This design comes from an exercise in tuning for small area and a short achievable clock period on the open sky130 flow, not from production work.
Not every run is shown, and edits may drop behaviour that the tests do not exercise.
No functional check of the RTL was part of any run shown here.

==> design/flow/design.v <==
module full_adder(
input a,
input b,
input c,
output sum,
output carry);
assign sum= a^b^c;
assign carry= (a&b) | (c&(a^b));
endmodule
module half_adder(
input a,
input b,
output sum,
output carry);
assign sum= a^b;
assign carry= a&b;
endmodule
module DaddaKS_16bitMAC(
    input [15:0] a,
    input [15:0] b,
    input clk,
    input rst,
    input cin,
    output reg [31:0] out,
    output cout
);
wire pp_0_0;
wire pp_0_1;
wire pp_0_2;
wire pp_0_3;
wire pp_0_4;
wire pp_0_5;
wire pp_0_6;
wire pp_0_7;
wire pp_0_8;
wire pp_0_9;
wire pp_0_10;
wire pp_0_11;
wire pp_0_12;
wire pp_0_13;
wire pp_0_14;
wire pp_0_15;
wire pp_1_0;
wire pp_1_1;
wire pp_1_2;
wire pp_1_3;
wire pp_1_4;
wire pp_1_5;
wire pp_1_6;
wire pp_1_7;
wire pp_1_8;
wire pp_1_9;
wire pp_1_10;
wire pp_1_11;
wire pp_1_12;
wire pp_1_13;
wire pp_1_14;
wire pp_1_15;
wire pp_2_0;
wire pp_2_1;
wire pp_2_2;
wire pp_2_3;
wire pp_2_4;
wire pp_2_5;
wire pp_2_6;
wire pp_2_7;
wire pp_2_8;
wire pp_2_9;
wire pp_2_10;
wire pp_2_11;
wire pp_2_12;
wire pp_2_13;
wire pp_2_14;
wire pp_2_15;
wire pp_3_0;
wire pp_3_1;
wire pp_3_2;
wire pp_3_3;
wire pp_3_4;
wire pp_3_5;
wire pp_3_6;
wire pp_3_7;
wire pp_3_8;
wire pp_3_9;
wire pp_3_10;
wire pp_3_11;
wire pp_3_12;
wire pp_3_13;
wire pp_3_14;
wire pp_3_15;
wire pp_4_0;
wire pp_4_1;
wire pp_4_2;
wire pp_4_3;
wire pp_4_4;
wire pp_4_5;
wire pp_4_6;
wire pp_4_7;
wire pp_4_8;
wire pp_4_9;
wire pp_4_10;
wire pp_4_11;
wire pp_4_12;
wire pp_4_13;
wire pp_4_14;
wire pp_4_15;
wire pp_5_0;
wire pp_5_1;
wire pp_5_2;
wire pp_5_3;
wire pp_5_4;
wire pp_5_5;
wire pp_5_6;
wire pp_5_7;
wire pp_5_8;
wire pp_5_9;
wire pp_5_10;
wire pp_5_11;
wire pp_5_12;
wire pp_5_13;
wire pp_5_14;
wire pp_5_15;
wire pp_6_0;
wire pp_6_1;
wire pp_6_2;
wire pp_6_3;
wire pp_6_4;
wire pp_6_5;
wire pp_6_6;
wire pp_6_7;
wire pp_6_8;
wire pp_6_9;
wire pp_6_10;
wire pp_6_11;
wire pp_6_12;
wire pp_6_13;
wire pp_6_14;
wire pp_6_15;
wire pp_7_0;
wire pp_7_1;
wire pp_7_2;
wire pp_7_3;
wire pp_7_4;
wire pp_7_5;
wire pp_7_6;
wire pp_7_7;
wire pp_7_8;
wire pp_7_9;
wire pp_7_10;
wire pp_7_11;
wire pp_7_12;
wire pp_7_13;
wire pp_7_14;
wire pp_7_15;
wire pp_8_0;
wire pp_8_1;
wire pp_8_2;
wire pp_8_3;
wire pp_8_4;
wire pp_8_5;
wire pp_8_6;
wire pp_8_7;
wire pp_8_8;
wire pp_8_9;
wire pp_8_10;
wire pp_8_11;
wire pp_8_12;
wire pp_8_13;
wire pp_8_14;
wire pp_8_15;
wire pp_9_0;
wire pp_9_1;
wire pp_9_2;
wire pp_9_3;
wire pp_9_4;
wire pp_9_5;
wire pp_9_6;
wire pp_9_7;
wire pp_9_8;
wire pp_9_9;
wire pp_9_10;
wire pp_9_11;
wire pp_9_12;
wire pp_9_13;
wire pp_9_14;
wire pp_9_15;
wire pp_10_0;
wire pp_10_1;
wire pp_10_2;
wire pp_10_3;
wire pp_10_4;
wire pp_10_5;
wire pp_10_6;
wire pp_10_7;
wire pp_10_8;
wire pp_10_9;
wire pp_10_10;
wire pp_10_11;
wire pp_10_12;
wire pp_10_13;
wire pp_10_14;
wire pp_10_15;
wire pp_11_0;
wire pp_11_1;
wire pp_11_2;
wire pp_11_3;
wire pp_11_4;
wire pp_11_5;
wire pp_11_6;
wire pp_11_7;
wire pp_11_8;
wire pp_11_9;
wire pp_11_10;
wire pp_11_11;
wire pp_11_12;
wire pp_11_13;
wire pp_11_14;
wire pp_11_15;
wire pp_12_0;
wire pp_12_1;
wire pp_12_2;
wire pp_12_3;
wire pp_12_4;
wire pp_12_5;
wire pp_12_6;
wire pp_12_7;
wire pp_12_8;
wire pp_12_9;
wire pp_12_10;
wire pp_12_11;
wire pp_12_12;
wire pp_12_13;
wire pp_12_14;
wire pp_12_15;
wire pp_13_0;
wire pp_13_1;
wire pp_13_2;
wire pp_13_3;
wire pp_13_4;
wire pp_13_5;
wire pp_13_6;
wire pp_13_7;
wire pp_13_8;
wire pp_13_9;
wire pp_13_10;
wire pp_13_11;
wire pp_13_12;
wire pp_13_13;
wire pp_13_14;
wire pp_13_15;
wire pp_14_0;
wire pp_14_1;
wire pp_14_2;
wire pp_14_3;
wire pp_14_4;
wire pp_14_5;
wire pp_14_6;
wire pp_14_7;
wire pp_14_8;
wire pp_14_9;
wire pp_14_10;
wire pp_14_11;
wire pp_14_12;
wire pp_14_13;
wire pp_14_14;
wire pp_14_15;
wire pp_15_0;
wire pp_15_1;
wire pp_15_2;
wire pp_15_3;
wire pp_15_4;
wire pp_15_5;
wire pp_15_6;
wire pp_15_7;
wire pp_15_8;
wire pp_15_9;
wire pp_15_10;
wire pp_15_11;
wire pp_15_12;
wire pp_15_13;
wire pp_15_14;
wire pp_15_15;
wire iv1;
wire s2;
wire c3;
wire iv4;
wire s5;
wire c6;
wire hs7;
wire hc8;
wire s9;
wire c10;
wire iv11;
wire s12;
wire c13;
wire hs14;
wire hc15;
wire s16;
wire c17;
wire s18;
wire c19;
wire iv20;
wire s21;
wire c22;
wire hs23;
wire hc24;
wire s25;
wire c26;
wire iv27;
wire s28;
wire c29;
wire s30;
wire c31;
wire s32;
wire c33;
wire hs34;
wire hc35;
wire s36;
wire c37;
wire s38;
wire c39;
wire s40;
wire c41;
wire s42;
wire c43;
wire iv44;
wire s45;
wire c46;
wire hs47;
wire hc48;
wire s49;
wire c50;
wire s51;
wire c52;
wire s53;
wire c54;
wire iv55;
wire s56;
wire c57;
wire s58;
wire c59;
wire s60;
wire c61;
wire s62;
wire c63;
wire s64;
wire c65;
wire iv66;
wire s67;
wire c68;
wire s69;
wire c70;
wire s71;
wire c72;
wire s73;
wire c74;
wire hs75;
wire hc76;
wire s77;
wire c78;
wire s79;
wire c80;
wire s81;
wire c82;
wire s83;
wire c84;
wire s85;
wire c86;
wire s87;
wire c88;
wire s89;
wire c90;
wire hs91;
wire hc92;
wire s93;
wire c94;
wire s95;
wire c96;
wire s97;
wire c98;
wire s99;
wire c100;
wire s101;
wire c102;
wire s103;
wire c104;
wire iv105;
wire s106;
wire c107;
wire s108;
wire c109;
wire hs110;
wire hc111;
wire s112;
wire c113;
wire s114;
wire c115;
wire s116;
wire c117;
wire iv118;
wire s119;
wire c120;
wire s121;
wire c122;
wire s123;
wire c124;
wire s125;
wire c126;
wire s127;
wire c128;
wire s129;
wire c130;
wire hs131;
wire hc132;
wire s133;
wire c134;
wire s135;
wire c136;
wire s137;
wire c138;
wire s139;
wire c140;
wire s141;
wire c142;
wire s143;
wire c144;
wire s145;
wire c146;
wire s147;
wire c148;
wire s149;
wire c150;
wire s151;
wire c152;
wire hs153;
wire hc154;
wire s155;
wire c156;
wire s157;
wire c158;
wire s159;
wire c160;
wire s161;
wire c162;
wire s163;
wire c164;
wire s165;
wire c166;
wire s167;
wire c168;
wire s169;
wire c170;
wire s171;
wire c172;
wire s173;
wire c174;
wire iv175;
wire s176;
wire c177;
wire hs178;
wire hc179;
wire s180;
wire c181;
wire s182;
wire c183;
wire s184;
wire c185;
wire s186;
wire c187;
wire iv188;
wire s189;
wire c190;
wire s191;
wire c192;
wire s193;
wire c194;
wire s195;
wire c196;
wire s197;
wire c198;
wire s199;
wire c200;
wire s201;
wire c202;
wire s203;
wire c204;
wire hs205;
wire hc206;
wire s207;
wire c208;
wire s209;
wire c210;
wire s211;
wire c212;
wire s213;
wire c214;
wire s215;
wire c216;
wire s217;
wire c218;
wire s219;
wire c220;
wire s221;
wire c222;
wire s223;
wire c224;
wire s225;
wire c226;
wire s227;
wire c228;
wire iv229;
wire s230;
wire c231;
wire s232;
wire c233;
wire hs234;
wire hc235;
wire s236;
wire c237;
wire s238;
wire c239;
wire s240;
wire c241;
wire s242;
wire c243;
wire s244;
wire c245;
wire s246;
wire c247;
wire s248;
wire c249;
wire s250;
wire c251;
wire s252;
wire c253;
wire s254;
wire c255;
wire s256;
wire c257;
wire s258;
wire c259;
wire s260;
wire c261;
wire s262;
wire c263;
wire hs264;
wire hc265;
wire s266;
wire c267;
wire s268;
wire c269;
wire s270;
wire c271;
wire s272;
wire c273;
wire s274;
wire c275;
wire s276;
wire c277;
wire s278;
wire c279;
wire s280;
wire c281;
wire s282;
wire c283;
wire s284;
wire c285;
wire s286;
wire c287;
wire s288;
wire c289;
wire iv290;
wire s291;
wire c292;
wire s293;
wire c294;
wire hs295;
wire hc296;
wire s297;
wire c298;
wire s299;
wire c300;
wire s301;
wire c302;
wire s303;
wire c304;
wire iv305;
wire s306;
wire c307;
wire s308;
wire c309;
wire s310;
wire c311;
wire s312;
wire c313;
wire s314;
wire c315;
wire s316;
wire c317;
wire s318;
wire c319;
wire s320;
wire c321;
wire s322;
wire c323;
wire s324;
wire c325;
wire s326;
wire c327;
wire s328;
wire c329;
wire s330;
wire c331;
wire s332;
wire c333;
wire s334;
wire c335;
wire s336;
wire c337;
wire s338;
wire c339;
wire s340;
wire c341;
wire s342;
wire c343;
wire s344;
wire c345;
wire iv346;
wire s347;
wire c348;
wire s349;
wire c350;
wire s351;
wire c352;
wire s353;
wire c354;
wire s355;
wire c356;
wire s357;
wire c358;
wire s359;
wire c360;
wire s361;
wire c362;
wire s363;
wire c364;
wire s365;
wire c366;
wire s367;
wire c368;
wire s369;
wire c370;
wire iv371;
wire s372;
wire c373;
wire s374;
wire c375;
wire s376;
wire c377;
wire s378;
wire c379;
wire s380;
wire c381;
wire s382;
wire c383;
wire iv384;
wire s385;
wire c386;
wire s387;
wire c388;
wire s389;
wire c390;
wire s391;
wire c392;
wire s393;
wire c394;
wire s395;
wire c396;
wire s397;
wire c398;
wire s399;
wire c400;
wire s401;
wire c402;
wire s403;
wire c404;
wire s405;
wire c406;
wire s407;
wire c408;
wire s409;
wire c410;
wire s411;
wire c412;
wire s413;
wire c414;
wire s415;
wire c416;
wire s417;
wire c418;
wire s419;
wire c420;
wire s421;
wire c422;
wire s423;
wire c424;
wire s425;
wire c426;
wire s427;
wire c428;
wire s429;
wire c430;
wire s431;
wire c432;
wire s433;
wire c434;
wire s435;
wire c436;
wire iv437;
wire s438;
wire c439;
wire s440;
wire c441;
wire s442;
wire c443;
wire iv444;
wire s445;
wire c446;
wire s447;
wire c448;
wire s449;
wire c450;
wire s451;
wire c452;
wire s453;
wire c454;
wire s455;
wire c456;
wire s457;
wire c458;
wire s459;
wire c460;
wire s461;
wire c462;
wire s463;
wire c464;
wire s465;
wire c466;
wire s467;
wire c468;
wire iv469;
wire s470;
wire c471;
wire s472;
wire c473;
wire s474;
wire c475;
wire s476;
wire c477;
wire s478;
wire c479;
wire s480;
wire c481;
wire iv482;
wire s483;
wire c484;
wire s485;
wire c486;
wire iv487;
wire s488;
wire c489;
wire s490;
wire c491;
wire s492;
wire c493;
wire s494;
wire c495;
wire s496;
wire c497;
wire s498;
wire c499;
wire s500;
wire c501;
wire iv502;
wire s503;
wire c504;
wire s505;
wire c506;
wire s507;
wire c508;
wire iv509;
wire s510;
wire c511;
wire iv512;
wire s513;
wire c514;
wire s515;
wire c516;
wire iv517;
wire s518;
wire c519;
wire p_0;
wire g_0;
wire p_1;
wire g_1;
wire p_2;
wire g_2;
wire p_3;
wire g_3;
wire p_4;
wire g_4;
wire p_5;
wire g_5;
wire p_6;
wire g_6;
wire p_7;
wire g_7;
wire p_8;
wire g_8;
wire p_9;
wire g_9;
wire p_10;
wire g_10;
wire p_11;
wire g_11;
wire p_12;
wire g_12;
wire p_13;
wire g_13;
wire p_14;
wire g_14;
wire p_15;
wire g_15;
wire p_16;
wire g_16;
wire p_17;
wire g_17;
wire p_18;
wire g_18;
wire p_19;
wire g_19;
wire p_20;
wire g_20;
wire p_21;
wire g_21;
wire p_22;
wire g_22;
wire p_23;
wire g_23;
wire p_24;
wire g_24;
wire p_25;
wire g_25;
wire p_26;
wire g_26;
wire p_27;
wire g_27;
wire p_28;
wire g_28;
wire p_29;
wire g_29;
wire p_30;
wire g_30;
wire p_31;
wire g_31;
wire p_32;
wire g_32;
wire G1_0_520;
wire G3_2_521;
wire P3_2_522;
wire G5_4_523;
wire P5_4_524;
wire G7_6_525;
wire P7_6_526;
wire G9_8_527;
wire P9_8_528;
wire G11_10_529;
wire P11_10_530;
wire G13_12_531;
wire P13_12_532;
wire G15_14_533;
wire P15_14_534;
wire G17_16_535;
wire P17_16_536;
wire G19_18_537;
wire P19_18_538;
wire G21_20_539;
wire P21_20_540;
wire G23_22_541;
wire P23_22_542;
wire G25_24_543;
wire P25_24_544;
wire G27_26_545;
wire P27_26_546;
wire G29_28_547;
wire P29_28_548;
wire G31_30_549;
wire P31_30_550;
wire G3_0_551;
wire G7_4_552;
wire P7_4_553;
wire G11_8_554;
wire P11_8_555;
wire G15_12_556;
wire P15_12_557;
wire G19_16_558;
wire P19_16_559;
wire G23_20_560;
wire P23_20_561;
wire G27_24_562;
wire P27_24_563;
wire G31_28_564;
wire P31_28_565;
wire G7_0_566;
wire G15_8_567;
wire P15_8_568;
wire G23_16_569;
wire P23_16_570;
wire G31_24_571;
wire P31_24_572;
wire G15_0_573;
wire G31_16_574;
wire P31_16_575;
wire G31_0_576;
wire gi577;
wire G23_0_578;
wire gi579;
wire G11_0_580;
wire G19_0_581;
wire G27_0_582;
wire gi583;
wire G5_0_584;
wire G9_0_585;
wire G13_0_586;
wire gi587;
wire G17_0_588;
wire G21_0_589;
wire gi590;
wire G25_0_591;
wire G29_0_592;
wire gi593;
wire G2_0_594;
wire G4_0_595;
wire G6_0_596;
wire gi597;
wire G8_0_598;
wire G10_0_599;
wire gi600;
wire G12_0_601;
wire G14_0_602;
wire G16_0_603;
wire G18_0_604;
wire gi605;
wire G20_0_606;
wire G22_0_607;
wire G24_0_608;
wire G26_0_609;
wire gi610;
wire G28_0_611;
wire G30_0_612;
wire sum_0;
wire sum_1;
wire sum_2;
wire sum_3;
wire sum_4;
wire sum_5;
wire sum_6;
wire sum_7;
wire sum_8;
wire sum_9;
wire sum_10;
wire sum_11;
wire sum_12;
wire sum_13;
wire sum_14;
wire sum_15;
wire sum_16;
wire sum_17;
wire sum_18;
wire sum_19;
wire sum_20;
wire sum_21;
wire sum_22;
wire sum_23;
wire sum_24;
wire sum_25;
wire sum_26;
wire sum_27;
wire sum_28;
wire sum_29;
wire sum_30;
wire sum_31;
wire sum_32;
assign pp_0_0 = ~(a[0] & b[0]);
assign pp_0_1 = ~(a[0] & b[1]);
assign pp_0_2 = ~(a[0] & b[2]);
assign pp_0_3 = ~(a[0] & b[3]);
assign pp_0_4 = ~(a[0] & b[4]);
assign pp_0_5 = ~(a[0] & b[5]);
assign pp_0_6 = ~(a[0] & b[6]);
assign pp_0_7 = ~(a[0] & b[7]);
assign pp_0_8 = ~(a[0] & b[8]);
assign pp_0_9 = ~(a[0] & b[9]);
assign pp_0_10 = ~(a[0] & b[10]);
assign pp_0_11 = ~(a[0] & b[11]);
assign pp_0_12 = ~(a[0] & b[12]);
assign pp_0_13 = ~(a[0] & b[13]);
assign pp_0_14 = ~(a[0] & b[14]);
assign pp_0_15 = ~(a[0] & b[15]);
assign pp_1_0 = ~(a[1] & b[0]);
assign pp_1_1 = ~(a[1] & b[1]);
assign pp_1_2 = ~(a[1] & b[2]);
assign pp_1_3 = ~(a[1] & b[3]);
assign pp_1_4 = ~(a[1] & b[4]);
assign pp_1_5 = ~(a[1] & b[5]);
assign pp_1_6 = ~(a[1] & b[6]);
assign pp_1_7 = ~(a[1] & b[7]);
assign pp_1_8 = ~(a[1] & b[8]);
assign pp_1_9 = ~(a[1] & b[9]);
assign pp_1_10 = ~(a[1] & b[10]);
assign pp_1_11 = ~(a[1] & b[11]);
assign pp_1_12 = ~(a[1] & b[12]);
assign pp_1_13 = ~(a[1] & b[13]);
assign pp_1_14 = ~(a[1] & b[14]);
assign pp_1_15 = ~(a[1] & b[15]);
assign pp_2_0 = ~(a[2] & b[0]);
assign pp_2_1 = ~(a[2] & b[1]);
assign pp_2_2 = ~(a[2] & b[2]);
assign pp_2_3 = ~(a[2] & b[3]);
assign pp_2_4 = ~(a[2] & b[4]);
assign pp_2_5 = ~(a[2] & b[5]);
assign pp_2_6 = ~(a[2] & b[6]);
assign pp_2_7 = ~(a[2] & b[7]);
assign pp_2_8 = ~(a[2] & b[8]);
assign pp_2_9 = ~(a[2] & b[9]);
assign pp_2_10 = ~(a[2] & b[10]);
assign pp_2_11 = ~(a[2] & b[11]);
assign pp_2_12 = ~(a[2] & b[12]);
assign pp_2_13 = ~(a[2] & b[13]);
assign pp_2_14 = ~(a[2] & b[14]);
assign pp_2_15 = ~(a[2] & b[15]);
assign pp_3_0 = ~(a[3] & b[0]);
assign pp_3_1 = ~(a[3] & b[1]);
assign pp_3_2 = ~(a[3] & b[2]);
assign pp_3_3 = ~(a[3] & b[3]);
assign pp_3_4 = ~(a[3] & b[4]);
assign pp_3_5 = ~(a[3] & b[5]);
assign pp_3_6 = ~(a[3] & b[6]);
assign pp_3_7 = ~(a[3] & b[7]);
assign pp_3_8 = ~(a[3] & b[8]);
assign pp_3_9 = ~(a[3] & b[9]);
assign pp_3_10 = ~(a[3] & b[10]);
assign pp_3_11 = ~(a[3] & b[11]);
assign pp_3_12 = ~(a[3] & b[12]);
assign pp_3_13 = ~(a[3] & b[13]);
assign pp_3_14 = ~(a[3] & b[14]);
assign pp_3_15 = ~(a[3] & b[15]);
assign pp_4_0 = ~(a[4] & b[0]);
assign pp_4_1 = ~(a[4] & b[1]);
assign pp_4_2 = ~(a[4] & b[2]);
assign pp_4_3 = ~(a[4] & b[3]);
assign pp_4_4 = ~(a[4] & b[4]);
assign pp_4_5 = ~(a[4] & b[5]);
assign pp_4_6 = ~(a[4] & b[6]);
assign pp_4_7 = ~(a[4] & b[7]);
assign pp_4_8 = ~(a[4] & b[8]);
assign pp_4_9 = ~(a[4] & b[9]);
assign pp_4_10 = ~(a[4] & b[10]);
assign pp_4_11 = ~(a[4] & b[11]);
assign pp_4_12 = ~(a[4] & b[12]);
assign pp_4_13 = ~(a[4] & b[13]);
assign pp_4_14 = ~(a[4] & b[14]);
assign pp_4_15 = ~(a[4] & b[15]);
assign pp_5_0 = ~(a[5] & b[0]);
assign pp_5_1 = ~(a[5] & b[1]);
assign pp_5_2 = ~(a[5] & b[2]);
assign pp_5_3 = ~(a[5] & b[3]);
assign pp_5_4 = ~(a[5] & b[4]);
assign pp_5_5 = ~(a[5] & b[5]);
assign pp_5_6 = ~(a[5] & b[6]);
assign pp_5_7 = ~(a[5] & b[7]);
assign pp_5_8 = ~(a[5] & b[8]);
assign pp_5_9 = ~(a[5] & b[9]);
assign pp_5_10 = ~(a[5] & b[10]);
assign pp_5_11 = ~(a[5] & b[11]);
assign pp_5_12 = ~(a[5] & b[12]);
assign pp_5_13 = ~(a[5] & b[13]);
assign pp_5_14 = ~(a[5] & b[14]);
assign pp_5_15 = ~(a[5] & b[15]);
assign pp_6_0 = ~(a[6] & b[0]);
assign pp_6_1 = ~(a[6] & b[1]);
assign pp_6_2 = ~(a[6] & b[2]);
assign pp_6_3 = ~(a[6] & b[3]);
assign pp_6_4 = ~(a[6] & b[4]);
assign pp_6_5 = ~(a[6] & b[5]);
assign pp_6_6 = ~(a[6] & b[6]);
assign pp_6_7 = ~(a[6] & b[7]);
assign pp_6_8 = ~(a[6] & b[8]);
assign pp_6_9 = ~(a[6] & b[9]);
assign pp_6_10 = ~(a[6] & b[10]);
assign pp_6_11 = ~(a[6] & b[11]);
assign pp_6_12 = ~(a[6] & b[12]);
assign pp_6_13 = ~(a[6] & b[13]);
assign pp_6_14 = ~(a[6] & b[14]);
assign pp_6_15 = ~(a[6] & b[15]);
assign pp_7_0 = ~(a[7] & b[0]);
assign pp_7_1 = ~(a[7] & b[1]);
assign pp_7_2 = ~(a[7] & b[2]);
assign pp_7_3 = ~(a[7] & b[3]);
assign pp_7_4 = ~(a[7] & b[4]);
assign pp_7_5 = ~(a[7] & b[5]);
assign pp_7_6 = ~(a[7] & b[6]);
assign pp_7_7 = ~(a[7] & b[7]);
assign pp_7_8 = ~(a[7] & b[8]);
assign pp_7_9 = ~(a[7] & b[9]);
assign pp_7_10 = ~(a[7] & b[10]);
assign pp_7_11 = ~(a[7] & b[11]);
assign pp_7_12 = ~(a[7] & b[12]);
assign pp_7_13 = ~(a[7] & b[13]);
assign pp_7_14 = ~(a[7] & b[14]);
assign pp_7_15 = ~(a[7] & b[15]);
assign pp_8_0 = ~(a[8] & b[0]);
assign pp_8_1 = ~(a[8] & b[1]);
assign pp_8_2 = ~(a[8] & b[2]);
assign pp_8_3 = ~(a[8] & b[3]);
assign pp_8_4 = ~(a[8] & b[4]);
assign pp_8_5 = ~(a[8] & b[5]);
assign pp_8_6 = ~(a[8] & b[6]);
assign pp_8_7 = ~(a[8] & b[7]);
assign pp_8_8 = ~(a[8] & b[8]);
assign pp_8_9 = ~(a[8] & b[9]);
assign pp_8_10 = ~(a[8] & b[10]);
assign pp_8_11 = ~(a[8] & b[11]);
assign pp_8_12 = ~(a[8] & b[12]);
assign pp_8_13 = ~(a[8] & b[13]);
assign pp_8_14 = ~(a[8] & b[14]);
assign pp_8_15 = ~(a[8] & b[15]);
assign pp_9_0 = ~(a[9] & b[0]);
assign pp_9_1 = ~(a[9] & b[1]);
assign pp_9_2 = ~(a[9] & b[2]);
assign pp_9_3 = ~(a[9] & b[3]);
assign pp_9_4 = ~(a[9] & b[4]);
assign pp_9_5 = ~(a[9] & b[5]);
assign pp_9_6 = ~(a[9] & b[6]);
assign pp_9_7 = ~(a[9] & b[7]);
assign pp_9_8 = ~(a[9] & b[8]);
assign pp_9_9 = ~(a[9] & b[9]);
assign pp_9_10 = ~(a[9] & b[10]);
assign pp_9_11 = ~(a[9] & b[11]);
assign pp_9_12 = ~(a[9] & b[12]);
assign pp_9_13 = ~(a[9] & b[13]);
assign pp_9_14 = ~(a[9] & b[14]);
assign pp_9_15 = ~(a[9] & b[15]);
assign pp_10_0 = ~(a[10] & b[0]);
assign pp_10_1 = ~(a[10] & b[1]);
assign pp_10_2 = ~(a[10] & b[2]);
assign pp_10_3 = ~(a[10] & b[3]);
assign pp_10_4 = ~(a[10] & b[4]);
assign pp_10_5 = ~(a[10] & b[5]);
assign pp_10_6 = ~(a[10] & b[6]);
assign pp_10_7 = ~(a[10] & b[7]);
assign pp_10_8 = ~(a[10] & b[8]);
assign pp_10_9 = ~(a[10] & b[9]);
assign pp_10_10 = ~(a[10] & b[10]);
assign pp_10_11 = ~(a[10] & b[11]);
assign pp_10_12 = ~(a[10] & b[12]);
assign pp_10_13 = ~(a[10] & b[13]);
assign pp_10_14 = ~(a[10] & b[14]);
assign pp_10_15 = ~(a[10] & b[15]);
assign pp_11_0 = ~(a[11] & b[0]);
assign pp_11_1 = ~(a[11] & b[1]);
assign pp_11_2 = ~(a[11] & b[2]);
assign pp_11_3 = ~(a[11] & b[3]);
assign pp_11_4 = ~(a[11] & b[4]);
assign pp_11_5 = ~(a[11] & b[5]);
assign pp_11_6 = ~(a[11] & b[6]);
assign pp_11_7 = ~(a[11] & b[7]);
assign pp_11_8 = ~(a[11] & b[8]);
assign pp_11_9 = ~(a[11] & b[9]);
assign pp_11_10 = ~(a[11] & b[10]);
assign pp_11_11 = ~(a[11] & b[11]);
assign pp_11_12 = ~(a[11] & b[12]);
assign pp_11_13 = ~(a[11] & b[13]);
assign pp_11_14 = ~(a[11] & b[14]);
assign pp_11_15 = ~(a[11] & b[15]);
assign pp_12_0 = ~(a[12] & b[0]);
assign pp_12_1 = ~(a[12] & b[1]);
assign pp_12_2 = ~(a[12] & b[2]);
assign pp_12_3 = ~(a[12] & b[3]);
assign pp_12_4 = ~(a[12] & b[4]);
assign pp_12_5 = ~(a[12] & b[5]);
assign pp_12_6 = ~(a[12] & b[6]);
assign pp_12_7 = ~(a[12] & b[7]);
assign pp_12_8 = ~(a[12] & b[8]);
assign pp_12_9 = ~(a[12] & b[9]);
assign pp_12_10 = ~(a[12] & b[10]);
assign pp_12_11 = ~(a[12] & b[11]);
assign pp_12_12 = ~(a[12] & b[12]);
assign pp_12_13 = ~(a[12] & b[13]);
assign pp_12_14 = ~(a[12] & b[14]);
assign pp_12_15 = ~(a[12] & b[15]);
assign pp_13_0 = ~(a[13] & b[0]);
assign pp_13_1 = ~(a[13] & b[1]);
assign pp_13_2 = ~(a[13] & b[2]);
assign pp_13_3 = ~(a[13] & b[3]);
assign pp_13_4 = ~(a[13] & b[4]);
assign pp_13_5 = ~(a[13] & b[5]);
assign pp_13_6 = ~(a[13] & b[6]);
assign pp_13_7 = ~(a[13] & b[7]);
assign pp_13_8 = ~(a[13] & b[8]);
assign pp_13_9 = ~(a[13] & b[9]);
assign pp_13_10 = ~(a[13] & b[10]);
assign pp_13_11 = ~(a[13] & b[11]);
assign pp_13_12 = ~(a[13] & b[12]);
assign pp_13_13 = ~(a[13] & b[13]);
assign pp_13_14 = ~(a[13] & b[14]);
assign pp_13_15 = ~(a[13] & b[15]);
assign pp_14_0 = ~(a[14] & b[0]);
assign pp_14_1 = ~(a[14] & b[1]);
assign pp_14_2 = ~(a[14] & b[2]);
assign pp_14_3 = ~(a[14] & b[3]);
assign pp_14_4 = ~(a[14] & b[4]);
assign pp_14_5 = ~(a[14] & b[5]);
assign pp_14_6 = ~(a[14] & b[6]);
assign pp_14_7 = ~(a[14] & b[7]);
assign pp_14_8 = ~(a[14] & b[8]);
assign pp_14_9 = ~(a[14] & b[9]);
assign pp_14_10 = ~(a[14] & b[10]);
assign pp_14_11 = ~(a[14] & b[11]);
assign pp_14_12 = ~(a[14] & b[12]);
assign pp_14_13 = ~(a[14] & b[13]);
assign pp_14_14 = ~(a[14] & b[14]);
assign pp_14_15 = ~(a[14] & b[15]);
assign pp_15_0 = ~(a[15] & b[0]);
assign pp_15_1 = ~(a[15] & b[1]);
assign pp_15_2 = ~(a[15] & b[2]);
assign pp_15_3 = ~(a[15] & b[3]);
assign pp_15_4 = ~(a[15] & b[4]);
assign pp_15_5 = ~(a[15] & b[5]);
assign pp_15_6 = ~(a[15] & b[6]);
assign pp_15_7 = ~(a[15] & b[7]);
assign pp_15_8 = ~(a[15] & b[8]);
assign pp_15_9 = ~(a[15] & b[9]);
assign pp_15_10 = ~(a[15] & b[10]);
assign pp_15_11 = ~(a[15] & b[11]);
assign pp_15_12 = ~(a[15] & b[12]);
assign pp_15_13 = ~(a[15] & b[13]);
assign pp_15_14 = ~(a[15] & b[14]);
assign pp_15_15 = ~(a[15] & b[15]);
assign iv1 = ~pp_0_0;
full_adder fa3 (.a(out[0]), .b(cin), .c(iv1), .sum(s2), .carry(c3));
assign iv4 = ~out[1];
full_adder fa6 (.a(iv4), .b(pp_0_1), .c(pp_1_0), .sum(s5), .carry(c6));
bxnor hx8 (.a(c3), .b(s5), .y(hs7));
bandn hn8 (.a(c3), .b(s5), .y(hc8));
full_adder fa10 (.a(pp_0_2), .b(pp_1_1), .c(pp_2_0), .sum(s9), .carry(c10));
assign iv11 = ~out[2];
full_adder fa13 (.a(iv11), .b(c6), .c(s9), .sum(s12), .carry(c13));
bxnor hx15 (.a(hc8), .b(s12), .y(hs14));
bandn hn15 (.a(hc8), .b(s12), .y(hc15));
full_adder fa17 (.a(pp_0_3), .b(pp_1_2), .c(pp_2_1), .sum(s16), .carry(c17));
full_adder fa19 (.a(pp_3_0), .b(c10), .c(s16), .sum(s18), .carry(c19));
assign iv20 = ~out[3];
full_adder fa22 (.a(iv20), .b(c13), .c(s18), .sum(s21), .carry(c22));
bxnor hx24 (.a(hc15), .b(s21), .y(hs23));
bandn hn24 (.a(hc15), .b(s21), .y(hc24));
full_adder fa26 (.a(pp_0_4), .b(pp_1_3), .c(pp_2_2), .sum(s25), .carry(c26));
assign iv27 = ~out[4];
full_adder fa29 (.a(iv27), .b(pp_3_1), .c(pp_4_0), .sum(s28), .carry(c29));
full_adder fa31 (.a(c17), .b(s25), .c(s28), .sum(s30), .carry(c31));
full_adder fa33 (.a(c19), .b(s30), .c(c22), .sum(s32), .carry(c33));
bxnor hx35 (.a(hc24), .b(s32), .y(hs34));
bandn hn35 (.a(hc24), .b(s32), .y(hc35));
full_adder fa37 (.a(pp_0_5), .b(pp_1_4), .c(pp_2_3), .sum(s36), .carry(c37));
full_adder fa39 (.a(pp_3_2), .b(pp_4_1), .c(pp_5_0), .sum(s38), .carry(c39));
full_adder fa41 (.a(c26), .b(c29), .c(s36), .sum(s40), .carry(c41));
full_adder fa43 (.a(s38), .b(c31), .c(s40), .sum(s42), .carry(c43));
assign iv44 = ~out[5];
full_adder fa46 (.a(iv44), .b(s42), .c(c33), .sum(s45), .carry(c46));
bxnor hx48 (.a(hc35), .b(s45), .y(hs47));
bandn hn48 (.a(hc35), .b(s45), .y(hc48));
full_adder fa50 (.a(pp_0_6), .b(pp_1_5), .c(pp_2_4), .sum(s49), .carry(c50));
full_adder fa52 (.a(pp_3_3), .b(pp_4_2), .c(pp_5_1), .sum(s51), .carry(c52));
full_adder fa54 (.a(pp_6_0), .b(c37), .c(c39), .sum(s53), .carry(c54));
assign iv55 = ~out[6];
full_adder fa57 (.a(iv55), .b(s49), .c(s51), .sum(s56), .carry(c57));
full_adder fa59 (.a(c41), .b(s53), .c(s56), .sum(s58), .carry(c59));
full_adder fa61 (.a(c43), .b(s58), .c(c46), .sum(s60), .carry(c61));
full_adder fa63 (.a(pp_0_7), .b(pp_1_6), .c(pp_2_5), .sum(s62), .carry(c63));
full_adder fa65 (.a(pp_3_4), .b(pp_4_3), .c(pp_5_2), .sum(s64), .carry(c65));
assign iv66 = ~out[7];
full_adder fa68 (.a(iv66), .b(pp_6_1), .c(pp_7_0), .sum(s67), .carry(c68));
full_adder fa70 (.a(c50), .b(c52), .c(s62), .sum(s69), .carry(c70));
full_adder fa72 (.a(s64), .b(s67), .c(c54), .sum(s71), .carry(c72));
full_adder fa74 (.a(c57), .b(s69), .c(s71), .sum(s73), .carry(c74));
bxor hx76 (.a(c59), .b(s73), .y(hs75));
bnor hn76 (.a(c59), .b(s73), .y(hc76));
full_adder fa78 (.a(pp_0_8), .b(pp_1_7), .c(pp_2_6), .sum(s77), .carry(c78));
full_adder fa80 (.a(pp_3_5), .b(pp_4_4), .c(pp_5_3), .sum(s79), .carry(c80));
full_adder fa82 (.a(pp_6_2), .b(pp_7_1), .c(pp_8_0), .sum(s81), .carry(c82));
full_adder fa84 (.a(c63), .b(c65), .c(c68), .sum(s83), .carry(c84));
full_adder fa86 (.a(s77), .b(s79), .c(s81), .sum(s85), .carry(c86));
full_adder fa88 (.a(c70), .b(s83), .c(s85), .sum(s87), .carry(c88));
full_adder fa90 (.a(c72), .b(s87), .c(c74), .sum(s89), .carry(c90));
half_adder ha92 (.a(out[8]), .b(hc76), .sum(hs91), .carry(hc92));
full_adder fa94 (.a(pp_0_9), .b(pp_1_8), .c(pp_2_7), .sum(s93), .carry(c94));
full_adder fa96 (.a(pp_3_6), .b(pp_4_5), .c(pp_5_4), .sum(s95), .carry(c96));
full_adder fa98 (.a(pp_6_3), .b(pp_7_2), .c(pp_8_1), .sum(s97), .carry(c98));
full_adder fa100 (.a(pp_9_0), .b(c78), .c(c80), .sum(s99), .carry(c100));
full_adder fa102 (.a(c82), .b(s93), .c(s95), .sum(s101), .carry(c102));
full_adder fa104 (.a(s97), .b(c84), .c(c86), .sum(s103), .carry(c104));
assign iv105 = ~out[9];
full_adder fa107 (.a(iv105), .b(s99), .c(s101), .sum(s106), .carry(c107));
full_adder fa109 (.a(c88), .b(s103), .c(s106), .sum(s108), .carry(c109));
bxor hx111 (.a(s108), .b(c90), .y(hs110));
bnor hn111 (.a(s108), .b(c90), .y(hc111));
full_adder fa113 (.a(pp_0_10), .b(pp_1_9), .c(pp_2_8), .sum(s112), .carry(c113));
full_adder fa115 (.a(pp_3_7), .b(pp_4_6), .c(pp_5_5), .sum(s114), .carry(c115));
full_adder fa117 (.a(pp_6_4), .b(pp_7_3), .c(pp_8_2), .sum(s116), .carry(c117));
assign iv118 = ~out[10];
full_adder fa120 (.a(iv118), .b(pp_9_1), .c(pp_10_0), .sum(s119), .carry(c120));
full_adder fa122 (.a(c94), .b(c96), .c(c98), .sum(s121), .carry(c122));
full_adder fa124 (.a(s112), .b(s114), .c(s116), .sum(s123), .carry(c124));
full_adder fa126 (.a(s119), .b(c100), .c(c102), .sum(s125), .carry(c126));
full_adder fa128 (.a(s121), .b(s123), .c(c104), .sum(s127), .carry(c128));
full_adder fa130 (.a(c107), .b(s125), .c(s127), .sum(s129), .carry(c130));
bxor hx132 (.a(c109), .b(s129), .y(hs131));
bnor hn132 (.a(c109), .b(s129), .y(hc132));
full_adder fa134 (.a(pp_0_11), .b(pp_1_10), .c(pp_2_9), .sum(s133), .carry(c134));
full_adder fa136 (.a(pp_3_8), .b(pp_4_7), .c(pp_5_6), .sum(s135), .carry(c136));
full_adder fa138 (.a(pp_6_5), .b(pp_7_4), .c(pp_8_3), .sum(s137), .carry(c138));
full_adder fa140 (.a(pp_9_2), .b(pp_10_1), .c(pp_11_0), .sum(s139), .carry(c140));
full_adder fa142 (.a(c113), .b(c115), .c(c117), .sum(s141), .carry(c142));
full_adder fa144 (.a(c120), .b(s133), .c(s135), .sum(s143), .carry(c144));
full_adder fa146 (.a(s137), .b(s139), .c(c122), .sum(s145), .carry(c146));
full_adder fa148 (.a(c124), .b(s141), .c(s143), .sum(s147), .carry(c148));
full_adder fa150 (.a(c126), .b(s145), .c(s147), .sum(s149), .carry(c150));
full_adder fa152 (.a(c128), .b(s149), .c(c130), .sum(s151), .carry(c152));
half_adder ha154 (.a(out[11]), .b(hc132), .sum(hs153), .carry(hc154));
full_adder fa156 (.a(pp_0_12), .b(pp_1_11), .c(pp_2_10), .sum(s155), .carry(c156));
full_adder fa158 (.a(pp_3_9), .b(pp_4_8), .c(pp_5_7), .sum(s157), .carry(c158));
full_adder fa160 (.a(pp_6_6), .b(pp_7_5), .c(pp_8_4), .sum(s159), .carry(c160));
full_adder fa162 (.a(pp_9_3), .b(pp_10_2), .c(pp_11_1), .sum(s161), .carry(c162));
full_adder fa164 (.a(pp_12_0), .b(c134), .c(c136), .sum(s163), .carry(c164));
full_adder fa166 (.a(c138), .b(c140), .c(s155), .sum(s165), .carry(c166));
full_adder fa168 (.a(s157), .b(s159), .c(s161), .sum(s167), .carry(c168));
full_adder fa170 (.a(c142), .b(c144), .c(s163), .sum(s169), .carry(c170));
full_adder fa172 (.a(s165), .b(s167), .c(c146), .sum(s171), .carry(c172));
full_adder fa174 (.a(c148), .b(s169), .c(s171), .sum(s173), .carry(c174));
assign iv175 = ~out[12];
full_adder fa177 (.a(iv175), .b(c150), .c(s173), .sum(s176), .carry(c177));
bxor hx179 (.a(c152), .b(s176), .y(hs178));
bnor hn179 (.a(c152), .b(s176), .y(hc179));
full_adder fa181 (.a(pp_0_13), .b(pp_1_12), .c(pp_2_11), .sum(s180), .carry(c181));
full_adder fa183 (.a(pp_3_10), .b(pp_4_9), .c(pp_5_8), .sum(s182), .carry(c183));
full_adder fa185 (.a(pp_6_7), .b(pp_7_6), .c(pp_8_5), .sum(s184), .carry(c185));
full_adder fa187 (.a(pp_9_4), .b(pp_10_3), .c(pp_11_2), .sum(s186), .carry(c187));
assign iv188 = ~out[13];
full_adder fa190 (.a(iv188), .b(pp_12_1), .c(pp_13_0), .sum(s189), .carry(c190));
full_adder fa192 (.a(c156), .b(c158), .c(c160), .sum(s191), .carry(c192));
full_adder fa194 (.a(c162), .b(s180), .c(s182), .sum(s193), .carry(c194));
full_adder fa196 (.a(s184), .b(s186), .c(s189), .sum(s195), .carry(c196));
full_adder fa198 (.a(c164), .b(c166), .c(c168), .sum(s197), .carry(c198));
full_adder fa200 (.a(s191), .b(s193), .c(s195), .sum(s199), .carry(c200));
full_adder fa202 (.a(c170), .b(s197), .c(s199), .sum(s201), .carry(c202));
full_adder fa204 (.a(c172), .b(s201), .c(c174), .sum(s203), .carry(c204));
bxor hx206 (.a(c177), .b(s203), .y(hs205));
bnor hn206 (.a(c177), .b(s203), .y(hc206));
full_adder fa208 (.a(pp_0_14), .b(pp_1_13), .c(pp_2_12), .sum(s207), .carry(c208));
full_adder fa210 (.a(pp_3_11), .b(pp_4_10), .c(pp_5_9), .sum(s209), .carry(c210));
full_adder fa212 (.a(pp_6_8), .b(pp_7_7), .c(pp_8_6), .sum(s211), .carry(c212));
full_adder fa214 (.a(pp_9_5), .b(pp_10_4), .c(pp_11_3), .sum(s213), .carry(c214));
full_adder fa216 (.a(pp_12_2), .b(pp_13_1), .c(pp_14_0), .sum(s215), .carry(c216));
full_adder fa218 (.a(c181), .b(c183), .c(c185), .sum(s217), .carry(c218));
full_adder fa220 (.a(c187), .b(c190), .c(s207), .sum(s219), .carry(c220));
full_adder fa222 (.a(s209), .b(s211), .c(s213), .sum(s221), .carry(c222));
full_adder fa224 (.a(s215), .b(c192), .c(c194), .sum(s223), .carry(c224));
full_adder fa226 (.a(c196), .b(s217), .c(s219), .sum(s225), .carry(c226));
full_adder fa228 (.a(s221), .b(c198), .c(c200), .sum(s227), .carry(c228));
assign iv229 = ~out[14];
full_adder fa231 (.a(iv229), .b(s223), .c(s225), .sum(s230), .carry(c231));
full_adder fa233 (.a(c202), .b(s227), .c(s230), .sum(s232), .carry(c233));
bxor hx235 (.a(c204), .b(s232), .y(hs234));
bnor hn235 (.a(c204), .b(s232), .y(hc235));
full_adder fa237 (.a(pp_0_15), .b(pp_1_14), .c(pp_2_13), .sum(s236), .carry(c237));
full_adder fa239 (.a(pp_3_12), .b(pp_4_11), .c(pp_5_10), .sum(s238), .carry(c239));
full_adder fa241 (.a(pp_6_9), .b(pp_7_8), .c(pp_8_7), .sum(s240), .carry(c241));
full_adder fa243 (.a(pp_9_6), .b(pp_10_5), .c(pp_11_4), .sum(s242), .carry(c243));
full_adder fa245 (.a(pp_12_3), .b(pp_13_2), .c(pp_14_1), .sum(s244), .carry(c245));
full_adder fa247 (.a(pp_15_0), .b(c208), .c(c210), .sum(s246), .carry(c247));
full_adder fa249 (.a(c212), .b(c214), .c(c216), .sum(s248), .carry(c249));
full_adder fa251 (.a(s236), .b(s238), .c(s240), .sum(s250), .carry(c251));
full_adder fa253 (.a(s242), .b(s244), .c(c218), .sum(s252), .carry(c253));
full_adder fa255 (.a(c220), .b(c222), .c(s246), .sum(s254), .carry(c255));
full_adder fa257 (.a(s248), .b(s250), .c(c224), .sum(s256), .carry(c257));
full_adder fa259 (.a(s252), .b(c226), .c(s254), .sum(s258), .carry(c259));
full_adder fa261 (.a(c228), .b(s256), .c(c231), .sum(s260), .carry(c261));
full_adder fa263 (.a(s258), .b(c233), .c(s260), .sum(s262), .carry(c263));
half_adder ha265 (.a(out[15]), .b(hc235), .sum(hs264), .carry(hc265));
full_adder fa267 (.a(pp_1_15), .b(pp_2_14), .c(pp_3_13), .sum(s266), .carry(c267));
full_adder fa269 (.a(pp_4_12), .b(pp_5_11), .c(pp_6_10), .sum(s268), .carry(c269));
full_adder fa271 (.a(pp_7_9), .b(pp_8_8), .c(pp_9_7), .sum(s270), .carry(c271));
full_adder fa273 (.a(pp_10_6), .b(pp_11_5), .c(pp_12_4), .sum(s272), .carry(c273));
full_adder fa275 (.a(pp_13_3), .b(pp_14_2), .c(pp_15_1), .sum(s274), .carry(c275));
full_adder fa277 (.a(c237), .b(c239), .c(c241), .sum(s276), .carry(c277));
full_adder fa279 (.a(c243), .b(c245), .c(s266), .sum(s278), .carry(c279));
full_adder fa281 (.a(s268), .b(s270), .c(s272), .sum(s280), .carry(c281));
full_adder fa283 (.a(s274), .b(c247), .c(c249), .sum(s282), .carry(c283));
full_adder fa285 (.a(c251), .b(s276), .c(s278), .sum(s284), .carry(c285));
full_adder fa287 (.a(s280), .b(c253), .c(c255), .sum(s286), .carry(c287));
full_adder fa289 (.a(s282), .b(s284), .c(c257), .sum(s288), .carry(c289));
assign iv290 = ~out[16];
full_adder fa292 (.a(iv290), .b(c259), .c(s286), .sum(s291), .carry(c292));
full_adder fa294 (.a(s288), .b(c261), .c(s291), .sum(s293), .carry(c294));
bxor hx296 (.a(c263), .b(s293), .y(hs295));
bnor hn296 (.a(c263), .b(s293), .y(hc296));
full_adder fa298 (.a(pp_2_15), .b(pp_3_14), .c(pp_4_13), .sum(s297), .carry(c298));
full_adder fa300 (.a(pp_5_12), .b(pp_6_11), .c(pp_7_10), .sum(s299), .carry(c300));
full_adder fa302 (.a(pp_8_9), .b(pp_9_8), .c(pp_10_7), .sum(s301), .carry(c302));
full_adder fa304 (.a(pp_11_6), .b(pp_12_5), .c(pp_13_4), .sum(s303), .carry(c304));
assign iv305 = ~out[17];
full_adder fa307 (.a(iv305), .b(pp_14_3), .c(pp_15_2), .sum(s306), .carry(c307));
full_adder fa309 (.a(c267), .b(c269), .c(c271), .sum(s308), .carry(c309));
full_adder fa311 (.a(c273), .b(c275), .c(s297), .sum(s310), .carry(c311));
full_adder fa313 (.a(s299), .b(s301), .c(s303), .sum(s312), .carry(c313));
full_adder fa315 (.a(s306), .b(c277), .c(c279), .sum(s314), .carry(c315));
full_adder fa317 (.a(c281), .b(s308), .c(s310), .sum(s316), .carry(c317));
full_adder fa319 (.a(s312), .b(c283), .c(c285), .sum(s318), .carry(c319));
full_adder fa321 (.a(s314), .b(s316), .c(c287), .sum(s320), .carry(c321));
full_adder fa323 (.a(s318), .b(c289), .c(c292), .sum(s322), .carry(c323));
full_adder fa325 (.a(s320), .b(c294), .c(s322), .sum(s324), .carry(c325));
full_adder fa327 (.a(pp_3_15), .b(pp_4_14), .c(pp_5_13), .sum(s326), .carry(c327));
full_adder fa329 (.a(pp_6_12), .b(pp_7_11), .c(pp_8_10), .sum(s328), .carry(c329));
full_adder fa331 (.a(pp_9_9), .b(pp_10_8), .c(pp_11_7), .sum(s330), .carry(c331));
full_adder fa333 (.a(pp_12_6), .b(pp_13_5), .c(pp_14_4), .sum(s332), .carry(c333));
full_adder fa335 (.a(pp_15_3), .b(c298), .c(c300), .sum(s334), .carry(c335));
full_adder fa337 (.a(c302), .b(c304), .c(c307), .sum(s336), .carry(c337));
full_adder fa339 (.a(s326), .b(s328), .c(s330), .sum(s338), .carry(c339));
full_adder fa341 (.a(s332), .b(c309), .c(c311), .sum(s340), .carry(c341));
full_adder fa343 (.a(c313), .b(s334), .c(s336), .sum(s342), .carry(c343));
full_adder fa345 (.a(s338), .b(c315), .c(c317), .sum(s344), .carry(c345));
assign iv346 = ~out[18];
full_adder fa348 (.a(iv346), .b(s340), .c(s342), .sum(s347), .carry(c348));
full_adder fa350 (.a(c319), .b(s344), .c(s347), .sum(s349), .carry(c350));
full_adder fa352 (.a(c321), .b(s349), .c(c323), .sum(s351), .carry(c352));
full_adder fa354 (.a(pp_4_15), .b(pp_5_14), .c(pp_6_13), .sum(s353), .carry(c354));
full_adder fa356 (.a(pp_7_12), .b(pp_8_11), .c(pp_9_10), .sum(s355), .carry(c356));
full_adder fa358 (.a(pp_10_9), .b(pp_11_8), .c(pp_12_7), .sum(s357), .carry(c358));
full_adder fa360 (.a(pp_13_6), .b(pp_14_5), .c(pp_15_4), .sum(s359), .carry(c360));
full_adder fa362 (.a(c327), .b(c329), .c(c331), .sum(s361), .carry(c362));
full_adder fa364 (.a(c333), .b(s353), .c(s355), .sum(s363), .carry(c364));
full_adder fa366 (.a(s357), .b(s359), .c(c335), .sum(s365), .carry(c366));
full_adder fa368 (.a(c337), .b(c339), .c(s361), .sum(s367), .carry(c368));
full_adder fa370 (.a(s363), .b(c341), .c(c343), .sum(s369), .carry(c370));
assign iv371 = ~out[19];
full_adder fa373 (.a(iv371), .b(s365), .c(s367), .sum(s372), .carry(c373));
full_adder fa375 (.a(c345), .b(c348), .c(s369), .sum(s374), .carry(c375));
full_adder fa377 (.a(s372), .b(c350), .c(s374), .sum(s376), .carry(c377));
full_adder fa379 (.a(pp_5_15), .b(pp_6_14), .c(pp_7_13), .sum(s378), .carry(c379));
full_adder fa381 (.a(pp_8_12), .b(pp_9_11), .c(pp_10_10), .sum(s380), .carry(c381));
full_adder fa383 (.a(pp_11_9), .b(pp_12_8), .c(pp_13_7), .sum(s382), .carry(c383));
assign iv384 = ~out[20];
full_adder fa386 (.a(iv384), .b(pp_14_6), .c(pp_15_5), .sum(s385), .carry(c386));
full_adder fa388 (.a(c354), .b(c356), .c(c358), .sum(s387), .carry(c388));
full_adder fa390 (.a(c360), .b(s378), .c(s380), .sum(s389), .carry(c390));
full_adder fa392 (.a(s382), .b(s385), .c(c362), .sum(s391), .carry(c392));
full_adder fa394 (.a(c364), .b(s387), .c(s389), .sum(s393), .carry(c394));
full_adder fa396 (.a(c366), .b(c368), .c(s391), .sum(s395), .carry(c396));
full_adder fa398 (.a(s393), .b(c370), .c(c373), .sum(s397), .carry(c398));
full_adder fa400 (.a(s395), .b(c375), .c(s397), .sum(s399), .carry(c400));
full_adder fa402 (.a(pp_6_15), .b(pp_7_14), .c(pp_8_13), .sum(s401), .carry(c402));
full_adder fa404 (.a(pp_9_12), .b(pp_10_11), .c(pp_11_10), .sum(s403), .carry(c404));
full_adder fa406 (.a(pp_12_9), .b(pp_13_8), .c(pp_14_7), .sum(s405), .carry(c406));
full_adder fa408 (.a(pp_15_6), .b(c379), .c(c381), .sum(s407), .carry(c408));
full_adder fa410 (.a(c383), .b(c386), .c(s401), .sum(s409), .carry(c410));
full_adder fa412 (.a(s403), .b(s405), .c(c388), .sum(s411), .carry(c412));
full_adder fa414 (.a(c390), .b(s407), .c(s409), .sum(s413), .carry(c414));
full_adder fa416 (.a(c392), .b(s411), .c(c394), .sum(s415), .carry(c416));
full_adder fa418 (.a(s413), .b(c396), .c(s415), .sum(s417), .carry(c418));
full_adder fa420 (.a(c398), .b(s417), .c(c400), .sum(s419), .carry(c420));
full_adder fa422 (.a(pp_7_15), .b(pp_8_14), .c(pp_9_13), .sum(s421), .carry(c422));
full_adder fa424 (.a(pp_10_12), .b(pp_11_11), .c(pp_12_10), .sum(s423), .carry(c424));
full_adder fa426 (.a(pp_13_9), .b(pp_14_8), .c(pp_15_7), .sum(s425), .carry(c426));
full_adder fa428 (.a(c402), .b(c404), .c(c406), .sum(s427), .carry(c428));
full_adder fa430 (.a(s421), .b(s423), .c(s425), .sum(s429), .carry(c430));
full_adder fa432 (.a(c408), .b(c410), .c(s427), .sum(s431), .carry(c432));
full_adder fa434 (.a(s429), .b(c412), .c(c414), .sum(s433), .carry(c434));
full_adder fa436 (.a(s431), .b(c416), .c(s433), .sum(s435), .carry(c436));
assign iv437 = ~out[22];
full_adder fa439 (.a(iv437), .b(c418), .c(s435), .sum(s438), .carry(c439));
full_adder fa441 (.a(pp_8_15), .b(pp_9_14), .c(pp_10_13), .sum(s440), .carry(c441));
full_adder fa443 (.a(pp_11_12), .b(pp_12_11), .c(pp_13_10), .sum(s442), .carry(c443));
assign iv444 = ~out[23];
full_adder fa446 (.a(iv444), .b(pp_14_9), .c(pp_15_8), .sum(s445), .carry(c446));
full_adder fa448 (.a(c422), .b(c424), .c(c426), .sum(s447), .carry(c448));
full_adder fa450 (.a(s440), .b(s442), .c(s445), .sum(s449), .carry(c450));
full_adder fa452 (.a(c428), .b(c430), .c(s447), .sum(s451), .carry(c452));
full_adder fa454 (.a(s449), .b(c432), .c(s451), .sum(s453), .carry(c454));
full_adder fa456 (.a(c434), .b(s453), .c(c436), .sum(s455), .carry(c456));
full_adder fa458 (.a(pp_9_15), .b(pp_10_14), .c(pp_11_13), .sum(s457), .carry(c458));
full_adder fa460 (.a(pp_12_12), .b(pp_13_11), .c(pp_14_10), .sum(s459), .carry(c460));
full_adder fa462 (.a(pp_15_9), .b(c441), .c(c443), .sum(s461), .carry(c462));
full_adder fa464 (.a(c446), .b(s457), .c(s459), .sum(s463), .carry(c464));
full_adder fa466 (.a(c448), .b(c450), .c(s461), .sum(s465), .carry(c466));
full_adder fa468 (.a(s463), .b(c452), .c(s465), .sum(s467), .carry(c468));
assign iv469 = ~out[24];
full_adder fa471 (.a(iv469), .b(c454), .c(s467), .sum(s470), .carry(c471));
full_adder fa473 (.a(pp_10_15), .b(pp_11_14), .c(pp_12_13), .sum(s472), .carry(c473));
full_adder fa475 (.a(pp_13_12), .b(pp_14_11), .c(pp_15_10), .sum(s474), .carry(c475));
full_adder fa477 (.a(c458), .b(c460), .c(s472), .sum(s476), .carry(c477));
full_adder fa479 (.a(s474), .b(c462), .c(c464), .sum(s478), .carry(c479));
full_adder fa481 (.a(s476), .b(c466), .c(s478), .sum(s480), .carry(c481));
assign iv482 = ~out[25];
full_adder fa484 (.a(iv482), .b(c468), .c(s480), .sum(s483), .carry(c484));
full_adder fa486 (.a(pp_11_15), .b(pp_12_14), .c(pp_13_13), .sum(s485), .carry(c486));
assign iv487 = ~out[26];
full_adder fa489 (.a(iv487), .b(pp_14_12), .c(pp_15_11), .sum(s488), .carry(c489));
full_adder fa491 (.a(c473), .b(c475), .c(s485), .sum(s490), .carry(c491));
full_adder fa493 (.a(s488), .b(c477), .c(s490), .sum(s492), .carry(c493));
full_adder fa495 (.a(c479), .b(s492), .c(c481), .sum(s494), .carry(c495));
full_adder fa497 (.a(pp_12_15), .b(pp_13_14), .c(pp_14_13), .sum(s496), .carry(c497));
full_adder fa499 (.a(pp_15_12), .b(c486), .c(c489), .sum(s498), .carry(c499));
full_adder fa501 (.a(s496), .b(c491), .c(s498), .sum(s500), .carry(c501));
assign iv502 = ~out[27];
full_adder fa504 (.a(iv502), .b(c493), .c(s500), .sum(s503), .carry(c504));
full_adder fa506 (.a(pp_13_15), .b(pp_14_14), .c(pp_15_13), .sum(s505), .carry(c506));
full_adder fa508 (.a(c497), .b(s505), .c(c499), .sum(s507), .carry(c508));
assign iv509 = ~out[28];
full_adder fa511 (.a(iv509), .b(c501), .c(s507), .sum(s510), .carry(c511));
assign iv512 = ~out[29];
full_adder fa514 (.a(iv512), .b(pp_14_15), .c(pp_15_14), .sum(s513), .carry(c514));
full_adder fa516 (.a(c506), .b(s513), .c(c508), .sum(s515), .carry(c516));
assign iv517 = ~out[30];
full_adder fa519 (.a(iv517), .b(pp_15_15), .c(c514), .sum(s518), .carry(c519));
assign p_0 = s2;
assign g_0 = 1'b0;
assign p_1 = hs7;
assign g_1 = 1'b0;
assign p_2 = hs14;
assign g_2 = 1'b0;
assign p_3 = hs23;
assign g_3 = 1'b0;
assign p_4 = hs34;
assign g_4 = 1'b0;
assign p_5 = hs47;
assign g_5 = 1'b0;
bxnor px6 (.a(hc48), .b(s60), .y(p_6));
bandn pg6 (.a(hc48), .b(s60), .y(g_6));
bxnor px7 (.a(hs75), .b(c61), .y(p_7));
bandn pg7 (.a(hs75), .b(c61), .y(g_7));
bxnor px8 (.a(hs91), .b(s89), .y(p_8));
bandn pg8 (.a(hs91), .b(s89), .y(g_8));
bxor px9 (.a(hc92), .b(hs110), .y(p_9));
band pg9 (.a(hc92), .b(hs110), .y(g_9));
bxor px10 (.a(hc111), .b(hs131), .y(p_10));
band pg10 (.a(hc111), .b(hs131), .y(g_10));
bxnor px11 (.a(hs153), .b(s151), .y(p_11));
bandn pg11 (.a(hs153), .b(s151), .y(g_11));
bxor px12 (.a(hc154), .b(hs178), .y(p_12));
band pg12 (.a(hc154), .b(hs178), .y(g_12));
bxor px13 (.a(hc179), .b(hs205), .y(p_13));
band pg13 (.a(hc179), .b(hs205), .y(g_13));
bxor px14 (.a(hc206), .b(hs234), .y(p_14));
band pg14 (.a(hc206), .b(hs234), .y(g_14));
bxnor px15 (.a(hs264), .b(s262), .y(p_15));
bandn pg15 (.a(hs264), .b(s262), .y(g_15));
bxor px16 (.a(hc265), .b(hs295), .y(p_16));
band pg16 (.a(hc265), .b(hs295), .y(g_16));
bxnor px17 (.a(hc296), .b(s324), .y(p_17));
bandn pg17 (.a(hc296), .b(s324), .y(g_17));
bxor px18 (.a(c325), .b(s351), .y(p_18));
bnor pg18 (.a(c325), .b(s351), .y(g_18));
bxor px19 (.a(c352), .b(s376), .y(p_19));
bnor pg19 (.a(c352), .b(s376), .y(g_19));
bxor px20 (.a(c377), .b(s399), .y(p_20));
bnor pg20 (.a(c377), .b(s399), .y(g_20));
bxnor px21 (.a(out[21]), .b(s419), .y(p_21));
bandn pg21 (.a(out[21]), .b(s419), .y(g_21));
bxor px22 (.a(c420), .b(s438), .y(p_22));
bnor pg22 (.a(c420), .b(s438), .y(g_22));
bxor px23 (.a(c439), .b(s455), .y(p_23));
bnor pg23 (.a(c439), .b(s455), .y(g_23));
bxor px24 (.a(c456), .b(s470), .y(p_24));
bnor pg24 (.a(c456), .b(s470), .y(g_24));
bxor px25 (.a(c471), .b(s483), .y(p_25));
bnor pg25 (.a(c471), .b(s483), .y(g_25));
bxor px26 (.a(c484), .b(s494), .y(p_26));
bnor pg26 (.a(c484), .b(s494), .y(g_26));
bxor px27 (.a(c495), .b(s503), .y(p_27));
bnor pg27 (.a(c495), .b(s503), .y(g_27));
bxor px28 (.a(c504), .b(s510), .y(p_28));
bnor pg28 (.a(c504), .b(s510), .y(g_28));
bxor px29 (.a(c511), .b(s515), .y(p_29));
bnor pg29 (.a(c511), .b(s515), .y(g_29));
bxor px30 (.a(c516), .b(s518), .y(p_30));
bnor pg30 (.a(c516), .b(s518), .y(g_30));
bxnor px31 (.a(out[31]), .b(c519), .y(p_31));
bandn pg31 (.a(out[31]), .b(c519), .y(g_31));
assign p_32 = 1'b0;
assign g_32 = 1'b0;
aoi21 uG1_0_520 (.a(p_1), .b(g_0), .c(g_1), .y(G1_0_520));
aoi21 uG3_2_521 (.a(p_3), .b(g_2), .c(g_3), .y(G3_2_521));
nand2 uP3_2_522 (.a(p_3), .b(p_2), .y(P3_2_522));
aoi21 uG5_4_523 (.a(p_5), .b(g_4), .c(g_5), .y(G5_4_523));
nand2 uP5_4_524 (.a(p_5), .b(p_4), .y(P5_4_524));
aoi21 uG7_6_525 (.a(p_7), .b(g_6), .c(g_7), .y(G7_6_525));
nand2 uP7_6_526 (.a(p_7), .b(p_6), .y(P7_6_526));
aoi21 uG9_8_527 (.a(p_9), .b(g_8), .c(g_9), .y(G9_8_527));
nand2 uP9_8_528 (.a(p_9), .b(p_8), .y(P9_8_528));
aoi21 uG11_10_529 (.a(p_11), .b(g_10), .c(g_11), .y(G11_10_529));
nand2 uP11_10_530 (.a(p_11), .b(p_10), .y(P11_10_530));
aoi21 uG13_12_531 (.a(p_13), .b(g_12), .c(g_13), .y(G13_12_531));
nand2 uP13_12_532 (.a(p_13), .b(p_12), .y(P13_12_532));
aoi21 uG15_14_533 (.a(p_15), .b(g_14), .c(g_15), .y(G15_14_533));
nand2 uP15_14_534 (.a(p_15), .b(p_14), .y(P15_14_534));
aoi21 uG17_16_535 (.a(p_17), .b(g_16), .c(g_17), .y(G17_16_535));
nand2 uP17_16_536 (.a(p_17), .b(p_16), .y(P17_16_536));
aoi21 uG19_18_537 (.a(p_19), .b(g_18), .c(g_19), .y(G19_18_537));
nand2 uP19_18_538 (.a(p_19), .b(p_18), .y(P19_18_538));
aoi21 uG21_20_539 (.a(p_21), .b(g_20), .c(g_21), .y(G21_20_539));
nand2 uP21_20_540 (.a(p_21), .b(p_20), .y(P21_20_540));
aoi21 uG23_22_541 (.a(p_23), .b(g_22), .c(g_23), .y(G23_22_541));
nand2 uP23_22_542 (.a(p_23), .b(p_22), .y(P23_22_542));
aoi21 uG25_24_543 (.a(p_25), .b(g_24), .c(g_25), .y(G25_24_543));
nand2 uP25_24_544 (.a(p_25), .b(p_24), .y(P25_24_544));
aoi21 uG27_26_545 (.a(p_27), .b(g_26), .c(g_27), .y(G27_26_545));
nand2 uP27_26_546 (.a(p_27), .b(p_26), .y(P27_26_546));
aoi21 uG29_28_547 (.a(p_29), .b(g_28), .c(g_29), .y(G29_28_547));
nand2 uP29_28_548 (.a(p_29), .b(p_28), .y(P29_28_548));
aoi21 uG31_30_549 (.a(p_31), .b(g_30), .c(g_31), .y(G31_30_549));
nand2 uP31_30_550 (.a(p_31), .b(p_30), .y(P31_30_550));
oai21 uG3_0_551 (.a(P3_2_522), .b(G1_0_520), .c(G3_2_521), .y(G3_0_551));
oai21 uG7_4_552 (.a(P7_6_526), .b(G5_4_523), .c(G7_6_525), .y(G7_4_552));
nor2 uP7_4_553 (.a(P7_6_526), .b(P5_4_524), .y(P7_4_553));
oai21 uG11_8_554 (.a(P11_10_530), .b(G9_8_527), .c(G11_10_529), .y(G11_8_554));
nor2 uP11_8_555 (.a(P11_10_530), .b(P9_8_528), .y(P11_8_555));
oai21 uG15_12_556 (.a(P15_14_534), .b(G13_12_531), .c(G15_14_533), .y(G15_12_556));
nor2 uP15_12_557 (.a(P15_14_534), .b(P13_12_532), .y(P15_12_557));
oai21 uG19_16_558 (.a(P19_18_538), .b(G17_16_535), .c(G19_18_537), .y(G19_16_558));
nor2 uP19_16_559 (.a(P19_18_538), .b(P17_16_536), .y(P19_16_559));
oai21 uG23_20_560 (.a(P23_22_542), .b(G21_20_539), .c(G23_22_541), .y(G23_20_560));
nor2 uP23_20_561 (.a(P23_22_542), .b(P21_20_540), .y(P23_20_561));
oai21 uG27_24_562 (.a(P27_26_546), .b(G25_24_543), .c(G27_26_545), .y(G27_24_562));
nor2 uP27_24_563 (.a(P27_26_546), .b(P25_24_544), .y(P27_24_563));
oai21 uG31_28_564 (.a(P31_30_550), .b(G29_28_547), .c(G31_30_549), .y(G31_28_564));
nor2 uP31_28_565 (.a(P31_30_550), .b(P29_28_548), .y(P31_28_565));
aoi21 uG7_0_566 (.a(P7_4_553), .b(G3_0_551), .c(G7_4_552), .y(G7_0_566));
aoi21 uG15_8_567 (.a(P15_12_557), .b(G11_8_554), .c(G15_12_556), .y(G15_8_567));
nand2 uP15_8_568 (.a(P15_12_557), .b(P11_8_555), .y(P15_8_568));
aoi21 uG23_16_569 (.a(P23_20_561), .b(G19_16_558), .c(G23_20_560), .y(G23_16_569));
nand2 uP23_16_570 (.a(P23_20_561), .b(P19_16_559), .y(P23_16_570));
aoi21 uG31_24_571 (.a(P31_28_565), .b(G27_24_562), .c(G31_28_564), .y(G31_24_571));
nand2 uP31_24_572 (.a(P31_28_565), .b(P27_24_563), .y(P31_24_572));
oai21 uG15_0_573 (.a(P15_8_568), .b(G7_0_566), .c(G15_8_567), .y(G15_0_573));
oai21 uG31_16_574 (.a(P31_24_572), .b(G23_16_569), .c(G31_24_571), .y(G31_16_574));
nor2 uP31_16_575 (.a(P31_24_572), .b(P23_16_570), .y(P31_16_575));
aoi21 uG31_0_576 (.a(P31_16_575), .b(G15_0_573), .c(G31_16_574), .y(G31_0_576));
assign gi577 = ~G15_0_573;
oai21 uG23_0_578 (.a(P23_16_570), .b(gi577), .c(G23_16_569), .y(G23_0_578));
assign gi579 = ~G7_0_566;
aoi21 uG11_0_580 (.a(P11_8_555), .b(gi579), .c(G11_8_554), .y(G11_0_580));
aoi21 uG19_0_581 (.a(P19_16_559), .b(G15_0_573), .c(G19_16_558), .y(G19_0_581));
aoi21 uG27_0_582 (.a(P27_24_563), .b(G23_0_578), .c(G27_24_562), .y(G27_0_582));
assign gi583 = ~G3_0_551;
oai21 uG5_0_584 (.a(P5_4_524), .b(gi583), .c(G5_4_523), .y(G5_0_584));
oai21 uG9_0_585 (.a(P9_8_528), .b(G7_0_566), .c(G9_8_527), .y(G9_0_585));
oai21 uG13_0_586 (.a(P13_12_532), .b(G11_0_580), .c(G13_12_531), .y(G13_0_586));
assign gi587 = ~G15_0_573;
oai21 uG17_0_588 (.a(P17_16_536), .b(gi587), .c(G17_16_535), .y(G17_0_588));
oai21 uG21_0_589 (.a(P21_20_540), .b(G19_0_581), .c(G21_20_539), .y(G21_0_589));
assign gi590 = ~G23_0_578;
oai21 uG25_0_591 (.a(P25_24_544), .b(gi590), .c(G25_24_543), .y(G25_0_591));
oai21 uG29_0_592 (.a(P29_28_548), .b(G27_0_582), .c(G29_28_547), .y(G29_0_592));
assign gi593 = ~G1_0_520;
aoi21 uG2_0_594 (.a(p_2), .b(gi593), .c(g_2), .y(G2_0_594));
aoi21 uG4_0_595 (.a(p_4), .b(G3_0_551), .c(g_4), .y(G4_0_595));
aoi21 uG6_0_596 (.a(p_6), .b(G5_0_584), .c(g_6), .y(G6_0_596));
assign gi597 = ~G7_0_566;
aoi21 uG8_0_598 (.a(p_8), .b(gi597), .c(g_8), .y(G8_0_598));
aoi21 uG10_0_599 (.a(p_10), .b(G9_0_585), .c(g_10), .y(G10_0_599));
assign gi600 = ~G11_0_580;
aoi21 uG12_0_601 (.a(p_12), .b(gi600), .c(g_12), .y(G12_0_601));
aoi21 uG14_0_602 (.a(p_14), .b(G13_0_586), .c(g_14), .y(G14_0_602));
aoi21 uG16_0_603 (.a(p_16), .b(G15_0_573), .c(g_16), .y(G16_0_603));
aoi21 uG18_0_604 (.a(p_18), .b(G17_0_588), .c(g_18), .y(G18_0_604));
assign gi605 = ~G19_0_581;
aoi21 uG20_0_606 (.a(p_20), .b(gi605), .c(g_20), .y(G20_0_606));
aoi21 uG22_0_607 (.a(p_22), .b(G21_0_589), .c(g_22), .y(G22_0_607));
aoi21 uG24_0_608 (.a(p_24), .b(G23_0_578), .c(g_24), .y(G24_0_608));
aoi21 uG26_0_609 (.a(p_26), .b(G25_0_591), .c(g_26), .y(G26_0_609));
assign gi610 = ~G27_0_582;
aoi21 uG28_0_611 (.a(p_28), .b(gi610), .c(g_28), .y(G28_0_611));
aoi21 uG30_0_612 (.a(p_30), .b(G29_0_592), .c(g_30), .y(G30_0_612));
assign sum_0 = p_0;
bxor sx1 (.a(p_1), .b(g_0), .y(sum_1));
bxnor sx2 (.a(p_2), .b(G1_0_520), .y(sum_2));
bxnor sx3 (.a(p_3), .b(G2_0_594), .y(sum_3));
bxor sx4 (.a(p_4), .b(G3_0_551), .y(sum_4));
bxnor sx5 (.a(p_5), .b(G4_0_595), .y(sum_5));
bxor sx6 (.a(p_6), .b(G5_0_584), .y(sum_6));
bxnor sx7 (.a(p_7), .b(G6_0_596), .y(sum_7));
bxnor sx8 (.a(p_8), .b(G7_0_566), .y(sum_8));
bxnor sx9 (.a(p_9), .b(G8_0_598), .y(sum_9));
bxor sx10 (.a(p_10), .b(G9_0_585), .y(sum_10));
bxnor sx11 (.a(p_11), .b(G10_0_599), .y(sum_11));
bxnor sx12 (.a(p_12), .b(G11_0_580), .y(sum_12));
bxnor sx13 (.a(p_13), .b(G12_0_601), .y(sum_13));
bxor sx14 (.a(p_14), .b(G13_0_586), .y(sum_14));
bxnor sx15 (.a(p_15), .b(G14_0_602), .y(sum_15));
bxor sx16 (.a(p_16), .b(G15_0_573), .y(sum_16));
bxnor sx17 (.a(p_17), .b(G16_0_603), .y(sum_17));
bxor sx18 (.a(p_18), .b(G17_0_588), .y(sum_18));
bxnor sx19 (.a(p_19), .b(G18_0_604), .y(sum_19));
bxnor sx20 (.a(p_20), .b(G19_0_581), .y(sum_20));
bxnor sx21 (.a(p_21), .b(G20_0_606), .y(sum_21));
bxor sx22 (.a(p_22), .b(G21_0_589), .y(sum_22));
bxnor sx23 (.a(p_23), .b(G22_0_607), .y(sum_23));
bxor sx24 (.a(p_24), .b(G23_0_578), .y(sum_24));
bxnor sx25 (.a(p_25), .b(G24_0_608), .y(sum_25));
bxor sx26 (.a(p_26), .b(G25_0_591), .y(sum_26));
bxnor sx27 (.a(p_27), .b(G26_0_609), .y(sum_27));
bxnor sx28 (.a(p_28), .b(G27_0_582), .y(sum_28));
bxnor sx29 (.a(p_29), .b(G28_0_611), .y(sum_29));
bxor sx30 (.a(p_30), .b(G29_0_592), .y(sum_30));
bxnor sx31 (.a(p_31), .b(G30_0_612), .y(sum_31));
bxnor sx32 (.a(p_32), .b(G31_0_576), .y(sum_32));
assign cout = sum_32;
always @(posedge clk or posedge rst) begin
    if (rst)
        out <= 32'h0;
    else
        out <= {sum_31, sum_30, sum_29, sum_28, sum_27, sum_26, sum_25, sum_24, sum_23, sum_22, sum_21, sum_20, sum_19, sum_18, sum_17, sum_16, sum_15, sum_14, sum_13, sum_12, sum_11, sum_10, sum_9, sum_8, sum_7, sum_6, sum_5, sum_4, sum_3, sum_2, sum_1, sum_0};
end
endmodule
module bxor(input a, input b, output y);
assign y = a ^ b;
endmodule
module bxnor(input a, input b, output y);
assign y = ~(a ^ b);
endmodule
module band(input a, input b, output y);
assign y = a & b;
endmodule
module bnor(input a, input b, output y);
assign y = ~(a | b);
endmodule
module bandn(input a, input b, output y);
assign y = a & ~b;
endmodule
module aoi21(input a, input b, input c, output y);
assign y = ~((a & b) | c);
endmodule
module oai21(input a, input b, input c, output y);
assign y = ~((a | b) & c);
endmodule
module nand2(input a, input b, output y);
assign y = ~(a & b);
endmodule
module nor2(input a, input b, output y);
assign y = ~(a | b);
endmodule
==> design/flow/flow/run.sh <==
#!/bin/bash
# The standard layout (standard.sh) with these ORFS settings on top of config.mk's:
#   'BUFFER_PORTS_ARGS=-buffer_cell sky130_fd_sc_hd__buf_1'
# and one extra step after global placement: downsize.tcl gives every cell the smallest
# drive strength that keeps the worst setup slack (area recovery; synthesis maps the
# one-gate modules to needlessly large cells).  Each tool's output is in its own log.
set -euo pipefail
bash standard.sh 'BUFFER_PORTS_ARGS=-buffer_cell sky130_fd_sc_hd__buf_1' place > standard_place.log 2>&1
R=$PWD/orfs/results/sky130hd/DaddaKS_16bitMAC/base
DS_ODB=$R/3_place.odb DS_SDC=$R/3_place.sdc DS_TARGET=5.3 \
  DS_LIB=$FLOW_HOME/platforms/sky130hd/lib/sky130_fd_sc_hd__tt_025C_1v80.lib \
  DS_PLATFORM_DIR=$FLOW_HOME/platforms/sky130hd \
  openroad -no_init -exit flow/downsize.tcl > downsize.log 2>&1
bash standard.sh 'BUFFER_PORTS_ARGS=-buffer_cell sky130_fd_sc_hd__buf_1' finish > standard_finish.log 2>&1
==> design/flow/flow/downsize.tcl <==
# Area recovery: give each cell the smallest drive strength of its kind that keeps the
# design's worst setup slack at least DS_TARGET (or the slack it had, if that is lower).
# Reads and rewrites the ODB given in DS_ODB; DS_SDC is its SDC.
read_db $::env(DS_ODB)
read_liberty $::env(DS_LIB)
read_sdc $::env(DS_SDC)
source $::env(DS_PLATFORM_DIR)/setRC.tcl
estimate_parasitics -placement
set wns0 [sta::worst_slack -max]
set target [expr {min($wns0, $::env(DS_TARGET))}]
puts "downsize: worst slack $wns0, target $target"
set area0 0.0
set saved 0.0
set n 0
set insts [get_cells *]
foreach inst $insts {
  set m [get_property $inst ref_name]
  if {![regexp {^(sky130_fd_sc_hd__[a-z0-9]+)_([0-9]+)$} $m -> base size]} { continue }
  if {[string match *df* $base] || [string match *tap* $base] || [string match *conb* $base]} { continue }
  set cands {}
  foreach lc [get_lib_cells */${base}_*] {
    set nm [get_property $lc name]
    if {[regexp "^${base}_(\[0-9\]+)\$" $nm -> s2] && $s2 < $size} { lappend cands [list $s2 $nm] }
  }
  if {![llength $cands]} { continue }
  set cands [lsort -integer -index 0 $cands]
  foreach c $cands {
    set nm [lindex $c 1]
    replace_cell $inst $nm
    if {[sta::worst_slack -max] >= $target} {
      incr n
      puts "downsize: [get_full_name $inst] $m -> $nm"
      break
    }
    replace_cell $inst $m
  }
}
puts "downsize: resized $n cells, worst slack now [sta::worst_slack -max]"
report_design_area
write_db $::env(DS_ODB)
==> design/flow/standard.sh <==
#!/bin/bash
# synth_recipe.tcl (not shown) runs the flow's synth.tcl, then flattens the netlist and writes it again
# the make line also repeats each setting of config.mk as NAME=value (left out here)
make -C /OpenROAD-flow-scripts/flow DESIGN_CONFIG=/design/flow/config.mk WORK_HOME=/design/flow/orfs CLKGATE_MAP_FILE= SYNTH_SCRIPT=/design/flow/synth_recipe.tcl "${@:-finish}"
==> design/flow/config.mk <==
export PLATFORM = sky130hd
export DESIGN_NAME = DaddaKS_16bitMAC
export DESIGN_NICKNAME = DaddaKS_16bitMAC
export VERILOG_FILES = /design/flow/design.v
export SDC_FILE = /design/flow/constraint.sdc
export NUM_CORES = 4
export LEC_CHECK = 0
export CAP_MARGIN = 20
export CORE_MARGIN = 2
export CORE_UTILIZATION = 40
export SETUP_SLACK_MARGIN = 5
export SLEW_MARGIN = 20
export SYNTH_HIERARCHICAL = 1
==> design/flow/constraint.sdc <==
create_clock -name core_clock -period 17.0 [get_ports {clk}]
set_input_delay 3.4000 -clock core_clock [delete_from_list [all_inputs] [get_ports {clk}]]
set_output_delay 3.4000 -clock core_clock [all_outputs]
set_load 0.01 [all_outputs]
### Finished layout with every layer on, run 1

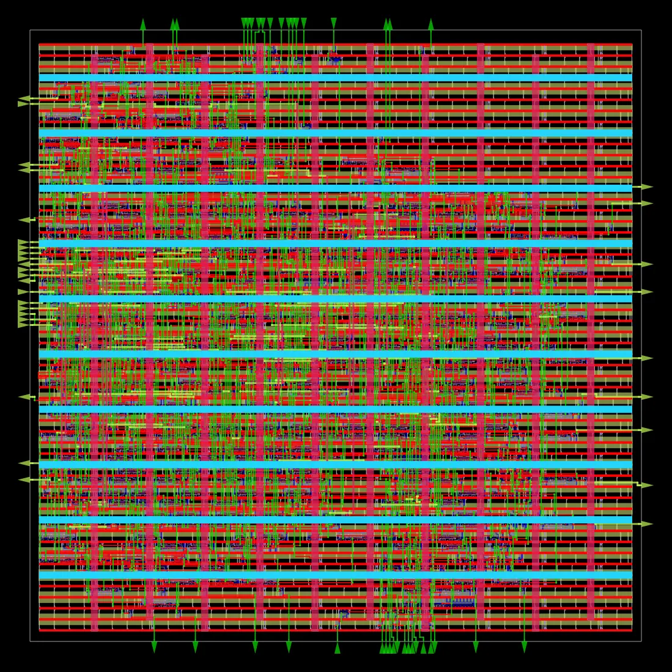
Chip Height: 150 um
count of standard-cell rows: 53
wire length after detailed routing: 20.9 mm
ports placed on the boundary: 68

### Cell area per tile, run 1

Scale bar: 50 um. The die is cut into 15 by 15 equal tiles; dark purple is low, yellow is high, 0 to 100% covered.
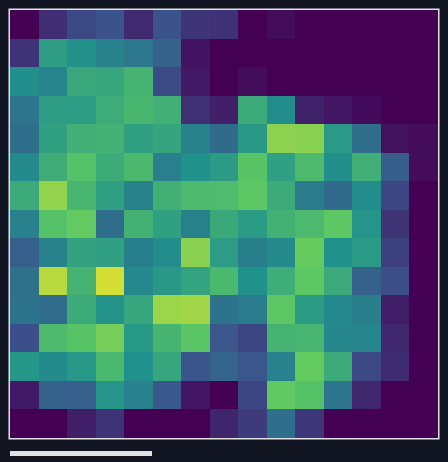
emptiest ninth of the die = upper right
mean over tiles = 37%
tiles over 75% full = 5.8%
fullest tile = 93%
nearly empty tiles = 19%

### I/O pins on the die edge, run 1

Scale bar: 50 um. Pins as bars across the die edge, other pins in grey.
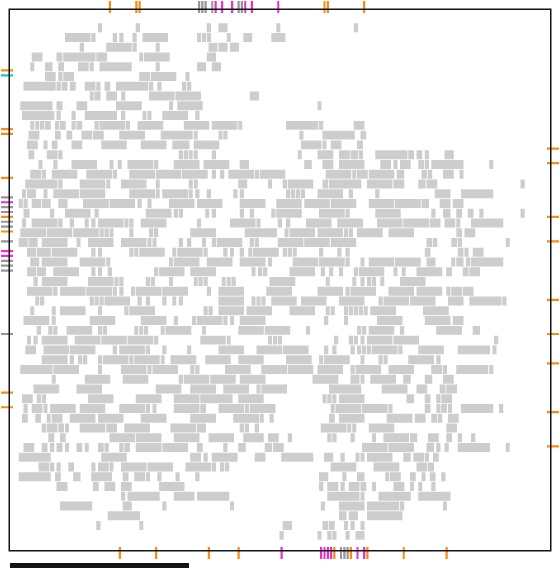
cyan -> `clk`  # pins 1, direction input, edge left
orange -> `out`  # pins 32, direction output, edge 9 bottom, 9 right, 8 left, 6 top
magenta -> `b`  # pins 16, direction input, edge 7 bottom, 6 top, 3 left
all pins by edge = 22 left, 19 bottom, 18 top, 9 right

==> impl_results.html, run 1 <==
<table>
<tr><th>Metric</th><th>Value</th></tr>
<tr><th colspan="2">Run status</th></tr>
<tr><td>Run status</td><td>no timing/DRC/antenna violations</td></tr>
<tr><th colspan="2">GRT</th></tr>
<tr><td>Via count of the first global-routing pass</td><td>6463</td></tr>
<tr><td>Initial antenna violation count</td><td>0</td></tr>
<tr><td>GRT Total Usage</td><td>20.3%</td></tr>
<tr><td>Largest net degree at the start of global routing</td><td>33</td></tr>
<tr><td>Grt met3 use</td><td>3.00%</td></tr>
<tr><td>Global route hottest layer</td><td>met2</td></tr>
<tr><td>Global-route wire length before repair</td><td>34.6 mm</td></tr>
<tr><td>Met2 track demand over resource</td><td>34.3%</td></tr>
<tr><td>Remaining Overflow, GRT</td><td>0</td></tr>
<tr><td>Met1 Track Usage GR</td><td>27.0%</td></tr>
<tr><th colspan="2">Setup path</th></tr>
<tr><td>Critical path capture point type</td><td>output port</td></tr>
<tr><td>Capturing instance or port of the critical path</td><td>cout</td></tr>
<tr><td>Required time at the endpoint of the critical path</td><td>13.60 ns</td></tr>
<tr><td>R2R setup slack</td><td>10.76 ns</td></tr>
<tr><td>Critical Setup Path Class</td><td>primary input to output port</td></tr>
<tr><td>Top delay family on crit path</td><td>adder cells</td></tr>
<tr><td>Crit path launch type</td><td>primary input</td></tr>
<tr><td>Capture instance of the worst register-to-register path</td><td>out[31]$_DFF_PP0_</td></tr>
<tr><td>Number of cells on the worst reg-to-reg path</td><td>19</td></tr>
<tr><td>Slowest Stage Delay on Critical Path</td><td>0.59 ns</td></tr>
<tr><td>Startpoint of the worst register-to-register path</td><td>out[13]$_DFF_PP0_</td></tr>
<tr><td>Most frequent cell on the critical path</td><td>fa_1</td></tr>
<tr><td>Arrival @ worst endpoint</td><td>8.28 ns</td></tr>
<tr><td>Buf+Inv Stages, Crit Path</td><td>3</td></tr>
<tr><td>Critical-path cell list</td><td>buf_1, buf_4, nand2_1, fa_1, fa_1, fa_1, fa_1, fa_1, fa_1, fa_1, xnor2_2, a21oi_1, o21ai_2, a21oi_1, o21ai_1, a21oi_2, xnor2_1, buf_1</td></tr>
<tr><td>Path length in cells of the critical path</td><td>18</td></tr>
<tr><td>Worst setup path startpoint</td><td>a[0]</td></tr>
<tr><td>Biggest fanout along the worst timing path</td><td>16</td></tr>
<tr><td>Master of the slowest instance on the critical path</td><td>fa_1</td></tr>
<tr><th colspan="2">STA</th></tr>
<tr><td>Post-route setup TNS</td><td>0 ns</td></tr>
<tr><td>Worst-Margin Slew</td><td>0.868 ns</td></tr>
<tr><td>Finish-stage setup viols</td><td>0</td></tr>
<tr><td>Highest attainable clock frequency</td><td>85.6 MHz</td></tr>
<tr><td>Hold Fails Final Rpt</td><td>0</td></tr>
<tr><td>Remaining max-slew budget at the tightest pin</td><td>41.5%</td></tr>
<tr><td>Final critical-path share of the clock period</td><td>68.7%</td></tr>
<tr><td>Setup repair after global routing missed its margin</td><td>false</td></tr>
<tr><td>Least setup slack across all paths after layout</td><td>5.32 ns</td></tr>
<tr><td>Final worst clock skew</td><td>0.00761 ns</td></tr>
<tr><td>Time the worst path needs with I/O delays and setup</td><td>11.68 ns</td></tr>
<tr><td>Worst Hold Margin</td><td>0.581 ns</td></tr>
<tr><td>Number of slew-limit violations in the final report</td><td>0</td></tr>
<tr><th colspan="2">Final layout</th></tr>
<tr><td>Layout Cells excl Fill</td><td>1127</td></tr>
<tr><td>Max FFs per register</td><td>32</td></tr>
<tr><td>Antenna diode count</td><td>0</td></tr>
<tr><td>Area delta synth-&gt;final</td><td>2.49%</td></tr>
<tr><td>Fraction of layout instances using a drive strength above 1</td><td>6.10%</td></tr>
<tr><td>Final cell area excluding filler cells</td><td>0.00879 sq mm</td></tr>
<tr><td>Final layout net count</td><td>1120</td></tr>
<tr><td>Register with the most flip-flops</td><td>out</td></tr>
<tr><td>Largest regs</td><td>out: 32 flops</td></tr>
<tr><td>Share of the core filled with cells</td><td>41.8%</td></tr>
<tr><th colspan="2">Clock network</th></tr>
<tr><td>Post-CTS repair timing setup buffer count</td><td>0</td></tr>
<tr><td>Cell at the root of the clock tree</td><td>clkbuf_16</td></tr>
<tr><td>Clock-pin slew reported for the worst setup and hold paths after clock tree synthesis</td><td>0.06 ns</td></tr>
<tr><td>Clock latency on the worst-skew pair</td><td>0.30 ns</td></tr>
<tr><td>Clock tree sinks</td><td>32</td></tr>
<tr><td>Post_cts resized</td><td>105</td></tr>
<tr><td>Number of buffers on the longest clock path</td><td>2</td></tr>
<tr><td>Number of hold-repair buffers added at the cts stage</td><td>0</td></tr>
<tr><td>Total number of H-tree levels</td><td>2</td></tr>
<tr><td>CTS tree</td><td>yes</td></tr>
<tr><td>CTS Buf Count</td><td>5</td></tr>
<tr><th colspan="2">Detailed routing</th></tr>
<tr><td># DRC</td><td>0</td></tr>
<tr><td>Via count normalized by instance count</td><td>5.06</td></tr>
<tr><td>Number of nets still failing antenna checks after routing</td><td>0</td></tr>
<tr><td>Via count</td><td>5707</td></tr>
<tr><td>WL/cell</td><td>18.6 um</td></tr>
<tr><td>Violation count after the first detailed-route iteration</td><td>420</td></tr>
<tr><td>Initial DRT Pass Iterations</td><td>5</td></tr>
<tr><th colspan="2">Synth</th></tr>
<tr><td>Most frequent cell after synthesis</td><td>nand2_1</td></tr>
<tr><td>Total of warnings raised by yosys</td><td>7</td></tr>
<tr><td>Flip-flop and latch count after synthesis</td><td>32</td></tr>
<tr><td>Number of distinct library cells after synthesis</td><td>18</td></tr>
<tr><td>EDFF count, synth</td><td>0</td></tr>
<tr><td>Cell area after technology mapping</td><td>0.00858 sq mm</td></tr>
<tr><td>Most frequent cells after synthesis</td><td>269 x nand2_1, 231 x fa_1, 39 x a21oi_2</td></tr>
<tr><td>Top cells by area, synth</td><td>fa_1 54%, nand2_1 12%, dfrtp_1 9.3%</td></tr>
<tr><td>Share of the yosys chip area belonging to registers</td><td>9.33%</td></tr>
<tr><td>Async set-reset flop share out of synthesis</td><td>100%</td></tr>
<tr><td>Synth Flop Type</td><td>dfrtp_1</td></tr>
<tr><td>Syn avg cell area</td><td>10.6 sq um</td></tr>
<tr><td>Yosys top cell by area</td><td>fa_1</td></tr>
<tr><td>Fraction of synthesized cell area taken by the top area cell type</td><td>53.9%</td></tr>
<tr><td>Cells after synthesis</td><td>811</td></tr>
<tr><th colspan="2">Placement</th></tr>
<tr><td>Placement-stage worst setup slack</td><td>4.57 ns</td></tr>
<tr><td>Buffers added on ports</td><td>67</td></tr>
<tr><td>Total instance count after detailed placement</td><td>1115</td></tr>
<tr><td>HPWL after detailed placement</td><td>16.5 mm</td></tr>
<tr><td>Final weighted congestion in routability-driven placement</td><td>0.900</td></tr>
<tr><td>Placement Cell Area</td><td>0.00874 sq mm</td></tr>
<tr><th colspan="2">Die</th></tr>
<tr><td>Initial core utilization</td><td>40.8%</td></tr>
<tr><td>Core area</td><td>0.0210 sq mm</td></tr>
<tr><td>Die Width</td><td>150 um</td></tr>
<tr><td>Die Area</td><td>0.0226 sq mm</td></tr>
<tr><th colspan="2">Min path</th></tr>
<tr><td>Worst min path class</td><td>register to register</td></tr>
<tr><td>Min-Delay Endpoint</td><td>out[0]$_DFF_PP0_</td></tr>
<tr><td>Number of cells traversed by the worst hold path</td><td>1</td></tr>
<tr><td>Hold path startpoint</td><td>out[0]$_DFF_PP0_</td></tr>
<tr><th colspan="2">Flow run</th></tr>
<tr><td>Max-cap violation count</td><td>0</td></tr>
</table>
[run 1: per-layer routing]
| metal | wire (um) | share of wire, % |
|---|---|---|
| met5 | 0 | 0 |
| met2 | 10300 | 49 |
| met4 | 832 | 4.0 |
| met1 | 8670 | 41 |
| met3 | 1120 | 5.3 |
[run 1: cell type report]
| cell class | count | area (sq um) |
|---|---|---|
| fill | 2101 | 12200 |
| multi-input combinational | 691 | 6890 |
| sequential | 32 | 801 |
| timing repair buffer | 86 | 483 |
| tap | 275 | 344 |
| clock buffer | 6 | 139 |
| inverter | 35 | 131 |
| clock inverter | 2 | 10.0 |
[run 1: logic make-up (layout without fill, tap and decap cells)]
logic type                 after synthesis  in the layout  share of synthesized area, %
AOI/OAI and AO/OA                       57             57                          5.03
buffers and inverters                   97            129                          8.27
DFF                                     32             32                          9.33
and+or+nand+nor                        320            320                          15.9
other                                    1             10                        0.0437
adders and majority gates              234            234                          54.3
xor gates and xnor gates                70             70                          7.14
[run 1: placed cells by master (no fill, tap or decap), types with 2 or more instances in the layout]
| cell | n |
|---|---|
| buf_2 | 3 |
| a21oi_1 | 38 |
| buf_4 | 11 |
| nor2_1 | 27 |
| buf_6 | 2 |
| ha_1 | 3 |
| clkbuf_4 | 20 |
| conb_1 | 10 |
| o21ai_0 | 16 |
| dfrtp_1 | 32 |
| nor2b_1 | 13 |
| clkinv_2 | 2 |
| fa_1 | 231 |
| clkbuf_16 | 5 |
| and2_0 | 7 |
| xnor2_1 | 31 |
| nand2_1 | 273 |
| xnor2_2 | 3 |
| inv_1 | 35 |
| xor2_1 | 35 |
| buf_1 | 48 |
[run 1: Yosys stat by module, one instance, submodules excluded, excerpt]
module | cells | flops+latches
DaddaKS_16bitMAC | 386 | 32
aoi21 | 1 | 0
band | 1 | 0
bnor | 1 | 0
bxor | 1 | 0
full_adder | 1 | 0
nand2 | 1 | 0
nor2 | 1 | 0
oai21 | 1 | 0
==> run 2: a larger rewrite; changed files in full <==
==> design/flow/design.v <==
module full_adder(
input a,
input b,
input c,
output sum,
output carry);
assign sum= a^b^c;
assign carry= (a&b) | (c&(a^b));
endmodule
module half_adder(
input a,
input b,
output sum,
output carry);
assign sum= a^b;
assign carry= a&b;
endmodule
module DaddaKS_16bitMAC(
    input [15:0] a,
    input [15:0] b,
    input clk,
    input rst,
    input cin,
    output reg [31:0] out,
    output cout
);
wire pp_0_0;
wire pp_0_1;
wire pp_0_2;
wire pp_0_3;
wire pp_0_4;
wire pp_0_5;
wire pp_0_6;
wire pp_0_7;
wire pp_0_8;
wire pp_0_9;
wire pp_0_10;
wire pp_0_11;
wire pp_0_12;
wire pp_0_13;
wire pp_0_14;
wire pp_0_15;
wire pp_1_0;
wire pp_1_1;
wire pp_1_2;
wire pp_1_3;
wire pp_1_4;
wire pp_1_5;
wire pp_1_6;
wire pp_1_7;
wire pp_1_8;
wire pp_1_9;
wire pp_1_10;
wire pp_1_11;
wire pp_1_12;
wire pp_1_13;
wire pp_1_14;
wire pp_1_15;
wire pp_2_0;
wire pp_2_1;
wire pp_2_2;
wire pp_2_3;
wire pp_2_4;
wire pp_2_5;
wire pp_2_6;
wire pp_2_7;
wire pp_2_8;
wire pp_2_9;
wire pp_2_10;
wire pp_2_11;
wire pp_2_12;
wire pp_2_13;
wire pp_2_14;
wire pp_2_15;
wire pp_3_0;
wire pp_3_1;
wire pp_3_2;
wire pp_3_3;
wire pp_3_4;
wire pp_3_5;
wire pp_3_6;
wire pp_3_7;
wire pp_3_8;
wire pp_3_9;
wire pp_3_10;
wire pp_3_11;
wire pp_3_12;
wire pp_3_13;
wire pp_3_14;
wire pp_3_15;
wire pp_4_0;
wire pp_4_1;
wire pp_4_2;
wire pp_4_3;
wire pp_4_4;
wire pp_4_5;
wire pp_4_6;
wire pp_4_7;
wire pp_4_8;
wire pp_4_9;
wire pp_4_10;
wire pp_4_11;
wire pp_4_12;
wire pp_4_13;
wire pp_4_14;
wire pp_4_15;
wire pp_5_0;
wire pp_5_1;
wire pp_5_2;
wire pp_5_3;
wire pp_5_4;
wire pp_5_5;
wire pp_5_6;
wire pp_5_7;
wire pp_5_8;
wire pp_5_9;
wire pp_5_10;
wire pp_5_11;
wire pp_5_12;
wire pp_5_13;
wire pp_5_14;
wire pp_5_15;
wire pp_6_0;
wire pp_6_1;
wire pp_6_2;
wire pp_6_3;
wire pp_6_4;
wire pp_6_5;
wire pp_6_6;
wire pp_6_7;
wire pp_6_8;
wire pp_6_9;
wire pp_6_10;
wire pp_6_11;
wire pp_6_12;
wire pp_6_13;
wire pp_6_14;
wire pp_6_15;
wire pp_7_0;
wire pp_7_1;
wire pp_7_2;
wire pp_7_3;
wire pp_7_4;
wire pp_7_5;
wire pp_7_6;
wire pp_7_7;
wire pp_7_8;
wire pp_7_9;
wire pp_7_10;
wire pp_7_11;
wire pp_7_12;
wire pp_7_13;
wire pp_7_14;
wire pp_7_15;
wire pp_8_0;
wire pp_8_1;
wire pp_8_2;
wire pp_8_3;
wire pp_8_4;
wire pp_8_5;
wire pp_8_6;
wire pp_8_7;
wire pp_8_8;
wire pp_8_9;
wire pp_8_10;
wire pp_8_11;
wire pp_8_12;
wire pp_8_13;
wire pp_8_14;
wire pp_8_15;
wire pp_9_0;
wire pp_9_1;
wire pp_9_2;
wire pp_9_3;
wire pp_9_4;
wire pp_9_5;
wire pp_9_6;
wire pp_9_7;
wire pp_9_8;
wire pp_9_9;
wire pp_9_10;
wire pp_9_11;
wire pp_9_12;
wire pp_9_13;
wire pp_9_14;
wire pp_9_15;
wire pp_10_0;
wire pp_10_1;
wire pp_10_2;
wire pp_10_3;
wire pp_10_4;
wire pp_10_5;
wire pp_10_6;
wire pp_10_7;
wire pp_10_8;
wire pp_10_9;
wire pp_10_10;
wire pp_10_11;
wire pp_10_12;
wire pp_10_13;
wire pp_10_14;
wire pp_10_15;
wire pp_11_0;
wire pp_11_1;
wire pp_11_2;
wire pp_11_3;
wire pp_11_4;
wire pp_11_5;
wire pp_11_6;
wire pp_11_7;
wire pp_11_8;
wire pp_11_9;
wire pp_11_10;
wire pp_11_11;
wire pp_11_12;
wire pp_11_13;
wire pp_11_14;
wire pp_11_15;
wire pp_12_0;
wire pp_12_1;
wire pp_12_2;
wire pp_12_3;
wire pp_12_4;
wire pp_12_5;
wire pp_12_6;
wire pp_12_7;
wire pp_12_8;
wire pp_12_9;
wire pp_12_10;
wire pp_12_11;
wire pp_12_12;
wire pp_12_13;
wire pp_12_14;
wire pp_12_15;
wire pp_13_0;
wire pp_13_1;
wire pp_13_2;
wire pp_13_3;
wire pp_13_4;
wire pp_13_5;
wire pp_13_6;
wire pp_13_7;
wire pp_13_8;
wire pp_13_9;
wire pp_13_10;
wire pp_13_11;
wire pp_13_12;
wire pp_13_13;
wire pp_13_14;
wire pp_13_15;
wire pp_14_0;
wire pp_14_1;
wire pp_14_2;
wire pp_14_3;
wire pp_14_4;
wire pp_14_5;
wire pp_14_6;
wire pp_14_7;
wire pp_14_8;
wire pp_14_9;
wire pp_14_10;
wire pp_14_11;
wire pp_14_12;
wire pp_14_13;
wire pp_14_14;
wire pp_14_15;
wire pp_15_0;
wire pp_15_1;
wire pp_15_2;
wire pp_15_3;
wire pp_15_4;
wire pp_15_5;
wire pp_15_6;
wire pp_15_7;
wire pp_15_8;
wire pp_15_9;
wire pp_15_10;
wire pp_15_11;
wire pp_15_12;
wire pp_15_13;
wire pp_15_14;
wire pp_15_15;
wire iv1;
wire s2;
wire c3;
wire iv4;
wire s5;
wire c6;
wire hs7;
wire hc8;
wire s9;
wire c10;
wire iv11;
wire s12;
wire c13;
wire hs14;
wire hc15;
wire s16;
wire c17;
wire s18;
wire c19;
wire iv20;
wire s21;
wire c22;
wire hs23;
wire hc24;
wire s25;
wire c26;
wire iv27;
wire s28;
wire c29;
wire s30;
wire c31;
wire s32;
wire c33;
wire s34;
wire c35;
wire s36;
wire c37;
wire s38;
wire c39;
wire s40;
wire c41;
wire hs42;
wire hc43;
wire s44;
wire c45;
wire s46;
wire c47;
wire s48;
wire c49;
wire iv50;
wire s51;
wire c52;
wire s53;
wire c54;
wire hs55;
wire hc56;
wire s57;
wire c58;
wire s59;
wire c60;
wire iv61;
wire s62;
wire c63;
wire s64;
wire c65;
wire s66;
wire c67;
wire s68;
wire c69;
wire hs70;
wire hc71;
wire s72;
wire c73;
wire s74;
wire c75;
wire s76;
wire c77;
wire s78;
wire c79;
wire s80;
wire c81;
wire s82;
wire c83;
wire s84;
wire c85;
wire hs86;
wire hc87;
wire s88;
wire c89;
wire s90;
wire c91;
wire s92;
wire c93;
wire s94;
wire c95;
wire s96;
wire c97;
wire s98;
wire c99;
wire iv100;
wire s101;
wire c102;
wire s103;
wire c104;
wire hs105;
wire hc106;
wire s107;
wire c108;
wire s109;
wire c110;
wire s111;
wire c112;
wire iv113;
wire s114;
wire c115;
wire s116;
wire c117;
wire s118;
wire c119;
wire s120;
wire c121;
wire s122;
wire c123;
wire s124;
wire c125;
wire hs126;
wire hc127;
wire s128;
wire c129;
wire s130;
wire c131;
wire s132;
wire c133;
wire s134;
wire c135;
wire s136;
wire c137;
wire s138;
wire c139;
wire s140;
wire c141;
wire s142;
wire c143;
wire s144;
wire c145;
wire s146;
wire c147;
wire hs148;
wire hc149;
wire s150;
wire c151;
wire s152;
wire c153;
wire s154;
wire c155;
wire s156;
wire c157;
wire s158;
wire c159;
wire s160;
wire c161;
wire s162;
wire c163;
wire s164;
wire c165;
wire s166;
wire c167;
wire s168;
wire c169;
wire iv170;
wire s171;
wire c172;
wire hs173;
wire hc174;
wire s175;
wire c176;
wire s177;
wire c178;
wire s179;
wire c180;
wire s181;
wire c182;
wire iv183;
wire s184;
wire c185;
wire s186;
wire c187;
wire s188;
wire c189;
wire s190;
wire c191;
wire s192;
wire c193;
wire s194;
wire c195;
wire s196;
wire c197;
wire s198;
wire c199;
wire hs200;
wire hc201;
wire s202;
wire c203;
wire s204;
wire c205;
wire s206;
wire c207;
wire s208;
wire c209;
wire s210;
wire c211;
wire s212;
wire c213;
wire s214;
wire c215;
wire s216;
wire c217;
wire s218;
wire c219;
wire s220;
wire c221;
wire s222;
wire c223;
wire iv224;
wire s225;
wire c226;
wire s227;
wire c228;
wire hs229;
wire hc230;
wire s231;
wire c232;
wire s233;
wire c234;
wire s235;
wire c236;
wire s237;
wire c238;
wire s239;
wire c240;
wire s241;
wire c242;
wire s243;
wire c244;
wire s245;
wire c246;
wire s247;
wire c248;
wire s249;
wire c250;
wire s251;
wire c252;
wire s253;
wire c254;
wire s255;
wire c256;
wire s257;
wire c258;
wire hs259;
wire hc260;
wire s261;
wire c262;
wire s263;
wire c264;
wire s265;
wire c266;
wire s267;
wire c268;
wire s269;
wire c270;
wire s271;
wire c272;
wire s273;
wire c274;
wire s275;
wire c276;
wire s277;
wire c278;
wire s279;
wire c280;
wire s281;
wire c282;
wire s283;
wire c284;
wire iv285;
wire s286;
wire c287;
wire s288;
wire c289;
wire hs290;
wire hc291;
wire s292;
wire c293;
wire s294;
wire c295;
wire s296;
wire c297;
wire s298;
wire c299;
wire iv300;
wire s301;
wire c302;
wire s303;
wire c304;
wire s305;
wire c306;
wire s307;
wire c308;
wire s309;
wire c310;
wire s311;
wire c312;
wire s313;
wire c314;
wire s315;
wire c316;
wire s317;
wire c318;
wire s319;
wire c320;
wire s321;
wire c322;
wire s323;
wire c324;
wire s325;
wire c326;
wire s327;
wire c328;
wire s329;
wire c330;
wire s331;
wire c332;
wire s333;
wire c334;
wire s335;
wire c336;
wire s337;
wire c338;
wire s339;
wire c340;
wire iv341;
wire s342;
wire c343;
wire s344;
wire c345;
wire s346;
wire c347;
wire s348;
wire c349;
wire s350;
wire c351;
wire s352;
wire c353;
wire s354;
wire c355;
wire s356;
wire c357;
wire s358;
wire c359;
wire s360;
wire c361;
wire s362;
wire c363;
wire s364;
wire c365;
wire iv366;
wire s367;
wire c368;
wire s369;
wire c370;
wire s371;
wire c372;
wire s373;
wire c374;
wire s375;
wire c376;
wire s377;
wire c378;
wire iv379;
wire s380;
wire c381;
wire s382;
wire c383;
wire s384;
wire c385;
wire s386;
wire c387;
wire s388;
wire c389;
wire s390;
wire c391;
wire s392;
wire c393;
wire s394;
wire c395;
wire s396;
wire c397;
wire s398;
wire c399;
wire s400;
wire c401;
wire s402;
wire c403;
wire s404;
wire c405;
wire s406;
wire c407;
wire s408;
wire c409;
wire s410;
wire c411;
wire s412;
wire c413;
wire s414;
wire c415;
wire s416;
wire c417;
wire s418;
wire c419;
wire s420;
wire c421;
wire s422;
wire c423;
wire s424;
wire c425;
wire s426;
wire c427;
wire s428;
wire c429;
wire s430;
wire c431;
wire iv432;
wire s433;
wire c434;
wire s435;
wire c436;
wire s437;
wire c438;
wire iv439;
wire s440;
wire c441;
wire s442;
wire c443;
wire s444;
wire c445;
wire s446;
wire c447;
wire s448;
wire c449;
wire s450;
wire c451;
wire s452;
wire c453;
wire s454;
wire c455;
wire s456;
wire c457;
wire s458;
wire c459;
wire s460;
wire c461;
wire s462;
wire c463;
wire iv464;
wire s465;
wire c466;
wire s467;
wire c468;
wire s469;
wire c470;
wire s471;
wire c472;
wire s473;
wire c474;
wire s475;
wire c476;
wire iv477;
wire s478;
wire c479;
wire s480;
wire c481;
wire iv482;
wire s483;
wire c484;
wire s485;
wire c486;
wire s487;
wire c488;
wire s489;
wire c490;
wire s491;
wire c492;
wire s493;
wire c494;
wire s495;
wire c496;
wire iv497;
wire s498;
wire c499;
wire s500;
wire c501;
wire s502;
wire c503;
wire iv504;
wire s505;
wire c506;
wire iv507;
wire s508;
wire c509;
wire s510;
wire c511;
wire iv512;
wire s513;
wire c514;
wire p_0;
wire g_0;
wire p_1;
wire g_1;
wire p_2;
wire g_2;
wire p_3;
wire g_3;
wire p_4;
wire g_4;
wire p_5;
wire g_5;
wire p_6;
wire g_6;
wire p_7;
wire g_7;
wire p_8;
wire g_8;
wire t_8;
wire p_9;
wire g_9;
wire t_9;
wire p_10;
wire g_10;
wire t_10;
wire p_11;
wire g_11;
wire t_11;
wire p_12;
wire g_12;
wire t_12;
wire p_13;
wire g_13;
wire t_13;
wire p_14;
wire g_14;
wire t_14;
wire p_15;
wire g_15;
wire t_15;
wire p_16;
wire g_16;
wire t_16;
wire p_17;
wire g_17;
wire t_17;
wire p_18;
wire g_18;
wire t_18;
wire p_19;
wire g_19;
wire t_19;
wire p_20;
wire g_20;
wire t_20;
wire p_21;
wire g_21;
wire t_21;
wire p_22;
wire g_22;
wire t_22;
wire p_23;
wire g_23;
wire t_23;
wire p_24;
wire g_24;
wire t_24;
wire p_25;
wire g_25;
wire t_25;
wire p_26;
wire g_26;
wire t_26;
wire p_27;
wire g_27;
wire p_28;
wire g_28;
wire p_29;
wire g_29;
wire p_30;
wire g_30;
wire p_31;
wire g_31;
wire p_32;
wire g_32;
wire G1_0_515;
wire G3_2_516;
wire P3_2_517;
wire G5_4_518;
wire P5_4_519;
wire G7_6_520;
wire P7_6_521;
wire G9_8_522;
wire P9_8_523;
wire G11_10_524;
wire P11_10_525;
wire G13_12_526;
wire P13_12_527;
wire G15_14_528;
wire P15_14_529;
wire G17_16_530;
wire P17_16_531;
wire G19_18_532;
wire P19_18_533;
wire G21_20_534;
wire P21_20_535;
wire G23_22_536;
wire P23_22_537;
wire G25_24_538;
wire P25_24_539;
wire G27_26_540;
wire P27_26_541;
wire G29_28_542;
wire P29_28_543;
wire G31_30_544;
wire P31_30_545;
wire G3_0_546;
wire G7_4_547;
wire P7_4_548;
wire G11_8_549;
wire P11_8_550;
wire G15_12_551;
wire P15_12_552;
wire G19_16_553;
wire P19_16_554;
wire G23_20_555;
wire P23_20_556;
wire G27_24_557;
wire P27_24_558;
wire G31_28_559;
wire P31_28_560;
wire G7_0_561;
wire G15_8_562;
wire P15_8_563;
wire G23_16_564;
wire P23_16_565;
wire G31_24_566;
wire P31_24_567;
wire G15_0_568;
wire G31_16_569;
wire P31_16_570;
wire G31_0_571;
wire gi572;
wire G23_0_573;
wire gi574;
wire G11_0_575;
wire G19_0_576;
wire G27_0_577;
wire gi578;
wire G5_0_579;
wire G9_0_580;
wire G13_0_581;
wire gi582;
wire G17_0_583;
wire G21_0_584;
wire gi585;
wire G25_0_586;
wire G29_0_587;
wire gi588;
wire G2_0_589;
wire G4_0_590;
wire G6_0_591;
wire gi592;
wire G8_0_593;
wire G10_0_594;
wire gi595;
wire G12_0_596;
wire G14_0_597;
wire G16_0_598;
wire G18_0_599;
wire gi600;
wire G20_0_601;
wire G22_0_602;
wire G24_0_603;
wire G26_0_604;
wire gi605;
wire G28_0_606;
wire G30_0_607;
wire sum_0;
wire sum_1;
wire sum_2;
wire sum_3;
wire sum_4;
wire sum_5;
wire sum_6;
wire sum_7;
wire sum_8;
wire sum_9;
wire sum_10;
wire sum_11;
wire sum_12;
wire sum_13;
wire sum_14;
wire sum_15;
wire sum_16;
wire sum_17;
wire sum_18;
wire sum_19;
wire sum_20;
wire sum_21;
wire sum_22;
wire sum_23;
wire sum_24;
wire sum_25;
wire sum_26;
wire sum_27;
wire sum_28;
wire sum_29;
wire sum_30;
wire sum_31;
wire sum_32;
assign pp_0_0 = ~(a[0] & b[0]);
assign pp_0_1 = ~(a[0] & b[1]);
assign pp_0_2 = ~(a[0] & b[2]);
assign pp_0_3 = ~(a[0] & b[3]);
assign pp_0_4 = ~(a[0] & b[4]);
assign pp_0_5 = ~(a[0] & b[5]);
assign pp_0_6 = ~(a[0] & b[6]);
assign pp_0_7 = ~(a[0] & b[7]);
assign pp_0_8 = ~(a[0] & b[8]);
assign pp_0_9 = ~(a[0] & b[9]);
assign pp_0_10 = ~(a[0] & b[10]);
assign pp_0_11 = ~(a[0] & b[11]);
assign pp_0_12 = ~(a[0] & b[12]);
assign pp_0_13 = ~(a[0] & b[13]);
assign pp_0_14 = ~(a[0] & b[14]);
assign pp_0_15 = ~(a[0] & b[15]);
assign pp_1_0 = ~(a[1] & b[0]);
assign pp_1_1 = ~(a[1] & b[1]);
assign pp_1_2 = ~(a[1] & b[2]);
assign pp_1_3 = ~(a[1] & b[3]);
assign pp_1_4 = ~(a[1] & b[4]);
assign pp_1_5 = ~(a[1] & b[5]);
assign pp_1_6 = ~(a[1] & b[6]);
assign pp_1_7 = ~(a[1] & b[7]);
assign pp_1_8 = ~(a[1] & b[8]);
assign pp_1_9 = ~(a[1] & b[9]);
assign pp_1_10 = ~(a[1] & b[10]);
assign pp_1_11 = ~(a[1] & b[11]);
assign pp_1_12 = ~(a[1] & b[12]);
assign pp_1_13 = ~(a[1] & b[13]);
assign pp_1_14 = ~(a[1] & b[14]);
assign pp_1_15 = ~(a[1] & b[15]);
assign pp_2_0 = ~(a[2] & b[0]);
assign pp_2_1 = ~(a[2] & b[1]);
assign pp_2_2 = ~(a[2] & b[2]);
assign pp_2_3 = ~(a[2] & b[3]);
assign pp_2_4 = ~(a[2] & b[4]);
assign pp_2_5 = ~(a[2] & b[5]);
assign pp_2_6 = ~(a[2] & b[6]);
assign pp_2_7 = ~(a[2] & b[7]);
assign pp_2_8 = ~(a[2] & b[8]);
assign pp_2_9 = ~(a[2] & b[9]);
assign pp_2_10 = ~(a[2] & b[10]);
assign pp_2_11 = ~(a[2] & b[11]);
assign pp_2_12 = ~(a[2] & b[12]);
assign pp_2_13 = ~(a[2] & b[13]);
assign pp_2_14 = ~(a[2] & b[14]);
assign pp_2_15 = ~(a[2] & b[15]);
assign pp_3_0 = ~(a[3] & b[0]);
assign pp_3_1 = ~(a[3] & b[1]);
assign pp_3_2 = ~(a[3] & b[2]);
assign pp_3_3 = ~(a[3] & b[3]);
assign pp_3_4 = ~(a[3] & b[4]);
assign pp_3_5 = ~(a[3] & b[5]);
assign pp_3_6 = ~(a[3] & b[6]);
assign pp_3_7 = ~(a[3] & b[7]);
assign pp_3_8 = ~(a[3] & b[8]);
assign pp_3_9 = ~(a[3] & b[9]);
assign pp_3_10 = ~(a[3] & b[10]);
assign pp_3_11 = ~(a[3] & b[11]);
assign pp_3_12 = ~(a[3] & b[12]);
assign pp_3_13 = ~(a[3] & b[13]);
assign pp_3_14 = ~(a[3] & b[14]);
assign pp_3_15 = ~(a[3] & b[15]);
assign pp_4_0 = ~(a[4] & b[0]);
assign pp_4_1 = ~(a[4] & b[1]);
assign pp_4_2 = ~(a[4] & b[2]);
assign pp_4_3 = ~(a[4] & b[3]);
assign pp_4_4 = ~(a[4] & b[4]);
assign pp_4_5 = ~(a[4] & b[5]);
assign pp_4_6 = ~(a[4] & b[6]);
assign pp_4_7 = ~(a[4] & b[7]);
assign pp_4_8 = ~(a[4] & b[8]);
assign pp_4_9 = ~(a[4] & b[9]);
assign pp_4_10 = ~(a[4] & b[10]);
assign pp_4_11 = ~(a[4] & b[11]);
assign pp_4_12 = ~(a[4] & b[12]);
assign pp_4_13 = ~(a[4] & b[13]);
assign pp_4_14 = ~(a[4] & b[14]);
assign pp_4_15 = ~(a[4] & b[15]);
assign pp_5_0 = ~(a[5] & b[0]);
assign pp_5_1 = ~(a[5] & b[1]);
assign pp_5_2 = ~(a[5] & b[2]);
assign pp_5_3 = ~(a[5] & b[3]);
assign pp_5_4 = ~(a[5] & b[4]);
assign pp_5_5 = ~(a[5] & b[5]);
assign pp_5_6 = ~(a[5] & b[6]);
assign pp_5_7 = ~(a[5] & b[7]);
assign pp_5_8 = ~(a[5] & b[8]);
assign pp_5_9 = ~(a[5] & b[9]);
assign pp_5_10 = ~(a[5] & b[10]);
assign pp_5_11 = ~(a[5] & b[11]);
assign pp_5_12 = ~(a[5] & b[12]);
assign pp_5_13 = ~(a[5] & b[13]);
assign pp_5_14 = ~(a[5] & b[14]);
assign pp_5_15 = ~(a[5] & b[15]);
assign pp_6_0 = ~(a[6] & b[0]);
assign pp_6_1 = ~(a[6] & b[1]);
assign pp_6_2 = ~(a[6] & b[2]);
assign pp_6_3 = ~(a[6] & b[3]);
assign pp_6_4 = ~(a[6] & b[4]);
assign pp_6_5 = ~(a[6] & b[5]);
assign pp_6_6 = ~(a[6] & b[6]);
assign pp_6_7 = ~(a[6] & b[7]);
assign pp_6_8 = ~(a[6] & b[8]);
assign pp_6_9 = ~(a[6] & b[9]);
assign pp_6_10 = ~(a[6] & b[10]);
assign pp_6_11 = ~(a[6] & b[11]);
assign pp_6_12 = ~(a[6] & b[12]);
assign pp_6_13 = ~(a[6] & b[13]);
assign pp_6_14 = ~(a[6] & b[14]);
assign pp_6_15 = ~(a[6] & b[15]);
assign pp_7_0 = ~(a[7] & b[0]);
assign pp_7_1 = ~(a[7] & b[1]);
assign pp_7_2 = ~(a[7] & b[2]);
assign pp_7_3 = ~(a[7] & b[3]);
assign pp_7_4 = ~(a[7] & b[4]);
assign pp_7_5 = ~(a[7] & b[5]);
assign pp_7_6 = ~(a[7] & b[6]);
assign pp_7_7 = ~(a[7] & b[7]);
assign pp_7_8 = ~(a[7] & b[8]);
assign pp_7_9 = ~(a[7] & b[9]);
assign pp_7_10 = ~(a[7] & b[10]);
assign pp_7_11 = ~(a[7] & b[11]);
assign pp_7_12 = ~(a[7] & b[12]);
assign pp_7_13 = ~(a[7] & b[13]);
assign pp_7_14 = ~(a[7] & b[14]);
assign pp_7_15 = ~(a[7] & b[15]);
assign pp_8_0 = ~(a[8] & b[0]);
assign pp_8_1 = ~(a[8] & b[1]);
assign pp_8_2 = ~(a[8] & b[2]);
assign pp_8_3 = ~(a[8] & b[3]);
assign pp_8_4 = ~(a[8] & b[4]);
assign pp_8_5 = ~(a[8] & b[5]);
assign pp_8_6 = ~(a[8] & b[6]);
assign pp_8_7 = ~(a[8] & b[7]);
assign pp_8_8 = ~(a[8] & b[8]);
assign pp_8_9 = ~(a[8] & b[9]);
assign pp_8_10 = ~(a[8] & b[10]);
assign pp_8_11 = ~(a[8] & b[11]);
assign pp_8_12 = ~(a[8] & b[12]);
assign pp_8_13 = ~(a[8] & b[13]);
assign pp_8_14 = ~(a[8] & b[14]);
assign pp_8_15 = ~(a[8] & b[15]);
assign pp_9_0 = ~(a[9] & b[0]);
assign pp_9_1 = ~(a[9] & b[1]);
assign pp_9_2 = ~(a[9] & b[2]);
assign pp_9_3 = ~(a[9] & b[3]);
assign pp_9_4 = ~(a[9] & b[4]);
assign pp_9_5 = ~(a[9] & b[5]);
assign pp_9_6 = ~(a[9] & b[6]);
assign pp_9_7 = ~(a[9] & b[7]);
assign pp_9_8 = ~(a[9] & b[8]);
assign pp_9_9 = ~(a[9] & b[9]);
assign pp_9_10 = ~(a[9] & b[10]);
assign pp_9_11 = ~(a[9] & b[11]);
assign pp_9_12 = ~(a[9] & b[12]);
assign pp_9_13 = ~(a[9] & b[13]);
assign pp_9_14 = ~(a[9] & b[14]);
assign pp_9_15 = ~(a[9] & b[15]);
assign pp_10_0 = ~(a[10] & b[0]);
assign pp_10_1 = ~(a[10] & b[1]);
assign pp_10_2 = ~(a[10] & b[2]);
assign pp_10_3 = ~(a[10] & b[3]);
assign pp_10_4 = ~(a[10] & b[4]);
assign pp_10_5 = ~(a[10] & b[5]);
assign pp_10_6 = ~(a[10] & b[6]);
assign pp_10_7 = ~(a[10] & b[7]);
assign pp_10_8 = ~(a[10] & b[8]);
assign pp_10_9 = ~(a[10] & b[9]);
assign pp_10_10 = ~(a[10] & b[10]);
assign pp_10_11 = ~(a[10] & b[11]);
assign pp_10_12 = ~(a[10] & b[12]);
assign pp_10_13 = ~(a[10] & b[13]);
assign pp_10_14 = ~(a[10] & b[14]);
assign pp_10_15 = ~(a[10] & b[15]);
assign pp_11_0 = ~(a[11] & b[0]);
assign pp_11_1 = ~(a[11] & b[1]);
assign pp_11_2 = ~(a[11] & b[2]);
assign pp_11_3 = ~(a[11] & b[3]);
assign pp_11_4 = ~(a[11] & b[4]);
assign pp_11_5 = ~(a[11] & b[5]);
assign pp_11_6 = ~(a[11] & b[6]);
assign pp_11_7 = ~(a[11] & b[7]);
assign pp_11_8 = ~(a[11] & b[8]);
assign pp_11_9 = ~(a[11] & b[9]);
assign pp_11_10 = ~(a[11] & b[10]);
assign pp_11_11 = ~(a[11] & b[11]);
assign pp_11_12 = ~(a[11] & b[12]);
assign pp_11_13 = ~(a[11] & b[13]);
assign pp_11_14 = ~(a[11] & b[14]);
assign pp_11_15 = ~(a[11] & b[15]);
assign pp_12_0 = ~(a[12] & b[0]);
assign pp_12_1 = ~(a[12] & b[1]);
assign pp_12_2 = ~(a[12] & b[2]);
assign pp_12_3 = ~(a[12] & b[3]);
assign pp_12_4 = ~(a[12] & b[4]);
assign pp_12_5 = ~(a[12] & b[5]);
assign pp_12_6 = ~(a[12] & b[6]);
assign pp_12_7 = ~(a[12] & b[7]);
assign pp_12_8 = ~(a[12] & b[8]);
assign pp_12_9 = ~(a[12] & b[9]);
assign pp_12_10 = ~(a[12] & b[10]);
assign pp_12_11 = ~(a[12] & b[11]);
assign pp_12_12 = ~(a[12] & b[12]);
assign pp_12_13 = ~(a[12] & b[13]);
assign pp_12_14 = ~(a[12] & b[14]);
assign pp_12_15 = ~(a[12] & b[15]);
assign pp_13_0 = ~(a[13] & b[0]);
assign pp_13_1 = ~(a[13] & b[1]);
assign pp_13_2 = ~(a[13] & b[2]);
assign pp_13_3 = ~(a[13] & b[3]);
assign pp_13_4 = ~(a[13] & b[4]);
assign pp_13_5 = ~(a[13] & b[5]);
assign pp_13_6 = ~(a[13] & b[6]);
assign pp_13_7 = ~(a[13] & b[7]);
assign pp_13_8 = ~(a[13] & b[8]);
assign pp_13_9 = ~(a[13] & b[9]);
assign pp_13_10 = ~(a[13] & b[10]);
assign pp_13_11 = ~(a[13] & b[11]);
assign pp_13_12 = ~(a[13] & b[12]);
assign pp_13_13 = ~(a[13] & b[13]);
assign pp_13_14 = ~(a[13] & b[14]);
assign pp_13_15 = ~(a[13] & b[15]);
assign pp_14_0 = ~(a[14] & b[0]);
assign pp_14_1 = ~(a[14] & b[1]);
assign pp_14_2 = ~(a[14] & b[2]);
assign pp_14_3 = ~(a[14] & b[3]);
assign pp_14_4 = ~(a[14] & b[4]);
assign pp_14_5 = ~(a[14] & b[5]);
assign pp_14_6 = ~(a[14] & b[6]);
assign pp_14_7 = ~(a[14] & b[7]);
assign pp_14_8 = ~(a[14] & b[8]);
assign pp_14_9 = ~(a[14] & b[9]);
assign pp_14_10 = ~(a[14] & b[10]);
assign pp_14_11 = ~(a[14] & b[11]);
assign pp_14_12 = ~(a[14] & b[12]);
assign pp_14_13 = ~(a[14] & b[13]);
assign pp_14_14 = ~(a[14] & b[14]);
assign pp_14_15 = ~(a[14] & b[15]);
assign pp_15_0 = ~(a[15] & b[0]);
assign pp_15_1 = ~(a[15] & b[1]);
assign pp_15_2 = ~(a[15] & b[2]);
assign pp_15_3 = ~(a[15] & b[3]);
assign pp_15_4 = ~(a[15] & b[4]);
assign pp_15_5 = ~(a[15] & b[5]);
assign pp_15_6 = ~(a[15] & b[6]);
assign pp_15_7 = ~(a[15] & b[7]);
assign pp_15_8 = ~(a[15] & b[8]);
assign pp_15_9 = ~(a[15] & b[9]);
assign pp_15_10 = ~(a[15] & b[10]);
assign pp_15_11 = ~(a[15] & b[11]);
assign pp_15_12 = ~(a[15] & b[12]);
assign pp_15_13 = ~(a[15] & b[13]);
assign pp_15_14 = ~(a[15] & b[14]);
assign pp_15_15 = ~(a[15] & b[15]);
assign iv1 = ~pp_0_0;
full_adder fa3 (.a(out[0]), .b(cin), .c(iv1), .sum(s2), .carry(c3));
assign iv4 = ~out[1];
full_adder fa6 (.a(iv4), .b(pp_0_1), .c(pp_1_0), .sum(s5), .carry(c6));
bxnor hx8 (.a(c3), .b(s5), .y(hs7));
bandn hn8 (.a(c3), .b(s5), .y(hc8));
full_adder fa10 (.a(pp_0_2), .b(pp_1_1), .c(pp_2_0), .sum(s9), .carry(c10));
assign iv11 = ~out[2];
full_adder fa13 (.a(iv11), .b(c6), .c(s9), .sum(s12), .carry(c13));
bxnor hx15 (.a(hc8), .b(s12), .y(hs14));
bandn hn15 (.a(hc8), .b(s12), .y(hc15));
full_adder fa17 (.a(pp_0_3), .b(pp_1_2), .c(pp_2_1), .sum(s16), .carry(c17));
full_adder fa19 (.a(pp_3_0), .b(c10), .c(s16), .sum(s18), .carry(c19));
assign iv20 = ~out[3];
full_adder fa22 (.a(iv20), .b(c13), .c(s18), .sum(s21), .carry(c22));
bxnor hx24 (.a(hc15), .b(s21), .y(hs23));
bandn hn24 (.a(hc15), .b(s21), .y(hc24));
full_adder fa26 (.a(pp_0_4), .b(pp_1_3), .c(pp_2_2), .sum(s25), .carry(c26));
assign iv27 = ~out[4];
full_adder fa29 (.a(iv27), .b(pp_3_1), .c(pp_4_0), .sum(s28), .carry(c29));
full_adder fa31 (.a(c17), .b(s25), .c(s28), .sum(s30), .carry(c31));
full_adder fa33 (.a(c19), .b(s30), .c(c22), .sum(s32), .carry(c33));
full_adder fa35 (.a(pp_0_5), .b(pp_1_4), .c(pp_2_3), .sum(s34), .carry(c35));
full_adder fa37 (.a(pp_3_2), .b(pp_4_1), .c(pp_5_0), .sum(s36), .carry(c37));
full_adder fa39 (.a(c26), .b(c29), .c(s34), .sum(s38), .carry(c39));
full_adder fa41 (.a(s36), .b(c31), .c(s38), .sum(s40), .carry(c41));
bxnor hx43 (.a(out[5]), .b(s40), .y(hs42));
bandn hn43 (.a(out[5]), .b(s40), .y(hc43));
full_adder fa45 (.a(pp_0_6), .b(pp_1_5), .c(pp_2_4), .sum(s44), .carry(c45));
full_adder fa47 (.a(pp_3_3), .b(pp_4_2), .c(pp_5_1), .sum(s46), .carry(c47));
full_adder fa49 (.a(pp_6_0), .b(c35), .c(c37), .sum(s48), .carry(c49));
assign iv50 = ~out[6];
full_adder fa52 (.a(iv50), .b(s44), .c(s46), .sum(s51), .carry(c52));
full_adder fa54 (.a(c39), .b(s48), .c(s51), .sum(s53), .carry(c54));
bxor hx56 (.a(c41), .b(s53), .y(hs55));
bnor hn56 (.a(c41), .b(s53), .y(hc56));
full_adder fa58 (.a(pp_0_7), .b(pp_1_6), .c(pp_2_5), .sum(s57), .carry(c58));
full_adder fa60 (.a(pp_3_4), .b(pp_4_3), .c(pp_5_2), .sum(s59), .carry(c60));
assign iv61 = ~out[7];
full_adder fa63 (.a(iv61), .b(pp_6_1), .c(pp_7_0), .sum(s62), .carry(c63));
full_adder fa65 (.a(c45), .b(c47), .c(s57), .sum(s64), .carry(c65));
full_adder fa67 (.a(s59), .b(s62), .c(c49), .sum(s66), .carry(c67));
full_adder fa69 (.a(c52), .b(s64), .c(s66), .sum(s68), .carry(c69));
bxnor hx71 (.a(hc56), .b(c54), .y(hs70));
bandn hn71 (.a(hc56), .b(c54), .y(hc71));
full_adder fa73 (.a(pp_0_8), .b(pp_1_7), .c(pp_2_6), .sum(s72), .carry(c73));
full_adder fa75 (.a(pp_3_5), .b(pp_4_4), .c(pp_5_3), .sum(s74), .carry(c75));
full_adder fa77 (.a(pp_6_2), .b(pp_7_1), .c(pp_8_0), .sum(s76), .carry(c77));
full_adder fa79 (.a(c58), .b(c60), .c(c63), .sum(s78), .carry(c79));
full_adder fa81 (.a(s72), .b(s74), .c(s76), .sum(s80), .carry(c81));
full_adder fa83 (.a(c65), .b(s78), .c(s80), .sum(s82), .carry(c83));
full_adder fa85 (.a(c67), .b(s82), .c(c69), .sum(s84), .carry(c85));
half_adder ha87 (.a(out[8]), .b(hc71), .sum(hs86), .carry(hc87));
full_adder fa89 (.a(pp_0_9), .b(pp_1_8), .c(pp_2_7), .sum(s88), .carry(c89));
full_adder fa91 (.a(pp_3_6), .b(pp_4_5), .c(pp_5_4), .sum(s90), .carry(c91));
full_adder fa93 (.a(pp_6_3), .b(pp_7_2), .c(pp_8_1), .sum(s92), .carry(c93));
full_adder fa95 (.a(pp_9_0), .b(c73), .c(c75), .sum(s94), .carry(c95));
full_adder fa97 (.a(c77), .b(s88), .c(s90), .sum(s96), .carry(c97));
full_adder fa99 (.a(s92), .b(c79), .c(c81), .sum(s98), .carry(c99));
assign iv100 = ~out[9];
full_adder fa102 (.a(iv100), .b(s94), .c(s96), .sum(s101), .carry(c102));
full_adder fa104 (.a(c83), .b(s98), .c(s101), .sum(s103), .carry(c104));
bxor hx106 (.a(s103), .b(c85), .y(hs105));
bnor hn106 (.a(s103), .b(c85), .y(hc106));
full_adder fa108 (.a(pp_0_10), .b(pp_1_9), .c(pp_2_8), .sum(s107), .carry(c108));
full_adder fa110 (.a(pp_3_7), .b(pp_4_6), .c(pp_5_5), .sum(s109), .carry(c110));
full_adder fa112 (.a(pp_6_4), .b(pp_7_3), .c(pp_8_2), .sum(s111), .carry(c112));
assign iv113 = ~out[10];
full_adder fa115 (.a(iv113), .b(pp_9_1), .c(pp_10_0), .sum(s114), .carry(c115));
full_adder fa117 (.a(c89), .b(c91), .c(c93), .sum(s116), .carry(c117));
full_adder fa119 (.a(s107), .b(s109), .c(s111), .sum(s118), .carry(c119));
full_adder fa121 (.a(s114), .b(c95), .c(c97), .sum(s120), .carry(c121));
full_adder fa123 (.a(s116), .b(s118), .c(c99), .sum(s122), .carry(c123));
full_adder fa125 (.a(c102), .b(s120), .c(s122), .sum(s124), .carry(c125));
bxor hx127 (.a(c104), .b(s124), .y(hs126));
bnor hn127 (.a(c104), .b(s124), .y(hc127));
full_adder fa129 (.a(pp_0_11), .b(pp_1_10), .c(pp_2_9), .sum(s128), .carry(c129));
full_adder fa131 (.a(pp_3_8), .b(pp_4_7), .c(pp_5_6), .sum(s130), .carry(c131));
full_adder fa133 (.a(pp_6_5), .b(pp_7_4), .c(pp_8_3), .sum(s132), .carry(c133));
full_adder fa135 (.a(pp_9_2), .b(pp_10_1), .c(pp_11_0), .sum(s134), .carry(c135));
full_adder fa137 (.a(c108), .b(c110), .c(c112), .sum(s136), .carry(c137));
full_adder fa139 (.a(c115), .b(s128), .c(s130), .sum(s138), .carry(c139));
full_adder fa141 (.a(s132), .b(s134), .c(c117), .sum(s140), .carry(c141));
full_adder fa143 (.a(c119), .b(s136), .c(s138), .sum(s142), .carry(c143));
full_adder fa145 (.a(c121), .b(s140), .c(s142), .sum(s144), .carry(c145));
full_adder fa147 (.a(c123), .b(s144), .c(c125), .sum(s146), .carry(c147));
half_adder ha149 (.a(out[11]), .b(hc127), .sum(hs148), .carry(hc149));
full_adder fa151 (.a(pp_0_12), .b(pp_1_11), .c(pp_2_10), .sum(s150), .carry(c151));
full_adder fa153 (.a(pp_3_9), .b(pp_4_8), .c(pp_5_7), .sum(s152), .carry(c153));
full_adder fa155 (.a(pp_6_6), .b(pp_7_5), .c(pp_8_4), .sum(s154), .carry(c155));
full_adder fa157 (.a(pp_9_3), .b(pp_10_2), .c(pp_11_1), .sum(s156), .carry(c157));
full_adder fa159 (.a(pp_12_0), .b(c129), .c(c131), .sum(s158), .carry(c159));
full_adder fa161 (.a(c133), .b(c135), .c(s150), .sum(s160), .carry(c161));
full_adder fa163 (.a(s152), .b(s154), .c(s156), .sum(s162), .carry(c163));
full_adder fa165 (.a(c137), .b(c139), .c(s158), .sum(s164), .carry(c165));
full_adder fa167 (.a(s160), .b(s162), .c(c141), .sum(s166), .carry(c167));
full_adder fa169 (.a(c143), .b(s164), .c(s166), .sum(s168), .carry(c169));
assign iv170 = ~out[12];
full_adder fa172 (.a(iv170), .b(c145), .c(s168), .sum(s171), .carry(c172));
bxor hx174 (.a(c147), .b(s171), .y(hs173));
bnor hn174 (.a(c147), .b(s171), .y(hc174));
full_adder fa176 (.a(pp_0_13), .b(pp_1_12), .c(pp_2_11), .sum(s175), .carry(c176));
full_adder fa178 (.a(pp_3_10), .b(pp_4_9), .c(pp_5_8), .sum(s177), .carry(c178));
full_adder fa180 (.a(pp_6_7), .b(pp_7_6), .c(pp_8_5), .sum(s179), .carry(c180));
full_adder fa182 (.a(pp_9_4), .b(pp_10_3), .c(pp_11_2), .sum(s181), .carry(c182));
assign iv183 = ~out[13];
full_adder fa185 (.a(iv183), .b(pp_12_1), .c(pp_13_0), .sum(s184), .carry(c185));
full_adder fa187 (.a(c151), .b(c153), .c(c155), .sum(s186), .carry(c187));
full_adder fa189 (.a(c157), .b(s175), .c(s177), .sum(s188), .carry(c189));
full_adder fa191 (.a(s179), .b(s181), .c(s184), .sum(s190), .carry(c191));
full_adder fa193 (.a(c159), .b(c161), .c(c163), .sum(s192), .carry(c193));
full_adder fa195 (.a(s186), .b(s188), .c(s190), .sum(s194), .carry(c195));
full_adder fa197 (.a(c165), .b(s192), .c(s194), .sum(s196), .carry(c197));
full_adder fa199 (.a(c167), .b(s196), .c(c169), .sum(s198), .carry(c199));
bxor hx201 (.a(c172), .b(s198), .y(hs200));
bnor hn201 (.a(c172), .b(s198), .y(hc201));
full_adder fa203 (.a(pp_0_14), .b(pp_1_13), .c(pp_2_12), .sum(s202), .carry(c203));
full_adder fa205 (.a(pp_3_11), .b(pp_4_10), .c(pp_5_9), .sum(s204), .carry(c205));
full_adder fa207 (.a(pp_6_8), .b(pp_7_7), .c(pp_8_6), .sum(s206), .carry(c207));
full_adder fa209 (.a(pp_9_5), .b(pp_10_4), .c(pp_11_3), .sum(s208), .carry(c209));
full_adder fa211 (.a(pp_12_2), .b(pp_13_1), .c(pp_14_0), .sum(s210), .carry(c211));
full_adder fa213 (.a(c176), .b(c178), .c(c180), .sum(s212), .carry(c213));
full_adder fa215 (.a(c182), .b(c185), .c(s202), .sum(s214), .carry(c215));
full_adder fa217 (.a(s204), .b(s206), .c(s208), .sum(s216), .carry(c217));
full_adder fa219 (.a(s210), .b(c187), .c(c189), .sum(s218), .carry(c219));
full_adder fa221 (.a(c191), .b(s212), .c(s214), .sum(s220), .carry(c221));
full_adder fa223 (.a(s216), .b(c193), .c(c195), .sum(s222), .carry(c223));
assign iv224 = ~out[14];
full_adder fa226 (.a(iv224), .b(s218), .c(s220), .sum(s225), .carry(c226));
full_adder fa228 (.a(c197), .b(s222), .c(s225), .sum(s227), .carry(c228));
bxor hx230 (.a(c199), .b(s227), .y(hs229));
bnor hn230 (.a(c199), .b(s227), .y(hc230));
full_adder fa232 (.a(pp_0_15), .b(pp_1_14), .c(pp_2_13), .sum(s231), .carry(c232));
full_adder fa234 (.a(pp_3_12), .b(pp_4_11), .c(pp_5_10), .sum(s233), .carry(c234));
full_adder fa236 (.a(pp_6_9), .b(pp_7_8), .c(pp_8_7), .sum(s235), .carry(c236));
full_adder fa238 (.a(pp_9_6), .b(pp_10_5), .c(pp_11_4), .sum(s237), .carry(c238));
full_adder fa240 (.a(pp_12_3), .b(pp_13_2), .c(pp_14_1), .sum(s239), .carry(c240));
full_adder fa242 (.a(pp_15_0), .b(c203), .c(c205), .sum(s241), .carry(c242));
full_adder fa244 (.a(c207), .b(c209), .c(c211), .sum(s243), .carry(c244));
full_adder fa246 (.a(s231), .b(s233), .c(s235), .sum(s245), .carry(c246));
full_adder fa248 (.a(s237), .b(s239), .c(c213), .sum(s247), .carry(c248));
full_adder fa250 (.a(c215), .b(c217), .c(s241), .sum(s249), .carry(c250));
full_adder fa252 (.a(s243), .b(s245), .c(c219), .sum(s251), .carry(c252));
full_adder fa254 (.a(s247), .b(c221), .c(s249), .sum(s253), .carry(c254));
full_adder fa256 (.a(c223), .b(s251), .c(c226), .sum(s255), .carry(c256));
full_adder fa258 (.a(s253), .b(c228), .c(s255), .sum(s257), .carry(c258));
half_adder ha260 (.a(out[15]), .b(hc230), .sum(hs259), .carry(hc260));
full_adder fa262 (.a(pp_1_15), .b(pp_2_14), .c(pp_3_13), .sum(s261), .carry(c262));
full_adder fa264 (.a(pp_4_12), .b(pp_5_11), .c(pp_6_10), .sum(s263), .carry(c264));
full_adder fa266 (.a(pp_7_9), .b(pp_8_8), .c(pp_9_7), .sum(s265), .carry(c266));
full_adder fa268 (.a(pp_10_6), .b(pp_11_5), .c(pp_12_4), .sum(s267), .carry(c268));
full_adder fa270 (.a(pp_13_3), .b(pp_14_2), .c(pp_15_1), .sum(s269), .carry(c270));
full_adder fa272 (.a(c232), .b(c234), .c(c236), .sum(s271), .carry(c272));
full_adder fa274 (.a(c238), .b(c240), .c(s261), .sum(s273), .carry(c274));
full_adder fa276 (.a(s263), .b(s265), .c(s267), .sum(s275), .carry(c276));
full_adder fa278 (.a(s269), .b(c242), .c(c244), .sum(s277), .carry(c278));
full_adder fa280 (.a(c246), .b(s271), .c(s273), .sum(s279), .carry(c280));
full_adder fa282 (.a(s275), .b(c248), .c(c250), .sum(s281), .carry(c282));
full_adder fa284 (.a(s277), .b(s279), .c(c252), .sum(s283), .carry(c284));
assign iv285 = ~out[16];
full_adder fa287 (.a(iv285), .b(c254), .c(s281), .sum(s286), .carry(c287));
full_adder fa289 (.a(s283), .b(c256), .c(s286), .sum(s288), .carry(c289));
bxor hx291 (.a(c258), .b(s288), .y(hs290));
bnor hn291 (.a(c258), .b(s288), .y(hc291));
full_adder fa293 (.a(pp_2_15), .b(pp_3_14), .c(pp_4_13), .sum(s292), .carry(c293));
full_adder fa295 (.a(pp_5_12), .b(pp_6_11), .c(pp_7_10), .sum(s294), .carry(c295));
full_adder fa297 (.a(pp_8_9), .b(pp_9_8), .c(pp_10_7), .sum(s296), .carry(c297));
full_adder fa299 (.a(pp_11_6), .b(pp_12_5), .c(pp_13_4), .sum(s298), .carry(c299));
assign iv300 = ~out[17];
full_adder fa302 (.a(iv300), .b(pp_14_3), .c(pp_15_2), .sum(s301), .carry(c302));
full_adder fa304 (.a(c262), .b(c264), .c(c266), .sum(s303), .carry(c304));
full_adder fa306 (.a(c268), .b(c270), .c(s292), .sum(s305), .carry(c306));
full_adder fa308 (.a(s294), .b(s296), .c(s298), .sum(s307), .carry(c308));
full_adder fa310 (.a(s301), .b(c272), .c(c274), .sum(s309), .carry(c310));
full_adder fa312 (.a(c276), .b(s303), .c(s305), .sum(s311), .carry(c312));
full_adder fa314 (.a(s307), .b(c278), .c(c280), .sum(s313), .carry(c314));
full_adder fa316 (.a(s309), .b(s311), .c(c282), .sum(s315), .carry(c316));
full_adder fa318 (.a(s313), .b(c284), .c(c287), .sum(s317), .carry(c318));
full_adder fa320 (.a(s315), .b(c289), .c(s317), .sum(s319), .carry(c320));
full_adder fa322 (.a(pp_3_15), .b(pp_4_14), .c(pp_5_13), .sum(s321), .carry(c322));
full_adder fa324 (.a(pp_6_12), .b(pp_7_11), .c(pp_8_10), .sum(s323), .carry(c324));
full_adder fa326 (.a(pp_9_9), .b(pp_10_8), .c(pp_11_7), .sum(s325), .carry(c326));
full_adder fa328 (.a(pp_12_6), .b(pp_13_5), .c(pp_14_4), .sum(s327), .carry(c328));
full_adder fa330 (.a(pp_15_3), .b(c293), .c(c295), .sum(s329), .carry(c330));
full_adder fa332 (.a(c297), .b(c299), .c(c302), .sum(s331), .carry(c332));
full_adder fa334 (.a(s321), .b(s323), .c(s325), .sum(s333), .carry(c334));
full_adder fa336 (.a(s327), .b(c304), .c(c306), .sum(s335), .carry(c336));
full_adder fa338 (.a(c308), .b(s329), .c(s331), .sum(s337), .carry(c338));
full_adder fa340 (.a(s333), .b(c310), .c(c312), .sum(s339), .carry(c340));
assign iv341 = ~out[18];
full_adder fa343 (.a(iv341), .b(s335), .c(s337), .sum(s342), .carry(c343));
full_adder fa345 (.a(c314), .b(s339), .c(s342), .sum(s344), .carry(c345));
full_adder fa347 (.a(c316), .b(s344), .c(c318), .sum(s346), .carry(c347));
full_adder fa349 (.a(pp_4_15), .b(pp_5_14), .c(pp_6_13), .sum(s348), .carry(c349));
full_adder fa351 (.a(pp_7_12), .b(pp_8_11), .c(pp_9_10), .sum(s350), .carry(c351));
full_adder fa353 (.a(pp_10_9), .b(pp_11_8), .c(pp_12_7), .sum(s352), .carry(c353));
full_adder fa355 (.a(pp_13_6), .b(pp_14_5), .c(pp_15_4), .sum(s354), .carry(c355));
full_adder fa357 (.a(c322), .b(c324), .c(c326), .sum(s356), .carry(c357));
full_adder fa359 (.a(c328), .b(s348), .c(s350), .sum(s358), .carry(c359));
full_adder fa361 (.a(s352), .b(s354), .c(c330), .sum(s360), .carry(c361));
full_adder fa363 (.a(c332), .b(c334), .c(s356), .sum(s362), .carry(c363));
full_adder fa365 (.a(s358), .b(c336), .c(c338), .sum(s364), .carry(c365));
assign iv366 = ~out[19];
full_adder fa368 (.a(iv366), .b(s360), .c(s362), .sum(s367), .carry(c368));
full_adder fa370 (.a(c340), .b(c343), .c(s364), .sum(s369), .carry(c370));
full_adder fa372 (.a(s367), .b(c345), .c(s369), .sum(s371), .carry(c372));
full_adder fa374 (.a(pp_5_15), .b(pp_6_14), .c(pp_7_13), .sum(s373), .carry(c374));
full_adder fa376 (.a(pp_8_12), .b(pp_9_11), .c(pp_10_10), .sum(s375), .carry(c376));
full_adder fa378 (.a(pp_11_9), .b(pp_12_8), .c(pp_13_7), .sum(s377), .carry(c378));
assign iv379 = ~out[20];
full_adder fa381 (.a(iv379), .b(pp_14_6), .c(pp_15_5), .sum(s380), .carry(c381));
full_adder fa383 (.a(c349), .b(c351), .c(c353), .sum(s382), .carry(c383));
full_adder fa385 (.a(c355), .b(s373), .c(s375), .sum(s384), .carry(c385));
full_adder fa387 (.a(s377), .b(s380), .c(c357), .sum(s386), .carry(c387));
full_adder fa389 (.a(c359), .b(s382), .c(s384), .sum(s388), .carry(c389));
full_adder fa391 (.a(c361), .b(c363), .c(s386), .sum(s390), .carry(c391));
full_adder fa393 (.a(s388), .b(c365), .c(c368), .sum(s392), .carry(c393));
full_adder fa395 (.a(s390), .b(c370), .c(s392), .sum(s394), .carry(c395));
full_adder fa397 (.a(pp_6_15), .b(pp_7_14), .c(pp_8_13), .sum(s396), .carry(c397));
full_adder fa399 (.a(pp_9_12), .b(pp_10_11), .c(pp_11_10), .sum(s398), .carry(c399));
full_adder fa401 (.a(pp_12_9), .b(pp_13_8), .c(pp_14_7), .sum(s400), .carry(c401));
full_adder fa403 (.a(pp_15_6), .b(c374), .c(c376), .sum(s402), .carry(c403));
full_adder fa405 (.a(c378), .b(c381), .c(s396), .sum(s404), .carry(c405));
full_adder fa407 (.a(s398), .b(s400), .c(c383), .sum(s406), .carry(c407));
full_adder fa409 (.a(c385), .b(s402), .c(s404), .sum(s408), .carry(c409));
full_adder fa411 (.a(c387), .b(s406), .c(c389), .sum(s410), .carry(c411));
full_adder fa413 (.a(s408), .b(c391), .c(s410), .sum(s412), .carry(c413));
full_adder fa415 (.a(c393), .b(s412), .c(c395), .sum(s414), .carry(c415));
full_adder fa417 (.a(pp_7_15), .b(pp_8_14), .c(pp_9_13), .sum(s416), .carry(c417));
full_adder fa419 (.a(pp_10_12), .b(pp_11_11), .c(pp_12_10), .sum(s418), .carry(c419));
full_adder fa421 (.a(pp_13_9), .b(pp_14_8), .c(pp_15_7), .sum(s420), .carry(c421));
full_adder fa423 (.a(c397), .b(c399), .c(c401), .sum(s422), .carry(c423));
full_adder fa425 (.a(s416), .b(s418), .c(s420), .sum(s424), .carry(c425));
full_adder fa427 (.a(c403), .b(c405), .c(s422), .sum(s426), .carry(c427));
full_adder fa429 (.a(s424), .b(c407), .c(c409), .sum(s428), .carry(c429));
full_adder fa431 (.a(s426), .b(c411), .c(s428), .sum(s430), .carry(c431));
assign iv432 = ~out[22];
full_adder fa434 (.a(iv432), .b(c413), .c(s430), .sum(s433), .carry(c434));
full_adder fa436 (.a(pp_8_15), .b(pp_9_14), .c(pp_10_13), .sum(s435), .carry(c436));
full_adder fa438 (.a(pp_11_12), .b(pp_12_11), .c(pp_13_10), .sum(s437), .carry(c438));
assign iv439 = ~out[23];
full_adder fa441 (.a(iv439), .b(pp_14_9), .c(pp_15_8), .sum(s440), .carry(c441));
full_adder fa443 (.a(c417), .b(c419), .c(c421), .sum(s442), .carry(c443));
full_adder fa445 (.a(s435), .b(s437), .c(s440), .sum(s444), .carry(c445));
full_adder fa447 (.a(c423), .b(c425), .c(s442), .sum(s446), .carry(c447));
full_adder fa449 (.a(s444), .b(c427), .c(s446), .sum(s448), .carry(c449));
full_adder fa451 (.a(c429), .b(s448), .c(c431), .sum(s450), .carry(c451));
full_adder fa453 (.a(pp_9_15), .b(pp_10_14), .c(pp_11_13), .sum(s452), .carry(c453));
full_adder fa455 (.a(pp_12_12), .b(pp_13_11), .c(pp_14_10), .sum(s454), .carry(c455));
full_adder fa457 (.a(pp_15_9), .b(c436), .c(c438), .sum(s456), .carry(c457));
full_adder fa459 (.a(c441), .b(s452), .c(s454), .sum(s458), .carry(c459));
full_adder fa461 (.a(c443), .b(c445), .c(s456), .sum(s460), .carry(c461));
full_adder fa463 (.a(s458), .b(c447), .c(s460), .sum(s462), .carry(c463));
assign iv464 = ~out[24];
full_adder fa466 (.a(iv464), .b(c449), .c(s462), .sum(s465), .carry(c466));
full_adder fa468 (.a(pp_10_15), .b(pp_11_14), .c(pp_12_13), .sum(s467), .carry(c468));
full_adder fa470 (.a(pp_13_12), .b(pp_14_11), .c(pp_15_10), .sum(s469), .carry(c470));
full_adder fa472 (.a(c453), .b(c455), .c(s467), .sum(s471), .carry(c472));
full_adder fa474 (.a(s469), .b(c457), .c(c459), .sum(s473), .carry(c474));
full_adder fa476 (.a(s471), .b(c461), .c(s473), .sum(s475), .carry(c476));
assign iv477 = ~out[25];
full_adder fa479 (.a(iv477), .b(c463), .c(s475), .sum(s478), .carry(c479));
full_adder fa481 (.a(pp_11_15), .b(pp_12_14), .c(pp_13_13), .sum(s480), .carry(c481));
assign iv482 = ~out[26];
full_adder fa484 (.a(iv482), .b(pp_14_12), .c(pp_15_11), .sum(s483), .carry(c484));
full_adder fa486 (.a(c468), .b(c470), .c(s480), .sum(s485), .carry(c486));
full_adder fa488 (.a(s483), .b(c472), .c(s485), .sum(s487), .carry(c488));
full_adder fa490 (.a(c474), .b(s487), .c(c476), .sum(s489), .carry(c490));
full_adder fa492 (.a(pp_12_15), .b(pp_13_14), .c(pp_14_13), .sum(s491), .carry(c492));
full_adder fa494 (.a(pp_15_12), .b(c481), .c(c484), .sum(s493), .carry(c494));
full_adder fa496 (.a(s491), .b(c486), .c(s493), .sum(s495), .carry(c496));
assign iv497 = ~out[27];
full_adder fa499 (.a(iv497), .b(c488), .c(s495), .sum(s498), .carry(c499));
full_adder fa501 (.a(pp_13_15), .b(pp_14_14), .c(pp_15_13), .sum(s500), .carry(c501));
full_adder fa503 (.a(c492), .b(s500), .c(c494), .sum(s502), .carry(c503));
assign iv504 = ~out[28];
full_adder fa506 (.a(iv504), .b(c496), .c(s502), .sum(s505), .carry(c506));
assign iv507 = ~out[29];
full_adder fa509 (.a(iv507), .b(pp_14_15), .c(pp_15_14), .sum(s508), .carry(c509));
full_adder fa511 (.a(c501), .b(s508), .c(c503), .sum(s510), .carry(c511));
assign iv512 = ~out[30];
full_adder fa514 (.a(iv512), .b(pp_15_15), .c(c509), .sum(s513), .carry(c514));
assign p_0 = s2;
assign g_0 = 1'b0;
assign p_1 = hs7;
assign g_1 = 1'b0;
assign p_2 = hs14;
assign g_2 = 1'b0;
assign p_3 = hs23;
assign g_3 = 1'b0;
bxnor px4 (.a(hc24), .b(s32), .y(p_4));
bandn pg4 (.a(hc24), .b(s32), .y(g_4));
bxnor px5 (.a(hs42), .b(c33), .y(p_5));
bandn pg5 (.a(hs42), .b(c33), .y(g_5));
bxor px6 (.a(hc43), .b(hs55), .y(p_6));
band pg6 (.a(hc43), .b(hs55), .y(g_6));
bxnor px7 (.a(hs70), .b(s68), .y(p_7));
bandn pg7 (.a(hs70), .b(s68), .y(g_7));
bxnor px8 (.a(hs86), .b(s84), .y(p_8));
bandn pg8 (.a(hs86), .b(s84), .y(g_8));
born pt8 (.a(hs86), .b(s84), .y(t_8));
bxor px9 (.a(hc87), .b(hs105), .y(p_9));
band pg9 (.a(hc87), .b(hs105), .y(g_9));
bor pt9 (.a(hc87), .b(hs105), .y(t_9));
bxor px10 (.a(hc106), .b(hs126), .y(p_10));
band pg10 (.a(hc106), .b(hs126), .y(g_10));
bor pt10 (.a(hc106), .b(hs126), .y(t_10));
bxnor px11 (.a(hs148), .b(s146), .y(p_11));
bandn pg11 (.a(hs148), .b(s146), .y(g_11));
born pt11 (.a(hs148), .b(s146), .y(t_11));
bxor px12 (.a(hc149), .b(hs173), .y(p_12));
band pg12 (.a(hc149), .b(hs173), .y(g_12));
bor pt12 (.a(hc149), .b(hs173), .y(t_12));
bxor px13 (.a(hc174), .b(hs200), .y(p_13));
band pg13 (.a(hc174), .b(hs200), .y(g_13));
bor pt13 (.a(hc174), .b(hs200), .y(t_13));
bxor px14 (.a(hc201), .b(hs229), .y(p_14));
band pg14 (.a(hc201), .b(hs229), .y(g_14));
bor pt14 (.a(hc201), .b(hs229), .y(t_14));
bxnor px15 (.a(hs259), .b(s257), .y(p_15));
bandn pg15 (.a(hs259), .b(s257), .y(g_15));
born pt15 (.a(hs259), .b(s257), .y(t_15));
bxor px16 (.a(hc260), .b(hs290), .y(p_16));
band pg16 (.a(hc260), .b(hs290), .y(g_16));
bor pt16 (.a(hc260), .b(hs290), .y(t_16));
bxnor px17 (.a(hc291), .b(s319), .y(p_17));
bandn pg17 (.a(hc291), .b(s319), .y(g_17));
born pt17 (.a(hc291), .b(s319), .y(t_17));
bxor px18 (.a(c320), .b(s346), .y(p_18));
bnor pg18 (.a(c320), .b(s346), .y(g_18));
nand2 pt18 (.a(c320), .b(s346), .y(t_18));
bxor px19 (.a(c347), .b(s371), .y(p_19));
bnor pg19 (.a(c347), .b(s371), .y(g_19));
nand2 pt19 (.a(c347), .b(s371), .y(t_19));
bxor px20 (.a(c372), .b(s394), .y(p_20));
bnor pg20 (.a(c372), .b(s394), .y(g_20));
nand2 pt20 (.a(c372), .b(s394), .y(t_20));
bxnor px21 (.a(out[21]), .b(s414), .y(p_21));
bandn pg21 (.a(out[21]), .b(s414), .y(g_21));
born pt21 (.a(out[21]), .b(s414), .y(t_21));
bxor px22 (.a(c415), .b(s433), .y(p_22));
bnor pg22 (.a(c415), .b(s433), .y(g_22));
nand2 pt22 (.a(c415), .b(s433), .y(t_22));
bxor px23 (.a(c434), .b(s450), .y(p_23));
bnor pg23 (.a(c434), .b(s450), .y(g_23));
nand2 pt23 (.a(c434), .b(s450), .y(t_23));
bxor px24 (.a(c451), .b(s465), .y(p_24));
bnor pg24 (.a(c451), .b(s465), .y(g_24));
nand2 pt24 (.a(c451), .b(s465), .y(t_24));
bxor px25 (.a(c466), .b(s478), .y(p_25));
bnor pg25 (.a(c466), .b(s478), .y(g_25));
nand2 pt25 (.a(c466), .b(s478), .y(t_25));
bxor px26 (.a(c479), .b(s489), .y(p_26));
bnor pg26 (.a(c479), .b(s489), .y(g_26));
nand2 pt26 (.a(c479), .b(s489), .y(t_26));
bxor px27 (.a(c490), .b(s498), .y(p_27));
bnor pg27 (.a(c490), .b(s498), .y(g_27));
bxor px28 (.a(c499), .b(s505), .y(p_28));
bnor pg28 (.a(c499), .b(s505), .y(g_28));
bxor px29 (.a(c506), .b(s510), .y(p_29));
bnor pg29 (.a(c506), .b(s510), .y(g_29));
bxor px30 (.a(c511), .b(s513), .y(p_30));
bnor pg30 (.a(c511), .b(s513), .y(g_30));
bxnor px31 (.a(out[31]), .b(c514), .y(p_31));
bandn pg31 (.a(out[31]), .b(c514), .y(g_31));
assign p_32 = 1'b0;
assign g_32 = 1'b0;
aoi21 uG1_0_515 (.a(p_1), .b(g_0), .c(g_1), .y(G1_0_515));
aoi21 uG3_2_516 (.a(p_3), .b(g_2), .c(g_3), .y(G3_2_516));
nand2 uP3_2_517 (.a(p_3), .b(p_2), .y(P3_2_517));
aoi21 uG5_4_518 (.a(p_5), .b(g_4), .c(g_5), .y(G5_4_518));
nand2 uP5_4_519 (.a(p_5), .b(p_4), .y(P5_4_519));
aoi21 uG7_6_520 (.a(p_7), .b(g_6), .c(g_7), .y(G7_6_520));
nand2 uP7_6_521 (.a(p_7), .b(p_6), .y(P7_6_521));
aoi21 uG9_8_522 (.a(t_9), .b(g_8), .c(g_9), .y(G9_8_522));
nand2 uP9_8_523 (.a(t_9), .b(t_8), .y(P9_8_523));
aoi21 uG11_10_524 (.a(t_11), .b(g_10), .c(g_11), .y(G11_10_524));
nand2 uP11_10_525 (.a(t_11), .b(t_10), .y(P11_10_525));
aoi21 uG13_12_526 (.a(t_13), .b(g_12), .c(g_13), .y(G13_12_526));
nand2 uP13_12_527 (.a(t_13), .b(t_12), .y(P13_12_527));
aoi21 uG15_14_528 (.a(t_15), .b(g_14), .c(g_15), .y(G15_14_528));
nand2 uP15_14_529 (.a(t_15), .b(t_14), .y(P15_14_529));
aoi21 uG17_16_530 (.a(t_17), .b(g_16), .c(g_17), .y(G17_16_530));
nand2 uP17_16_531 (.a(t_17), .b(t_16), .y(P17_16_531));
aoi21 uG19_18_532 (.a(t_19), .b(g_18), .c(g_19), .y(G19_18_532));
nand2 uP19_18_533 (.a(t_19), .b(t_18), .y(P19_18_533));
aoi21 uG21_20_534 (.a(t_21), .b(g_20), .c(g_21), .y(G21_20_534));
nand2 uP21_20_535 (.a(t_21), .b(t_20), .y(P21_20_535));
aoi21 uG23_22_536 (.a(t_23), .b(g_22), .c(g_23), .y(G23_22_536));
nand2 uP23_22_537 (.a(t_23), .b(t_22), .y(P23_22_537));
aoi21 uG25_24_538 (.a(t_25), .b(g_24), .c(g_25), .y(G25_24_538));
nand2 uP25_24_539 (.a(t_25), .b(t_24), .y(P25_24_539));
aoi21 uG27_26_540 (.a(p_27), .b(g_26), .c(g_27), .y(G27_26_540));
nand2 uP27_26_541 (.a(p_27), .b(t_26), .y(P27_26_541));
aoi21 uG29_28_542 (.a(p_29), .b(g_28), .c(g_29), .y(G29_28_542));
nand2 uP29_28_543 (.a(p_29), .b(p_28), .y(P29_28_543));
aoi21 uG31_30_544 (.a(p_31), .b(g_30), .c(g_31), .y(G31_30_544));
nand2 uP31_30_545 (.a(p_31), .b(p_30), .y(P31_30_545));
oai21 uG3_0_546 (.a(P3_2_517), .b(G1_0_515), .c(G3_2_516), .y(G3_0_546));
oai21 uG7_4_547 (.a(P7_6_521), .b(G5_4_518), .c(G7_6_520), .y(G7_4_547));
nor2 uP7_4_548 (.a(P7_6_521), .b(P5_4_519), .y(P7_4_548));
oai21 uG11_8_549 (.a(P11_10_525), .b(G9_8_522), .c(G11_10_524), .y(G11_8_549));
nor2 uP11_8_550 (.a(P11_10_525), .b(P9_8_523), .y(P11_8_550));
oai21 uG15_12_551 (.a(P15_14_529), .b(G13_12_526), .c(G15_14_528), .y(G15_12_551));
nor2 uP15_12_552 (.a(P15_14_529), .b(P13_12_527), .y(P15_12_552));
oai21 uG19_16_553 (.a(P19_18_533), .b(G17_16_530), .c(G19_18_532), .y(G19_16_553));
nor2 uP19_16_554 (.a(P19_18_533), .b(P17_16_531), .y(P19_16_554));
oai21 uG23_20_555 (.a(P23_22_537), .b(G21_20_534), .c(G23_22_536), .y(G23_20_555));
nor2 uP23_20_556 (.a(P23_22_537), .b(P21_20_535), .y(P23_20_556));
oai21 uG27_24_557 (.a(P27_26_541), .b(G25_24_538), .c(G27_26_540), .y(G27_24_557));
nor2 uP27_24_558 (.a(P27_26_541), .b(P25_24_539), .y(P27_24_558));
oai21 uG31_28_559 (.a(P31_30_545), .b(G29_28_542), .c(G31_30_544), .y(G31_28_559));
nor2 uP31_28_560 (.a(P31_30_545), .b(P29_28_543), .y(P31_28_560));
aoi21 uG7_0_561 (.a(P7_4_548), .b(G3_0_546), .c(G7_4_547), .y(G7_0_561));
aoi21 uG15_8_562 (.a(P15_12_552), .b(G11_8_549), .c(G15_12_551), .y(G15_8_562));
nand2 uP15_8_563 (.a(P15_12_552), .b(P11_8_550), .y(P15_8_563));
aoi21 uG23_16_564 (.a(P23_20_556), .b(G19_16_553), .c(G23_20_555), .y(G23_16_564));
nand2 uP23_16_565 (.a(P23_20_556), .b(P19_16_554), .y(P23_16_565));
aoi21 uG31_24_566 (.a(P31_28_560), .b(G27_24_557), .c(G31_28_559), .y(G31_24_566));
nand2 uP31_24_567 (.a(P31_28_560), .b(P27_24_558), .y(P31_24_567));
oai21 uG15_0_568 (.a(P15_8_563), .b(G7_0_561), .c(G15_8_562), .y(G15_0_568));
oai21 uG31_16_569 (.a(P31_24_567), .b(G23_16_564), .c(G31_24_566), .y(G31_16_569));
nor2 uP31_16_570 (.a(P31_24_567), .b(P23_16_565), .y(P31_16_570));
aoi21 uG31_0_571 (.a(P31_16_570), .b(G15_0_568), .c(G31_16_569), .y(G31_0_571));
assign gi572 = ~G15_0_568;
oai21 uG23_0_573 (.a(P23_16_565), .b(gi572), .c(G23_16_564), .y(G23_0_573));
assign gi574 = ~G7_0_561;
aoi21 uG11_0_575 (.a(P11_8_550), .b(gi574), .c(G11_8_549), .y(G11_0_575));
aoi21 uG19_0_576 (.a(P19_16_554), .b(G15_0_568), .c(G19_16_553), .y(G19_0_576));
aoi21 uG27_0_577 (.a(P27_24_558), .b(G23_0_573), .c(G27_24_557), .y(G27_0_577));
assign gi578 = ~G3_0_546;
oai21 uG5_0_579 (.a(P5_4_519), .b(gi578), .c(G5_4_518), .y(G5_0_579));
oai21 uG9_0_580 (.a(P9_8_523), .b(G7_0_561), .c(G9_8_522), .y(G9_0_580));
oai21 uG13_0_581 (.a(P13_12_527), .b(G11_0_575), .c(G13_12_526), .y(G13_0_581));
assign gi582 = ~G15_0_568;
oai21 uG17_0_583 (.a(P17_16_531), .b(gi582), .c(G17_16_530), .y(G17_0_583));
oai21 uG21_0_584 (.a(P21_20_535), .b(G19_0_576), .c(G21_20_534), .y(G21_0_584));
assign gi585 = ~G23_0_573;
oai21 uG25_0_586 (.a(P25_24_539), .b(gi585), .c(G25_24_538), .y(G25_0_586));
oai21 uG29_0_587 (.a(P29_28_543), .b(G27_0_577), .c(G29_28_542), .y(G29_0_587));
assign gi588 = ~G1_0_515;
aoi21 uG2_0_589 (.a(p_2), .b(gi588), .c(g_2), .y(G2_0_589));
aoi21 uG4_0_590 (.a(p_4), .b(G3_0_546), .c(g_4), .y(G4_0_590));
aoi21 uG6_0_591 (.a(p_6), .b(G5_0_579), .c(g_6), .y(G6_0_591));
assign gi592 = ~G7_0_561;
aoi21 uG8_0_593 (.a(t_8), .b(gi592), .c(g_8), .y(G8_0_593));
aoi21 uG10_0_594 (.a(t_10), .b(G9_0_580), .c(g_10), .y(G10_0_594));
assign gi595 = ~G11_0_575;
aoi21 uG12_0_596 (.a(t_12), .b(gi595), .c(g_12), .y(G12_0_596));
aoi21 uG14_0_597 (.a(t_14), .b(G13_0_581), .c(g_14), .y(G14_0_597));
aoi21 uG16_0_598 (.a(t_16), .b(G15_0_568), .c(g_16), .y(G16_0_598));
aoi21 uG18_0_599 (.a(t_18), .b(G17_0_583), .c(g_18), .y(G18_0_599));
assign gi600 = ~G19_0_576;
aoi21 uG20_0_601 (.a(t_20), .b(gi600), .c(g_20), .y(G20_0_601));
aoi21 uG22_0_602 (.a(t_22), .b(G21_0_584), .c(g_22), .y(G22_0_602));
aoi21 uG24_0_603 (.a(t_24), .b(G23_0_573), .c(g_24), .y(G24_0_603));
aoi21 uG26_0_604 (.a(t_26), .b(G25_0_586), .c(g_26), .y(G26_0_604));
assign gi605 = ~G27_0_577;
aoi21 uG28_0_606 (.a(p_28), .b(gi605), .c(g_28), .y(G28_0_606));
aoi21 uG30_0_607 (.a(p_30), .b(G29_0_587), .c(g_30), .y(G30_0_607));
assign sum_0 = p_0;
bxor sx1 (.a(p_1), .b(g_0), .y(sum_1));
bxnor sx2 (.a(p_2), .b(G1_0_515), .y(sum_2));
bxnor sx3 (.a(p_3), .b(G2_0_589), .y(sum_3));
bxor sx4 (.a(p_4), .b(G3_0_546), .y(sum_4));
bxnor sx5 (.a(p_5), .b(G4_0_590), .y(sum_5));
bxor sx6 (.a(p_6), .b(G5_0_579), .y(sum_6));
bxnor sx7 (.a(p_7), .b(G6_0_591), .y(sum_7));
bxnor sx8 (.a(p_8), .b(G7_0_561), .y(sum_8));
bxnor sx9 (.a(p_9), .b(G8_0_593), .y(sum_9));
bxor sx10 (.a(p_10), .b(G9_0_580), .y(sum_10));
bxnor sx11 (.a(p_11), .b(G10_0_594), .y(sum_11));
bxnor sx12 (.a(p_12), .b(G11_0_575), .y(sum_12));
bxnor sx13 (.a(p_13), .b(G12_0_596), .y(sum_13));
bxor sx14 (.a(p_14), .b(G13_0_581), .y(sum_14));
bxnor sx15 (.a(p_15), .b(G14_0_597), .y(sum_15));
bxor sx16 (.a(p_16), .b(G15_0_568), .y(sum_16));
bxnor sx17 (.a(p_17), .b(G16_0_598), .y(sum_17));
bxor sx18 (.a(p_18), .b(G17_0_583), .y(sum_18));
bxnor sx19 (.a(p_19), .b(G18_0_599), .y(sum_19));
bxnor sx20 (.a(p_20), .b(G19_0_576), .y(sum_20));
bxnor sx21 (.a(p_21), .b(G20_0_601), .y(sum_21));
bxor sx22 (.a(p_22), .b(G21_0_584), .y(sum_22));
bxnor sx23 (.a(p_23), .b(G22_0_602), .y(sum_23));
bxor sx24 (.a(p_24), .b(G23_0_573), .y(sum_24));
bxnor sx25 (.a(p_25), .b(G24_0_603), .y(sum_25));
bxor sx26 (.a(p_26), .b(G25_0_586), .y(sum_26));
bxnor sx27 (.a(p_27), .b(G26_0_604), .y(sum_27));
bxnor sx28 (.a(p_28), .b(G27_0_577), .y(sum_28));
bxnor sx29 (.a(p_29), .b(G28_0_606), .y(sum_29));
bxor sx30 (.a(p_30), .b(G29_0_587), .y(sum_30));
bxnor sx31 (.a(p_31), .b(G30_0_607), .y(sum_31));
bxnor sx32 (.a(p_32), .b(G31_0_571), .y(sum_32));
assign cout = sum_32;
always @(posedge clk or posedge rst) begin
    if (rst)
        out <= 32'h0;
    else
        out <= {sum_31, sum_30, sum_29, sum_28, sum_27, sum_26, sum_25, sum_24, sum_23, sum_22, sum_21, sum_20, sum_19, sum_18, sum_17, sum_16, sum_15, sum_14, sum_13, sum_12, sum_11, sum_10, sum_9, sum_8, sum_7, sum_6, sum_5, sum_4, sum_3, sum_2, sum_1, sum_0};
end
endmodule
module bxor(input a, input b, output y);
assign y = a ^ b;
endmodule
module bxnor(input a, input b, output y);
assign y = ~(a ^ b);
endmodule
module band(input a, input b, output y);
assign y = a & b;
endmodule
module bnor(input a, input b, output y);
assign y = ~(a | b);
endmodule
module bandn(input a, input b, output y);
assign y = a & ~b;
endmodule
module bor(input a, input b, output y);
assign y = a | b;
endmodule
module born(input a, input b, output y);
assign y = a | ~b;
endmodule
module aoi21(input a, input b, input c, output y);
assign y = ~((a & b) | c);
endmodule
module oai21(input a, input b, input c, output y);
assign y = ~((a | b) & c);
endmodule
module nand2(input a, input b, output y);
assign y = ~(a & b);
endmodule
module nor2(input a, input b, output y);
assign y = ~(a | b);
endmodule
### Cell area per tile, run 2

Scale bar: 50 um. The die is cut into 15 by 15 equal tiles; dark purple is low, yellow is high, 0 to 100% covered.
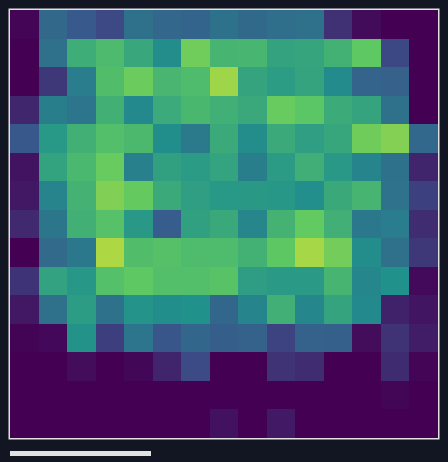
nearly empty tiles = 21%
mean over tiles = 37%
tiles over 75% full = 5.8%
fullest tile = 87%

### I/O pins on the die edge, run 2

Scale bar: 50 um. Pins as bars across the die edge, other pins in grey.
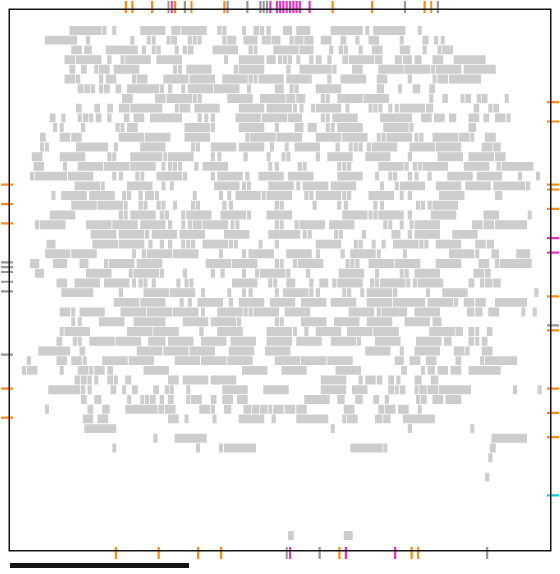
magenta -> `b`  # pins 16, direction input, edge 11 top, 3 bottom, 2 right
cyan -> `clk`  # pins 1, direction input, edge right
orange -> `out`  # pins 32, direction output, edge 10 right, 10 top, 7 bottom, 5 left
all pins by edge = 30 top, 14 right, 13 bottom, 11 left

### Signal wires on met1, run 2

Scale bar: 50 um.
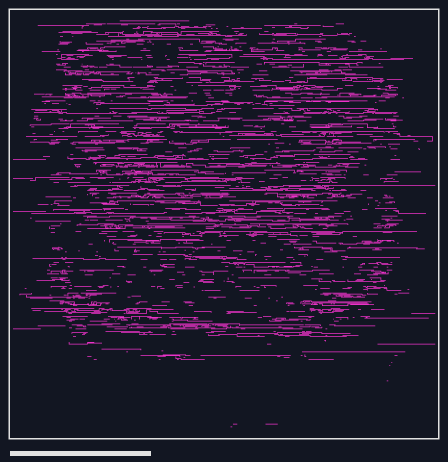
share of all routed wire = 42%
wire length on this layer = 8490 um
nets with wire on the layer = 934
main direction = horizontal
longest straight run = 39.8 um

==> impl_results.html, run 2 <==
<table>
<tr><th>Metric</th><th>Value</th></tr>
<tr><th colspan="2">Synth</th></tr>
<tr><td>Total of warnings raised by yosys</td><td>7 (unchanged)</td></tr>
<tr><td>Cell area after technology mapping</td><td>0.00867 sq mm (+1.1%)</td></tr>
<tr><td>EDFF count, synth</td><td>0 (unchanged)</td></tr>
<tr><td>Top cells by area, synth</td><td>fa_1 53%, nand2_1 12%, dfrtp_1 9.2%</td></tr>
<tr><td>Synth Flop Type</td><td>dfrtp_1</td></tr>
<tr><td>Share of the yosys chip area belonging to registers</td><td>9.23% (-0.10 points)</td></tr>
<tr><td>Most frequent cells after synthesis</td><td>280 x nand2_1, 229 x fa_1, 39 x a21oi_2</td></tr>
<tr><td>Cells after synthesis</td><td>831 (+2.5%)</td></tr>
<tr><td>Yosys top cell by area</td><td>fa_1</td></tr>
<tr><td>Most frequent cell after synthesis</td><td>nand2_1</td></tr>
<tr><td>Number of distinct library cells after synthesis</td><td>19 (+1)</td></tr>
<tr><td>Syn avg cell area</td><td>10.4 sq um (-1.4%)</td></tr>
<tr><td>Flip-flop and latch count after synthesis</td><td>32 (unchanged)</td></tr>
<tr><td>Async set-reset flop share out of synthesis</td><td>100% (unchanged)</td></tr>
<tr><td>Fraction of synthesized cell area taken by the top area cell type</td><td>52.9% (-1.0 points)</td></tr>
<tr><th colspan="2">Final layout</th></tr>
<tr><td>Area delta synth-&gt;final</td><td>1.95%</td></tr>
<tr><td>Filler Cell Count</td><td>2141 (+1.9%)</td></tr>
<tr><td>Antenna diode count</td><td>0 (unchanged)</td></tr>
<tr><td>Max FFs per register</td><td>32 (unchanged)</td></tr>
<tr><td>Final layout net count</td><td>1130 (+0.89%)</td></tr>
<tr><td>Most frequent cells in the layout</td><td>281 x nand2_1, 229 x fa_1, 42 x buf_1</td></tr>
<tr><td>Commonest non-fill, non-tap cell in the layout</td><td>nand2_1</td></tr>
<tr><td>Layout Cells excl Fill</td><td>1139 (+1.1%)</td></tr>
<tr><td>Largest regs</td><td>out: 32 flops</td></tr>
<tr><td>Register with the most flip-flops</td><td>out</td></tr>
<tr><td>Fraction of layout instances using a drive strength above 1</td><td>5.32% (-0.78 points)</td></tr>
<tr><th colspan="2">Detailed routing</th></tr>
<tr><td>Via count</td><td>5701 (-0.11%)</td></tr>
<tr><td>Met1 routed wirelength after detailed routing</td><td>8.49 mm (-2.1%)</td></tr>
<tr><td>Number of nets still failing antenna checks after routing</td><td>0 (unchanged)</td></tr>
<tr><td># DRC</td><td>0 (unchanged)</td></tr>
<tr><td>Wire length after detailed routing</td><td>20.4 mm (-2.5%)</td></tr>
<tr><td>Met2 Wirelength</td><td>10.2 mm (-0.74%)</td></tr>
<tr><td>Met3 wire length</td><td>1.26 mm (+13%)</td></tr>
<tr><td>Via count normalized by instance count</td><td>5.01 (-1.2%)</td></tr>
<tr><td>Top layer reached by signal wires</td><td>met4</td></tr>
<tr><td>Violation count after the first detailed-route iteration</td><td>461 (+9.8%)</td></tr>
<tr><td>Initial DRT Pass Iterations</td><td>7 (+2)</td></tr>
<tr><td>WL/cell</td><td>17.9 um (-3.5%)</td></tr>
<tr><th colspan="2">GRT</th></tr>
<tr><td>Global-route wire length before repair</td><td>33.8 mm (-2.4%)</td></tr>
<tr><td>Via count of the first global-routing pass</td><td>6192 (-4.2%)</td></tr>
<tr><td>Grt met3 use</td><td>3.73% (+0.73 points)</td></tr>
<tr><td>Met1 Track Usage GR</td><td>26.5% (-0.45 points)</td></tr>
<tr><td>GRT Total Usage</td><td>19.5% (-0.74 points)</td></tr>
<tr><td>Initial antenna violation count</td><td>0 (unchanged)</td></tr>
<tr><td>Remaining Overflow, GRT</td><td>0 (unchanged)</td></tr>
<tr><td>Met2 track demand over resource</td><td>32.0% (-2.3 points)</td></tr>
<tr><td>Largest net degree at the start of global routing</td><td>33 (unchanged)</td></tr>
<tr><td>Global route hottest layer</td><td>met2</td></tr>
<tr><th colspan="2">Clock network</th></tr>
<tr><td>Clock tree sinks</td><td>32 (unchanged)</td></tr>
<tr><td>Number of buffers on the longest clock path</td><td>2 (unchanged)</td></tr>
<tr><td>Clock-pin slew reported for the worst setup and hold paths after clock tree synthesis</td><td>0.06 ns (about the same)</td></tr>
<tr><td>Cell at the root of the clock tree</td><td>clkbuf_16</td></tr>
<tr><td>Clock latency on the worst-skew pair</td><td>0.30 ns (about the same)</td></tr>
<tr><td>Total number of H-tree levels</td><td>2 (unchanged)</td></tr>
<tr><td>CTS Buf Count</td><td>5 (unchanged)</td></tr>
<tr><td>CTS tree</td><td>yes</td></tr>
<tr><th colspan="2">Setup path</th></tr>
<tr><td>Arrival @ worst endpoint</td><td>8.26 ns (-0.02 ns)</td></tr>
<tr><td>Master of the slowest instance on the critical path</td><td>fa_1</td></tr>
<tr><td>Critical path capture point type</td><td>output port</td></tr>
<tr><td>Most frequent cell on the critical path</td><td>fa_1</td></tr>
<tr><td>Required time at the endpoint of the critical path</td><td>13.60 ns (about the same)</td></tr>
<tr><td>Crit path launch type</td><td>primary input</td></tr>
<tr><td>Biggest fanout along the worst timing path</td><td>16 (unchanged)</td></tr>
<tr><td>Buf+Inv Stages, Crit Path</td><td>2 (-1)</td></tr>
<tr><td>R2R setup slack</td><td>11.07 ns (+0.31 ns)</td></tr>
<tr><td>Startpoint of the worst register-to-register path</td><td>out[13]$_DFF_PP0_</td></tr>
<tr><td>Critical-path cell list</td><td>clkbuf_4, nand2_1, fa_1, fa_1, fa_1, fa_1, fa_1, fa_1, fa_1, nand2b_1, a21oi_2, o21ai_1, a21oi_1, o21ai_0, a21oi_1, xnor2_1, buf_1</td></tr>
<tr><td>Critical Setup Path Class</td><td>primary input to output port</td></tr>
<tr><td>Slowest Stage Delay on Critical Path</td><td>0.58 ns (about the same)</td></tr>
<tr><td>Number of cells on the worst reg-to-reg path</td><td>18 (-1)</td></tr>
<tr><td>Capture instance of the worst register-to-register path</td><td>out[31]$_DFF_PP0_</td></tr>
<tr><td>Top delay family on crit path</td><td>adder cells</td></tr>
<tr><th colspan="2">Die</th></tr>
<tr><td>Chip Height</td><td>151 um (+0.52%)</td></tr>
<tr><td>Die Area</td><td>0.0229 sq mm (+1.0%)</td></tr>
<tr><td>Count of standard-cell rows</td><td>53 (unchanged)</td></tr>
<tr><td>Core area</td><td>0.0212 sq mm (+0.63%)</td></tr>
<tr><td>Ports placed on the boundary</td><td>68 (unchanged)</td></tr>
<tr><td>Initial core utilization</td><td>41.0% (+0.18 points)</td></tr>
<tr><td>Die Width</td><td>151 um (+0.52%)</td></tr>
<tr><th colspan="2">Flow run</th></tr>
<tr><td>Max-cap violation count</td><td>0 (unchanged)</td></tr>
<tr><th colspan="2">STA</th></tr>
<tr><td>Final worst clock skew</td><td>0.00384 ns (-0.00377 ns)</td></tr>
<tr><td>Finish-stage setup viols</td><td>0 (unchanged)</td></tr>
<tr><td>Hold Fails Final Rpt</td><td>0 (unchanged)</td></tr>
<tr><td>Remaining max-slew budget at the tightest pin</td><td>44.6% (+3.1 points)</td></tr>
<tr><td>Number of slew-limit violations in the final report</td><td>0 (unchanged)</td></tr>
<tr><td>Setup repair after global routing missed its margin</td><td>false</td></tr>
<tr><td>Post-route setup TNS</td><td>0 ns (unchanged)</td></tr>
<tr><td>Time the worst path needs with I/O delays and setup</td><td>11.66 ns (-0.0214 ns)</td></tr>
<tr><td>Worst Hold Margin</td><td>0.591 ns (+0.0103 ns)</td></tr>
<tr><td>Worst-Margin Slew</td><td>0.822 ns (-0.0461 ns)</td></tr>
<tr><td>Final critical-path share of the clock period</td><td>68.6% (-0.13 points)</td></tr>
<tr><td>Highest attainable clock frequency</td><td>85.8 MHz (+0.18%)</td></tr>
<tr><th colspan="2">Min path</th></tr>
<tr><td>Min-Delay Endpoint</td><td>out[0]$_DFF_PP0_</td></tr>
<tr><td>Worst min path class</td><td>register to register</td></tr>
<tr><td>Number of cells traversed by the worst hold path</td><td>1 (unchanged)</td></tr>
<tr><td>Hold path startpoint</td><td>out[0]$_DFF_PP0_</td></tr>
<tr><th colspan="2">Placement</th></tr>
<tr><td>HPWL after detailed placement</td><td>16.4 mm (-0.62%)</td></tr>
<tr><td>Buffers added on ports</td><td>67 (unchanged)</td></tr>
<tr><td>Total instance count after detailed placement</td><td>1125 (+0.90%)</td></tr>
<tr><td>Final weighted congestion in routability-driven placement</td><td>0.852 (-5.3%)</td></tr>
<tr><th colspan="2">Run status</th></tr>
<tr><td>Run status</td><td>no timing/DRC/antenna violations</td></tr>
</table>
[run 2: changes by cell type after synthesis, sizes merged, moves of 2 or more]
cell and delta:
buf +3, or2 +6, nand2 +8, nand2b +5, fa -2, clkbuf -3
[run 2: worst max-delay path by stage]
stage           from  endpoint  slack, ns  depth (start not counted)
6_report        a[0]      cout       5.34                         17
5_1_grt         a[1]      cout       5.00                         17
4_1_cts        a[10]      cout       5.00                         18
3_5_place_dp    a[1]      cout       4.77                         17
3_3_place_gp    a[1]      cout       4.81                         17
2_1_floorplan   a[6]      cout       5.70                         17
[run 2: timing repair]
item                       CTS  global route
pin swaps                    0             1
setup endpoints to repair    1             1
setup buffers                0             5
hold buffers                 0             0
resized for setup           47            81
[run 2: kinds of logic after synthesis]
| family | synth area share [%] |
|---|---|
| other | 0.0432 |
| buffers and inverters | 8.22 |
| flip-flops | 9.23 |
| AO/OA/AOI/OAI | 4.98 |
| adder cells (fa/ha/maj) | 53.3 |
| AND/OR/NAND/NOR | 17.0 |
| XOR/XNOR | 7.27 |
[run 2: layout make-up]
class	instances	area, sq um	area share [%]
well taps	275	344	3.89
flip-flops and latches	32	801	9.06
inverters	34	128	1.44
clock buffers	8	146	1.66
repair buffers	81	493	5.58
multi-input cells	709	6930	78.4
[run 2: modules after synthesis, one instance, submodules excluded, a selection]
module      times used  flip-flops and latches  cells inside  cell area [sq um]
bandn               14                       0             1               13.8
half_adder           3                       0             1               12.5
aoi21               39                       0             1               8.76
bxor                37                       0             1               8.76
born                 5                       0             1               6.26
oai21               18                       0             1               5.00
nor2                 8                       0             1               3.75
[run 2: through the flow]
| step | util [%] | setup slack [ns] | cell area (sq um) |
|---|---|---|---|
| final | 41.8 | 5.34 | 8840 |
| after global routing | 41.8 | 5.00 | 8840 |
| after CTS | 41.4 | 5.00 | 8760 |
| after detailed placement | 41.4 | 4.77 | 8770 |
| after global placement | 41.4 | 4.81 | 8770 |
| after floorplan | - | 5.70 | 8700 |
## Run 3: large edit since run 2, in outline
design/flow/design.v: 1797 -> 1766 lines; modules unchanged: 13
  DaddaKS_16bitMAC: edited, 1747 -> 1716 lines
==> design/flow/flow/run.sh (replaced) <==
#!/bin/bash
# The standard layout (standard.sh) with these ORFS settings on top of config.mk's:
#   SETUP_SLACK_MARGIN=6 'BUFFER_PORTS_ARGS=-buffer_cell sky130_fd_sc_hd__buf_1' 'CTS_ARGS=-sink_clustering_enable -repair_clock_nets -buf_list sky130_fd_sc_hd__clkbuf_8 -dont_use_dummy_load'
# and one extra step after global placement: downsize.tcl gives every cell the smallest
# drive strength that keeps the worst setup slack (area recovery; synthesis maps the
# one-gate modules to needlessly large cells).  Each tool's output is in its own log.
set -euo pipefail
bash standard.sh SETUP_SLACK_MARGIN=6 'BUFFER_PORTS_ARGS=-buffer_cell sky130_fd_sc_hd__buf_1' 'CTS_ARGS=-sink_clustering_enable -repair_clock_nets -buf_list sky130_fd_sc_hd__clkbuf_8 -dont_use_dummy_load' place > standard_place.log 2>&1
R=$PWD/orfs/results/sky130hd/DaddaKS_16bitMAC/base
DS_ODB=$R/3_place.odb DS_SDC=$R/3_place.sdc DS_TARGET=6.3 \
  DS_LIB=$FLOW_HOME/platforms/sky130hd/lib/sky130_fd_sc_hd__tt_025C_1v80.lib \
  DS_PLATFORM_DIR=$FLOW_HOME/platforms/sky130hd \
  openroad -no_init -exit flow/downsize.tcl > downsize.log 2>&1
bash standard.sh SETUP_SLACK_MARGIN=6 'BUFFER_PORTS_ARGS=-buffer_cell sky130_fd_sc_hd__buf_1' 'CTS_ARGS=-sink_clustering_enable -repair_clock_nets -buf_list sky130_fd_sc_hd__clkbuf_8 -dont_use_dummy_load' finish > standard_finish.log 2>&1
--- a/design/flow/flow/downsize.tcl
+++ b/design/flow/flow/downsize.tcl
@@ -6,4 +6,5 @@
 read_sdc $::env(DS_SDC)
 source $::env(DS_PLATFORM_DIR)/setRC.tcl
+if {[info exists ::env(DS_PROP)] && $::env(DS_PROP)} { set_propagated_clock [all_clocks] }
 estimate_parasitics -placement
 set wns0 [sta::worst_slack -max]
@@ -17,5 +18,5 @@
   set m [get_property $inst ref_name]
   if {![regexp {^(sky130_fd_sc_hd__[a-z0-9]+)_([0-9]+)$} $m -> base size]} { continue }
-  if {[string match *df* $base] || [string match *tap* $base] || [string match *conb* $base]} { continue }
+  if {[string match *df* $base] || [string match *tap* $base] || [string match *conb* $base] || [string match *clkbuf* $base]} { continue }
   set cands {}
   foreach lc [get_lib_cells */${base}_*] {
### I/O pins on the die edge, run 3

Scale bar: 50 um. Pins as bars across the die edge, other pins in grey.
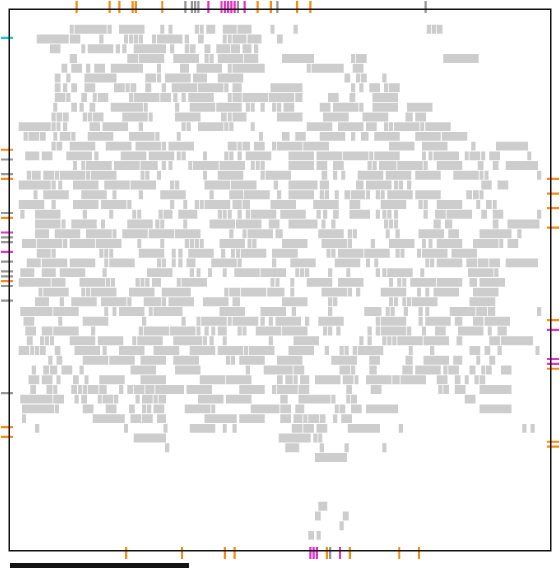
orange -> `out`  # pins 32, direction output, edge 10 top, 8 bottom, 8 right, 6 left
cyan -> `clk`  # pins 1, direction input, edge left
magenta -> `b`  # pins 16, direction input, edge 7 top, 4 bottom, 3 right, 2 left

### Drive-strength map, run 3

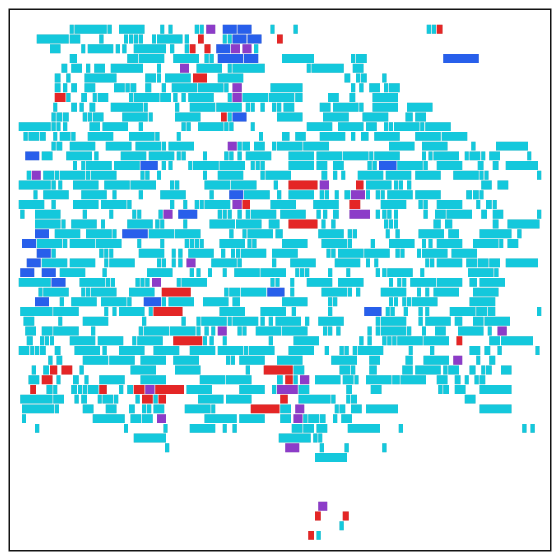
red -> x2  # cells 33, most used buf_2
blue -> x6 and larger  # cells 26, most used buf_6
purple -> x3 and x4  # cells 26, most used buf_4
cyan -> x1 and smaller  # cells 783, most used nand2_1

### Finished layout with every layer on, run 3

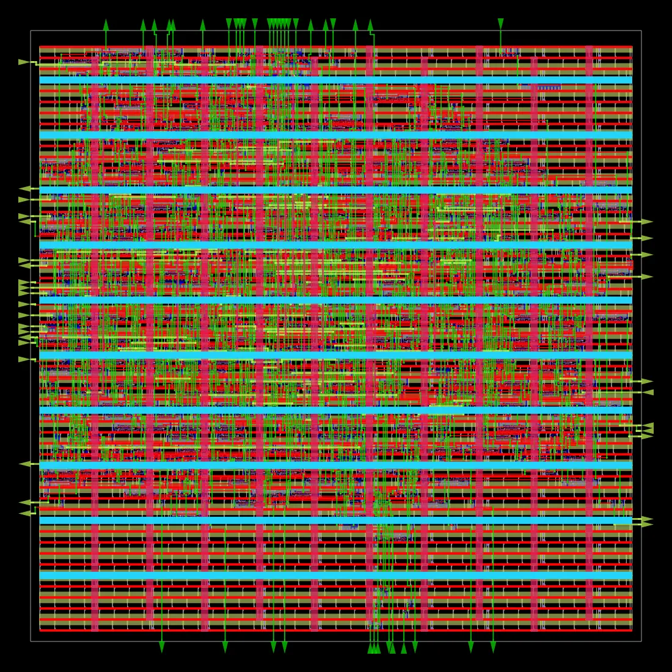
final cell area excluding filler cells: 0.00890 sq mm
wire length after detailed routing: 21.8 mm

==> impl_results.html, run 3 <==
<table>
<tr><th>Metric</th><th>Value</th></tr>
<tr><th colspan="2">Die</th></tr>
<tr><td>Core area</td><td>0.0211 sq mm (-0.31%)</td></tr>
<tr><td>Chip Height</td><td>151 um (-0.22%)</td></tr>
<tr><td>Tap cell instance count</td><td>275 (unchanged)</td></tr>
<tr><td>Count of standard-cell rows</td><td>53 (unchanged)</td></tr>
<tr><td>Initial core utilization</td><td>40.9% (-0.055 points)</td></tr>
<tr><td>Die Width</td><td>151 um (-0.22%)</td></tr>
<tr><th colspan="2">Synth</th></tr>
<tr><td>Number of distinct library cells after synthesis</td><td>16 (-3)</td></tr>
<tr><td>Cell area after technology mapping</td><td>0.00863 sq mm (-0.45%)</td></tr>
<tr><td>Share of the yosys chip area belonging to registers</td><td>9.27% (+0.041 points)</td></tr>
<tr><td>Most frequent cell after synthesis</td><td>nand2_1</td></tr>
<tr><td>Top cells by area, synth</td><td>fa_1 52%, nand2_1 12%, dfrtp_1 9.3%</td></tr>
<tr><td>Flip-flop and latch count after synthesis</td><td>32 (unchanged)</td></tr>
<tr><td>Async set-reset flop share out of synthesis</td><td>100% (unchanged)</td></tr>
<tr><th colspan="2">Final layout</th></tr>
<tr><td>Non-clock inverter count</td><td>24 (-29%)</td></tr>
<tr><td>Share of the core filled with cells</td><td>42.2% (+0.41 points)</td></tr>
<tr><td>Multi-input logic cell count</td><td>710 (+0.14%)</td></tr>
<tr><td>Signal buf overhead</td><td>7.45% (+1.9 points)</td></tr>
<tr><td>Layout Cells excl Fill</td><td>1143 (+0.35%)</td></tr>
<tr><td>Proportion of cell area occupied by multi-input gates</td><td>77.9% (-0.48 points)</td></tr>
<tr><td>FFs &amp; Latches</td><td>32 (unchanged)</td></tr>
<tr><td>Final layout net count</td><td>1130 (unchanged)</td></tr>
<tr><td>Fraction of layout instances using a drive strength above 1</td><td>9.79% (+4.5 points)</td></tr>
<tr><td>Antenna diode count</td><td>0 (unchanged)</td></tr>
<tr><td>Area delta synth-&gt;final</td><td>3.09%</td></tr>
<tr><td>Largest regs</td><td>out: 32 flops</td></tr>
<tr><td>Signal buffers</td><td>97 (+20%)</td></tr>
<tr><th colspan="2">Setup path</th></tr>
<tr><td>Required time at the endpoint of the critical path</td><td>13.60 ns (about the same)</td></tr>
<tr><td>Crit path launch type</td><td>primary input</td></tr>
<tr><th colspan="2">Placement</th></tr>
<tr><td>HPWL after detailed placement</td><td>16.8 mm (+2.6%)</td></tr>
<tr><td>Buffers added on ports</td><td>67 (unchanged)</td></tr>
<tr><td>Placement Cell Area</td><td>0.00857 sq mm (-2.2%)</td></tr>
<tr><td>Total instance count after detailed placement</td><td>1118 (-0.62%)</td></tr>
<tr><td>Placement-stage worst setup slack</td><td>5.05 ns (+0.285 ns)</td></tr>
<tr><td>Final weighted congestion in routability-driven placement</td><td>0.854 (+0.23%)</td></tr>
<tr><th colspan="2">GRT</th></tr>
<tr><td>Remaining Overflow, GRT</td><td>0 (unchanged)</td></tr>
<tr><td>Global route hottest layer</td><td>met2</td></tr>
<tr><td>GRT Total Usage</td><td>21.2% (+1.7 points)</td></tr>
<tr><td>Via count of the first global-routing pass</td><td>6483 (+4.7%)</td></tr>
<tr><th colspan="2">STA</th></tr>
<tr><td>Finish-stage setup viols</td><td>0 (unchanged)</td></tr>
<tr><td>Hold Fails Final Rpt</td><td>0 (unchanged)</td></tr>
<tr><td>Number of slew-limit violations in the final report</td><td>0 (unchanged)</td></tr>
<tr><td>Post-route setup TNS</td><td>0 ns (unchanged)</td></tr>
<tr><td>Final critical-path share of the clock period</td><td>64.5% (-4.1 points)</td></tr>
<tr><td>Remaining max-slew budget at the tightest pin</td><td>50.2% (+5.5 points)</td></tr>
<tr><td>Time the worst path needs with I/O delays and setup</td><td>10.97 ns (-0.691 ns)</td></tr>
<tr><td>Least setup slack across all paths after layout</td><td>6.03 ns (+0.691 ns)</td></tr>
<tr><th colspan="2">Clock network</th></tr>
<tr><td>CTS Buf Count</td><td>5 (unchanged)</td></tr>
<tr><td>Clock latency on the worst-skew pair</td><td>0.32 ns (+0.02 ns)</td></tr>
<tr><td>Number of buffers on the longest clock path</td><td>2 (unchanged)</td></tr>
<tr><td>Cell at the root of the clock tree</td><td>clkbuf_8</td></tr>
<tr><td>Clock tree sinks</td><td>32 (unchanged)</td></tr>
<tr><td>Number of hold-repair buffers added at the cts stage</td><td>0 (unchanged)</td></tr>
<tr><td>Total number of H-tree levels</td><td>2 (unchanged)</td></tr>
<tr><th colspan="2">Flow run</th></tr>
<tr><td>Max-cap violation count</td><td>0 (unchanged)</td></tr>
<tr><th colspan="2">Detailed routing</th></tr>
<tr><td>Number of nets still failing antenna checks after routing</td><td>0 (unchanged)</td></tr>
<tr><td>Via count normalized by instance count</td><td>5.06 (+1.1%)</td></tr>
<tr><td>Via count</td><td>5785 (+1.5%)</td></tr>
<tr><td>Initial DRT Pass Iterations</td><td>5 (-2)</td></tr>
<tr><th colspan="2">Run status</th></tr>
<tr><td>Run status</td><td>no timing/DRC/antenna violations</td></tr>
</table>
## run 3: cell types whose count changed after synthesis, sizes merged
| cell | previous run | this run |
|---|---|---|
| xnor2 | 35 | 23 |
| and2 | 8 | 0 |
| buf | 62 | 64 |
| or2 | 6 | 0 |
| nand2 | 281 | 292 |
| xor2 | 37 | 57 |
| fa | 229 | 225 |
| nand2b | 5 | 15 |
| nor2 | 27 | 39 |
| inv | 34 | 24 |
| ha | 3 | 0 |
| nor2b | 14 | 1 |
## run 3: worst max-delay path, cell delays in order
cell	delay, ns
buf_6	0.17
nand2_1	0.10
fa_1	0.50
fa_1	0.55
fa_1	0.45
fa_2	0.36
fa_1	0.47
fa_2	0.64
nand2_2	0.09
a21oi_4	0.17
o21ai_2	0.10
a21oi_2	0.14
o21ai_1	0.09
a21oi_2	0.13
xnor2_1	0.07
buf_2	0.13
## run 3: timing repair
action / CTS / global route
cloned: 1 / 0
gates resized for setup: 161 / 22
pin swaps: 19 / 9
setup buffers: 15 / 3
setup endpoints to repair: 1 / 1
## run 3: logic make-up (layout without fill, tap and decap cells)
| logic type | Yosys count | after routing | share of synthesized area, % |
|---|---|---|---|
| flip-flops | 32 | 32 | 9.27 |
| AO/OA/AOI/OAI | 57 | 57 | 5.00 |
| AND/OR/NAND/NOR | 347 | 347 | 15.9 |
| buffers and inverters | 88 | 126 | 9.53 |
| XOR/XNOR | 80 | 80 | 8.11 |
| adder cells (fa/ha/maj) | 225 | 225 | 52.2 |
| other | 1 | 1 | 0.0434 |
## run 3: routing by layer
metal,vias up,routed length (um)
li1,2551,-
met1,3017,9290
met2,189,10700
met3,28,1270
met4,0,529
met5,-,0
## run 3: path summary, 6_finish.rpt
path,startpoint,end,slack (ns),cells after the start
setup / recovery,a[5],cout,6.03,16
hold / removal,out[0]$_DFF_PP0_,out[0]$_DFF_PP0_,0.66,2
setup reg to reg,out[14]$_DFF_PP0_,out[31]$_DFF_PP0_,11.48,18
hold reg to reg,out[0]$_DFF_PP0_,out[0]$_DFF_PP0_,0.66,2
max in group asynchronous,rst,out[18]$_DFF_PP0_,13.41,4
min in group asynchronous,rst,out[11]$_DFF_PP0_,3.13,3
## Run 4: what changed since run 3
--- a/design/flow/design.v
+++ b/design/flow/design.v
@@ -800,8 +800,6 @@
 wire p_10;
 wire g_10;
-wire t_10;
 wire p_11;
 wire g_11;
-wire t_11;
 wire p_12;
 wire g_12;
@@ -845,8 +843,6 @@
 wire p_25;
 wire g_25;
-wire t_25;
 wire p_26;
 wire g_26;
-wire t_26;
 wire p_27;
 wire g_27;
@@ -1537,8 +1533,6 @@
 bxor px10 (.a(c454), .b(s455), .y(p_10));
 bnor pg10 (.a(c454), .b(s455), .y(g_10));
-nand2 pt10 (.a(c454), .b(s455), .y(t_10));
 bxor px11 (.a(c456), .b(s457), .y(p_11));
 bnor pg11 (.a(c456), .b(s457), .y(g_11));
-nand2 pt11 (.a(c456), .b(s457), .y(t_11));
 bxor px12 (.a(c458), .b(s459), .y(p_12));
 bnor pg12 (.a(c458), .b(s459), .y(g_12));
@@ -1582,8 +1576,6 @@
 bxor px25 (.a(c484), .b(s485), .y(p_25));
 bnor pg25 (.a(c484), .b(s485), .y(g_25));
-nand2 pt25 (.a(c484), .b(s485), .y(t_25));
 bxor px26 (.a(c486), .b(s487), .y(p_26));
 bnor pg26 (.a(c486), .b(s487), .y(g_26));
-nand2 pt26 (.a(c486), .b(s487), .y(t_26));
 bxor px27 (.a(c488), .b(s489), .y(p_27));
 bnor pg27 (.a(c488), .b(s489), .y(g_27));
@@ -1607,6 +1599,6 @@
 aoi21 uG9_8_505 (.a(p_9), .b(g_8), .c(g_9), .y(G9_8_505));
 nand2 uP9_8_506 (.a(p_9), .b(p_8), .y(P9_8_506));
-aoi21 uG11_10_507 (.a(t_11), .b(g_10), .c(g_11), .y(G11_10_507));
-nand2 uP11_10_508 (.a(t_11), .b(t_10), .y(P11_10_508));
+aoi21 uG11_10_507 (.a(p_11), .b(g_10), .c(g_11), .y(G11_10_507));
+nand2 uP11_10_508 (.a(p_11), .b(p_10), .y(P11_10_508));
 aoi21 uG13_12_509 (.a(t_13), .b(g_12), .c(g_13), .y(G13_12_509));
 nand2 uP13_12_510 (.a(t_13), .b(t_12), .y(P13_12_510));
@@ -1621,8 +1613,8 @@
 aoi21 uG23_22_519 (.a(t_23), .b(g_22), .c(g_23), .y(G23_22_519));
 nand2 uP23_22_520 (.a(t_23), .b(t_22), .y(P23_22_520));
-aoi21 uG25_24_521 (.a(t_25), .b(g_24), .c(g_25), .y(G25_24_521));
-nand2 uP25_24_522 (.a(t_25), .b(t_24), .y(P25_24_522));
+aoi21 uG25_24_521 (.a(p_25), .b(g_24), .c(g_25), .y(G25_24_521));
+nand2 uP25_24_522 (.a(p_25), .b(t_24), .y(P25_24_522));
 aoi21 uG27_26_523 (.a(p_27), .b(g_26), .c(g_27), .y(G27_26_523));
-nand2 uP27_26_524 (.a(p_27), .b(t_26), .y(P27_26_524));
+nand2 uP27_26_524 (.a(p_27), .b(p_26), .y(P27_26_524));
 aoi21 uG29_28_525 (.a(p_29), .b(g_28), .c(g_29), .y(G29_28_525));
 nand2 uP29_28_526 (.a(p_29), .b(p_28), .y(P29_28_526));
@@ -1677,5 +1669,5 @@
 assign gi575 = ~G7_0_544;
 aoi21 uG8_0_576 (.a(p_8), .b(gi575), .c(g_8), .y(G8_0_576));
-aoi21 uG10_0_577 (.a(t_10), .b(G9_0_563), .c(g_10), .y(G10_0_577));
+aoi21 uG10_0_577 (.a(p_10), .b(G9_0_563), .c(g_10), .y(G10_0_577));
 assign gi578 = ~G11_0_558;
 aoi21 uG12_0_579 (.a(t_12), .b(gi578), .c(g_12), .y(G12_0_579));
@@ -1687,5 +1679,5 @@
 aoi21 uG22_0_585 (.a(t_22), .b(G21_0_567), .c(g_22), .y(G22_0_585));
 aoi21 uG24_0_586 (.a(t_24), .b(G23_0_556), .c(g_24), .y(G24_0_586));
-aoi21 uG26_0_587 (.a(t_26), .b(G25_0_569), .c(g_26), .y(G26_0_587));
+aoi21 uG26_0_587 (.a(p_26), .b(G25_0_569), .c(g_26), .y(G26_0_587));
 assign gi588 = ~G27_0_560;
 aoi21 uG28_0_589 (.a(p_28), .b(gi588), .c(g_28), .y(G28_0_589));
### Drive-strength map, run 4

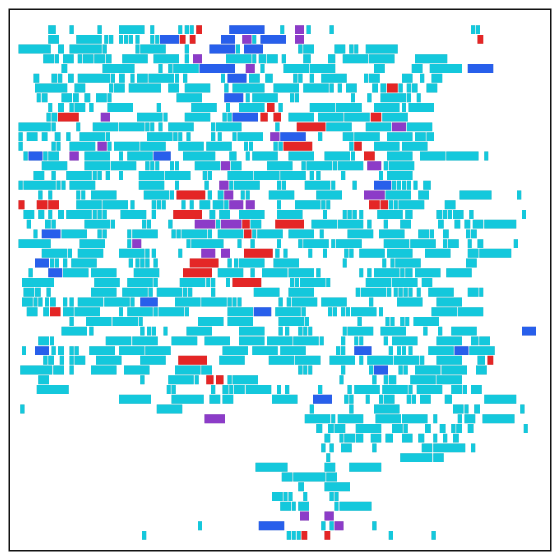
blue -> x6 and larger  # cells 27, most used buf_6
purple -> x3 and x4  # cells 26, most used buf_4
red -> x2  # cells 35, most used fa_2
cyan -> x1 and smaller  # cells 769, most used nand2_1

### Cell area per tile, run 4

Scale bar: 50 um. The die is cut into 15 by 15 equal tiles; dark purple is low, yellow is high, 0 to 100% covered.
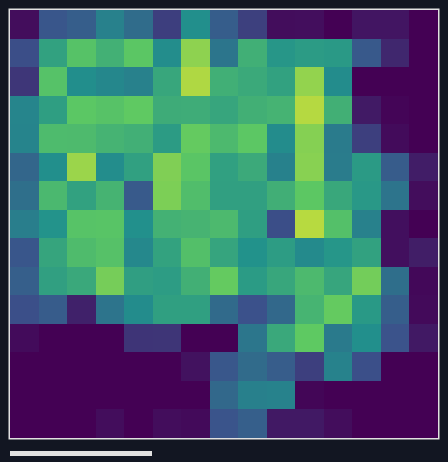
mean over tiles = 38%
fullest tile = 89%
densest ninth of the die = centre
tiles over 75% full = 7.1%
nearly empty tiles = 19%

### Finished layout with every layer on, run 4

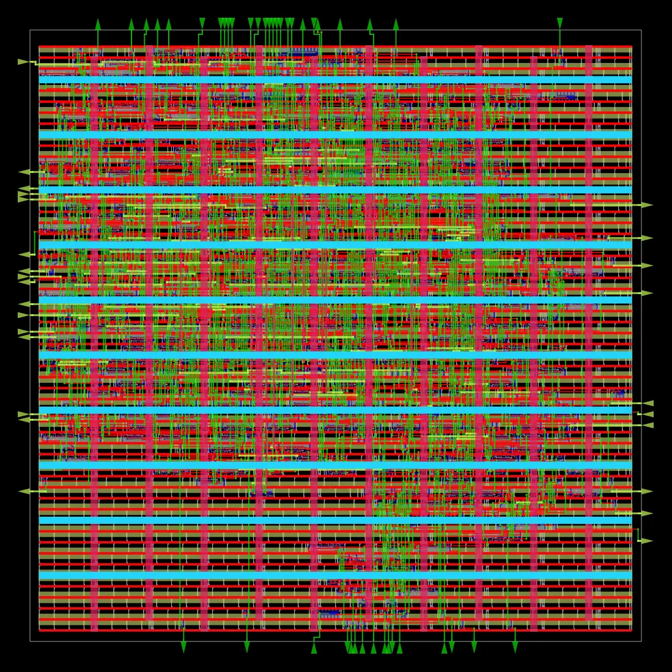
Chip Height: 151 um
Layout Cells excl Fill: 1132

==> impl_results.html, run 4 <==
<table>
<tr><th>Metric</th><th>Value</th></tr>
<tr><th colspan="2">GRT</th></tr>
<tr><td>Initial antenna violation count</td><td>0</td></tr>
<tr><td>Largest net degree at the start of global routing</td><td>33</td></tr>
<tr><td>Global-route wire length before repair</td><td>35.6 mm</td></tr>
<tr><td>Remaining Overflow, GRT</td><td>0 (unchanged)</td></tr>
<tr><td>Via count of the first global-routing pass</td><td>6308 (-2.7%)</td></tr>
<tr><td>GRT Total Usage</td><td>21.0% (-0.20 points)</td></tr>
<tr><th colspan="2">Synth</th></tr>
<tr><td>Yosys top cell by area</td><td>fa_1</td></tr>
<tr><td>Main combinational cell family by area after synthesis</td><td>adder cells</td></tr>
<tr><td>Fraction of synthesized cell area taken by the top area cell type</td><td>52.1%</td></tr>
<tr><td>Total of warnings raised by yosys</td><td>7</td></tr>
<tr><td>Synthesized-area fraction occupied by and/or/nand/nor cells</td><td>15.9% (about the same)</td></tr>
<tr><td>Cells after synthesis</td><td>826</td></tr>
<tr><td>Syn avg cell area</td><td>10.5 sq um</td></tr>
<tr><td>Top cells by area, synth</td><td>fa_1 52%, nand2_1 12%, dfrtp_1 9.3%</td></tr>
<tr><td>Cell area after technology mapping</td><td>0.00864 sq mm (+0.12%)</td></tr>
<tr><td>Flip-flop and latch count after synthesis</td><td>32 (unchanged)</td></tr>
<tr><td>Async set-reset flop share out of synthesis</td><td>100% (unchanged)</td></tr>
<tr><td>EDFF count, synth</td><td>0</td></tr>
<tr><td>Synth Flop Type</td><td>dfrtp_1</td></tr>
<tr><td>Synthesized-area fraction occupied by ao, oa, aoi and oai cells</td><td>4.99% (-0.0058 points)</td></tr>
<tr><td>Share of the yosys chip area belonging to registers</td><td>9.26% (-0.011 points)</td></tr>
<tr><td>Share of the synthesized netlist area taken by xor and xnor gates</td><td>8.11% (-0.0094 points)</td></tr>
<tr><td>Most frequent cells after synthesis</td><td>273 x nand2_1, 225 x fa_1, 60 x buf_6</td></tr>
<tr><td>Most frequent cell after synthesis</td><td>nand2_1</td></tr>
<tr><td>Share of synthesized area spent on multiplexers</td><td>0% (unchanged)</td></tr>
<tr><td>Synthesized-area fraction occupied by adder cells</td><td>52.1% (-0.060 points)</td></tr>
<tr><td>Number of distinct library cells after synthesis</td><td>16 (unchanged)</td></tr>
<tr><th colspan="2">STA</th></tr>
<tr><td>Final critical-path share of the clock period</td><td>64.5% (about the same)</td></tr>
<tr><td>Final worst clock skew</td><td>0.0163 ns</td></tr>
<tr><td>Post-route setup TNS</td><td>0 ns (unchanged)</td></tr>
<tr><td>Hold Fails Final Rpt</td><td>0 (unchanged)</td></tr>
<tr><td>Setup repair after global routing missed its margin</td><td>true</td></tr>
<tr><td>Worst-Margin Slew</td><td>0.710 ns</td></tr>
<tr><td>Finish-stage setup viols</td><td>0 (unchanged)</td></tr>
<tr><td>Time the worst path needs with I/O delays and setup</td><td>10.97 ns (-0.00156 ns)</td></tr>
<tr><td>Number of slew-limit violations in the final report</td><td>0 (unchanged)</td></tr>
<tr><td>Highest attainable clock frequency</td><td>91.2 MHz</td></tr>
<tr><td>Remaining max-slew budget at the tightest pin</td><td>52.6% (+2.5 points)</td></tr>
<tr><th colspan="2">Final layout</th></tr>
<tr><td>Max FFs per register</td><td>32</td></tr>
<tr><td>Most frequent cells in the layout</td><td>279 x nand2_1, 215 x fa_1, 56 x xor2_1</td></tr>
<tr><td>Register area</td><td>801 sq um</td></tr>
<tr><td>Area of combinational cells with multiple inputs</td><td>0.00698 sq mm</td></tr>
<tr><td>Filler Cell Count</td><td>2088</td></tr>
<tr><td>Final layout net count</td><td>1119 (-0.97%)</td></tr>
<tr><td>Fraction of layout instances using a drive strength above 1</td><td>10.3% (+0.48 points)</td></tr>
<tr><td>Register with the most flip-flops</td><td>out</td></tr>
<tr><td>Largest regs</td><td>out: 32 flops</td></tr>
<tr><td>Area delta synth-&gt;final</td><td>3.76%</td></tr>
<tr><td>Commonest non-fill, non-tap cell in the layout</td><td>nand2_1</td></tr>
<tr><td>Antenna diode count</td><td>0 (unchanged)</td></tr>
<tr><th colspan="2">Detailed routing</th></tr>
<tr><td>Via count</td><td>5753 (-0.55%)</td></tr>
<tr><td>Via count normalized by instance count</td><td>5.08 (+0.41%)</td></tr>
<tr><td>Met2 Wirelength</td><td>11.2 mm (+4.3%)</td></tr>
<tr><td>Initial DRT Pass Iterations</td><td>5 (unchanged)</td></tr>
<tr><td>WL/cell</td><td>19.3 um</td></tr>
<tr><td>Met1 routed wirelength after detailed routing</td><td>8.95 mm (-3.7%)</td></tr>
<tr><td>Violation count after the first detailed-route iteration</td><td>338</td></tr>
<tr><td># DRC</td><td>0</td></tr>
<tr><td>Number of nets still failing antenna checks after routing</td><td>0 (unchanged)</td></tr>
<tr><td>Wire length after detailed routing</td><td>21.9 mm (+0.26%)</td></tr>
<tr><td>Met3 wire length</td><td>1.24 mm (-2.4%)</td></tr>
<tr><td>Top layer reached by signal wires</td><td>met4</td></tr>
<tr><th colspan="2">Setup path</th></tr>
<tr><td>Crit path launch type</td><td>primary input</td></tr>
<tr><td>R2R setup slack</td><td>11.63 ns (+0.15 ns)</td></tr>
<tr><td>Critical Setup Path Class</td><td>primary input to output port</td></tr>
<tr><td>Number of cells on the worst reg-to-reg path</td><td>18 (unchanged)</td></tr>
<tr><td>Required time at the endpoint of the critical path</td><td>13.60 ns (about the same)</td></tr>
<tr><td>Capture instance of the worst register-to-register path</td><td>out[31]$_DFF_PP0_</td></tr>
<tr><td>Capturing instance or port of the critical path</td><td>cout</td></tr>
<tr><td>Arrival @ worst endpoint</td><td>7.57 ns</td></tr>
<tr><td>Startpoint of the worst register-to-register path</td><td>out[14]$_DFF_PP0_</td></tr>
<tr><td>Worst setup path startpoint</td><td>a[4]</td></tr>
<tr><td>Critical path capture point type</td><td>output port</td></tr>
<tr><td>Biggest fanout along the worst timing path</td><td>16</td></tr>
<tr><th colspan="2">Placement</th></tr>
<tr><td>Final weighted congestion in routability-driven placement</td><td>0.874 (+2.3%)</td></tr>
<tr><td>HPWL after detailed placement</td><td>17.0 mm (+1.2%)</td></tr>
<tr><td>Buffers added on ports</td><td>67 (unchanged)</td></tr>
<tr><th colspan="2">Clock network</th></tr>
<tr><td>Clock tree sinks</td><td>32 (unchanged)</td></tr>
<tr><td>Clock latency on the worst-skew pair</td><td>0.32 ns (about the same)</td></tr>
<tr><td>Clock-pin slew reported for the worst setup and hold paths after clock tree synthesis</td><td>0.08 ns</td></tr>
<tr><td>Number of buffers on the longest clock path</td><td>2 (unchanged)</td></tr>
<tr><td>CTS tree</td><td>yes</td></tr>
<tr><td>Cell at the root of the clock tree</td><td>clkbuf_8</td></tr>
<tr><td>Total number of H-tree levels</td><td>2 (unchanged)</td></tr>
<tr><td>CTS Buf Count</td><td>5 (unchanged)</td></tr>
<tr><td>Number of hold-repair buffers added at the cts stage</td><td>0 (unchanged)</td></tr>
<tr><th colspan="2">Die</th></tr>
<tr><td>Die Width</td><td>151 um (about the same)</td></tr>
<tr><td>Die Area</td><td>0.0228 sq mm</td></tr>
<tr><td>Count of standard-cell rows</td><td>53 (unchanged)</td></tr>
<tr><td>Ports placed on the boundary</td><td>68</td></tr>
<tr><td>Core area</td><td>0.0211 sq mm (unchanged)</td></tr>
<tr><td>Initial core utilization</td><td>41.0% (+0.047 points)</td></tr>
<tr><th colspan="2">Flow run</th></tr>
<tr><td>Max-cap violation count</td><td>0 (unchanged)</td></tr>
<tr><th colspan="2">Run status</th></tr>
<tr><td>Run status</td><td>no timing/DRC/antenna violations</td></tr>
<tr><th colspan="2">Min path</th></tr>
<tr><td>Worst min path class</td><td>register to register</td></tr>
</table>
-- run 4: cell families (layout without fill, tap and decap cells) --
kind of cell	after synthesis	after routing
flip-flops	32	32
AO/OA/AOI/OAI	57	57
AND/OR/NAND/NOR	343	343
other	1	1
buffers and inverters	88	119
adder cells (fa/ha/maj)	225	225
XOR/XNOR	80	80
-- run 4: area by class of cell --
class | instances | area share [%]
Timing Repair Buffer | 90 | 7.67
Inverter | 24 | 1.00
Multi-Input combinational cell | 706 | 77.8
Sequential cell | 32 | 8.93
Tap cell | 275 | 3.84
Clock buffer | 5 | 0.767
-- run 4: timing repair --
| action | in CTS | in global routing |
|---|---|---|
| setup endpoints to repair | 1 | 1 |
| gates resized for setup | 163 | 57 |
| setup buffers | 4 | 9 |
| pin swaps | 3 | 21 |
-- run 4: how the worst min path moves through the flow --
stage                            startpoint                end  slack, ns  cells after the start
after global placement     out[0]$_DFF_PP0_   out[0]$_DFF_PP0_       0.65                      2
after CTS                 out[31]$_DFF_PP0_  out[31]$_DFF_PP0_       0.68                      2
after detailed placement   out[0]$_DFF_PP0_   out[0]$_DFF_PP0_       0.67                      2
after global routing      out[31]$_DFF_PP0_  out[31]$_DFF_PP0_       0.73                      2
after floorplan            out[0]$_DFF_PP0_   out[0]$_DFF_PP0_       0.68                      2
final                     out[31]$_DFF_PP0_  out[31]$_DFF_PP0_       0.67                      2
-- run 4: worst max-delay path, cell delays in order --
cell and delay, ns:
buf_6 0.16, nand2_1 0.10, fa_1 0.53, fa_2 0.56
fa_1 0.42, fa_1 0.40, fa_1 0.43, fa_1 0.53
nor2_1 0.25, a21oi_4 0.11, o21ai_4 0.10, a21oi_2 0.08
o21ai_1 0.16, a21oi_2 0.05, xnor2_1 0.13, buf_2 0.15
-- run 4: through the flow --
step / setup WS, ns / util (%) / instances / instance area (sq um) / hold slack, ns
6_report: 6.03 / 42.5 / 1132 / 8970 / 0.668
5_1_grt: 5.91 / 42.5 / 1132 / 8970 / 0.730
4_1_cts: 6.00 / 41.1 / 1122 / 8670 / 0.676
3_5_place_dp: 5.01 / 40.6 / 1113 / 8570 / 0.665
3_3_place_gp: 5.12 / 40.6 / 1113 / 8570 / 0.650
2_1_floorplan: 6.12 / - / 826 / 8640 / 0.676
-- run 4: per-layer routing --
metal,track usage (%),vias to the layer above
li1,-,2517
met4,5.56,0
met5,0,-
met2,35.7,190
met1,28.6,3017
met3,2.50,29
## Run 5: large edit since run 4, in outline
design/flow/design.v: 1758 -> 1667 lines; modules unchanged: 7
  DaddaKS_16bitMAC: edited, 1708 -> 1635 lines
  removed: bor, born, aoi21, oai21, nand2, nor2
==> design/flow/run.sh (new file) <==
#!/bin/bash
# synth_recipe.tcl (not shown) runs the flow's synth.tcl, then flattens the netlist and writes it again
# the make line also repeats each setting of config.mk as NAME=value (left out here)
make -C /OpenROAD-flow-scripts/flow DESIGN_CONFIG=/design/flow/config.mk WORK_HOME=/design/flow/orfs CLKGATE_MAP_FILE= SYNTH_SCRIPT=/design/flow/synth_recipe.tcl finish
removed: design/flow/flow/run.sh
removed: design/flow/flow/downsize.tcl
removed: design/flow/standard.sh
### Signal wires on met1, run 5

Scale bar: 50 um.
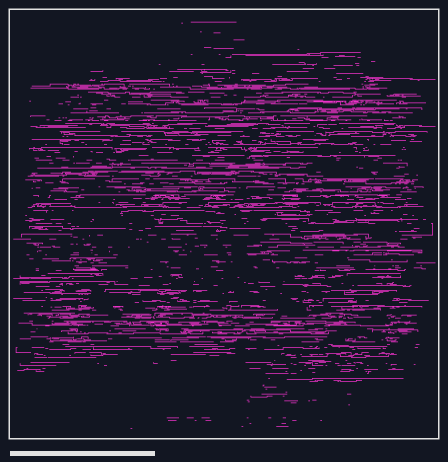
share of all routed wire = 36%
main direction = horizontal
nets with wire on the layer = 906
wire length on this layer = 8070 um
longest straight run = 31.3 um

### Drive-strength map, run 5

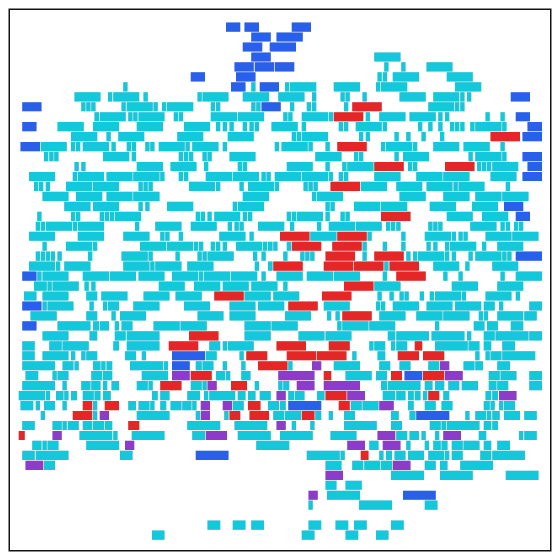
cyan -> x1 and smaller  # cells 723, most used nand2_1
blue -> x6 and larger  # cells 39, most used buf_8
purple -> x3 and x4  # cells 28
red -> x2  # cells 54, most used fa_2

### I/O pins on the die edge, run 5

Scale bar: 50 um. Pins as bars across the die edge, other pins in grey.
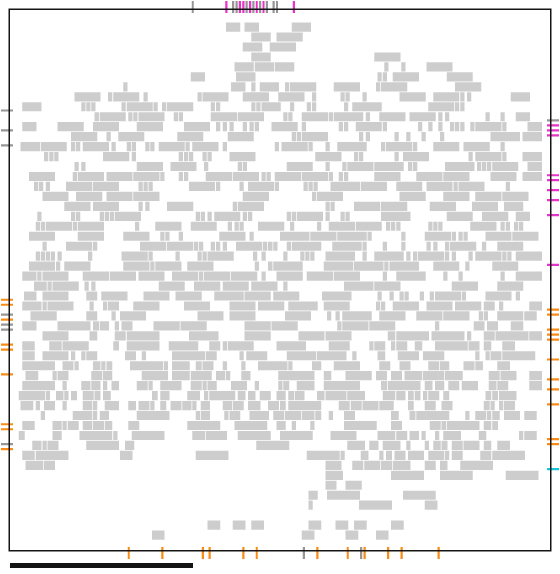
cyan -> `clk`  # pins 1, direction input, edge right
magenta -> `b`  # pins 16, direction input, edge 9 right, 7 top
orange -> `out`  # pins 32, direction output, edge 12 bottom, 11 right, 9 left

==> impl_results.html, run 5 <==
<table>
<tr><th>Metric</th><th>Value</th></tr>
<tr><th colspan="2">Run status</th></tr>
<tr><td>Run status</td><td>no timing/DRC/antenna violations</td></tr>
<tr><th colspan="2">Synth</th></tr>
<tr><td>Share of the yosys chip area belonging to registers</td><td>9.73% (+0.46 points)</td></tr>
<tr><td>Synthesized-area fraction occupied by and/or/nand/nor cells</td><td>17.8% (+1.9 points)</td></tr>
<tr><td>Async set-reset flop share out of synthesis</td><td>100% (unchanged)</td></tr>
<tr><td>EDFF count, synth</td><td>0 (unchanged)</td></tr>
<tr><td>Synth Flop Type</td><td>dfrtp_1</td></tr>
<tr><td>Number of distinct library cells after synthesis</td><td>42 (+26)</td></tr>
<tr><td>Syn avg cell area</td><td>10.0 sq um (-4.4%)</td></tr>
<tr><td>Top cells by area, synth</td><td>fa_1 55%, nand2_1 12%, dfrtp_1 9.7%</td></tr>
<tr><td>Main combinational cell family by area after synthesis</td><td>adder cells</td></tr>
<tr><td>Share of synthesized area spent on multiplexers</td><td>0.137% (+0.14 points)</td></tr>
<tr><td>Total of warnings raised by yosys</td><td>7 (unchanged)</td></tr>
<tr><td>Cells after synthesis</td><td>823 (-0.36%)</td></tr>
<tr><td>Fraction of synthesized cell area taken by the top area cell type</td><td>54.7% (+2.6 points)</td></tr>
<tr><td>Most frequent cell after synthesis</td><td>nand2_1</td></tr>
<tr><td>Most frequent cells after synthesis</td><td>265 x nand2_1, 225 x fa_1, 64 x clkbuf_1</td></tr>
<tr><td>Flip-flop and latch count after synthesis</td><td>32 (unchanged)</td></tr>
<tr><td>Cell area after technology mapping</td><td>0.00823 sq mm (-4.8%)</td></tr>
<tr><td>Share of the synthesized netlist area taken by xor and xnor gates</td><td>7.02% (-1.1 points)</td></tr>
<tr><td>Yosys top cell by area</td><td>fa_1</td></tr>
<tr><td>Synthesized-area fraction occupied by ao, oa, aoi and oai cells</td><td>4.50% (-0.50 points)</td></tr>
<tr><td>Synthesized-area fraction occupied by adder cells</td><td>56.4% (+4.3 points)</td></tr>
<tr><th colspan="2">Detailed routing</th></tr>
<tr><td>Met3 wire length</td><td>1.32 mm (+6.8%)</td></tr>
<tr><td>Number of nets still failing antenna checks after routing</td><td>0 (unchanged)</td></tr>
<tr><td>Violation count after the first detailed-route iteration</td><td>334 (-1.2%)</td></tr>
<tr><td>Met1 routed wirelength after detailed routing</td><td>8.07 mm (-9.8%)</td></tr>
<tr><td>WL/cell</td><td>19.8 um (+2.6%)</td></tr>
<tr><td>Met2 Wirelength</td><td>12.2 mm (+8.7%)</td></tr>
<tr><td>Top layer reached by signal wires</td><td>met4</td></tr>
<tr><td>Via count</td><td>5998 (+4.3%)</td></tr>
<tr><td>Via count normalized by instance count</td><td>5.38 (+5.9%)</td></tr>
<tr><td># DRC</td><td>0 (unchanged)</td></tr>
<tr><td>Wire length after detailed routing</td><td>22.1 mm (+0.99%)</td></tr>
<tr><td>Initial DRT Pass Iterations</td><td>5 (unchanged)</td></tr>
<tr><th colspan="2">STA</th></tr>
<tr><td>Remaining max-slew budget at the tightest pin</td><td>57.7% (+5.1 points)</td></tr>
<tr><td>Final worst clock skew</td><td>0.00423 ns (-0.0121 ns)</td></tr>
<tr><td>Setup repair after global routing missed its margin</td><td>false</td></tr>
<tr><td>Hold Fails Final Rpt</td><td>0 (unchanged)</td></tr>
<tr><td>Worst-Margin Slew</td><td>0.632 ns (-0.0783 ns)</td></tr>
<tr><td>Number of slew-limit violations in the final report</td><td>0 (unchanged)</td></tr>
<tr><td>Least setup slack across all paths after layout</td><td>5.23 ns (-0.805 ns)</td></tr>
<tr><td>Worst Hold Margin</td><td>0.614 ns (-0.0541 ns)</td></tr>
<tr><td>Time the worst path needs with I/O delays and setup</td><td>11.77 ns (+0.805 ns)</td></tr>
<tr><td>Highest attainable clock frequency</td><td>84.9 MHz (-6.8%)</td></tr>
<tr><td>Finish-stage setup viols</td><td>0 (unchanged)</td></tr>
<tr><td>Post-route setup TNS</td><td>0 ns (unchanged)</td></tr>
<tr><td>Final critical-path share of the clock period</td><td>69.3% (+4.7 points)</td></tr>
<tr><th colspan="2">GRT</th></tr>
<tr><td>Initial antenna violation count</td><td>0 (unchanged)</td></tr>
<tr><td>Largest net degree at the start of global routing</td><td>33 (unchanged)</td></tr>
<tr><td>Global-route wire length before repair</td><td>35.7 mm (+0.54%)</td></tr>
<tr><td>Remaining Overflow, GRT</td><td>0 (unchanged)</td></tr>
<tr><td>GRT Total Usage</td><td>21.4% (+0.46 points)</td></tr>
<tr><td>Via count of the first global-routing pass</td><td>6775 (+7.4%)</td></tr>
<tr><th colspan="2">Setup path</th></tr>
<tr><td>Capture instance of the worst register-to-register path</td><td>out[27]$_DFF_PP0_</td></tr>
<tr><td>Crit path launch type</td><td>primary input</td></tr>
<tr><td>Arrival @ worst endpoint</td><td>8.37 ns (+0.80 ns)</td></tr>
<tr><td>Startpoint of the worst register-to-register path</td><td>out[13]$_DFF_PP0_</td></tr>
<tr><td>Required time at the endpoint of the critical path</td><td>13.60 ns (about the same)</td></tr>
<tr><td>R2R setup slack</td><td>11.43 ns (-0.20 ns)</td></tr>
<tr><td>Critical Setup Path Class</td><td>primary input to output port</td></tr>
<tr><td>Number of cells on the worst reg-to-reg path</td><td>18 (unchanged)</td></tr>
<tr><td>Critical path capture point type</td><td>output port</td></tr>
<tr><td>Biggest fanout along the worst timing path</td><td>16 (unchanged)</td></tr>
<tr><th colspan="2">Final layout</th></tr>
<tr><td>Area delta synth-&gt;final</td><td>16.3%</td></tr>
<tr><td>Max FFs per register</td><td>32 (unchanged)</td></tr>
<tr><td>Share of the core filled with cells</td><td>47.3% (+4.8 points)</td></tr>
<tr><td>Commonest non-fill, non-tap cell in the layout</td><td>nand2_1</td></tr>
<tr><td>Largest regs</td><td>out: 32 flops</td></tr>
<tr><td>Register with the most flip-flops</td><td>out</td></tr>
<tr><td>Fraction of layout instances using a drive strength above 1</td><td>14.3% (+4.1 points)</td></tr>
<tr><td>Layout Cells excl Fill</td><td>1114 (-1.6%)</td></tr>
<tr><td>Final layout net count</td><td>1115 (-0.36%)</td></tr>
<tr><td>Final cell area excluding filler cells</td><td>0.00957 sq mm (+6.7%)</td></tr>
<tr><td>Antenna diode count</td><td>0 (unchanged)</td></tr>
<tr><td>Most frequent cells in the layout</td><td>265 x nand2_1, 195 x fa_1, 34 x clkdlybuf4s50_1</td></tr>
<tr><th colspan="2">Clock network</th></tr>
<tr><td>Total number of H-tree levels</td><td>2 (unchanged)</td></tr>
<tr><td>Clock-pin slew reported for the worst setup and hold paths after clock tree synthesis</td><td>0.05 ns (-0.03 ns)</td></tr>
<tr><td>Number of hold-repair buffers added at the cts stage</td><td>0 (unchanged)</td></tr>
<tr><td>CTS Buf Count</td><td>5 (unchanged)</td></tr>
<tr><td>Clock tree sinks</td><td>32 (unchanged)</td></tr>
<tr><td>CTS tree</td><td>yes</td></tr>
<tr><td>Clock latency on the worst-skew pair</td><td>0.28 ns (-0.04 ns)</td></tr>
<tr><td>Number of buffers on the longest clock path</td><td>2 (unchanged)</td></tr>
<tr><td>Cell at the root of the clock tree</td><td>clkbuf_16</td></tr>
<tr><th colspan="2">Die</th></tr>
<tr><td>Initial core utilization</td><td>40.7% (-0.31 points)</td></tr>
<tr><td>Die Area</td><td>0.0217 sq mm (-4.6%)</td></tr>
<tr><td>Chip Height</td><td>147 um (-2.3%)</td></tr>
<tr><td>Die Width</td><td>147 um (-2.3%)</td></tr>
<tr><td>Ports placed on the boundary</td><td>68 (unchanged)</td></tr>
<tr><td>Count of standard-cell rows</td><td>52 (-1.9%)</td></tr>
<tr><td>Core area</td><td>0.0202 sq mm (-4.0%)</td></tr>
<tr><th colspan="2">Placement</th></tr>
<tr><td>Final weighted congestion in routability-driven placement</td><td>0.862 (-1.4%)</td></tr>
<tr><td>Placement-stage worst setup slack</td><td>3.37 ns (-1.64 ns)</td></tr>
<tr><td>Buffers added on ports</td><td>67 (unchanged)</td></tr>
<tr><td>HPWL after detailed placement</td><td>16.9 mm (-0.49%)</td></tr>
<tr><td>Total instance count after detailed placement</td><td>1096 (-1.5%)</td></tr>
<tr><td>Placement Cell Area</td><td>0.00901 sq mm (+5.1%)</td></tr>
<tr><th colspan="2">Min path</th></tr>
<tr><td>Number of cells traversed by the worst hold path</td><td>2 (unchanged)</td></tr>
<tr><td>Worst min path class</td><td>register to register</td></tr>
<tr><td>Min-Delay Endpoint</td><td>out[0]$_DFF_PP0_</td></tr>
<tr><td>Hold path startpoint</td><td>out[0]$_DFF_PP0_</td></tr>
<tr><th colspan="2">Flow run</th></tr>
<tr><td>Max-cap violation count</td><td>0 (unchanged)</td></tr>
</table>
==> run 5: worst max-delay path: stages <==
cell and delay, ns:
buf_8 0.15, nand2_1 0.10, fa_2 0.59, fa_2 0.45
fa_2 0.35, fa_2 0.37, fa_1 0.41, fa_2 0.54
fa_2 0.48, xnor2_4 0.21, nand3_2 0.13, nor3_4 0.21
o2111ai_2 0.15, o211ai_1 0.19, o21ai_2 0.13, o21a_1 0.23
o21bai_1 0.12, buf_2 0.14
==> run 5: area by class of cell <==
| type | count | area [sq um] |
|---|---|---|
| Clock buffer | 7 | 153 |
| Inverter | 30 | 113 |
| Timing Repair Buffer | 79 | 890 |
| Tap cell | 270 | 338 |
| Fill cell | 1895 | 10700 |
| Sequential cell | 32 | 801 |
| Multi-Input combinational cell | 696 | 7280 |
==> run 5: logic make-up after synthesis <==
logic type / count (synthesis)
AO/OA/AOI/OAI: 54
XOR/XNOR: 66
adder cells (fa/ha/maj): 236
buffers and inverters: 95
flip-flops: 32
multiplexers: 1
AND/OR/NAND/NOR: 339
==> run 5: worst max-delay path by stage <==
stage / from / endpoint / slack, ns / cells after the start
floorplan: b[6] / cout / 5.01 / 18
global placement: b[11] / cout / 3.48 / 18
detailed placement: b[11] / cout / 3.37 / 18
CTS: b[9] / cout / 5.00 / 18
global route: b[14] / cout / 5.03 / 18
finish: b[14] / cout / 5.23 / 18
==> run 5: routing by layer <==
layer,track usage [%],vias up
met5,0,-
met4,6.01,0
met3,3.18,47
met2,39.1,250
met1,26.5,3175
li1,-,2526
==> run 5: repair_timing <==
| item | in CTS | in global routing |
|---|---|---|
| cloned | 0 | 0 |
| endpoints found under the setup margin | 1 | 1 |
| gates resized for setup | 250 | 53 |
| pin swaps | 6 | 20 |
| setup buffers | 4 | 7 |
| endpoints found under the hold margin | 0 | 0 |
==> run 5: per-module statistics from Yosys (local to each module, per instance), excerpt <==
module / flops+latches / area (sq um) / cells
DaddaKS_16bitMAC: 32 / 2990 / 508
bxor: 0 / 8.76 / 1
bnor: 0 / 3.75 / 1
half_adder: 0 / 12.5 / 1
band: 0 / 6.26 / 1
bandn: 0 / 13.8 / 1
full_adder: 0 / 20.0 / 1
## Run 6: what changed since run 5
--- a/design/flow/config.mk
+++ b/design/flow/config.mk
@@ -9,5 +9,5 @@
 export CORE_MARGIN = 2
 export CORE_UTILIZATION = 40
-export SETUP_SLACK_MARGIN = 5
+export SETUP_SLACK_MARGIN = 0.3
 export SLEW_MARGIN = 20
 export SYNTH_HIERARCHICAL = 1
### Finished layout with every layer on, run 6

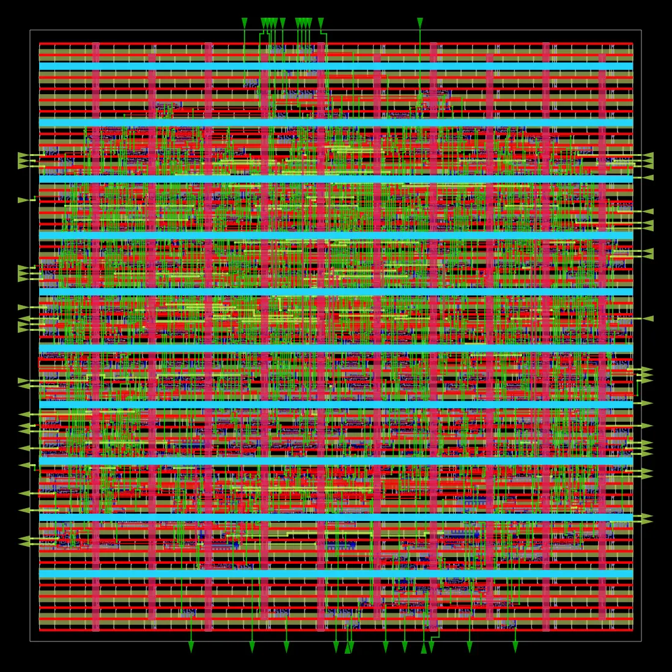
Die Area: 0.0217 sq mm
share of the core filled with cells: 45.4%
Layout Cells excl Fill: 1107
final cell area excluding filler cells: 0.00919 sq mm
wire length after detailed routing: 21.6 mm

### Cell area per tile, run 6

Scale bar: 50 um. The die is cut into 15 by 15 equal tiles; dark purple is low, yellow is high, 0 to 100% covered.
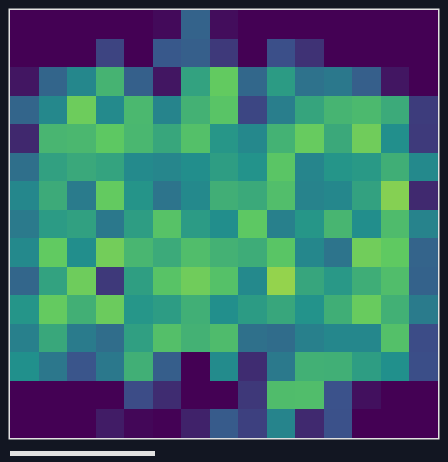
densest ninth of the die = centre
tiles over 75% full = 7.1%
nearly empty tiles = 17%
mean over tiles = 41%
fullest tile = 83%

### Signal wires on met1, run 6

Scale bar: 50 um.
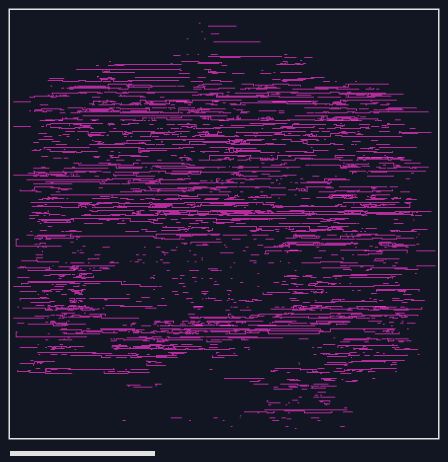
wire length on this layer = 8480 um
share of all routed wire = 39%
longest straight run = 35.9 um
nets with wire on the layer = 912

==> impl_results.html, run 6 <==
<table>
<tr><th>Metric</th><th>Value</th></tr>
<tr><th colspan="2">GRT</th></tr>
<tr><td>Via count of the first global-routing pass</td><td>6449 (-4.8%)</td></tr>
<tr><td>Largest net degree at the start of global routing</td><td>33 (unchanged)</td></tr>
<tr><td>Global-route wire length before repair</td><td>34.8 mm (-2.7%)</td></tr>
<tr><td>Remaining Overflow, GRT</td><td>0 (unchanged)</td></tr>
<tr><td>GRT Total Usage</td><td>21.0% (-0.44 points)</td></tr>
<tr><td>Initial antenna violation count</td><td>0 (unchanged)</td></tr>
<tr><th colspan="2">Die</th></tr>
<tr><td>Count of standard-cell rows</td><td>52 (unchanged)</td></tr>
<tr><td>Chip Height</td><td>147 um (unchanged)</td></tr>
<tr><td>Die Width</td><td>147 um (unchanged)</td></tr>
<tr><td>Core area</td><td>0.0202 sq mm (unchanged)</td></tr>
<tr><td>Initial core utilization</td><td>40.7% (unchanged)</td></tr>
<tr><td>Ports placed on the boundary</td><td>68 (unchanged)</td></tr>
<tr><th colspan="2">Placement</th></tr>
<tr><td>HPWL after detailed placement</td><td>16.7 mm (-1.3%)</td></tr>
<tr><td>Buffers added on ports</td><td>67 (unchanged)</td></tr>
<tr><td>Final weighted congestion in routability-driven placement</td><td>0.847 (-1.8%)</td></tr>
<tr><td>Placement Cell Area</td><td>0.00902 sq mm (+0.14%)</td></tr>
<tr><td>Placement-stage worst setup slack</td><td>3.22 ns (-0.145 ns)</td></tr>
<tr><th colspan="2">Clock network</th></tr>
<tr><td>Number of hold-repair buffers added at the cts stage</td><td>0 (unchanged)</td></tr>
<tr><td>Clock-pin slew reported for the worst setup and hold paths after clock tree synthesis</td><td>0.06 ns (about the same)</td></tr>
<tr><td>Total number of H-tree levels</td><td>2 (unchanged)</td></tr>
<tr><td>Cell at the root of the clock tree</td><td>clkbuf_16</td></tr>
<tr><td>Clock tree sinks</td><td>32 (unchanged)</td></tr>
<tr><td>Post-CTS repair timing setup buffer count</td><td>0 (-4)</td></tr>
<tr><td>Post_cts resized</td><td>0 (-100%)</td></tr>
<tr><td>Number of buffers on the longest clock path</td><td>2 (unchanged)</td></tr>
<tr><td>CTS Buf Count</td><td>5 (unchanged)</td></tr>
<tr><td>CTS tree</td><td>yes</td></tr>
<tr><td>Clock latency on the worst-skew pair</td><td>0.28 ns (about the same)</td></tr>
<tr><th colspan="2">Final layout</th></tr>
<tr><td>Commonest non-fill, non-tap cell in the layout</td><td>nand2_1</td></tr>
<tr><td>Antenna diode count</td><td>0 (unchanged)</td></tr>
<tr><td>Final layout net count</td><td>1107 (-0.72%)</td></tr>
<tr><td>Filler Cell Count</td><td>1942 (+2.5%)</td></tr>
<tr><td>Area of combinational cells with multiple inputs</td><td>0.00707 sq mm (-2.9%)</td></tr>
<tr><td>Register with the most flip-flops</td><td>out</td></tr>
<tr><td>Largest regs</td><td>out: 32 flops</td></tr>
<tr><td>Register area</td><td>801 sq um (unchanged)</td></tr>
<tr><td>Max FFs per register</td><td>32 (unchanged)</td></tr>
<tr><td>Fraction of layout instances using a drive strength above 1</td><td>3.94% (-10 points)</td></tr>
<tr><td>Most frequent cells in the layout</td><td>265 x nand2_1, 225 x fa_1, 67 x clkdlybuf4s50_1</td></tr>
<tr><td>Area delta synth-&gt;final</td><td>11.6%</td></tr>
<tr><th colspan="2">Synth</th></tr>
<tr><td>Syn avg cell area</td><td>10.0 sq um (unchanged)</td></tr>
<tr><td>Most frequent cell after synthesis</td><td>nand2_1</td></tr>
<tr><td>Total of warnings raised by yosys</td><td>7 (unchanged)</td></tr>
<tr><td>Synth Flop Type</td><td>dfrtp_1</td></tr>
<tr><td>Flip-flop and latch count after synthesis</td><td>32 (unchanged)</td></tr>
<tr><td>Yosys top cell by area</td><td>fa_1</td></tr>
<tr><td>Async set-reset flop share out of synthesis</td><td>100% (unchanged)</td></tr>
<tr><td>Top cells by area, synth</td><td>fa_1 55%, nand2_1 12%, dfrtp_1 9.7%</td></tr>
<tr><td>EDFF count, synth</td><td>0 (unchanged)</td></tr>
<tr><td>Most frequent cells after synthesis</td><td>265 x nand2_1, 225 x fa_1, 64 x clkbuf_1</td></tr>
<tr><td>Fraction of synthesized cell area taken by the top area cell type</td><td>54.7% (unchanged)</td></tr>
<tr><td>Cell area after technology mapping</td><td>0.00823 sq mm (unchanged)</td></tr>
<tr><td>Number of distinct library cells after synthesis</td><td>42 (unchanged)</td></tr>
<tr><td>Cells after synthesis</td><td>823 (unchanged)</td></tr>
<tr><td>Share of the yosys chip area belonging to registers</td><td>9.73% (unchanged)</td></tr>
<tr><th colspan="2">Setup path</th></tr>
<tr><td>Capture instance of the worst register-to-register path</td><td>out[27]$_DFF_PP0_</td></tr>
<tr><td>Critical Setup Path Class</td><td>primary input to output port</td></tr>
<tr><td>Worst setup path startpoint</td><td>b[11]</td></tr>
<tr><td>Critical path capture point type</td><td>output port</td></tr>
<tr><td>Startpoint of the worst register-to-register path</td><td>out[13]$_DFF_PP0_</td></tr>
<tr><td>Required time at the endpoint of the critical path</td><td>13.60 ns (about the same)</td></tr>
<tr><td>Number of cells on the worst reg-to-reg path</td><td>16 (-2)</td></tr>
<tr><td>Crit path launch type</td><td>primary input</td></tr>
<tr><td>Arrival @ worst endpoint</td><td>10.38 ns (+2.01 ns)</td></tr>
<tr><td>R2R setup slack</td><td>10.94 ns (-0.49 ns)</td></tr>
<tr><td>Biggest fanout along the worst timing path</td><td>16 (unchanged)</td></tr>
<tr><td>Capturing instance or port of the critical path</td><td>cout</td></tr>
<tr><th colspan="2">Min path</th></tr>
<tr><td>Hold path startpoint</td><td>out[0]$_DFF_PP0_</td></tr>
<tr><td>Worst min path class</td><td>register to register</td></tr>
<tr><td>Min-Delay Endpoint</td><td>out[0]$_DFF_PP0_</td></tr>
<tr><td>Number of cells traversed by the worst hold path</td><td>2 (unchanged)</td></tr>
<tr><th colspan="2">STA</th></tr>
<tr><td>Number of slew-limit violations in the final report</td><td>0 (unchanged)</td></tr>
<tr><td>Time the worst path needs with I/O delays and setup</td><td>13.78 ns (+2.01 ns)</td></tr>
<tr><td>Worst-Margin Slew</td><td>0.893 ns (+0.261 ns)</td></tr>
<tr><td>Setup repair after global routing missed its margin</td><td>false</td></tr>
<tr><td>Post-route setup TNS</td><td>0 ns (unchanged)</td></tr>
<tr><td>Hold Fails Final Rpt</td><td>0 (unchanged)</td></tr>
<tr><td>Remaining max-slew budget at the tightest pin</td><td>40.3% (-17 points)</td></tr>
<tr><td>Final critical-path share of the clock period</td><td>81.1% (+12 points)</td></tr>
<tr><td>Final worst clock skew</td><td>0.00660 ns (+0.00237 ns)</td></tr>
<tr><td>Highest attainable clock frequency</td><td>72.5 MHz (-15%)</td></tr>
<tr><td>Least setup slack across all paths after layout</td><td>3.22 ns (-2.01 ns)</td></tr>
<tr><td>Finish-stage setup viols</td><td>0 (unchanged)</td></tr>
<tr><th colspan="2">Detailed routing</th></tr>
<tr><td>Violation count after the first detailed-route iteration</td><td>347 (+3.9%)</td></tr>
<tr><td>Via count normalized by instance count</td><td>5.27 (-2.0%)</td></tr>
<tr><td>Via count</td><td>5839 (-2.7%)</td></tr>
<tr><td>WL/cell</td><td>19.5 um (-1.8%)</td></tr>
<tr><td>Number of nets still failing antenna checks after routing</td><td>0 (unchanged)</td></tr>
<tr><td># DRC</td><td>0 (unchanged)</td></tr>
<tr><td>Initial DRT Pass Iterations</td><td>5 (unchanged)</td></tr>
<tr><th colspan="2">Flow run</th></tr>
<tr><td>Max-cap violation count</td><td>0 (unchanged)</td></tr>
<tr><th colspan="2">Run status</th></tr>
<tr><td>Run status</td><td>no timing/DRC/antenna violations</td></tr>
</table>
-- run 6: cell count changes in the layout (fill, tap and decap cells not counted), sizes merged --
cell / previous run / this run
bufinv: 0 / 1
clkinvlp: 0 / 1
buf: 45 / 4
clkbuf: 7 / 5
clkinv: 0 / 1
clkdlybuf4s50: 34 / 67
-- run 6: layout make-up --
type                            count  area share, %
Clock buffer                        5           1.36
Timing Repair Buffer               71           7.63
Multi-Input combinational cell    696           76.9
Clock inverter                      3          0.463
Sequential cell                    32           8.72
Tap cell                          270           3.68
Inverter                           30           1.23
-- run 6: through the flow --
step	instances	hold slack, ns	utilization (%)
after floorplan	823	0.650	-
after global placement	1099	0.610	44.6
after detailed placement	1099	0.611	44.6
after CTS	1107	0.620	45.4
after global routing	1107	0.671	45.4
final	1107	0.612	45.4
-- run 6: cell families (layout without fill, tap and decap cells) --
kind of cell	after synthesis	after routing	synth area share [%]
multiplexers	1	1	0.137
XOR/XNOR	66	66	7.02
AO/OA/AOI/OAI	54	54	4.50
adder cells (fa/ha/maj)	236	236	56.4
AND/OR/NAND/NOR	339	339	17.8
flip-flops	32	32	9.73
buffers and inverters	95	109	4.42
-- run 6: routing by layer --
layer  global-route usage [%]  routed length, um
met2                     36.8              11300
met5                        0                  0
met4                     5.14                510
met1                     27.8               8480
met3                     2.75               1240
-- run 6: critical path: stages --
cell,delay (ns)
clkdlybuf4s50_1,0.99
nand2_1,0.17
fa_1,0.56
fa_1,0.54
fa_1,0.39
fa_1,0.43
fa_1,0.46
fa_1,0.42
fa_1,0.54
xnor2_1,0.47
nand3_1,0.17
nor3_1,0.28
o2111ai_1,0.18
o211ai_1,0.16
o21ai_0,0.24
o21a_1,0.30
o21bai_1,0.12
clkdlybuf4s50_1,0.55
## Run 7: what changed since run 6
--- a/design/flow/config.mk
+++ b/design/flow/config.mk
@@ -8,6 +8,6 @@
 export CAP_MARGIN = 20
 export CORE_MARGIN = 2
-export CORE_UTILIZATION = 40
-export SETUP_SLACK_MARGIN = 0.3
+export CORE_UTILIZATION = 60
+export SETUP_SLACK_MARGIN = 5
 export SLEW_MARGIN = 20
 export SYNTH_HIERARCHICAL = 1
### I/O pins on the die edge, run 7

Scale bar: 20 um. Pins as bars across the die edge, other pins in grey.
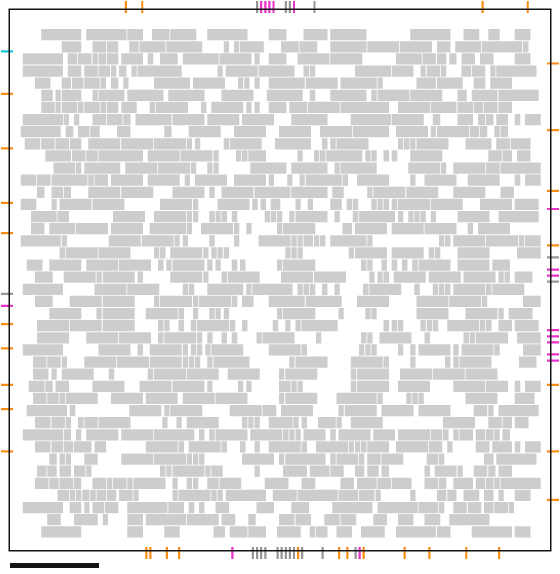
orange -> `out`  # pins 32, direction output, edge 12 bottom, 9 left, 7 right, 4 top
cyan -> `clk`  # pins 1, direction input, edge left
magenta -> `b`  # pins 16, direction input, edge 8 right, 5 top, 2 bottom, 1 left
all pins by edge = 26 bottom, 17 right, 13 top, 12 left

### Signal wires on met1, run 7

Scale bar: 20 um.
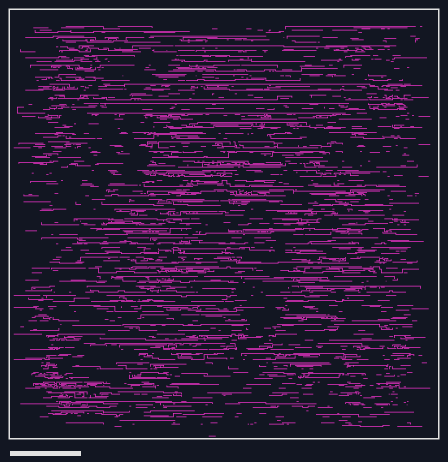
wire length on this layer = 7900 um
main direction = horizontal

### Drive-strength map, run 7

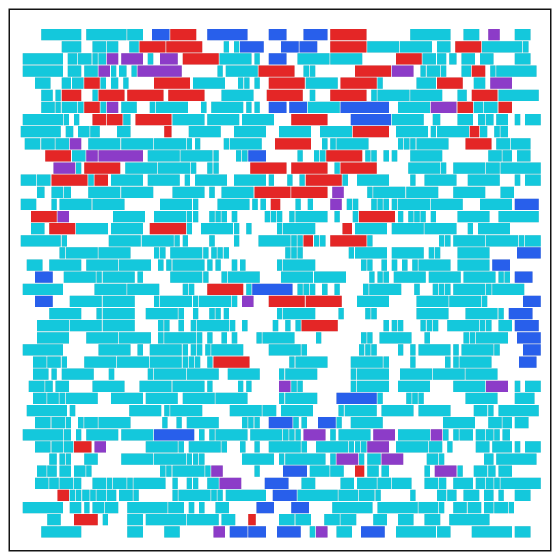
cyan -> x1 and smaller  # cells 716, most used nand2_1
purple -> x3 and x4  # cells 32, most used buf_4
red -> x2  # cells 64, most used fa_2
blue -> x6 and larger  # cells 39, most used buf_6

==> impl_results.html, run 7 <==
<table>
<tr><th>Metric</th><th>Value</th></tr>
<tr><th colspan="2">STA</th></tr>
<tr><td>Highest attainable clock frequency</td><td>84.3 MHz (+16%)</td></tr>
<tr><td>Worst-Margin Slew</td><td>0.738 ns (-0.155 ns)</td></tr>
<tr><td>Hold Fails Final Rpt</td><td>0 (unchanged)</td></tr>
<tr><td>Time the worst path needs with I/O delays and setup</td><td>11.87 ns (-1.92 ns)</td></tr>
<tr><td>Setup repair after global routing missed its margin</td><td>false</td></tr>
<tr><td>Final critical-path share of the clock period</td><td>69.8% (-11 points)</td></tr>
<tr><td>Finish-stage setup viols</td><td>0 (unchanged)</td></tr>
<tr><td>Number of slew-limit violations in the final report</td><td>0 (unchanged)</td></tr>
<tr><td>Least setup slack across all paths after layout</td><td>5.13 ns (+1.92 ns)</td></tr>
<tr><td>Remaining max-slew budget at the tightest pin</td><td>50.6% (+10 points)</td></tr>
<tr><td>Post-route setup TNS</td><td>0 ns (unchanged)</td></tr>
<tr><th colspan="2">Clock network</th></tr>
<tr><td>Total number of H-tree levels</td><td>2 (unchanged)</td></tr>
<tr><td>Clock latency on the worst-skew pair</td><td>0.30 ns (+0.02 ns)</td></tr>
<tr><td>Post-CTS repair timing setup buffer count</td><td>12 (+12)</td></tr>
<tr><td>CTS Buf Count</td><td>5 (unchanged)</td></tr>
<tr><td>Number of buffers on the longest clock path</td><td>2 (unchanged)</td></tr>
<tr><td>Number of hold-repair buffers added at the cts stage</td><td>0 (unchanged)</td></tr>
<tr><td>Clock tree sinks</td><td>32 (unchanged)</td></tr>
<tr><td>CTS tree</td><td>yes</td></tr>
<tr><th colspan="2">Synth</th></tr>
<tr><td>Main combinational cell family by area after synthesis</td><td>adder cells</td></tr>
<tr><td>Share of the synthesized netlist area taken by xor and xnor gates</td><td>7.02% (unchanged)</td></tr>
<tr><td>Share of synthesized area spent on multiplexers</td><td>0.137% (unchanged)</td></tr>
<tr><td>Number of distinct library cells after synthesis</td><td>42 (unchanged)</td></tr>
<tr><td>Most frequent cells after synthesis</td><td>265 x nand2_1, 225 x fa_1, 64 x clkbuf_1</td></tr>
<tr><td>EDFF count, synth</td><td>0 (unchanged)</td></tr>
<tr><td>Cell area after technology mapping</td><td>0.00823 sq mm (unchanged)</td></tr>
<tr><td>Cells after synthesis</td><td>823 (unchanged)</td></tr>
<tr><td>Fraction of synthesized cell area taken by the top area cell type</td><td>54.7% (unchanged)</td></tr>
<tr><td>Synthesized-area fraction occupied by adder cells</td><td>56.4% (unchanged)</td></tr>
<tr><td>Async set-reset flop share out of synthesis</td><td>100% (unchanged)</td></tr>
<tr><td>Total of warnings raised by yosys</td><td>7 (unchanged)</td></tr>
<tr><td>Yosys top cell by area</td><td>fa_1</td></tr>
<tr><td>Flip-flop and latch count after synthesis</td><td>32 (unchanged)</td></tr>
<tr><td>Synthesized-area fraction occupied by and/or/nand/nor cells</td><td>17.8% (unchanged)</td></tr>
<tr><td>Syn avg cell area</td><td>10.0 sq um (unchanged)</td></tr>
<tr><td>Synthesized-area fraction occupied by ao, oa, aoi and oai cells</td><td>4.50% (unchanged)</td></tr>
<tr><td>Most frequent cell after synthesis</td><td>nand2_1</td></tr>
<tr><td>Top cells by area, synth</td><td>fa_1 55%, nand2_1 12%, dfrtp_1 9.7%</td></tr>
<tr><td>Synth Flop Type</td><td>dfrtp_1</td></tr>
<tr><th colspan="2">GRT</th></tr>
<tr><td>GRT Total Usage</td><td>32.6% (+12 points)</td></tr>
<tr><td>Remaining Overflow, GRT</td><td>0 (unchanged)</td></tr>
<tr><td>Met1 Track Usage GR</td><td>43.2% (+15 points)</td></tr>
<tr><td>Largest net degree at the start of global routing</td><td>33 (unchanged)</td></tr>
<tr><td>Met2 track demand over resource</td><td>52.8% (+16 points)</td></tr>
<tr><td>Global route hottest layer</td><td>met2</td></tr>
<tr><td>Grt met3 use</td><td>7.94% (+5.2 points)</td></tr>
<tr><th colspan="2">Final layout</th></tr>
<tr><td>Antenna diode count</td><td>0 (unchanged)</td></tr>
<tr><td>Area delta synth-&gt;final</td><td>15.5%</td></tr>
<tr><td>Register with the most flip-flops</td><td>out</td></tr>
<tr><td>Fraction of layout instances using a drive strength above 1</td><td>15.9% (+12 points)</td></tr>
<tr><td>Most frequent cells in the layout</td><td>262 x nand2_1, 191 x fa_1, 34 x fa_2, 34 x clkdlybuf4s50_1, 32 x dfrtp_1</td></tr>
<tr><td>Final layout net count</td><td>1121 (+1.3%)</td></tr>
<tr><td>Commonest non-fill, non-tap cell in the layout</td><td>nand2_1</td></tr>
<tr><td>Max FFs per register</td><td>32 (unchanged)</td></tr>
<tr><td>Layout Cells excl Fill</td><td>1027 (-7.2%)</td></tr>
<tr><td>Largest regs</td><td>out: 32 flops</td></tr>
<tr><th colspan="2">Flow run</th></tr>
<tr><td>Max-cap violation count</td><td>0 (unchanged)</td></tr>
<tr><th colspan="2">Setup path</th></tr>
<tr><td>Worst setup path startpoint</td><td>a[9]</td></tr>
<tr><td>Critical path capture point type</td><td>output port</td></tr>
<tr><td>Path length in cells of the critical path</td><td>20 (+2)</td></tr>
<tr><td>Top delay family on crit path</td><td>adder cells</td></tr>
<tr><td>R2R setup slack</td><td>11.54 ns (+0.60 ns)</td></tr>
<tr><td>Most frequent cell on the critical path</td><td>fa_2</td></tr>
<tr><td>Number of cells on the worst reg-to-reg path</td><td>18 (+2)</td></tr>
<tr><td>Crit path launch type</td><td>primary input</td></tr>
<tr><td>Slowest Stage Delay on Critical Path</td><td>0.63 ns (-0.36 ns)</td></tr>
<tr><td>Biggest fanout along the worst timing path</td><td>7 (-9)</td></tr>
<tr><td>Capturing instance or port of the critical path</td><td>cout</td></tr>
<tr><td>Capture instance of the worst register-to-register path</td><td>out[27]$_DFF_PP0_</td></tr>
<tr><td>Master of the slowest instance on the critical path</td><td>fa_2</td></tr>
<tr><td>Critical Setup Path Class</td><td>primary input to output port</td></tr>
<tr><td>Critical-path cell list</td><td>dlygate4sd2_1, buf_8, nand2_2, fa_2, fa_2, fa_2, fa_2, fa_2, fa_2, fa_2, buf_6, nor2b_4, a21oi_1, nand2_1, a211oi_2, o211ai_1, o21ai_2, o21a_1, o21bai_1, buf_2</td></tr>
<tr><td>Startpoint of the worst register-to-register path</td><td>out[13]$_DFF_PP0_</td></tr>
<tr><td>Buf+Inv Stages, Crit Path</td><td>4 (+2)</td></tr>
<tr><td>Required time at the endpoint of the critical path</td><td>13.60 ns (about the same)</td></tr>
<tr><td>Arrival @ worst endpoint</td><td>8.47 ns (-1.91 ns)</td></tr>
<tr><th colspan="2">Placement</th></tr>
<tr><td>Buffers added on ports</td><td>67 (unchanged)</td></tr>
<tr><td>Placement-stage worst setup slack</td><td>3.27 ns (+0.0459 ns)</td></tr>
<tr><td>HPWL after detailed placement</td><td>16.5 mm (-1.0%)</td></tr>
<tr><td>Final weighted congestion in routability-driven placement</td><td>0.873 (+3.1%)</td></tr>
<tr><td>Total instance count after detailed placement</td><td>1004 (-8.6%)</td></tr>
<tr><th colspan="2">Min path</th></tr>
<tr><td>Number of cells traversed by the worst hold path</td><td>2 (unchanged)</td></tr>
<tr><td>Worst min path class</td><td>register to register</td></tr>
<tr><th colspan="2">Die</th></tr>
<tr><td>Count of standard-cell rows</td><td>42 (-19%)</td></tr>
<tr><td>Chip Height</td><td>121 um (-18%)</td></tr>
<tr><td>Die Width</td><td>121 um (-18%)</td></tr>
<tr><td>Ports placed on the boundary</td><td>68 (unchanged)</td></tr>
<tr><td>Die Area</td><td>0.0147 sq mm (-33%)</td></tr>
<tr><td>Initial core utilization</td><td>61.7% (+21 points)</td></tr>
<tr><td>Core area</td><td>0.0133 sq mm (-34%)</td></tr>
<tr><th colspan="2">Detailed routing</th></tr>
<tr><td>Initial DRT Pass Iterations</td><td>5 (unchanged)</td></tr>
<tr><td>Number of nets still failing antenna checks after routing</td><td>0 (unchanged)</td></tr>
<tr><td>Via count</td><td>6026 (+3.2%)</td></tr>
<tr><td># DRC</td><td>0 (unchanged)</td></tr>
<tr><td>Via count normalized by instance count</td><td>5.87 (+11%)</td></tr>
<tr><td>Wire length after detailed routing</td><td>21.2 mm (-1.6%)</td></tr>
<tr><td>Violation count after the first detailed-route iteration</td><td>446 (+29%)</td></tr>
<tr><td>WL/cell</td><td>20.7 um (+6.1%)</td></tr>
<tr><th colspan="2">Run status</th></tr>
<tr><td>Run status</td><td>no timing/DRC/antenna violations</td></tr>
</table>
## run 7: changes by cell type in the layout (fill, tap and decap cells not counted), moves of 3 or more
| cell | before | now |
|---|---|---|
| xor2_1 | 36 | 26 |
| nand2_2 | 0 | 3 |
| xnor2_1 | 30 | 27 |
| buf_6 | 0 | 20 |
| nand2_1 | 265 | 262 |
| fa_2 | 0 | 34 |
| clkdlybuf4s50_1 | 67 | 34 |
| fa_1 | 225 | 191 |
| buf_8 | 0 | 13 |
| buf_4 | 4 | 16 |
| xor2_2 | 0 | 9 |
## run 7: final cells by class
type | instances | area [sq um]
fillers | 977 | 3840
clock inverters | 2 | 35.0
inverters | 30 | 113
clock buffers | 6 | 129
multi-input cells | 696 | 7320
well taps | 176 | 220
repair buffers | 85 | 895
flip-flops and latches | 32 | 801
## run 7: worst min-delay path by stage
stage,slack (ns),endpoint,start
global placement,0.61,out[0]$_DFF_PP0_,out[0]$_DFF_PP0_
CTS,0.64,out[0]$_DFF_PP0_,out[0]$_DFF_PP0_
finish,0.63,out[0]$_DFF_PP0_,out[0]$_DFF_PP0_
global route,0.67,out[0]$_DFF_PP0_,out[0]$_DFF_PP0_
detailed placement,0.62,out[0]$_DFF_PP0_,out[0]$_DFF_PP0_
floorplan,0.65,out[0]$_DFF_PP0_,out[0]$_DFF_PP0_
## run 7: metal layers
layer  vias to the layer above  wire length, um
met5                         -                0
met4                         0              752
met3                        57             1880
met2                       304            10700
met1                      3114             7900
li1                       2551                -
## run 7: stage by stage
stage / instance area [sq um] / hold slack, ns / util (%)
after floorplan: 8280 / 0.650 / -
after global placement: 8900 / 0.611 / 66.7
after detailed placement: 8900 / 0.624 / 66.7
after CTS: 9200 / 0.635 / 68.9
after global routing: 9510 / 0.675 / 71.3
final: 9510 / 0.628 / 71.3
## run 7: modules after synthesis, one instance, submodules excluded
module	area [sq um]	copies in the design
band	6.26	9
DaddaKS_16bitMAC	2990	1
bnor	3.75	21
bandn	13.8	12
bxor	8.76	30
half_adder	12.5	6
bxnor	8.76	12
full_adder	20.0	225
## run 7: tightest hold or removal path, delay by kind of cell (launching register included)
family / cells / cell delay [ns]
XOR/XNOR: 1 / 0.07
adder cells (fa/ha/maj): 1 / 0.18
flip-flops: 1 / 0.34
## Run 8: what changed since run 7
--- a/design/flow/design.v
+++ b/design/flow/design.v
@@ -1512,102 +1512,56 @@
 wire G_31_30 = g_31 | (p_31 & g_30);
 wire P_31_30 = p_31 & p_30;
-wire G_2_0 = g_2 | (p_2 & G_1_0);
 wire G_3_0 = G_3_2 | (P_3_2 & G_1_0);
-wire G_6_4 = g_6 | (p_6 & G_5_4);
-wire P_6_4 = p_6 & P_5_4;
 wire G_7_4 = G_7_6 | (P_7_6 & G_5_4);
 wire P_7_4 = P_7_6 & P_5_4;
-wire G_10_8 = g_10 | (p_10 & G_9_8);
-wire P_10_8 = p_10 & P_9_8;
 wire G_11_8 = G_11_10 | (P_11_10 & G_9_8);
 wire P_11_8 = P_11_10 & P_9_8;
-wire G_14_12 = g_14 | (p_14 & G_13_12);
-wire P_14_12 = p_14 & P_13_12;
 wire G_15_12 = G_15_14 | (P_15_14 & G_13_12);
 wire P_15_12 = P_15_14 & P_13_12;
-wire G_18_16 = g_18 | (p_18 & G_17_16);
-wire P_18_16 = p_18 & P_17_16;
 wire G_19_16 = G_19_18 | (P_19_18 & G_17_16);
 wire P_19_16 = P_19_18 & P_17_16;
-wire G_22_20 = g_22 | (p_22 & G_21_20);
-wire P_22_20 = p_22 & P_21_20;
 wire G_23_20 = G_23_22 | (P_23_22 & G_21_20);
 wire P_23_20 = P_23_22 & P_21_20;
-wire G_26_24 = g_26 | (p_26 & G_25_24);
-wire P_26_24 = p_26 & P_25_24;
 wire G_27_24 = G_27_26 | (P_27_26 & G_25_24);
 wire P_27_24 = P_27_26 & P_25_24;
-wire G_30_28 = g_30 | (p_30 & G_29_28);
-wire P_30_28 = p_30 & P_29_28;
 wire G_31_28 = G_31_30 | (P_31_30 & G_29_28);
 wire P_31_28 = P_31_30 & P_29_28;
-wire G_4_0 = g_4 | (p_4 & G_3_0);
-wire G_5_0 = G_5_4 | (P_5_4 & G_3_0);
-wire G_6_0 = G_6_4 | (P_6_4 & G_3_0);
 wire G_7_0 = G_7_4 | (P_7_4 & G_3_0);
-wire G_12_8 = g_12 | (p_12 & G_11_8);
-wire P_12_8 = p_12 & P_11_8;
-wire G_13_8 = G_13_12 | (P_13_12 & G_11_8);
-wire P_13_8 = P_13_12 & P_11_8;
-wire G_14_8 = G_14_12 | (P_14_12 & G_11_8);
-wire P_14_8 = P_14_12 & P_11_8;
 wire G_15_8 = G_15_12 | (P_15_12 & G_11_8);
 wire P_15_8 = P_15_12 & P_11_8;
-wire G_20_16 = g_20 | (p_20 & G_19_16);
-wire P_20_16 = p_20 & P_19_16;
-wire G_21_16 = G_21_20 | (P_21_20 & G_19_16);
-wire P_21_16 = P_21_20 & P_19_16;
-wire G_22_16 = G_22_20 | (P_22_20 & G_19_16);
-wire P_22_16 = P_22_20 & P_19_16;
 wire G_23_16 = G_23_20 | (P_23_20 & G_19_16);
 wire P_23_16 = P_23_20 & P_19_16;
-wire G_28_24 = g_28 | (p_28 & G_27_24);
-wire P_28_24 = p_28 & P_27_24;
-wire G_29_24 = G_29_28 | (P_29_28 & G_27_24);
-wire P_29_24 = P_29_28 & P_27_24;
-wire G_30_24 = G_30_28 | (P_30_28 & G_27_24);
-wire P_30_24 = P_30_28 & P_27_24;
 wire G_31_24 = G_31_28 | (P_31_28 & G_27_24);
 wire P_31_24 = P_31_28 & P_27_24;
-wire G_8_0 = g_8 | (p_8 & G_7_0);
-wire G_9_0 = G_9_8 | (P_9_8 & G_7_0);
-wire G_10_0 = G_10_8 | (P_10_8 & G_7_0);
-wire G_11_0 = G_11_8 | (P_11_8 & G_7_0);
-wire G_12_0 = G_12_8 | (P_12_8 & G_7_0);
-wire G_13_0 = G_13_8 | (P_13_8 & G_7_0);
-wire G_14_0 = G_14_8 | (P_14_8 & G_7_0);
 wire G_15_0 = G_15_8 | (P_15_8 & G_7_0);
-wire G_24_16 = g_24 | (p_24 & G_23_16);
-wire P_24_16 = p_24 & P_23_16;
-wire G_25_16 = G_25_24 | (P_25_24 & G_23_16);
-wire P_25_16 = P_25_24 & P_23_16;
-wire G_26_16 = G_26_24 | (P_26_24 & G_23_16);
-wire P_26_16 = P_26_24 & P_23_16;
-wire G_27_16 = G_27_24 | (P_27_24 & G_23_16);
-wire P_27_16 = P_27_24 & P_23_16;
-wire G_28_16 = G_28_24 | (P_28_24 & G_23_16);
-wire P_28_16 = P_28_24 & P_23_16;
-wire G_29_16 = G_29_24 | (P_29_24 & G_23_16);
-wire P_29_16 = P_29_24 & P_23_16;
-wire G_30_16 = G_30_24 | (P_30_24 & G_23_16);
-wire P_30_16 = P_30_24 & P_23_16;
 wire G_31_16 = G_31_24 | (P_31_24 & G_23_16);
 wire P_31_16 = P_31_24 & P_23_16;
-wire G_16_0 = g_16 | (p_16 & G_15_0);
-wire G_17_0 = G_17_16 | (P_17_16 & G_15_0);
-wire G_18_0 = G_18_16 | (P_18_16 & G_15_0);
-wire G_19_0 = G_19_16 | (P_19_16 & G_15_0);
-wire G_20_0 = G_20_16 | (P_20_16 & G_15_0);
-wire G_21_0 = G_21_16 | (P_21_16 & G_15_0);
-wire G_22_0 = G_22_16 | (P_22_16 & G_15_0);
-wire G_23_0 = G_23_16 | (P_23_16 & G_15_0);
-wire G_24_0 = G_24_16 | (P_24_16 & G_15_0);
-wire G_25_0 = G_25_16 | (P_25_16 & G_15_0);
-wire G_26_0 = G_26_16 | (P_26_16 & G_15_0);
-wire G_27_0 = G_27_16 | (P_27_16 & G_15_0);
-wire G_28_0 = G_28_16 | (P_28_16 & G_15_0);
-wire G_29_0 = G_29_16 | (P_29_16 & G_15_0);
-wire G_30_0 = G_30_16 | (P_30_16 & G_15_0);
 wire G_31_0 = G_31_16 | (P_31_16 & G_15_0);
+wire G_23_0 = G_23_16 | (P_23_16 & G_15_0);
+wire G_11_0 = G_11_8 | (P_11_8 & G_7_0);
+wire G_19_0 = G_19_16 | (P_19_16 & G_15_0);
+wire G_27_0 = G_27_24 | (P_27_24 & G_23_0);
+wire G_5_0 = G_5_4 | (P_5_4 & G_3_0);
+wire G_9_0 = G_9_8 | (P_9_8 & G_7_0);
+wire G_13_0 = G_13_12 | (P_13_12 & G_11_0);
+wire G_17_0 = G_17_16 | (P_17_16 & G_15_0);
+wire G_21_0 = G_21_20 | (P_21_20 & G_19_0);
+wire G_25_0 = G_25_24 | (P_25_24 & G_23_0);
+wire G_29_0 = G_29_28 | (P_29_28 & G_27_0);
+wire G_2_0 = g_2 | (p_2 & G_1_0);
+wire G_4_0 = g_4 | (p_4 & G_3_0);
+wire G_6_0 = g_6 | (p_6 & G_5_0);
+wire G_8_0 = g_8 | (p_8 & G_7_0);
+wire G_10_0 = g_10 | (p_10 & G_9_0);
+wire G_12_0 = g_12 | (p_12 & G_11_0);
+wire G_14_0 = g_14 | (p_14 & G_13_0);
+wire G_16_0 = g_16 | (p_16 & G_15_0);
+wire G_18_0 = g_18 | (p_18 & G_17_0);
+wire G_20_0 = g_20 | (p_20 & G_19_0);
+wire G_22_0 = g_22 | (p_22 & G_21_0);
+wire G_24_0 = g_24 | (p_24 & G_23_0);
+wire G_26_0 = g_26 | (p_26 & G_25_0);
+wire G_28_0 = g_28 | (p_28 & G_27_0);
+wire G_30_0 = g_30 | (p_30 & G_29_0);
 assign sum_0 = p_0;
 assign sum_1 = p_1 ^ g_0;
--- a/design/flow/config.mk
+++ b/design/flow/config.mk
@@ -8,5 +8,5 @@
 export CAP_MARGIN = 20
 export CORE_MARGIN = 2
-export CORE_UTILIZATION = 60
+export CORE_UTILIZATION = 40
 export SETUP_SLACK_MARGIN = 5
 export SLEW_MARGIN = 20
### Signal wires on met1, run 8

Scale bar: 50 um.
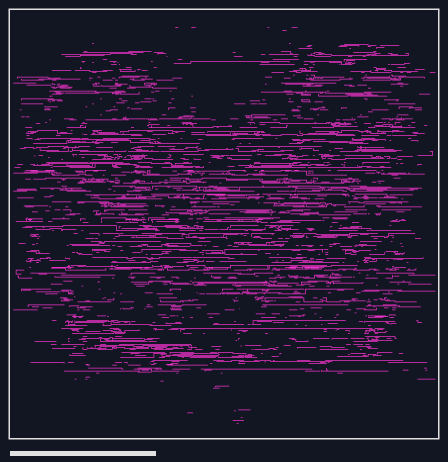
nets with wire on the layer = 946
wire length on this layer = 8250 um

### Drive-strength map, run 8

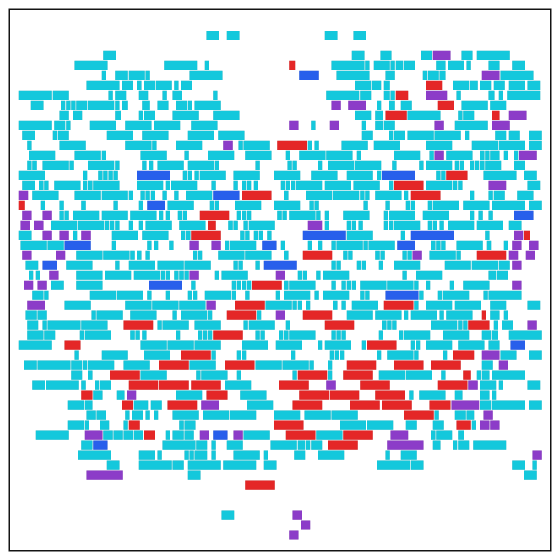
blue -> x6 and larger  # cells 18
red -> x2  # cells 67, most used fa_2
purple -> x3 and x4  # cells 64, most used buf_4
cyan -> x1 and smaller  # cells 692, most used nand2_1

### Finished layout with every layer on, run 8

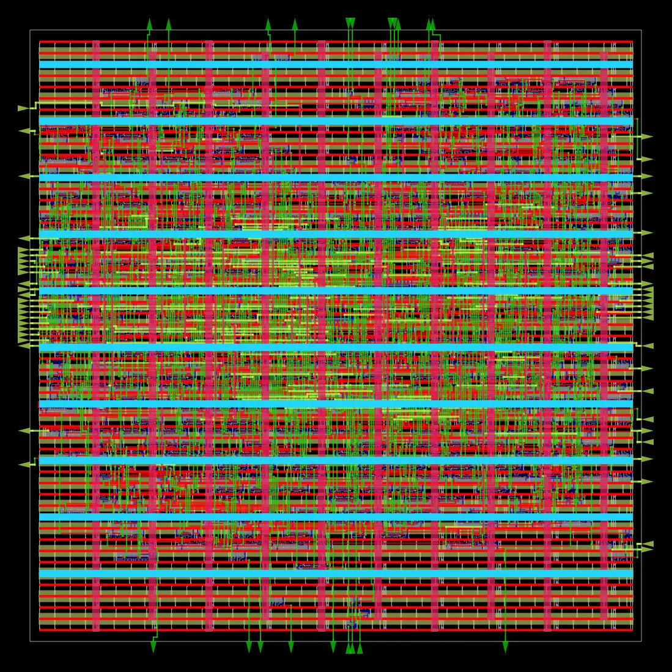
Die Width: 147 um
Layout Cells excl Fill: 1111
Chip Height: 147 um

==> impl_results.html, run 8 <==
<table>
<tr><th>Metric</th><th>Value</th></tr>
<tr><th colspan="2">GRT</th></tr>
<tr><td>Met1 Track Usage GR</td><td>28.6% (-15 points)</td></tr>
<tr><td>Grt met3 use</td><td>4.53% (-3.4 points)</td></tr>
<tr><td>Largest net degree at the start of global routing</td><td>33 (unchanged)</td></tr>
<tr><td>Global route hottest layer</td><td>met2</td></tr>
<tr><td>GRT Total Usage</td><td>21.5% (-11 points)</td></tr>
<tr><td>Met2 track demand over resource</td><td>35.5% (-17 points)</td></tr>
<tr><td>Remaining Overflow, GRT</td><td>0 (unchanged)</td></tr>
<tr><th colspan="2">Flow run</th></tr>
<tr><td>Max-cap violation count</td><td>0 (unchanged)</td></tr>
<tr><th colspan="2">STA</th></tr>
<tr><td>Post-route setup TNS</td><td>0 ns (unchanged)</td></tr>
<tr><td>Remaining max-slew budget at the tightest pin</td><td>65.0% (+14 points)</td></tr>
<tr><td>Highest attainable clock frequency</td><td>84.8 MHz (+0.62%)</td></tr>
<tr><td>Least setup slack across all paths after layout</td><td>5.21 ns (+0.0732 ns)</td></tr>
<tr><td>Final critical-path share of the clock period</td><td>69.4% (-0.43 points)</td></tr>
<tr><td>Finish-stage setup viols</td><td>0 (unchanged)</td></tr>
<tr><td>Hold Fails Final Rpt</td><td>0 (unchanged)</td></tr>
<tr><td>Setup repair after global routing missed its margin</td><td>false</td></tr>
<tr><td>Time the worst path needs with I/O delays and setup</td><td>11.79 ns (-0.0732 ns)</td></tr>
<tr><th colspan="2">Clock network</th></tr>
<tr><td>Total number of H-tree levels</td><td>2 (unchanged)</td></tr>
<tr><td>Number of hold-repair buffers added at the cts stage</td><td>0 (unchanged)</td></tr>
<tr><td>Clock tree sinks</td><td>32 (unchanged)</td></tr>
<tr><td>CTS Buf Count</td><td>5 (unchanged)</td></tr>
<tr><td>Number of buffers on the longest clock path</td><td>2 (unchanged)</td></tr>
<tr><th colspan="2">Final layout</th></tr>
<tr><td>Area delta synth-&gt;final</td><td>17.0%</td></tr>
<tr><td>Largest regs</td><td>out: 32 flops</td></tr>
<tr><td>Max FFs per register</td><td>32 (unchanged)</td></tr>
<tr><td>Commonest non-fill, non-tap cell in the layout</td><td>nand2_1</td></tr>
<tr><td>Final layout net count</td><td>1123 (+0.18%)</td></tr>
<tr><td>Register with the most flip-flops</td><td>out</td></tr>
<tr><td>Fraction of layout instances using a drive strength above 1</td><td>17.7% (+1.9 points)</td></tr>
<tr><td>Antenna diode count</td><td>0 (unchanged)</td></tr>
<tr><td>Most frequent cells in the layout</td><td>259 x nand2_1, 180 x fa_1, 45 x fa_2</td></tr>
<tr><td>Share of the core filled with cells</td><td>47.5% (-24 points)</td></tr>
<tr><td>Area of combinational cells with multiple inputs</td><td>0.00725 sq mm (-0.92%)</td></tr>
<tr><td>Register area</td><td>801 sq um (unchanged)</td></tr>
<tr><th colspan="2">Synth</th></tr>
<tr><td>Synth Flop Type</td><td>dfrtp_1</td></tr>
<tr><td>Most frequent cell after synthesis</td><td>nand2_1</td></tr>
<tr><td>Yosys top cell by area</td><td>fa_1</td></tr>
<tr><td>Flip-flop and latch count after synthesis</td><td>32 (unchanged)</td></tr>
<tr><td>Top cells by area, synth</td><td>fa_1 55%, nand2_1 12%, dfrtp_1 9.8%</td></tr>
<tr><td>Syn avg cell area</td><td>10.2 sq um (+2.1%)</td></tr>
<tr><td>Async set-reset flop share out of synthesis</td><td>100% (unchanged)</td></tr>
<tr><td>Most frequent cells after synthesis</td><td>261 x nand2_1, 225 x fa_1, 64 x clkbuf_1</td></tr>
<tr><td>Cell area after technology mapping</td><td>0.00818 sq mm (-0.62%)</td></tr>
<tr><td>Number of distinct library cells after synthesis</td><td>36 (-14%)</td></tr>
<tr><td>Fraction of synthesized cell area taken by the top area cell type</td><td>55.1% (+0.34 points)</td></tr>
<tr><td>EDFF count, synth</td><td>0 (unchanged)</td></tr>
<tr><td>Total of warnings raised by yosys</td><td>7 (unchanged)</td></tr>
<tr><th colspan="2">Die</th></tr>
<tr><td>Die Area</td><td>0.0216 sq mm (+47%)</td></tr>
<tr><td>Core area</td><td>0.0202 sq mm (+51%)</td></tr>
<tr><td>Count of standard-cell rows</td><td>52 (+24%)</td></tr>
<tr><td>Initial core utilization</td><td>40.6% (-21 points)</td></tr>
<tr><th colspan="2">Detailed routing</th></tr>
<tr><td>Violation count after the first detailed-route iteration</td><td>256 (-43%)</td></tr>
<tr><td>WL/cell</td><td>19.3 um (-6.7%)</td></tr>
<tr><td>Via count normalized by instance count</td><td>5.25 (-11%)</td></tr>
<tr><td># DRC</td><td>0 (unchanged)</td></tr>
<tr><td>Via count</td><td>5829 (-3.3%)</td></tr>
<tr><td>Number of nets still failing antenna checks after routing</td><td>0 (unchanged)</td></tr>
<tr><td>Wire length after detailed routing</td><td>21.4 mm (+0.91%)</td></tr>
<tr><th colspan="2">Placement</th></tr>
<tr><td>Buffers added on ports</td><td>67 (unchanged)</td></tr>
<tr><td>HPWL after detailed placement</td><td>16.1 mm (-2.8%)</td></tr>
<tr><td>Final weighted congestion in routability-driven placement</td><td>0.868 (-0.55%)</td></tr>
<tr><td>Placement-stage worst setup slack</td><td>3.51 ns (+0.237 ns)</td></tr>
<tr><th colspan="2">Setup path</th></tr>
<tr><td>Arrival @ worst endpoint</td><td>8.39 ns (-0.08 ns)</td></tr>
<tr><td>Critical path capture point type</td><td>output port</td></tr>
<tr><td>Critical Setup Path Class</td><td>primary input to output port</td></tr>
<tr><td>Required time at the endpoint of the critical path</td><td>13.60 ns (about the same)</td></tr>
<tr><th colspan="2">Min path</th></tr>
<tr><td>Worst min path class</td><td>register to register</td></tr>
<tr><th colspan="2">Run status</th></tr>
<tr><td>Run status</td><td>no timing/DRC/antenna violations</td></tr>
</table>
==> run 8: changes by cell type in the layout (fill, tap and decap cells not counted), sizes merged, moves of 5 or more <==
cell and change:
buf -11, ha +11, a21o +7, clkbuf +21
a21oi -9, nor2 +5, xor2 -6
==> run 8: layer usage <==
metal,share of wire [%],routed length [um]
met1,39,8250
met3,8.2,1750
met2,50,10600
met5,0,0
met4,3.7,792
==> run 8: stage by stage <==
stage | cell area, sq um | cells | hold WS (ns)
finish | 9570 | 1111 | 0.608
global placement | 8990 | 1079 | 0.603
CTS | 9440 | 1110 | 0.615
global route | 9570 | 1111 | 0.645
detailed placement | 8990 | 1079 | 0.605
floorplan | 8180 | 801 | 0.650
==> run 8: final cells by class <==
class	count	share of cell area [%]
flip-flops and latches	32	8.36
inverters	29	1.14
well taps	270	3.53
repair buffers	97	9.63
multi-input cells	676	75.7
clock buffers	7	1.59
==> run 8: logic make-up after synthesis <==
| group | share of synthesized area [%] |
|---|---|
| AOI/OAI and AO/OA | 3.85 |
| xor gates and xnor gates | 6.10 |
| and+or+nand+nor | 17.6 |
| buffers and inverters | 4.27 |
| adders and majority gates | 58.4 |
| DFF | 9.79 |
==> run 8: final timing paths <==
check                                   from                 to  slack [ns]  cells after the start
min in group asynchronous                rst  out[15]$_DFF_PP0_        3.52                      3
setup / recovery                        b[3]               cout        5.21                     19
setup reg to reg           out[17]$_DFF_PP0_  out[27]$_DFF_PP0_       11.33                     21
hold / removal              out[0]$_DFF_PP0_   out[0]$_DFF_PP0_        0.61                      2
max in group asynchronous                rst   out[6]$_DFF_PP0_       13.13                      3
hold reg to reg             out[0]$_DFF_PP0_   out[0]$_DFF_PP0_        0.61                      2
==> run 8: worst max-delay path, cell delays in order <==
cell	delay, ns
clkbuf_4	0.27
nand2_1	0.12
fa_1	0.42
fa_1	0.55
fa_2	0.45
fa_2	0.38
fa_2	0.37
fa_1	0.49
fa_2	0.61
buf_6	0.12
nor2b_4	0.03
a21o_1	0.16
a21o_1	0.16
a21oi_2	0.15
o21ai_2	0.08
nand2b_1	0.10
a31oi_2	0.12
a31o_1	0.26
buf_2	0.14
==> run 8: what timing repair did <==
action / in CTS / in global routing
resized for setup: 201 / 62
gates cloned: 2 / 0
pin swaps: 39 / 31
setup buffers: 22 / 1
setup endpoints to repair: 1 / 1

port drivers added, routing unchanged:
The flow's constraints put no driver on any port. The routed layouts listed below were extracted and timed again, unchanged, in two steps.
Step 1 assumes that a clkbuf_16 drives the clock port and a buf_2 every other input.
Step 2, shift: input delay + t, output delay - t, t = (earliest + latest rising clock arrival at the registers) / 2. This alone moves slack from input paths to output paths.
Slacks: no drivers / after step 1 / after step 2; pairs: no drivers / after step 1.
| run | shift t [ns] | setup WS [ns] | latest minus earliest clock arrival (ns) | slew at the worst register clock pin (ns) | cell pins on the clock port's net |
|---|---|---|---|---|---|
| run 1 | 0.334 | 5.319 / 5.294 / 5.294 | 0.008 / 0.007 | 0.06 / 0.06 | 1 |
| run 2 | 0.347 | 5.340 / 5.281 / 5.281 | 0.003 / 0.004 | 0.06 / 0.06 | 1 |
| run 3 | 0.358 | 6.031 / 5.984 / 5.984 | 0.005 / 0.005 | 0.08 / 0.08 | 1 |
| run 4 | 0.356 | 6.032 / 5.965 / 5.965 | 0.016 / 0.016 | 0.08 / 0.08 | 1 |
| run 5 | 0.320 | 5.227 / 5.175 / 5.175 | 0.005 / 0.004 | 0.05 / 0.05 | 1 |
| run 6 | 0.318 | 3.215 / 3.190 / 3.190 | 0.006 / 0.007 | 0.06 / 0.06 | 1 |
| run 7 | 0.339 | 5.134 / 5.089 / 5.089 | 0.004 / 0.004 | 0.06 / 0.06 | 1 |
| run 8 | 0.333 | 5.208 / 5.159 / 5.159 | 0.007 / 0.008 | 0.06 / 0.06 | 1 |
After both steps setup and hold are still met in every run listed. For run 4, which loses most, drivers alone change the setup slack by -0.067 ns; drivers and shift together by -0.067 ns.
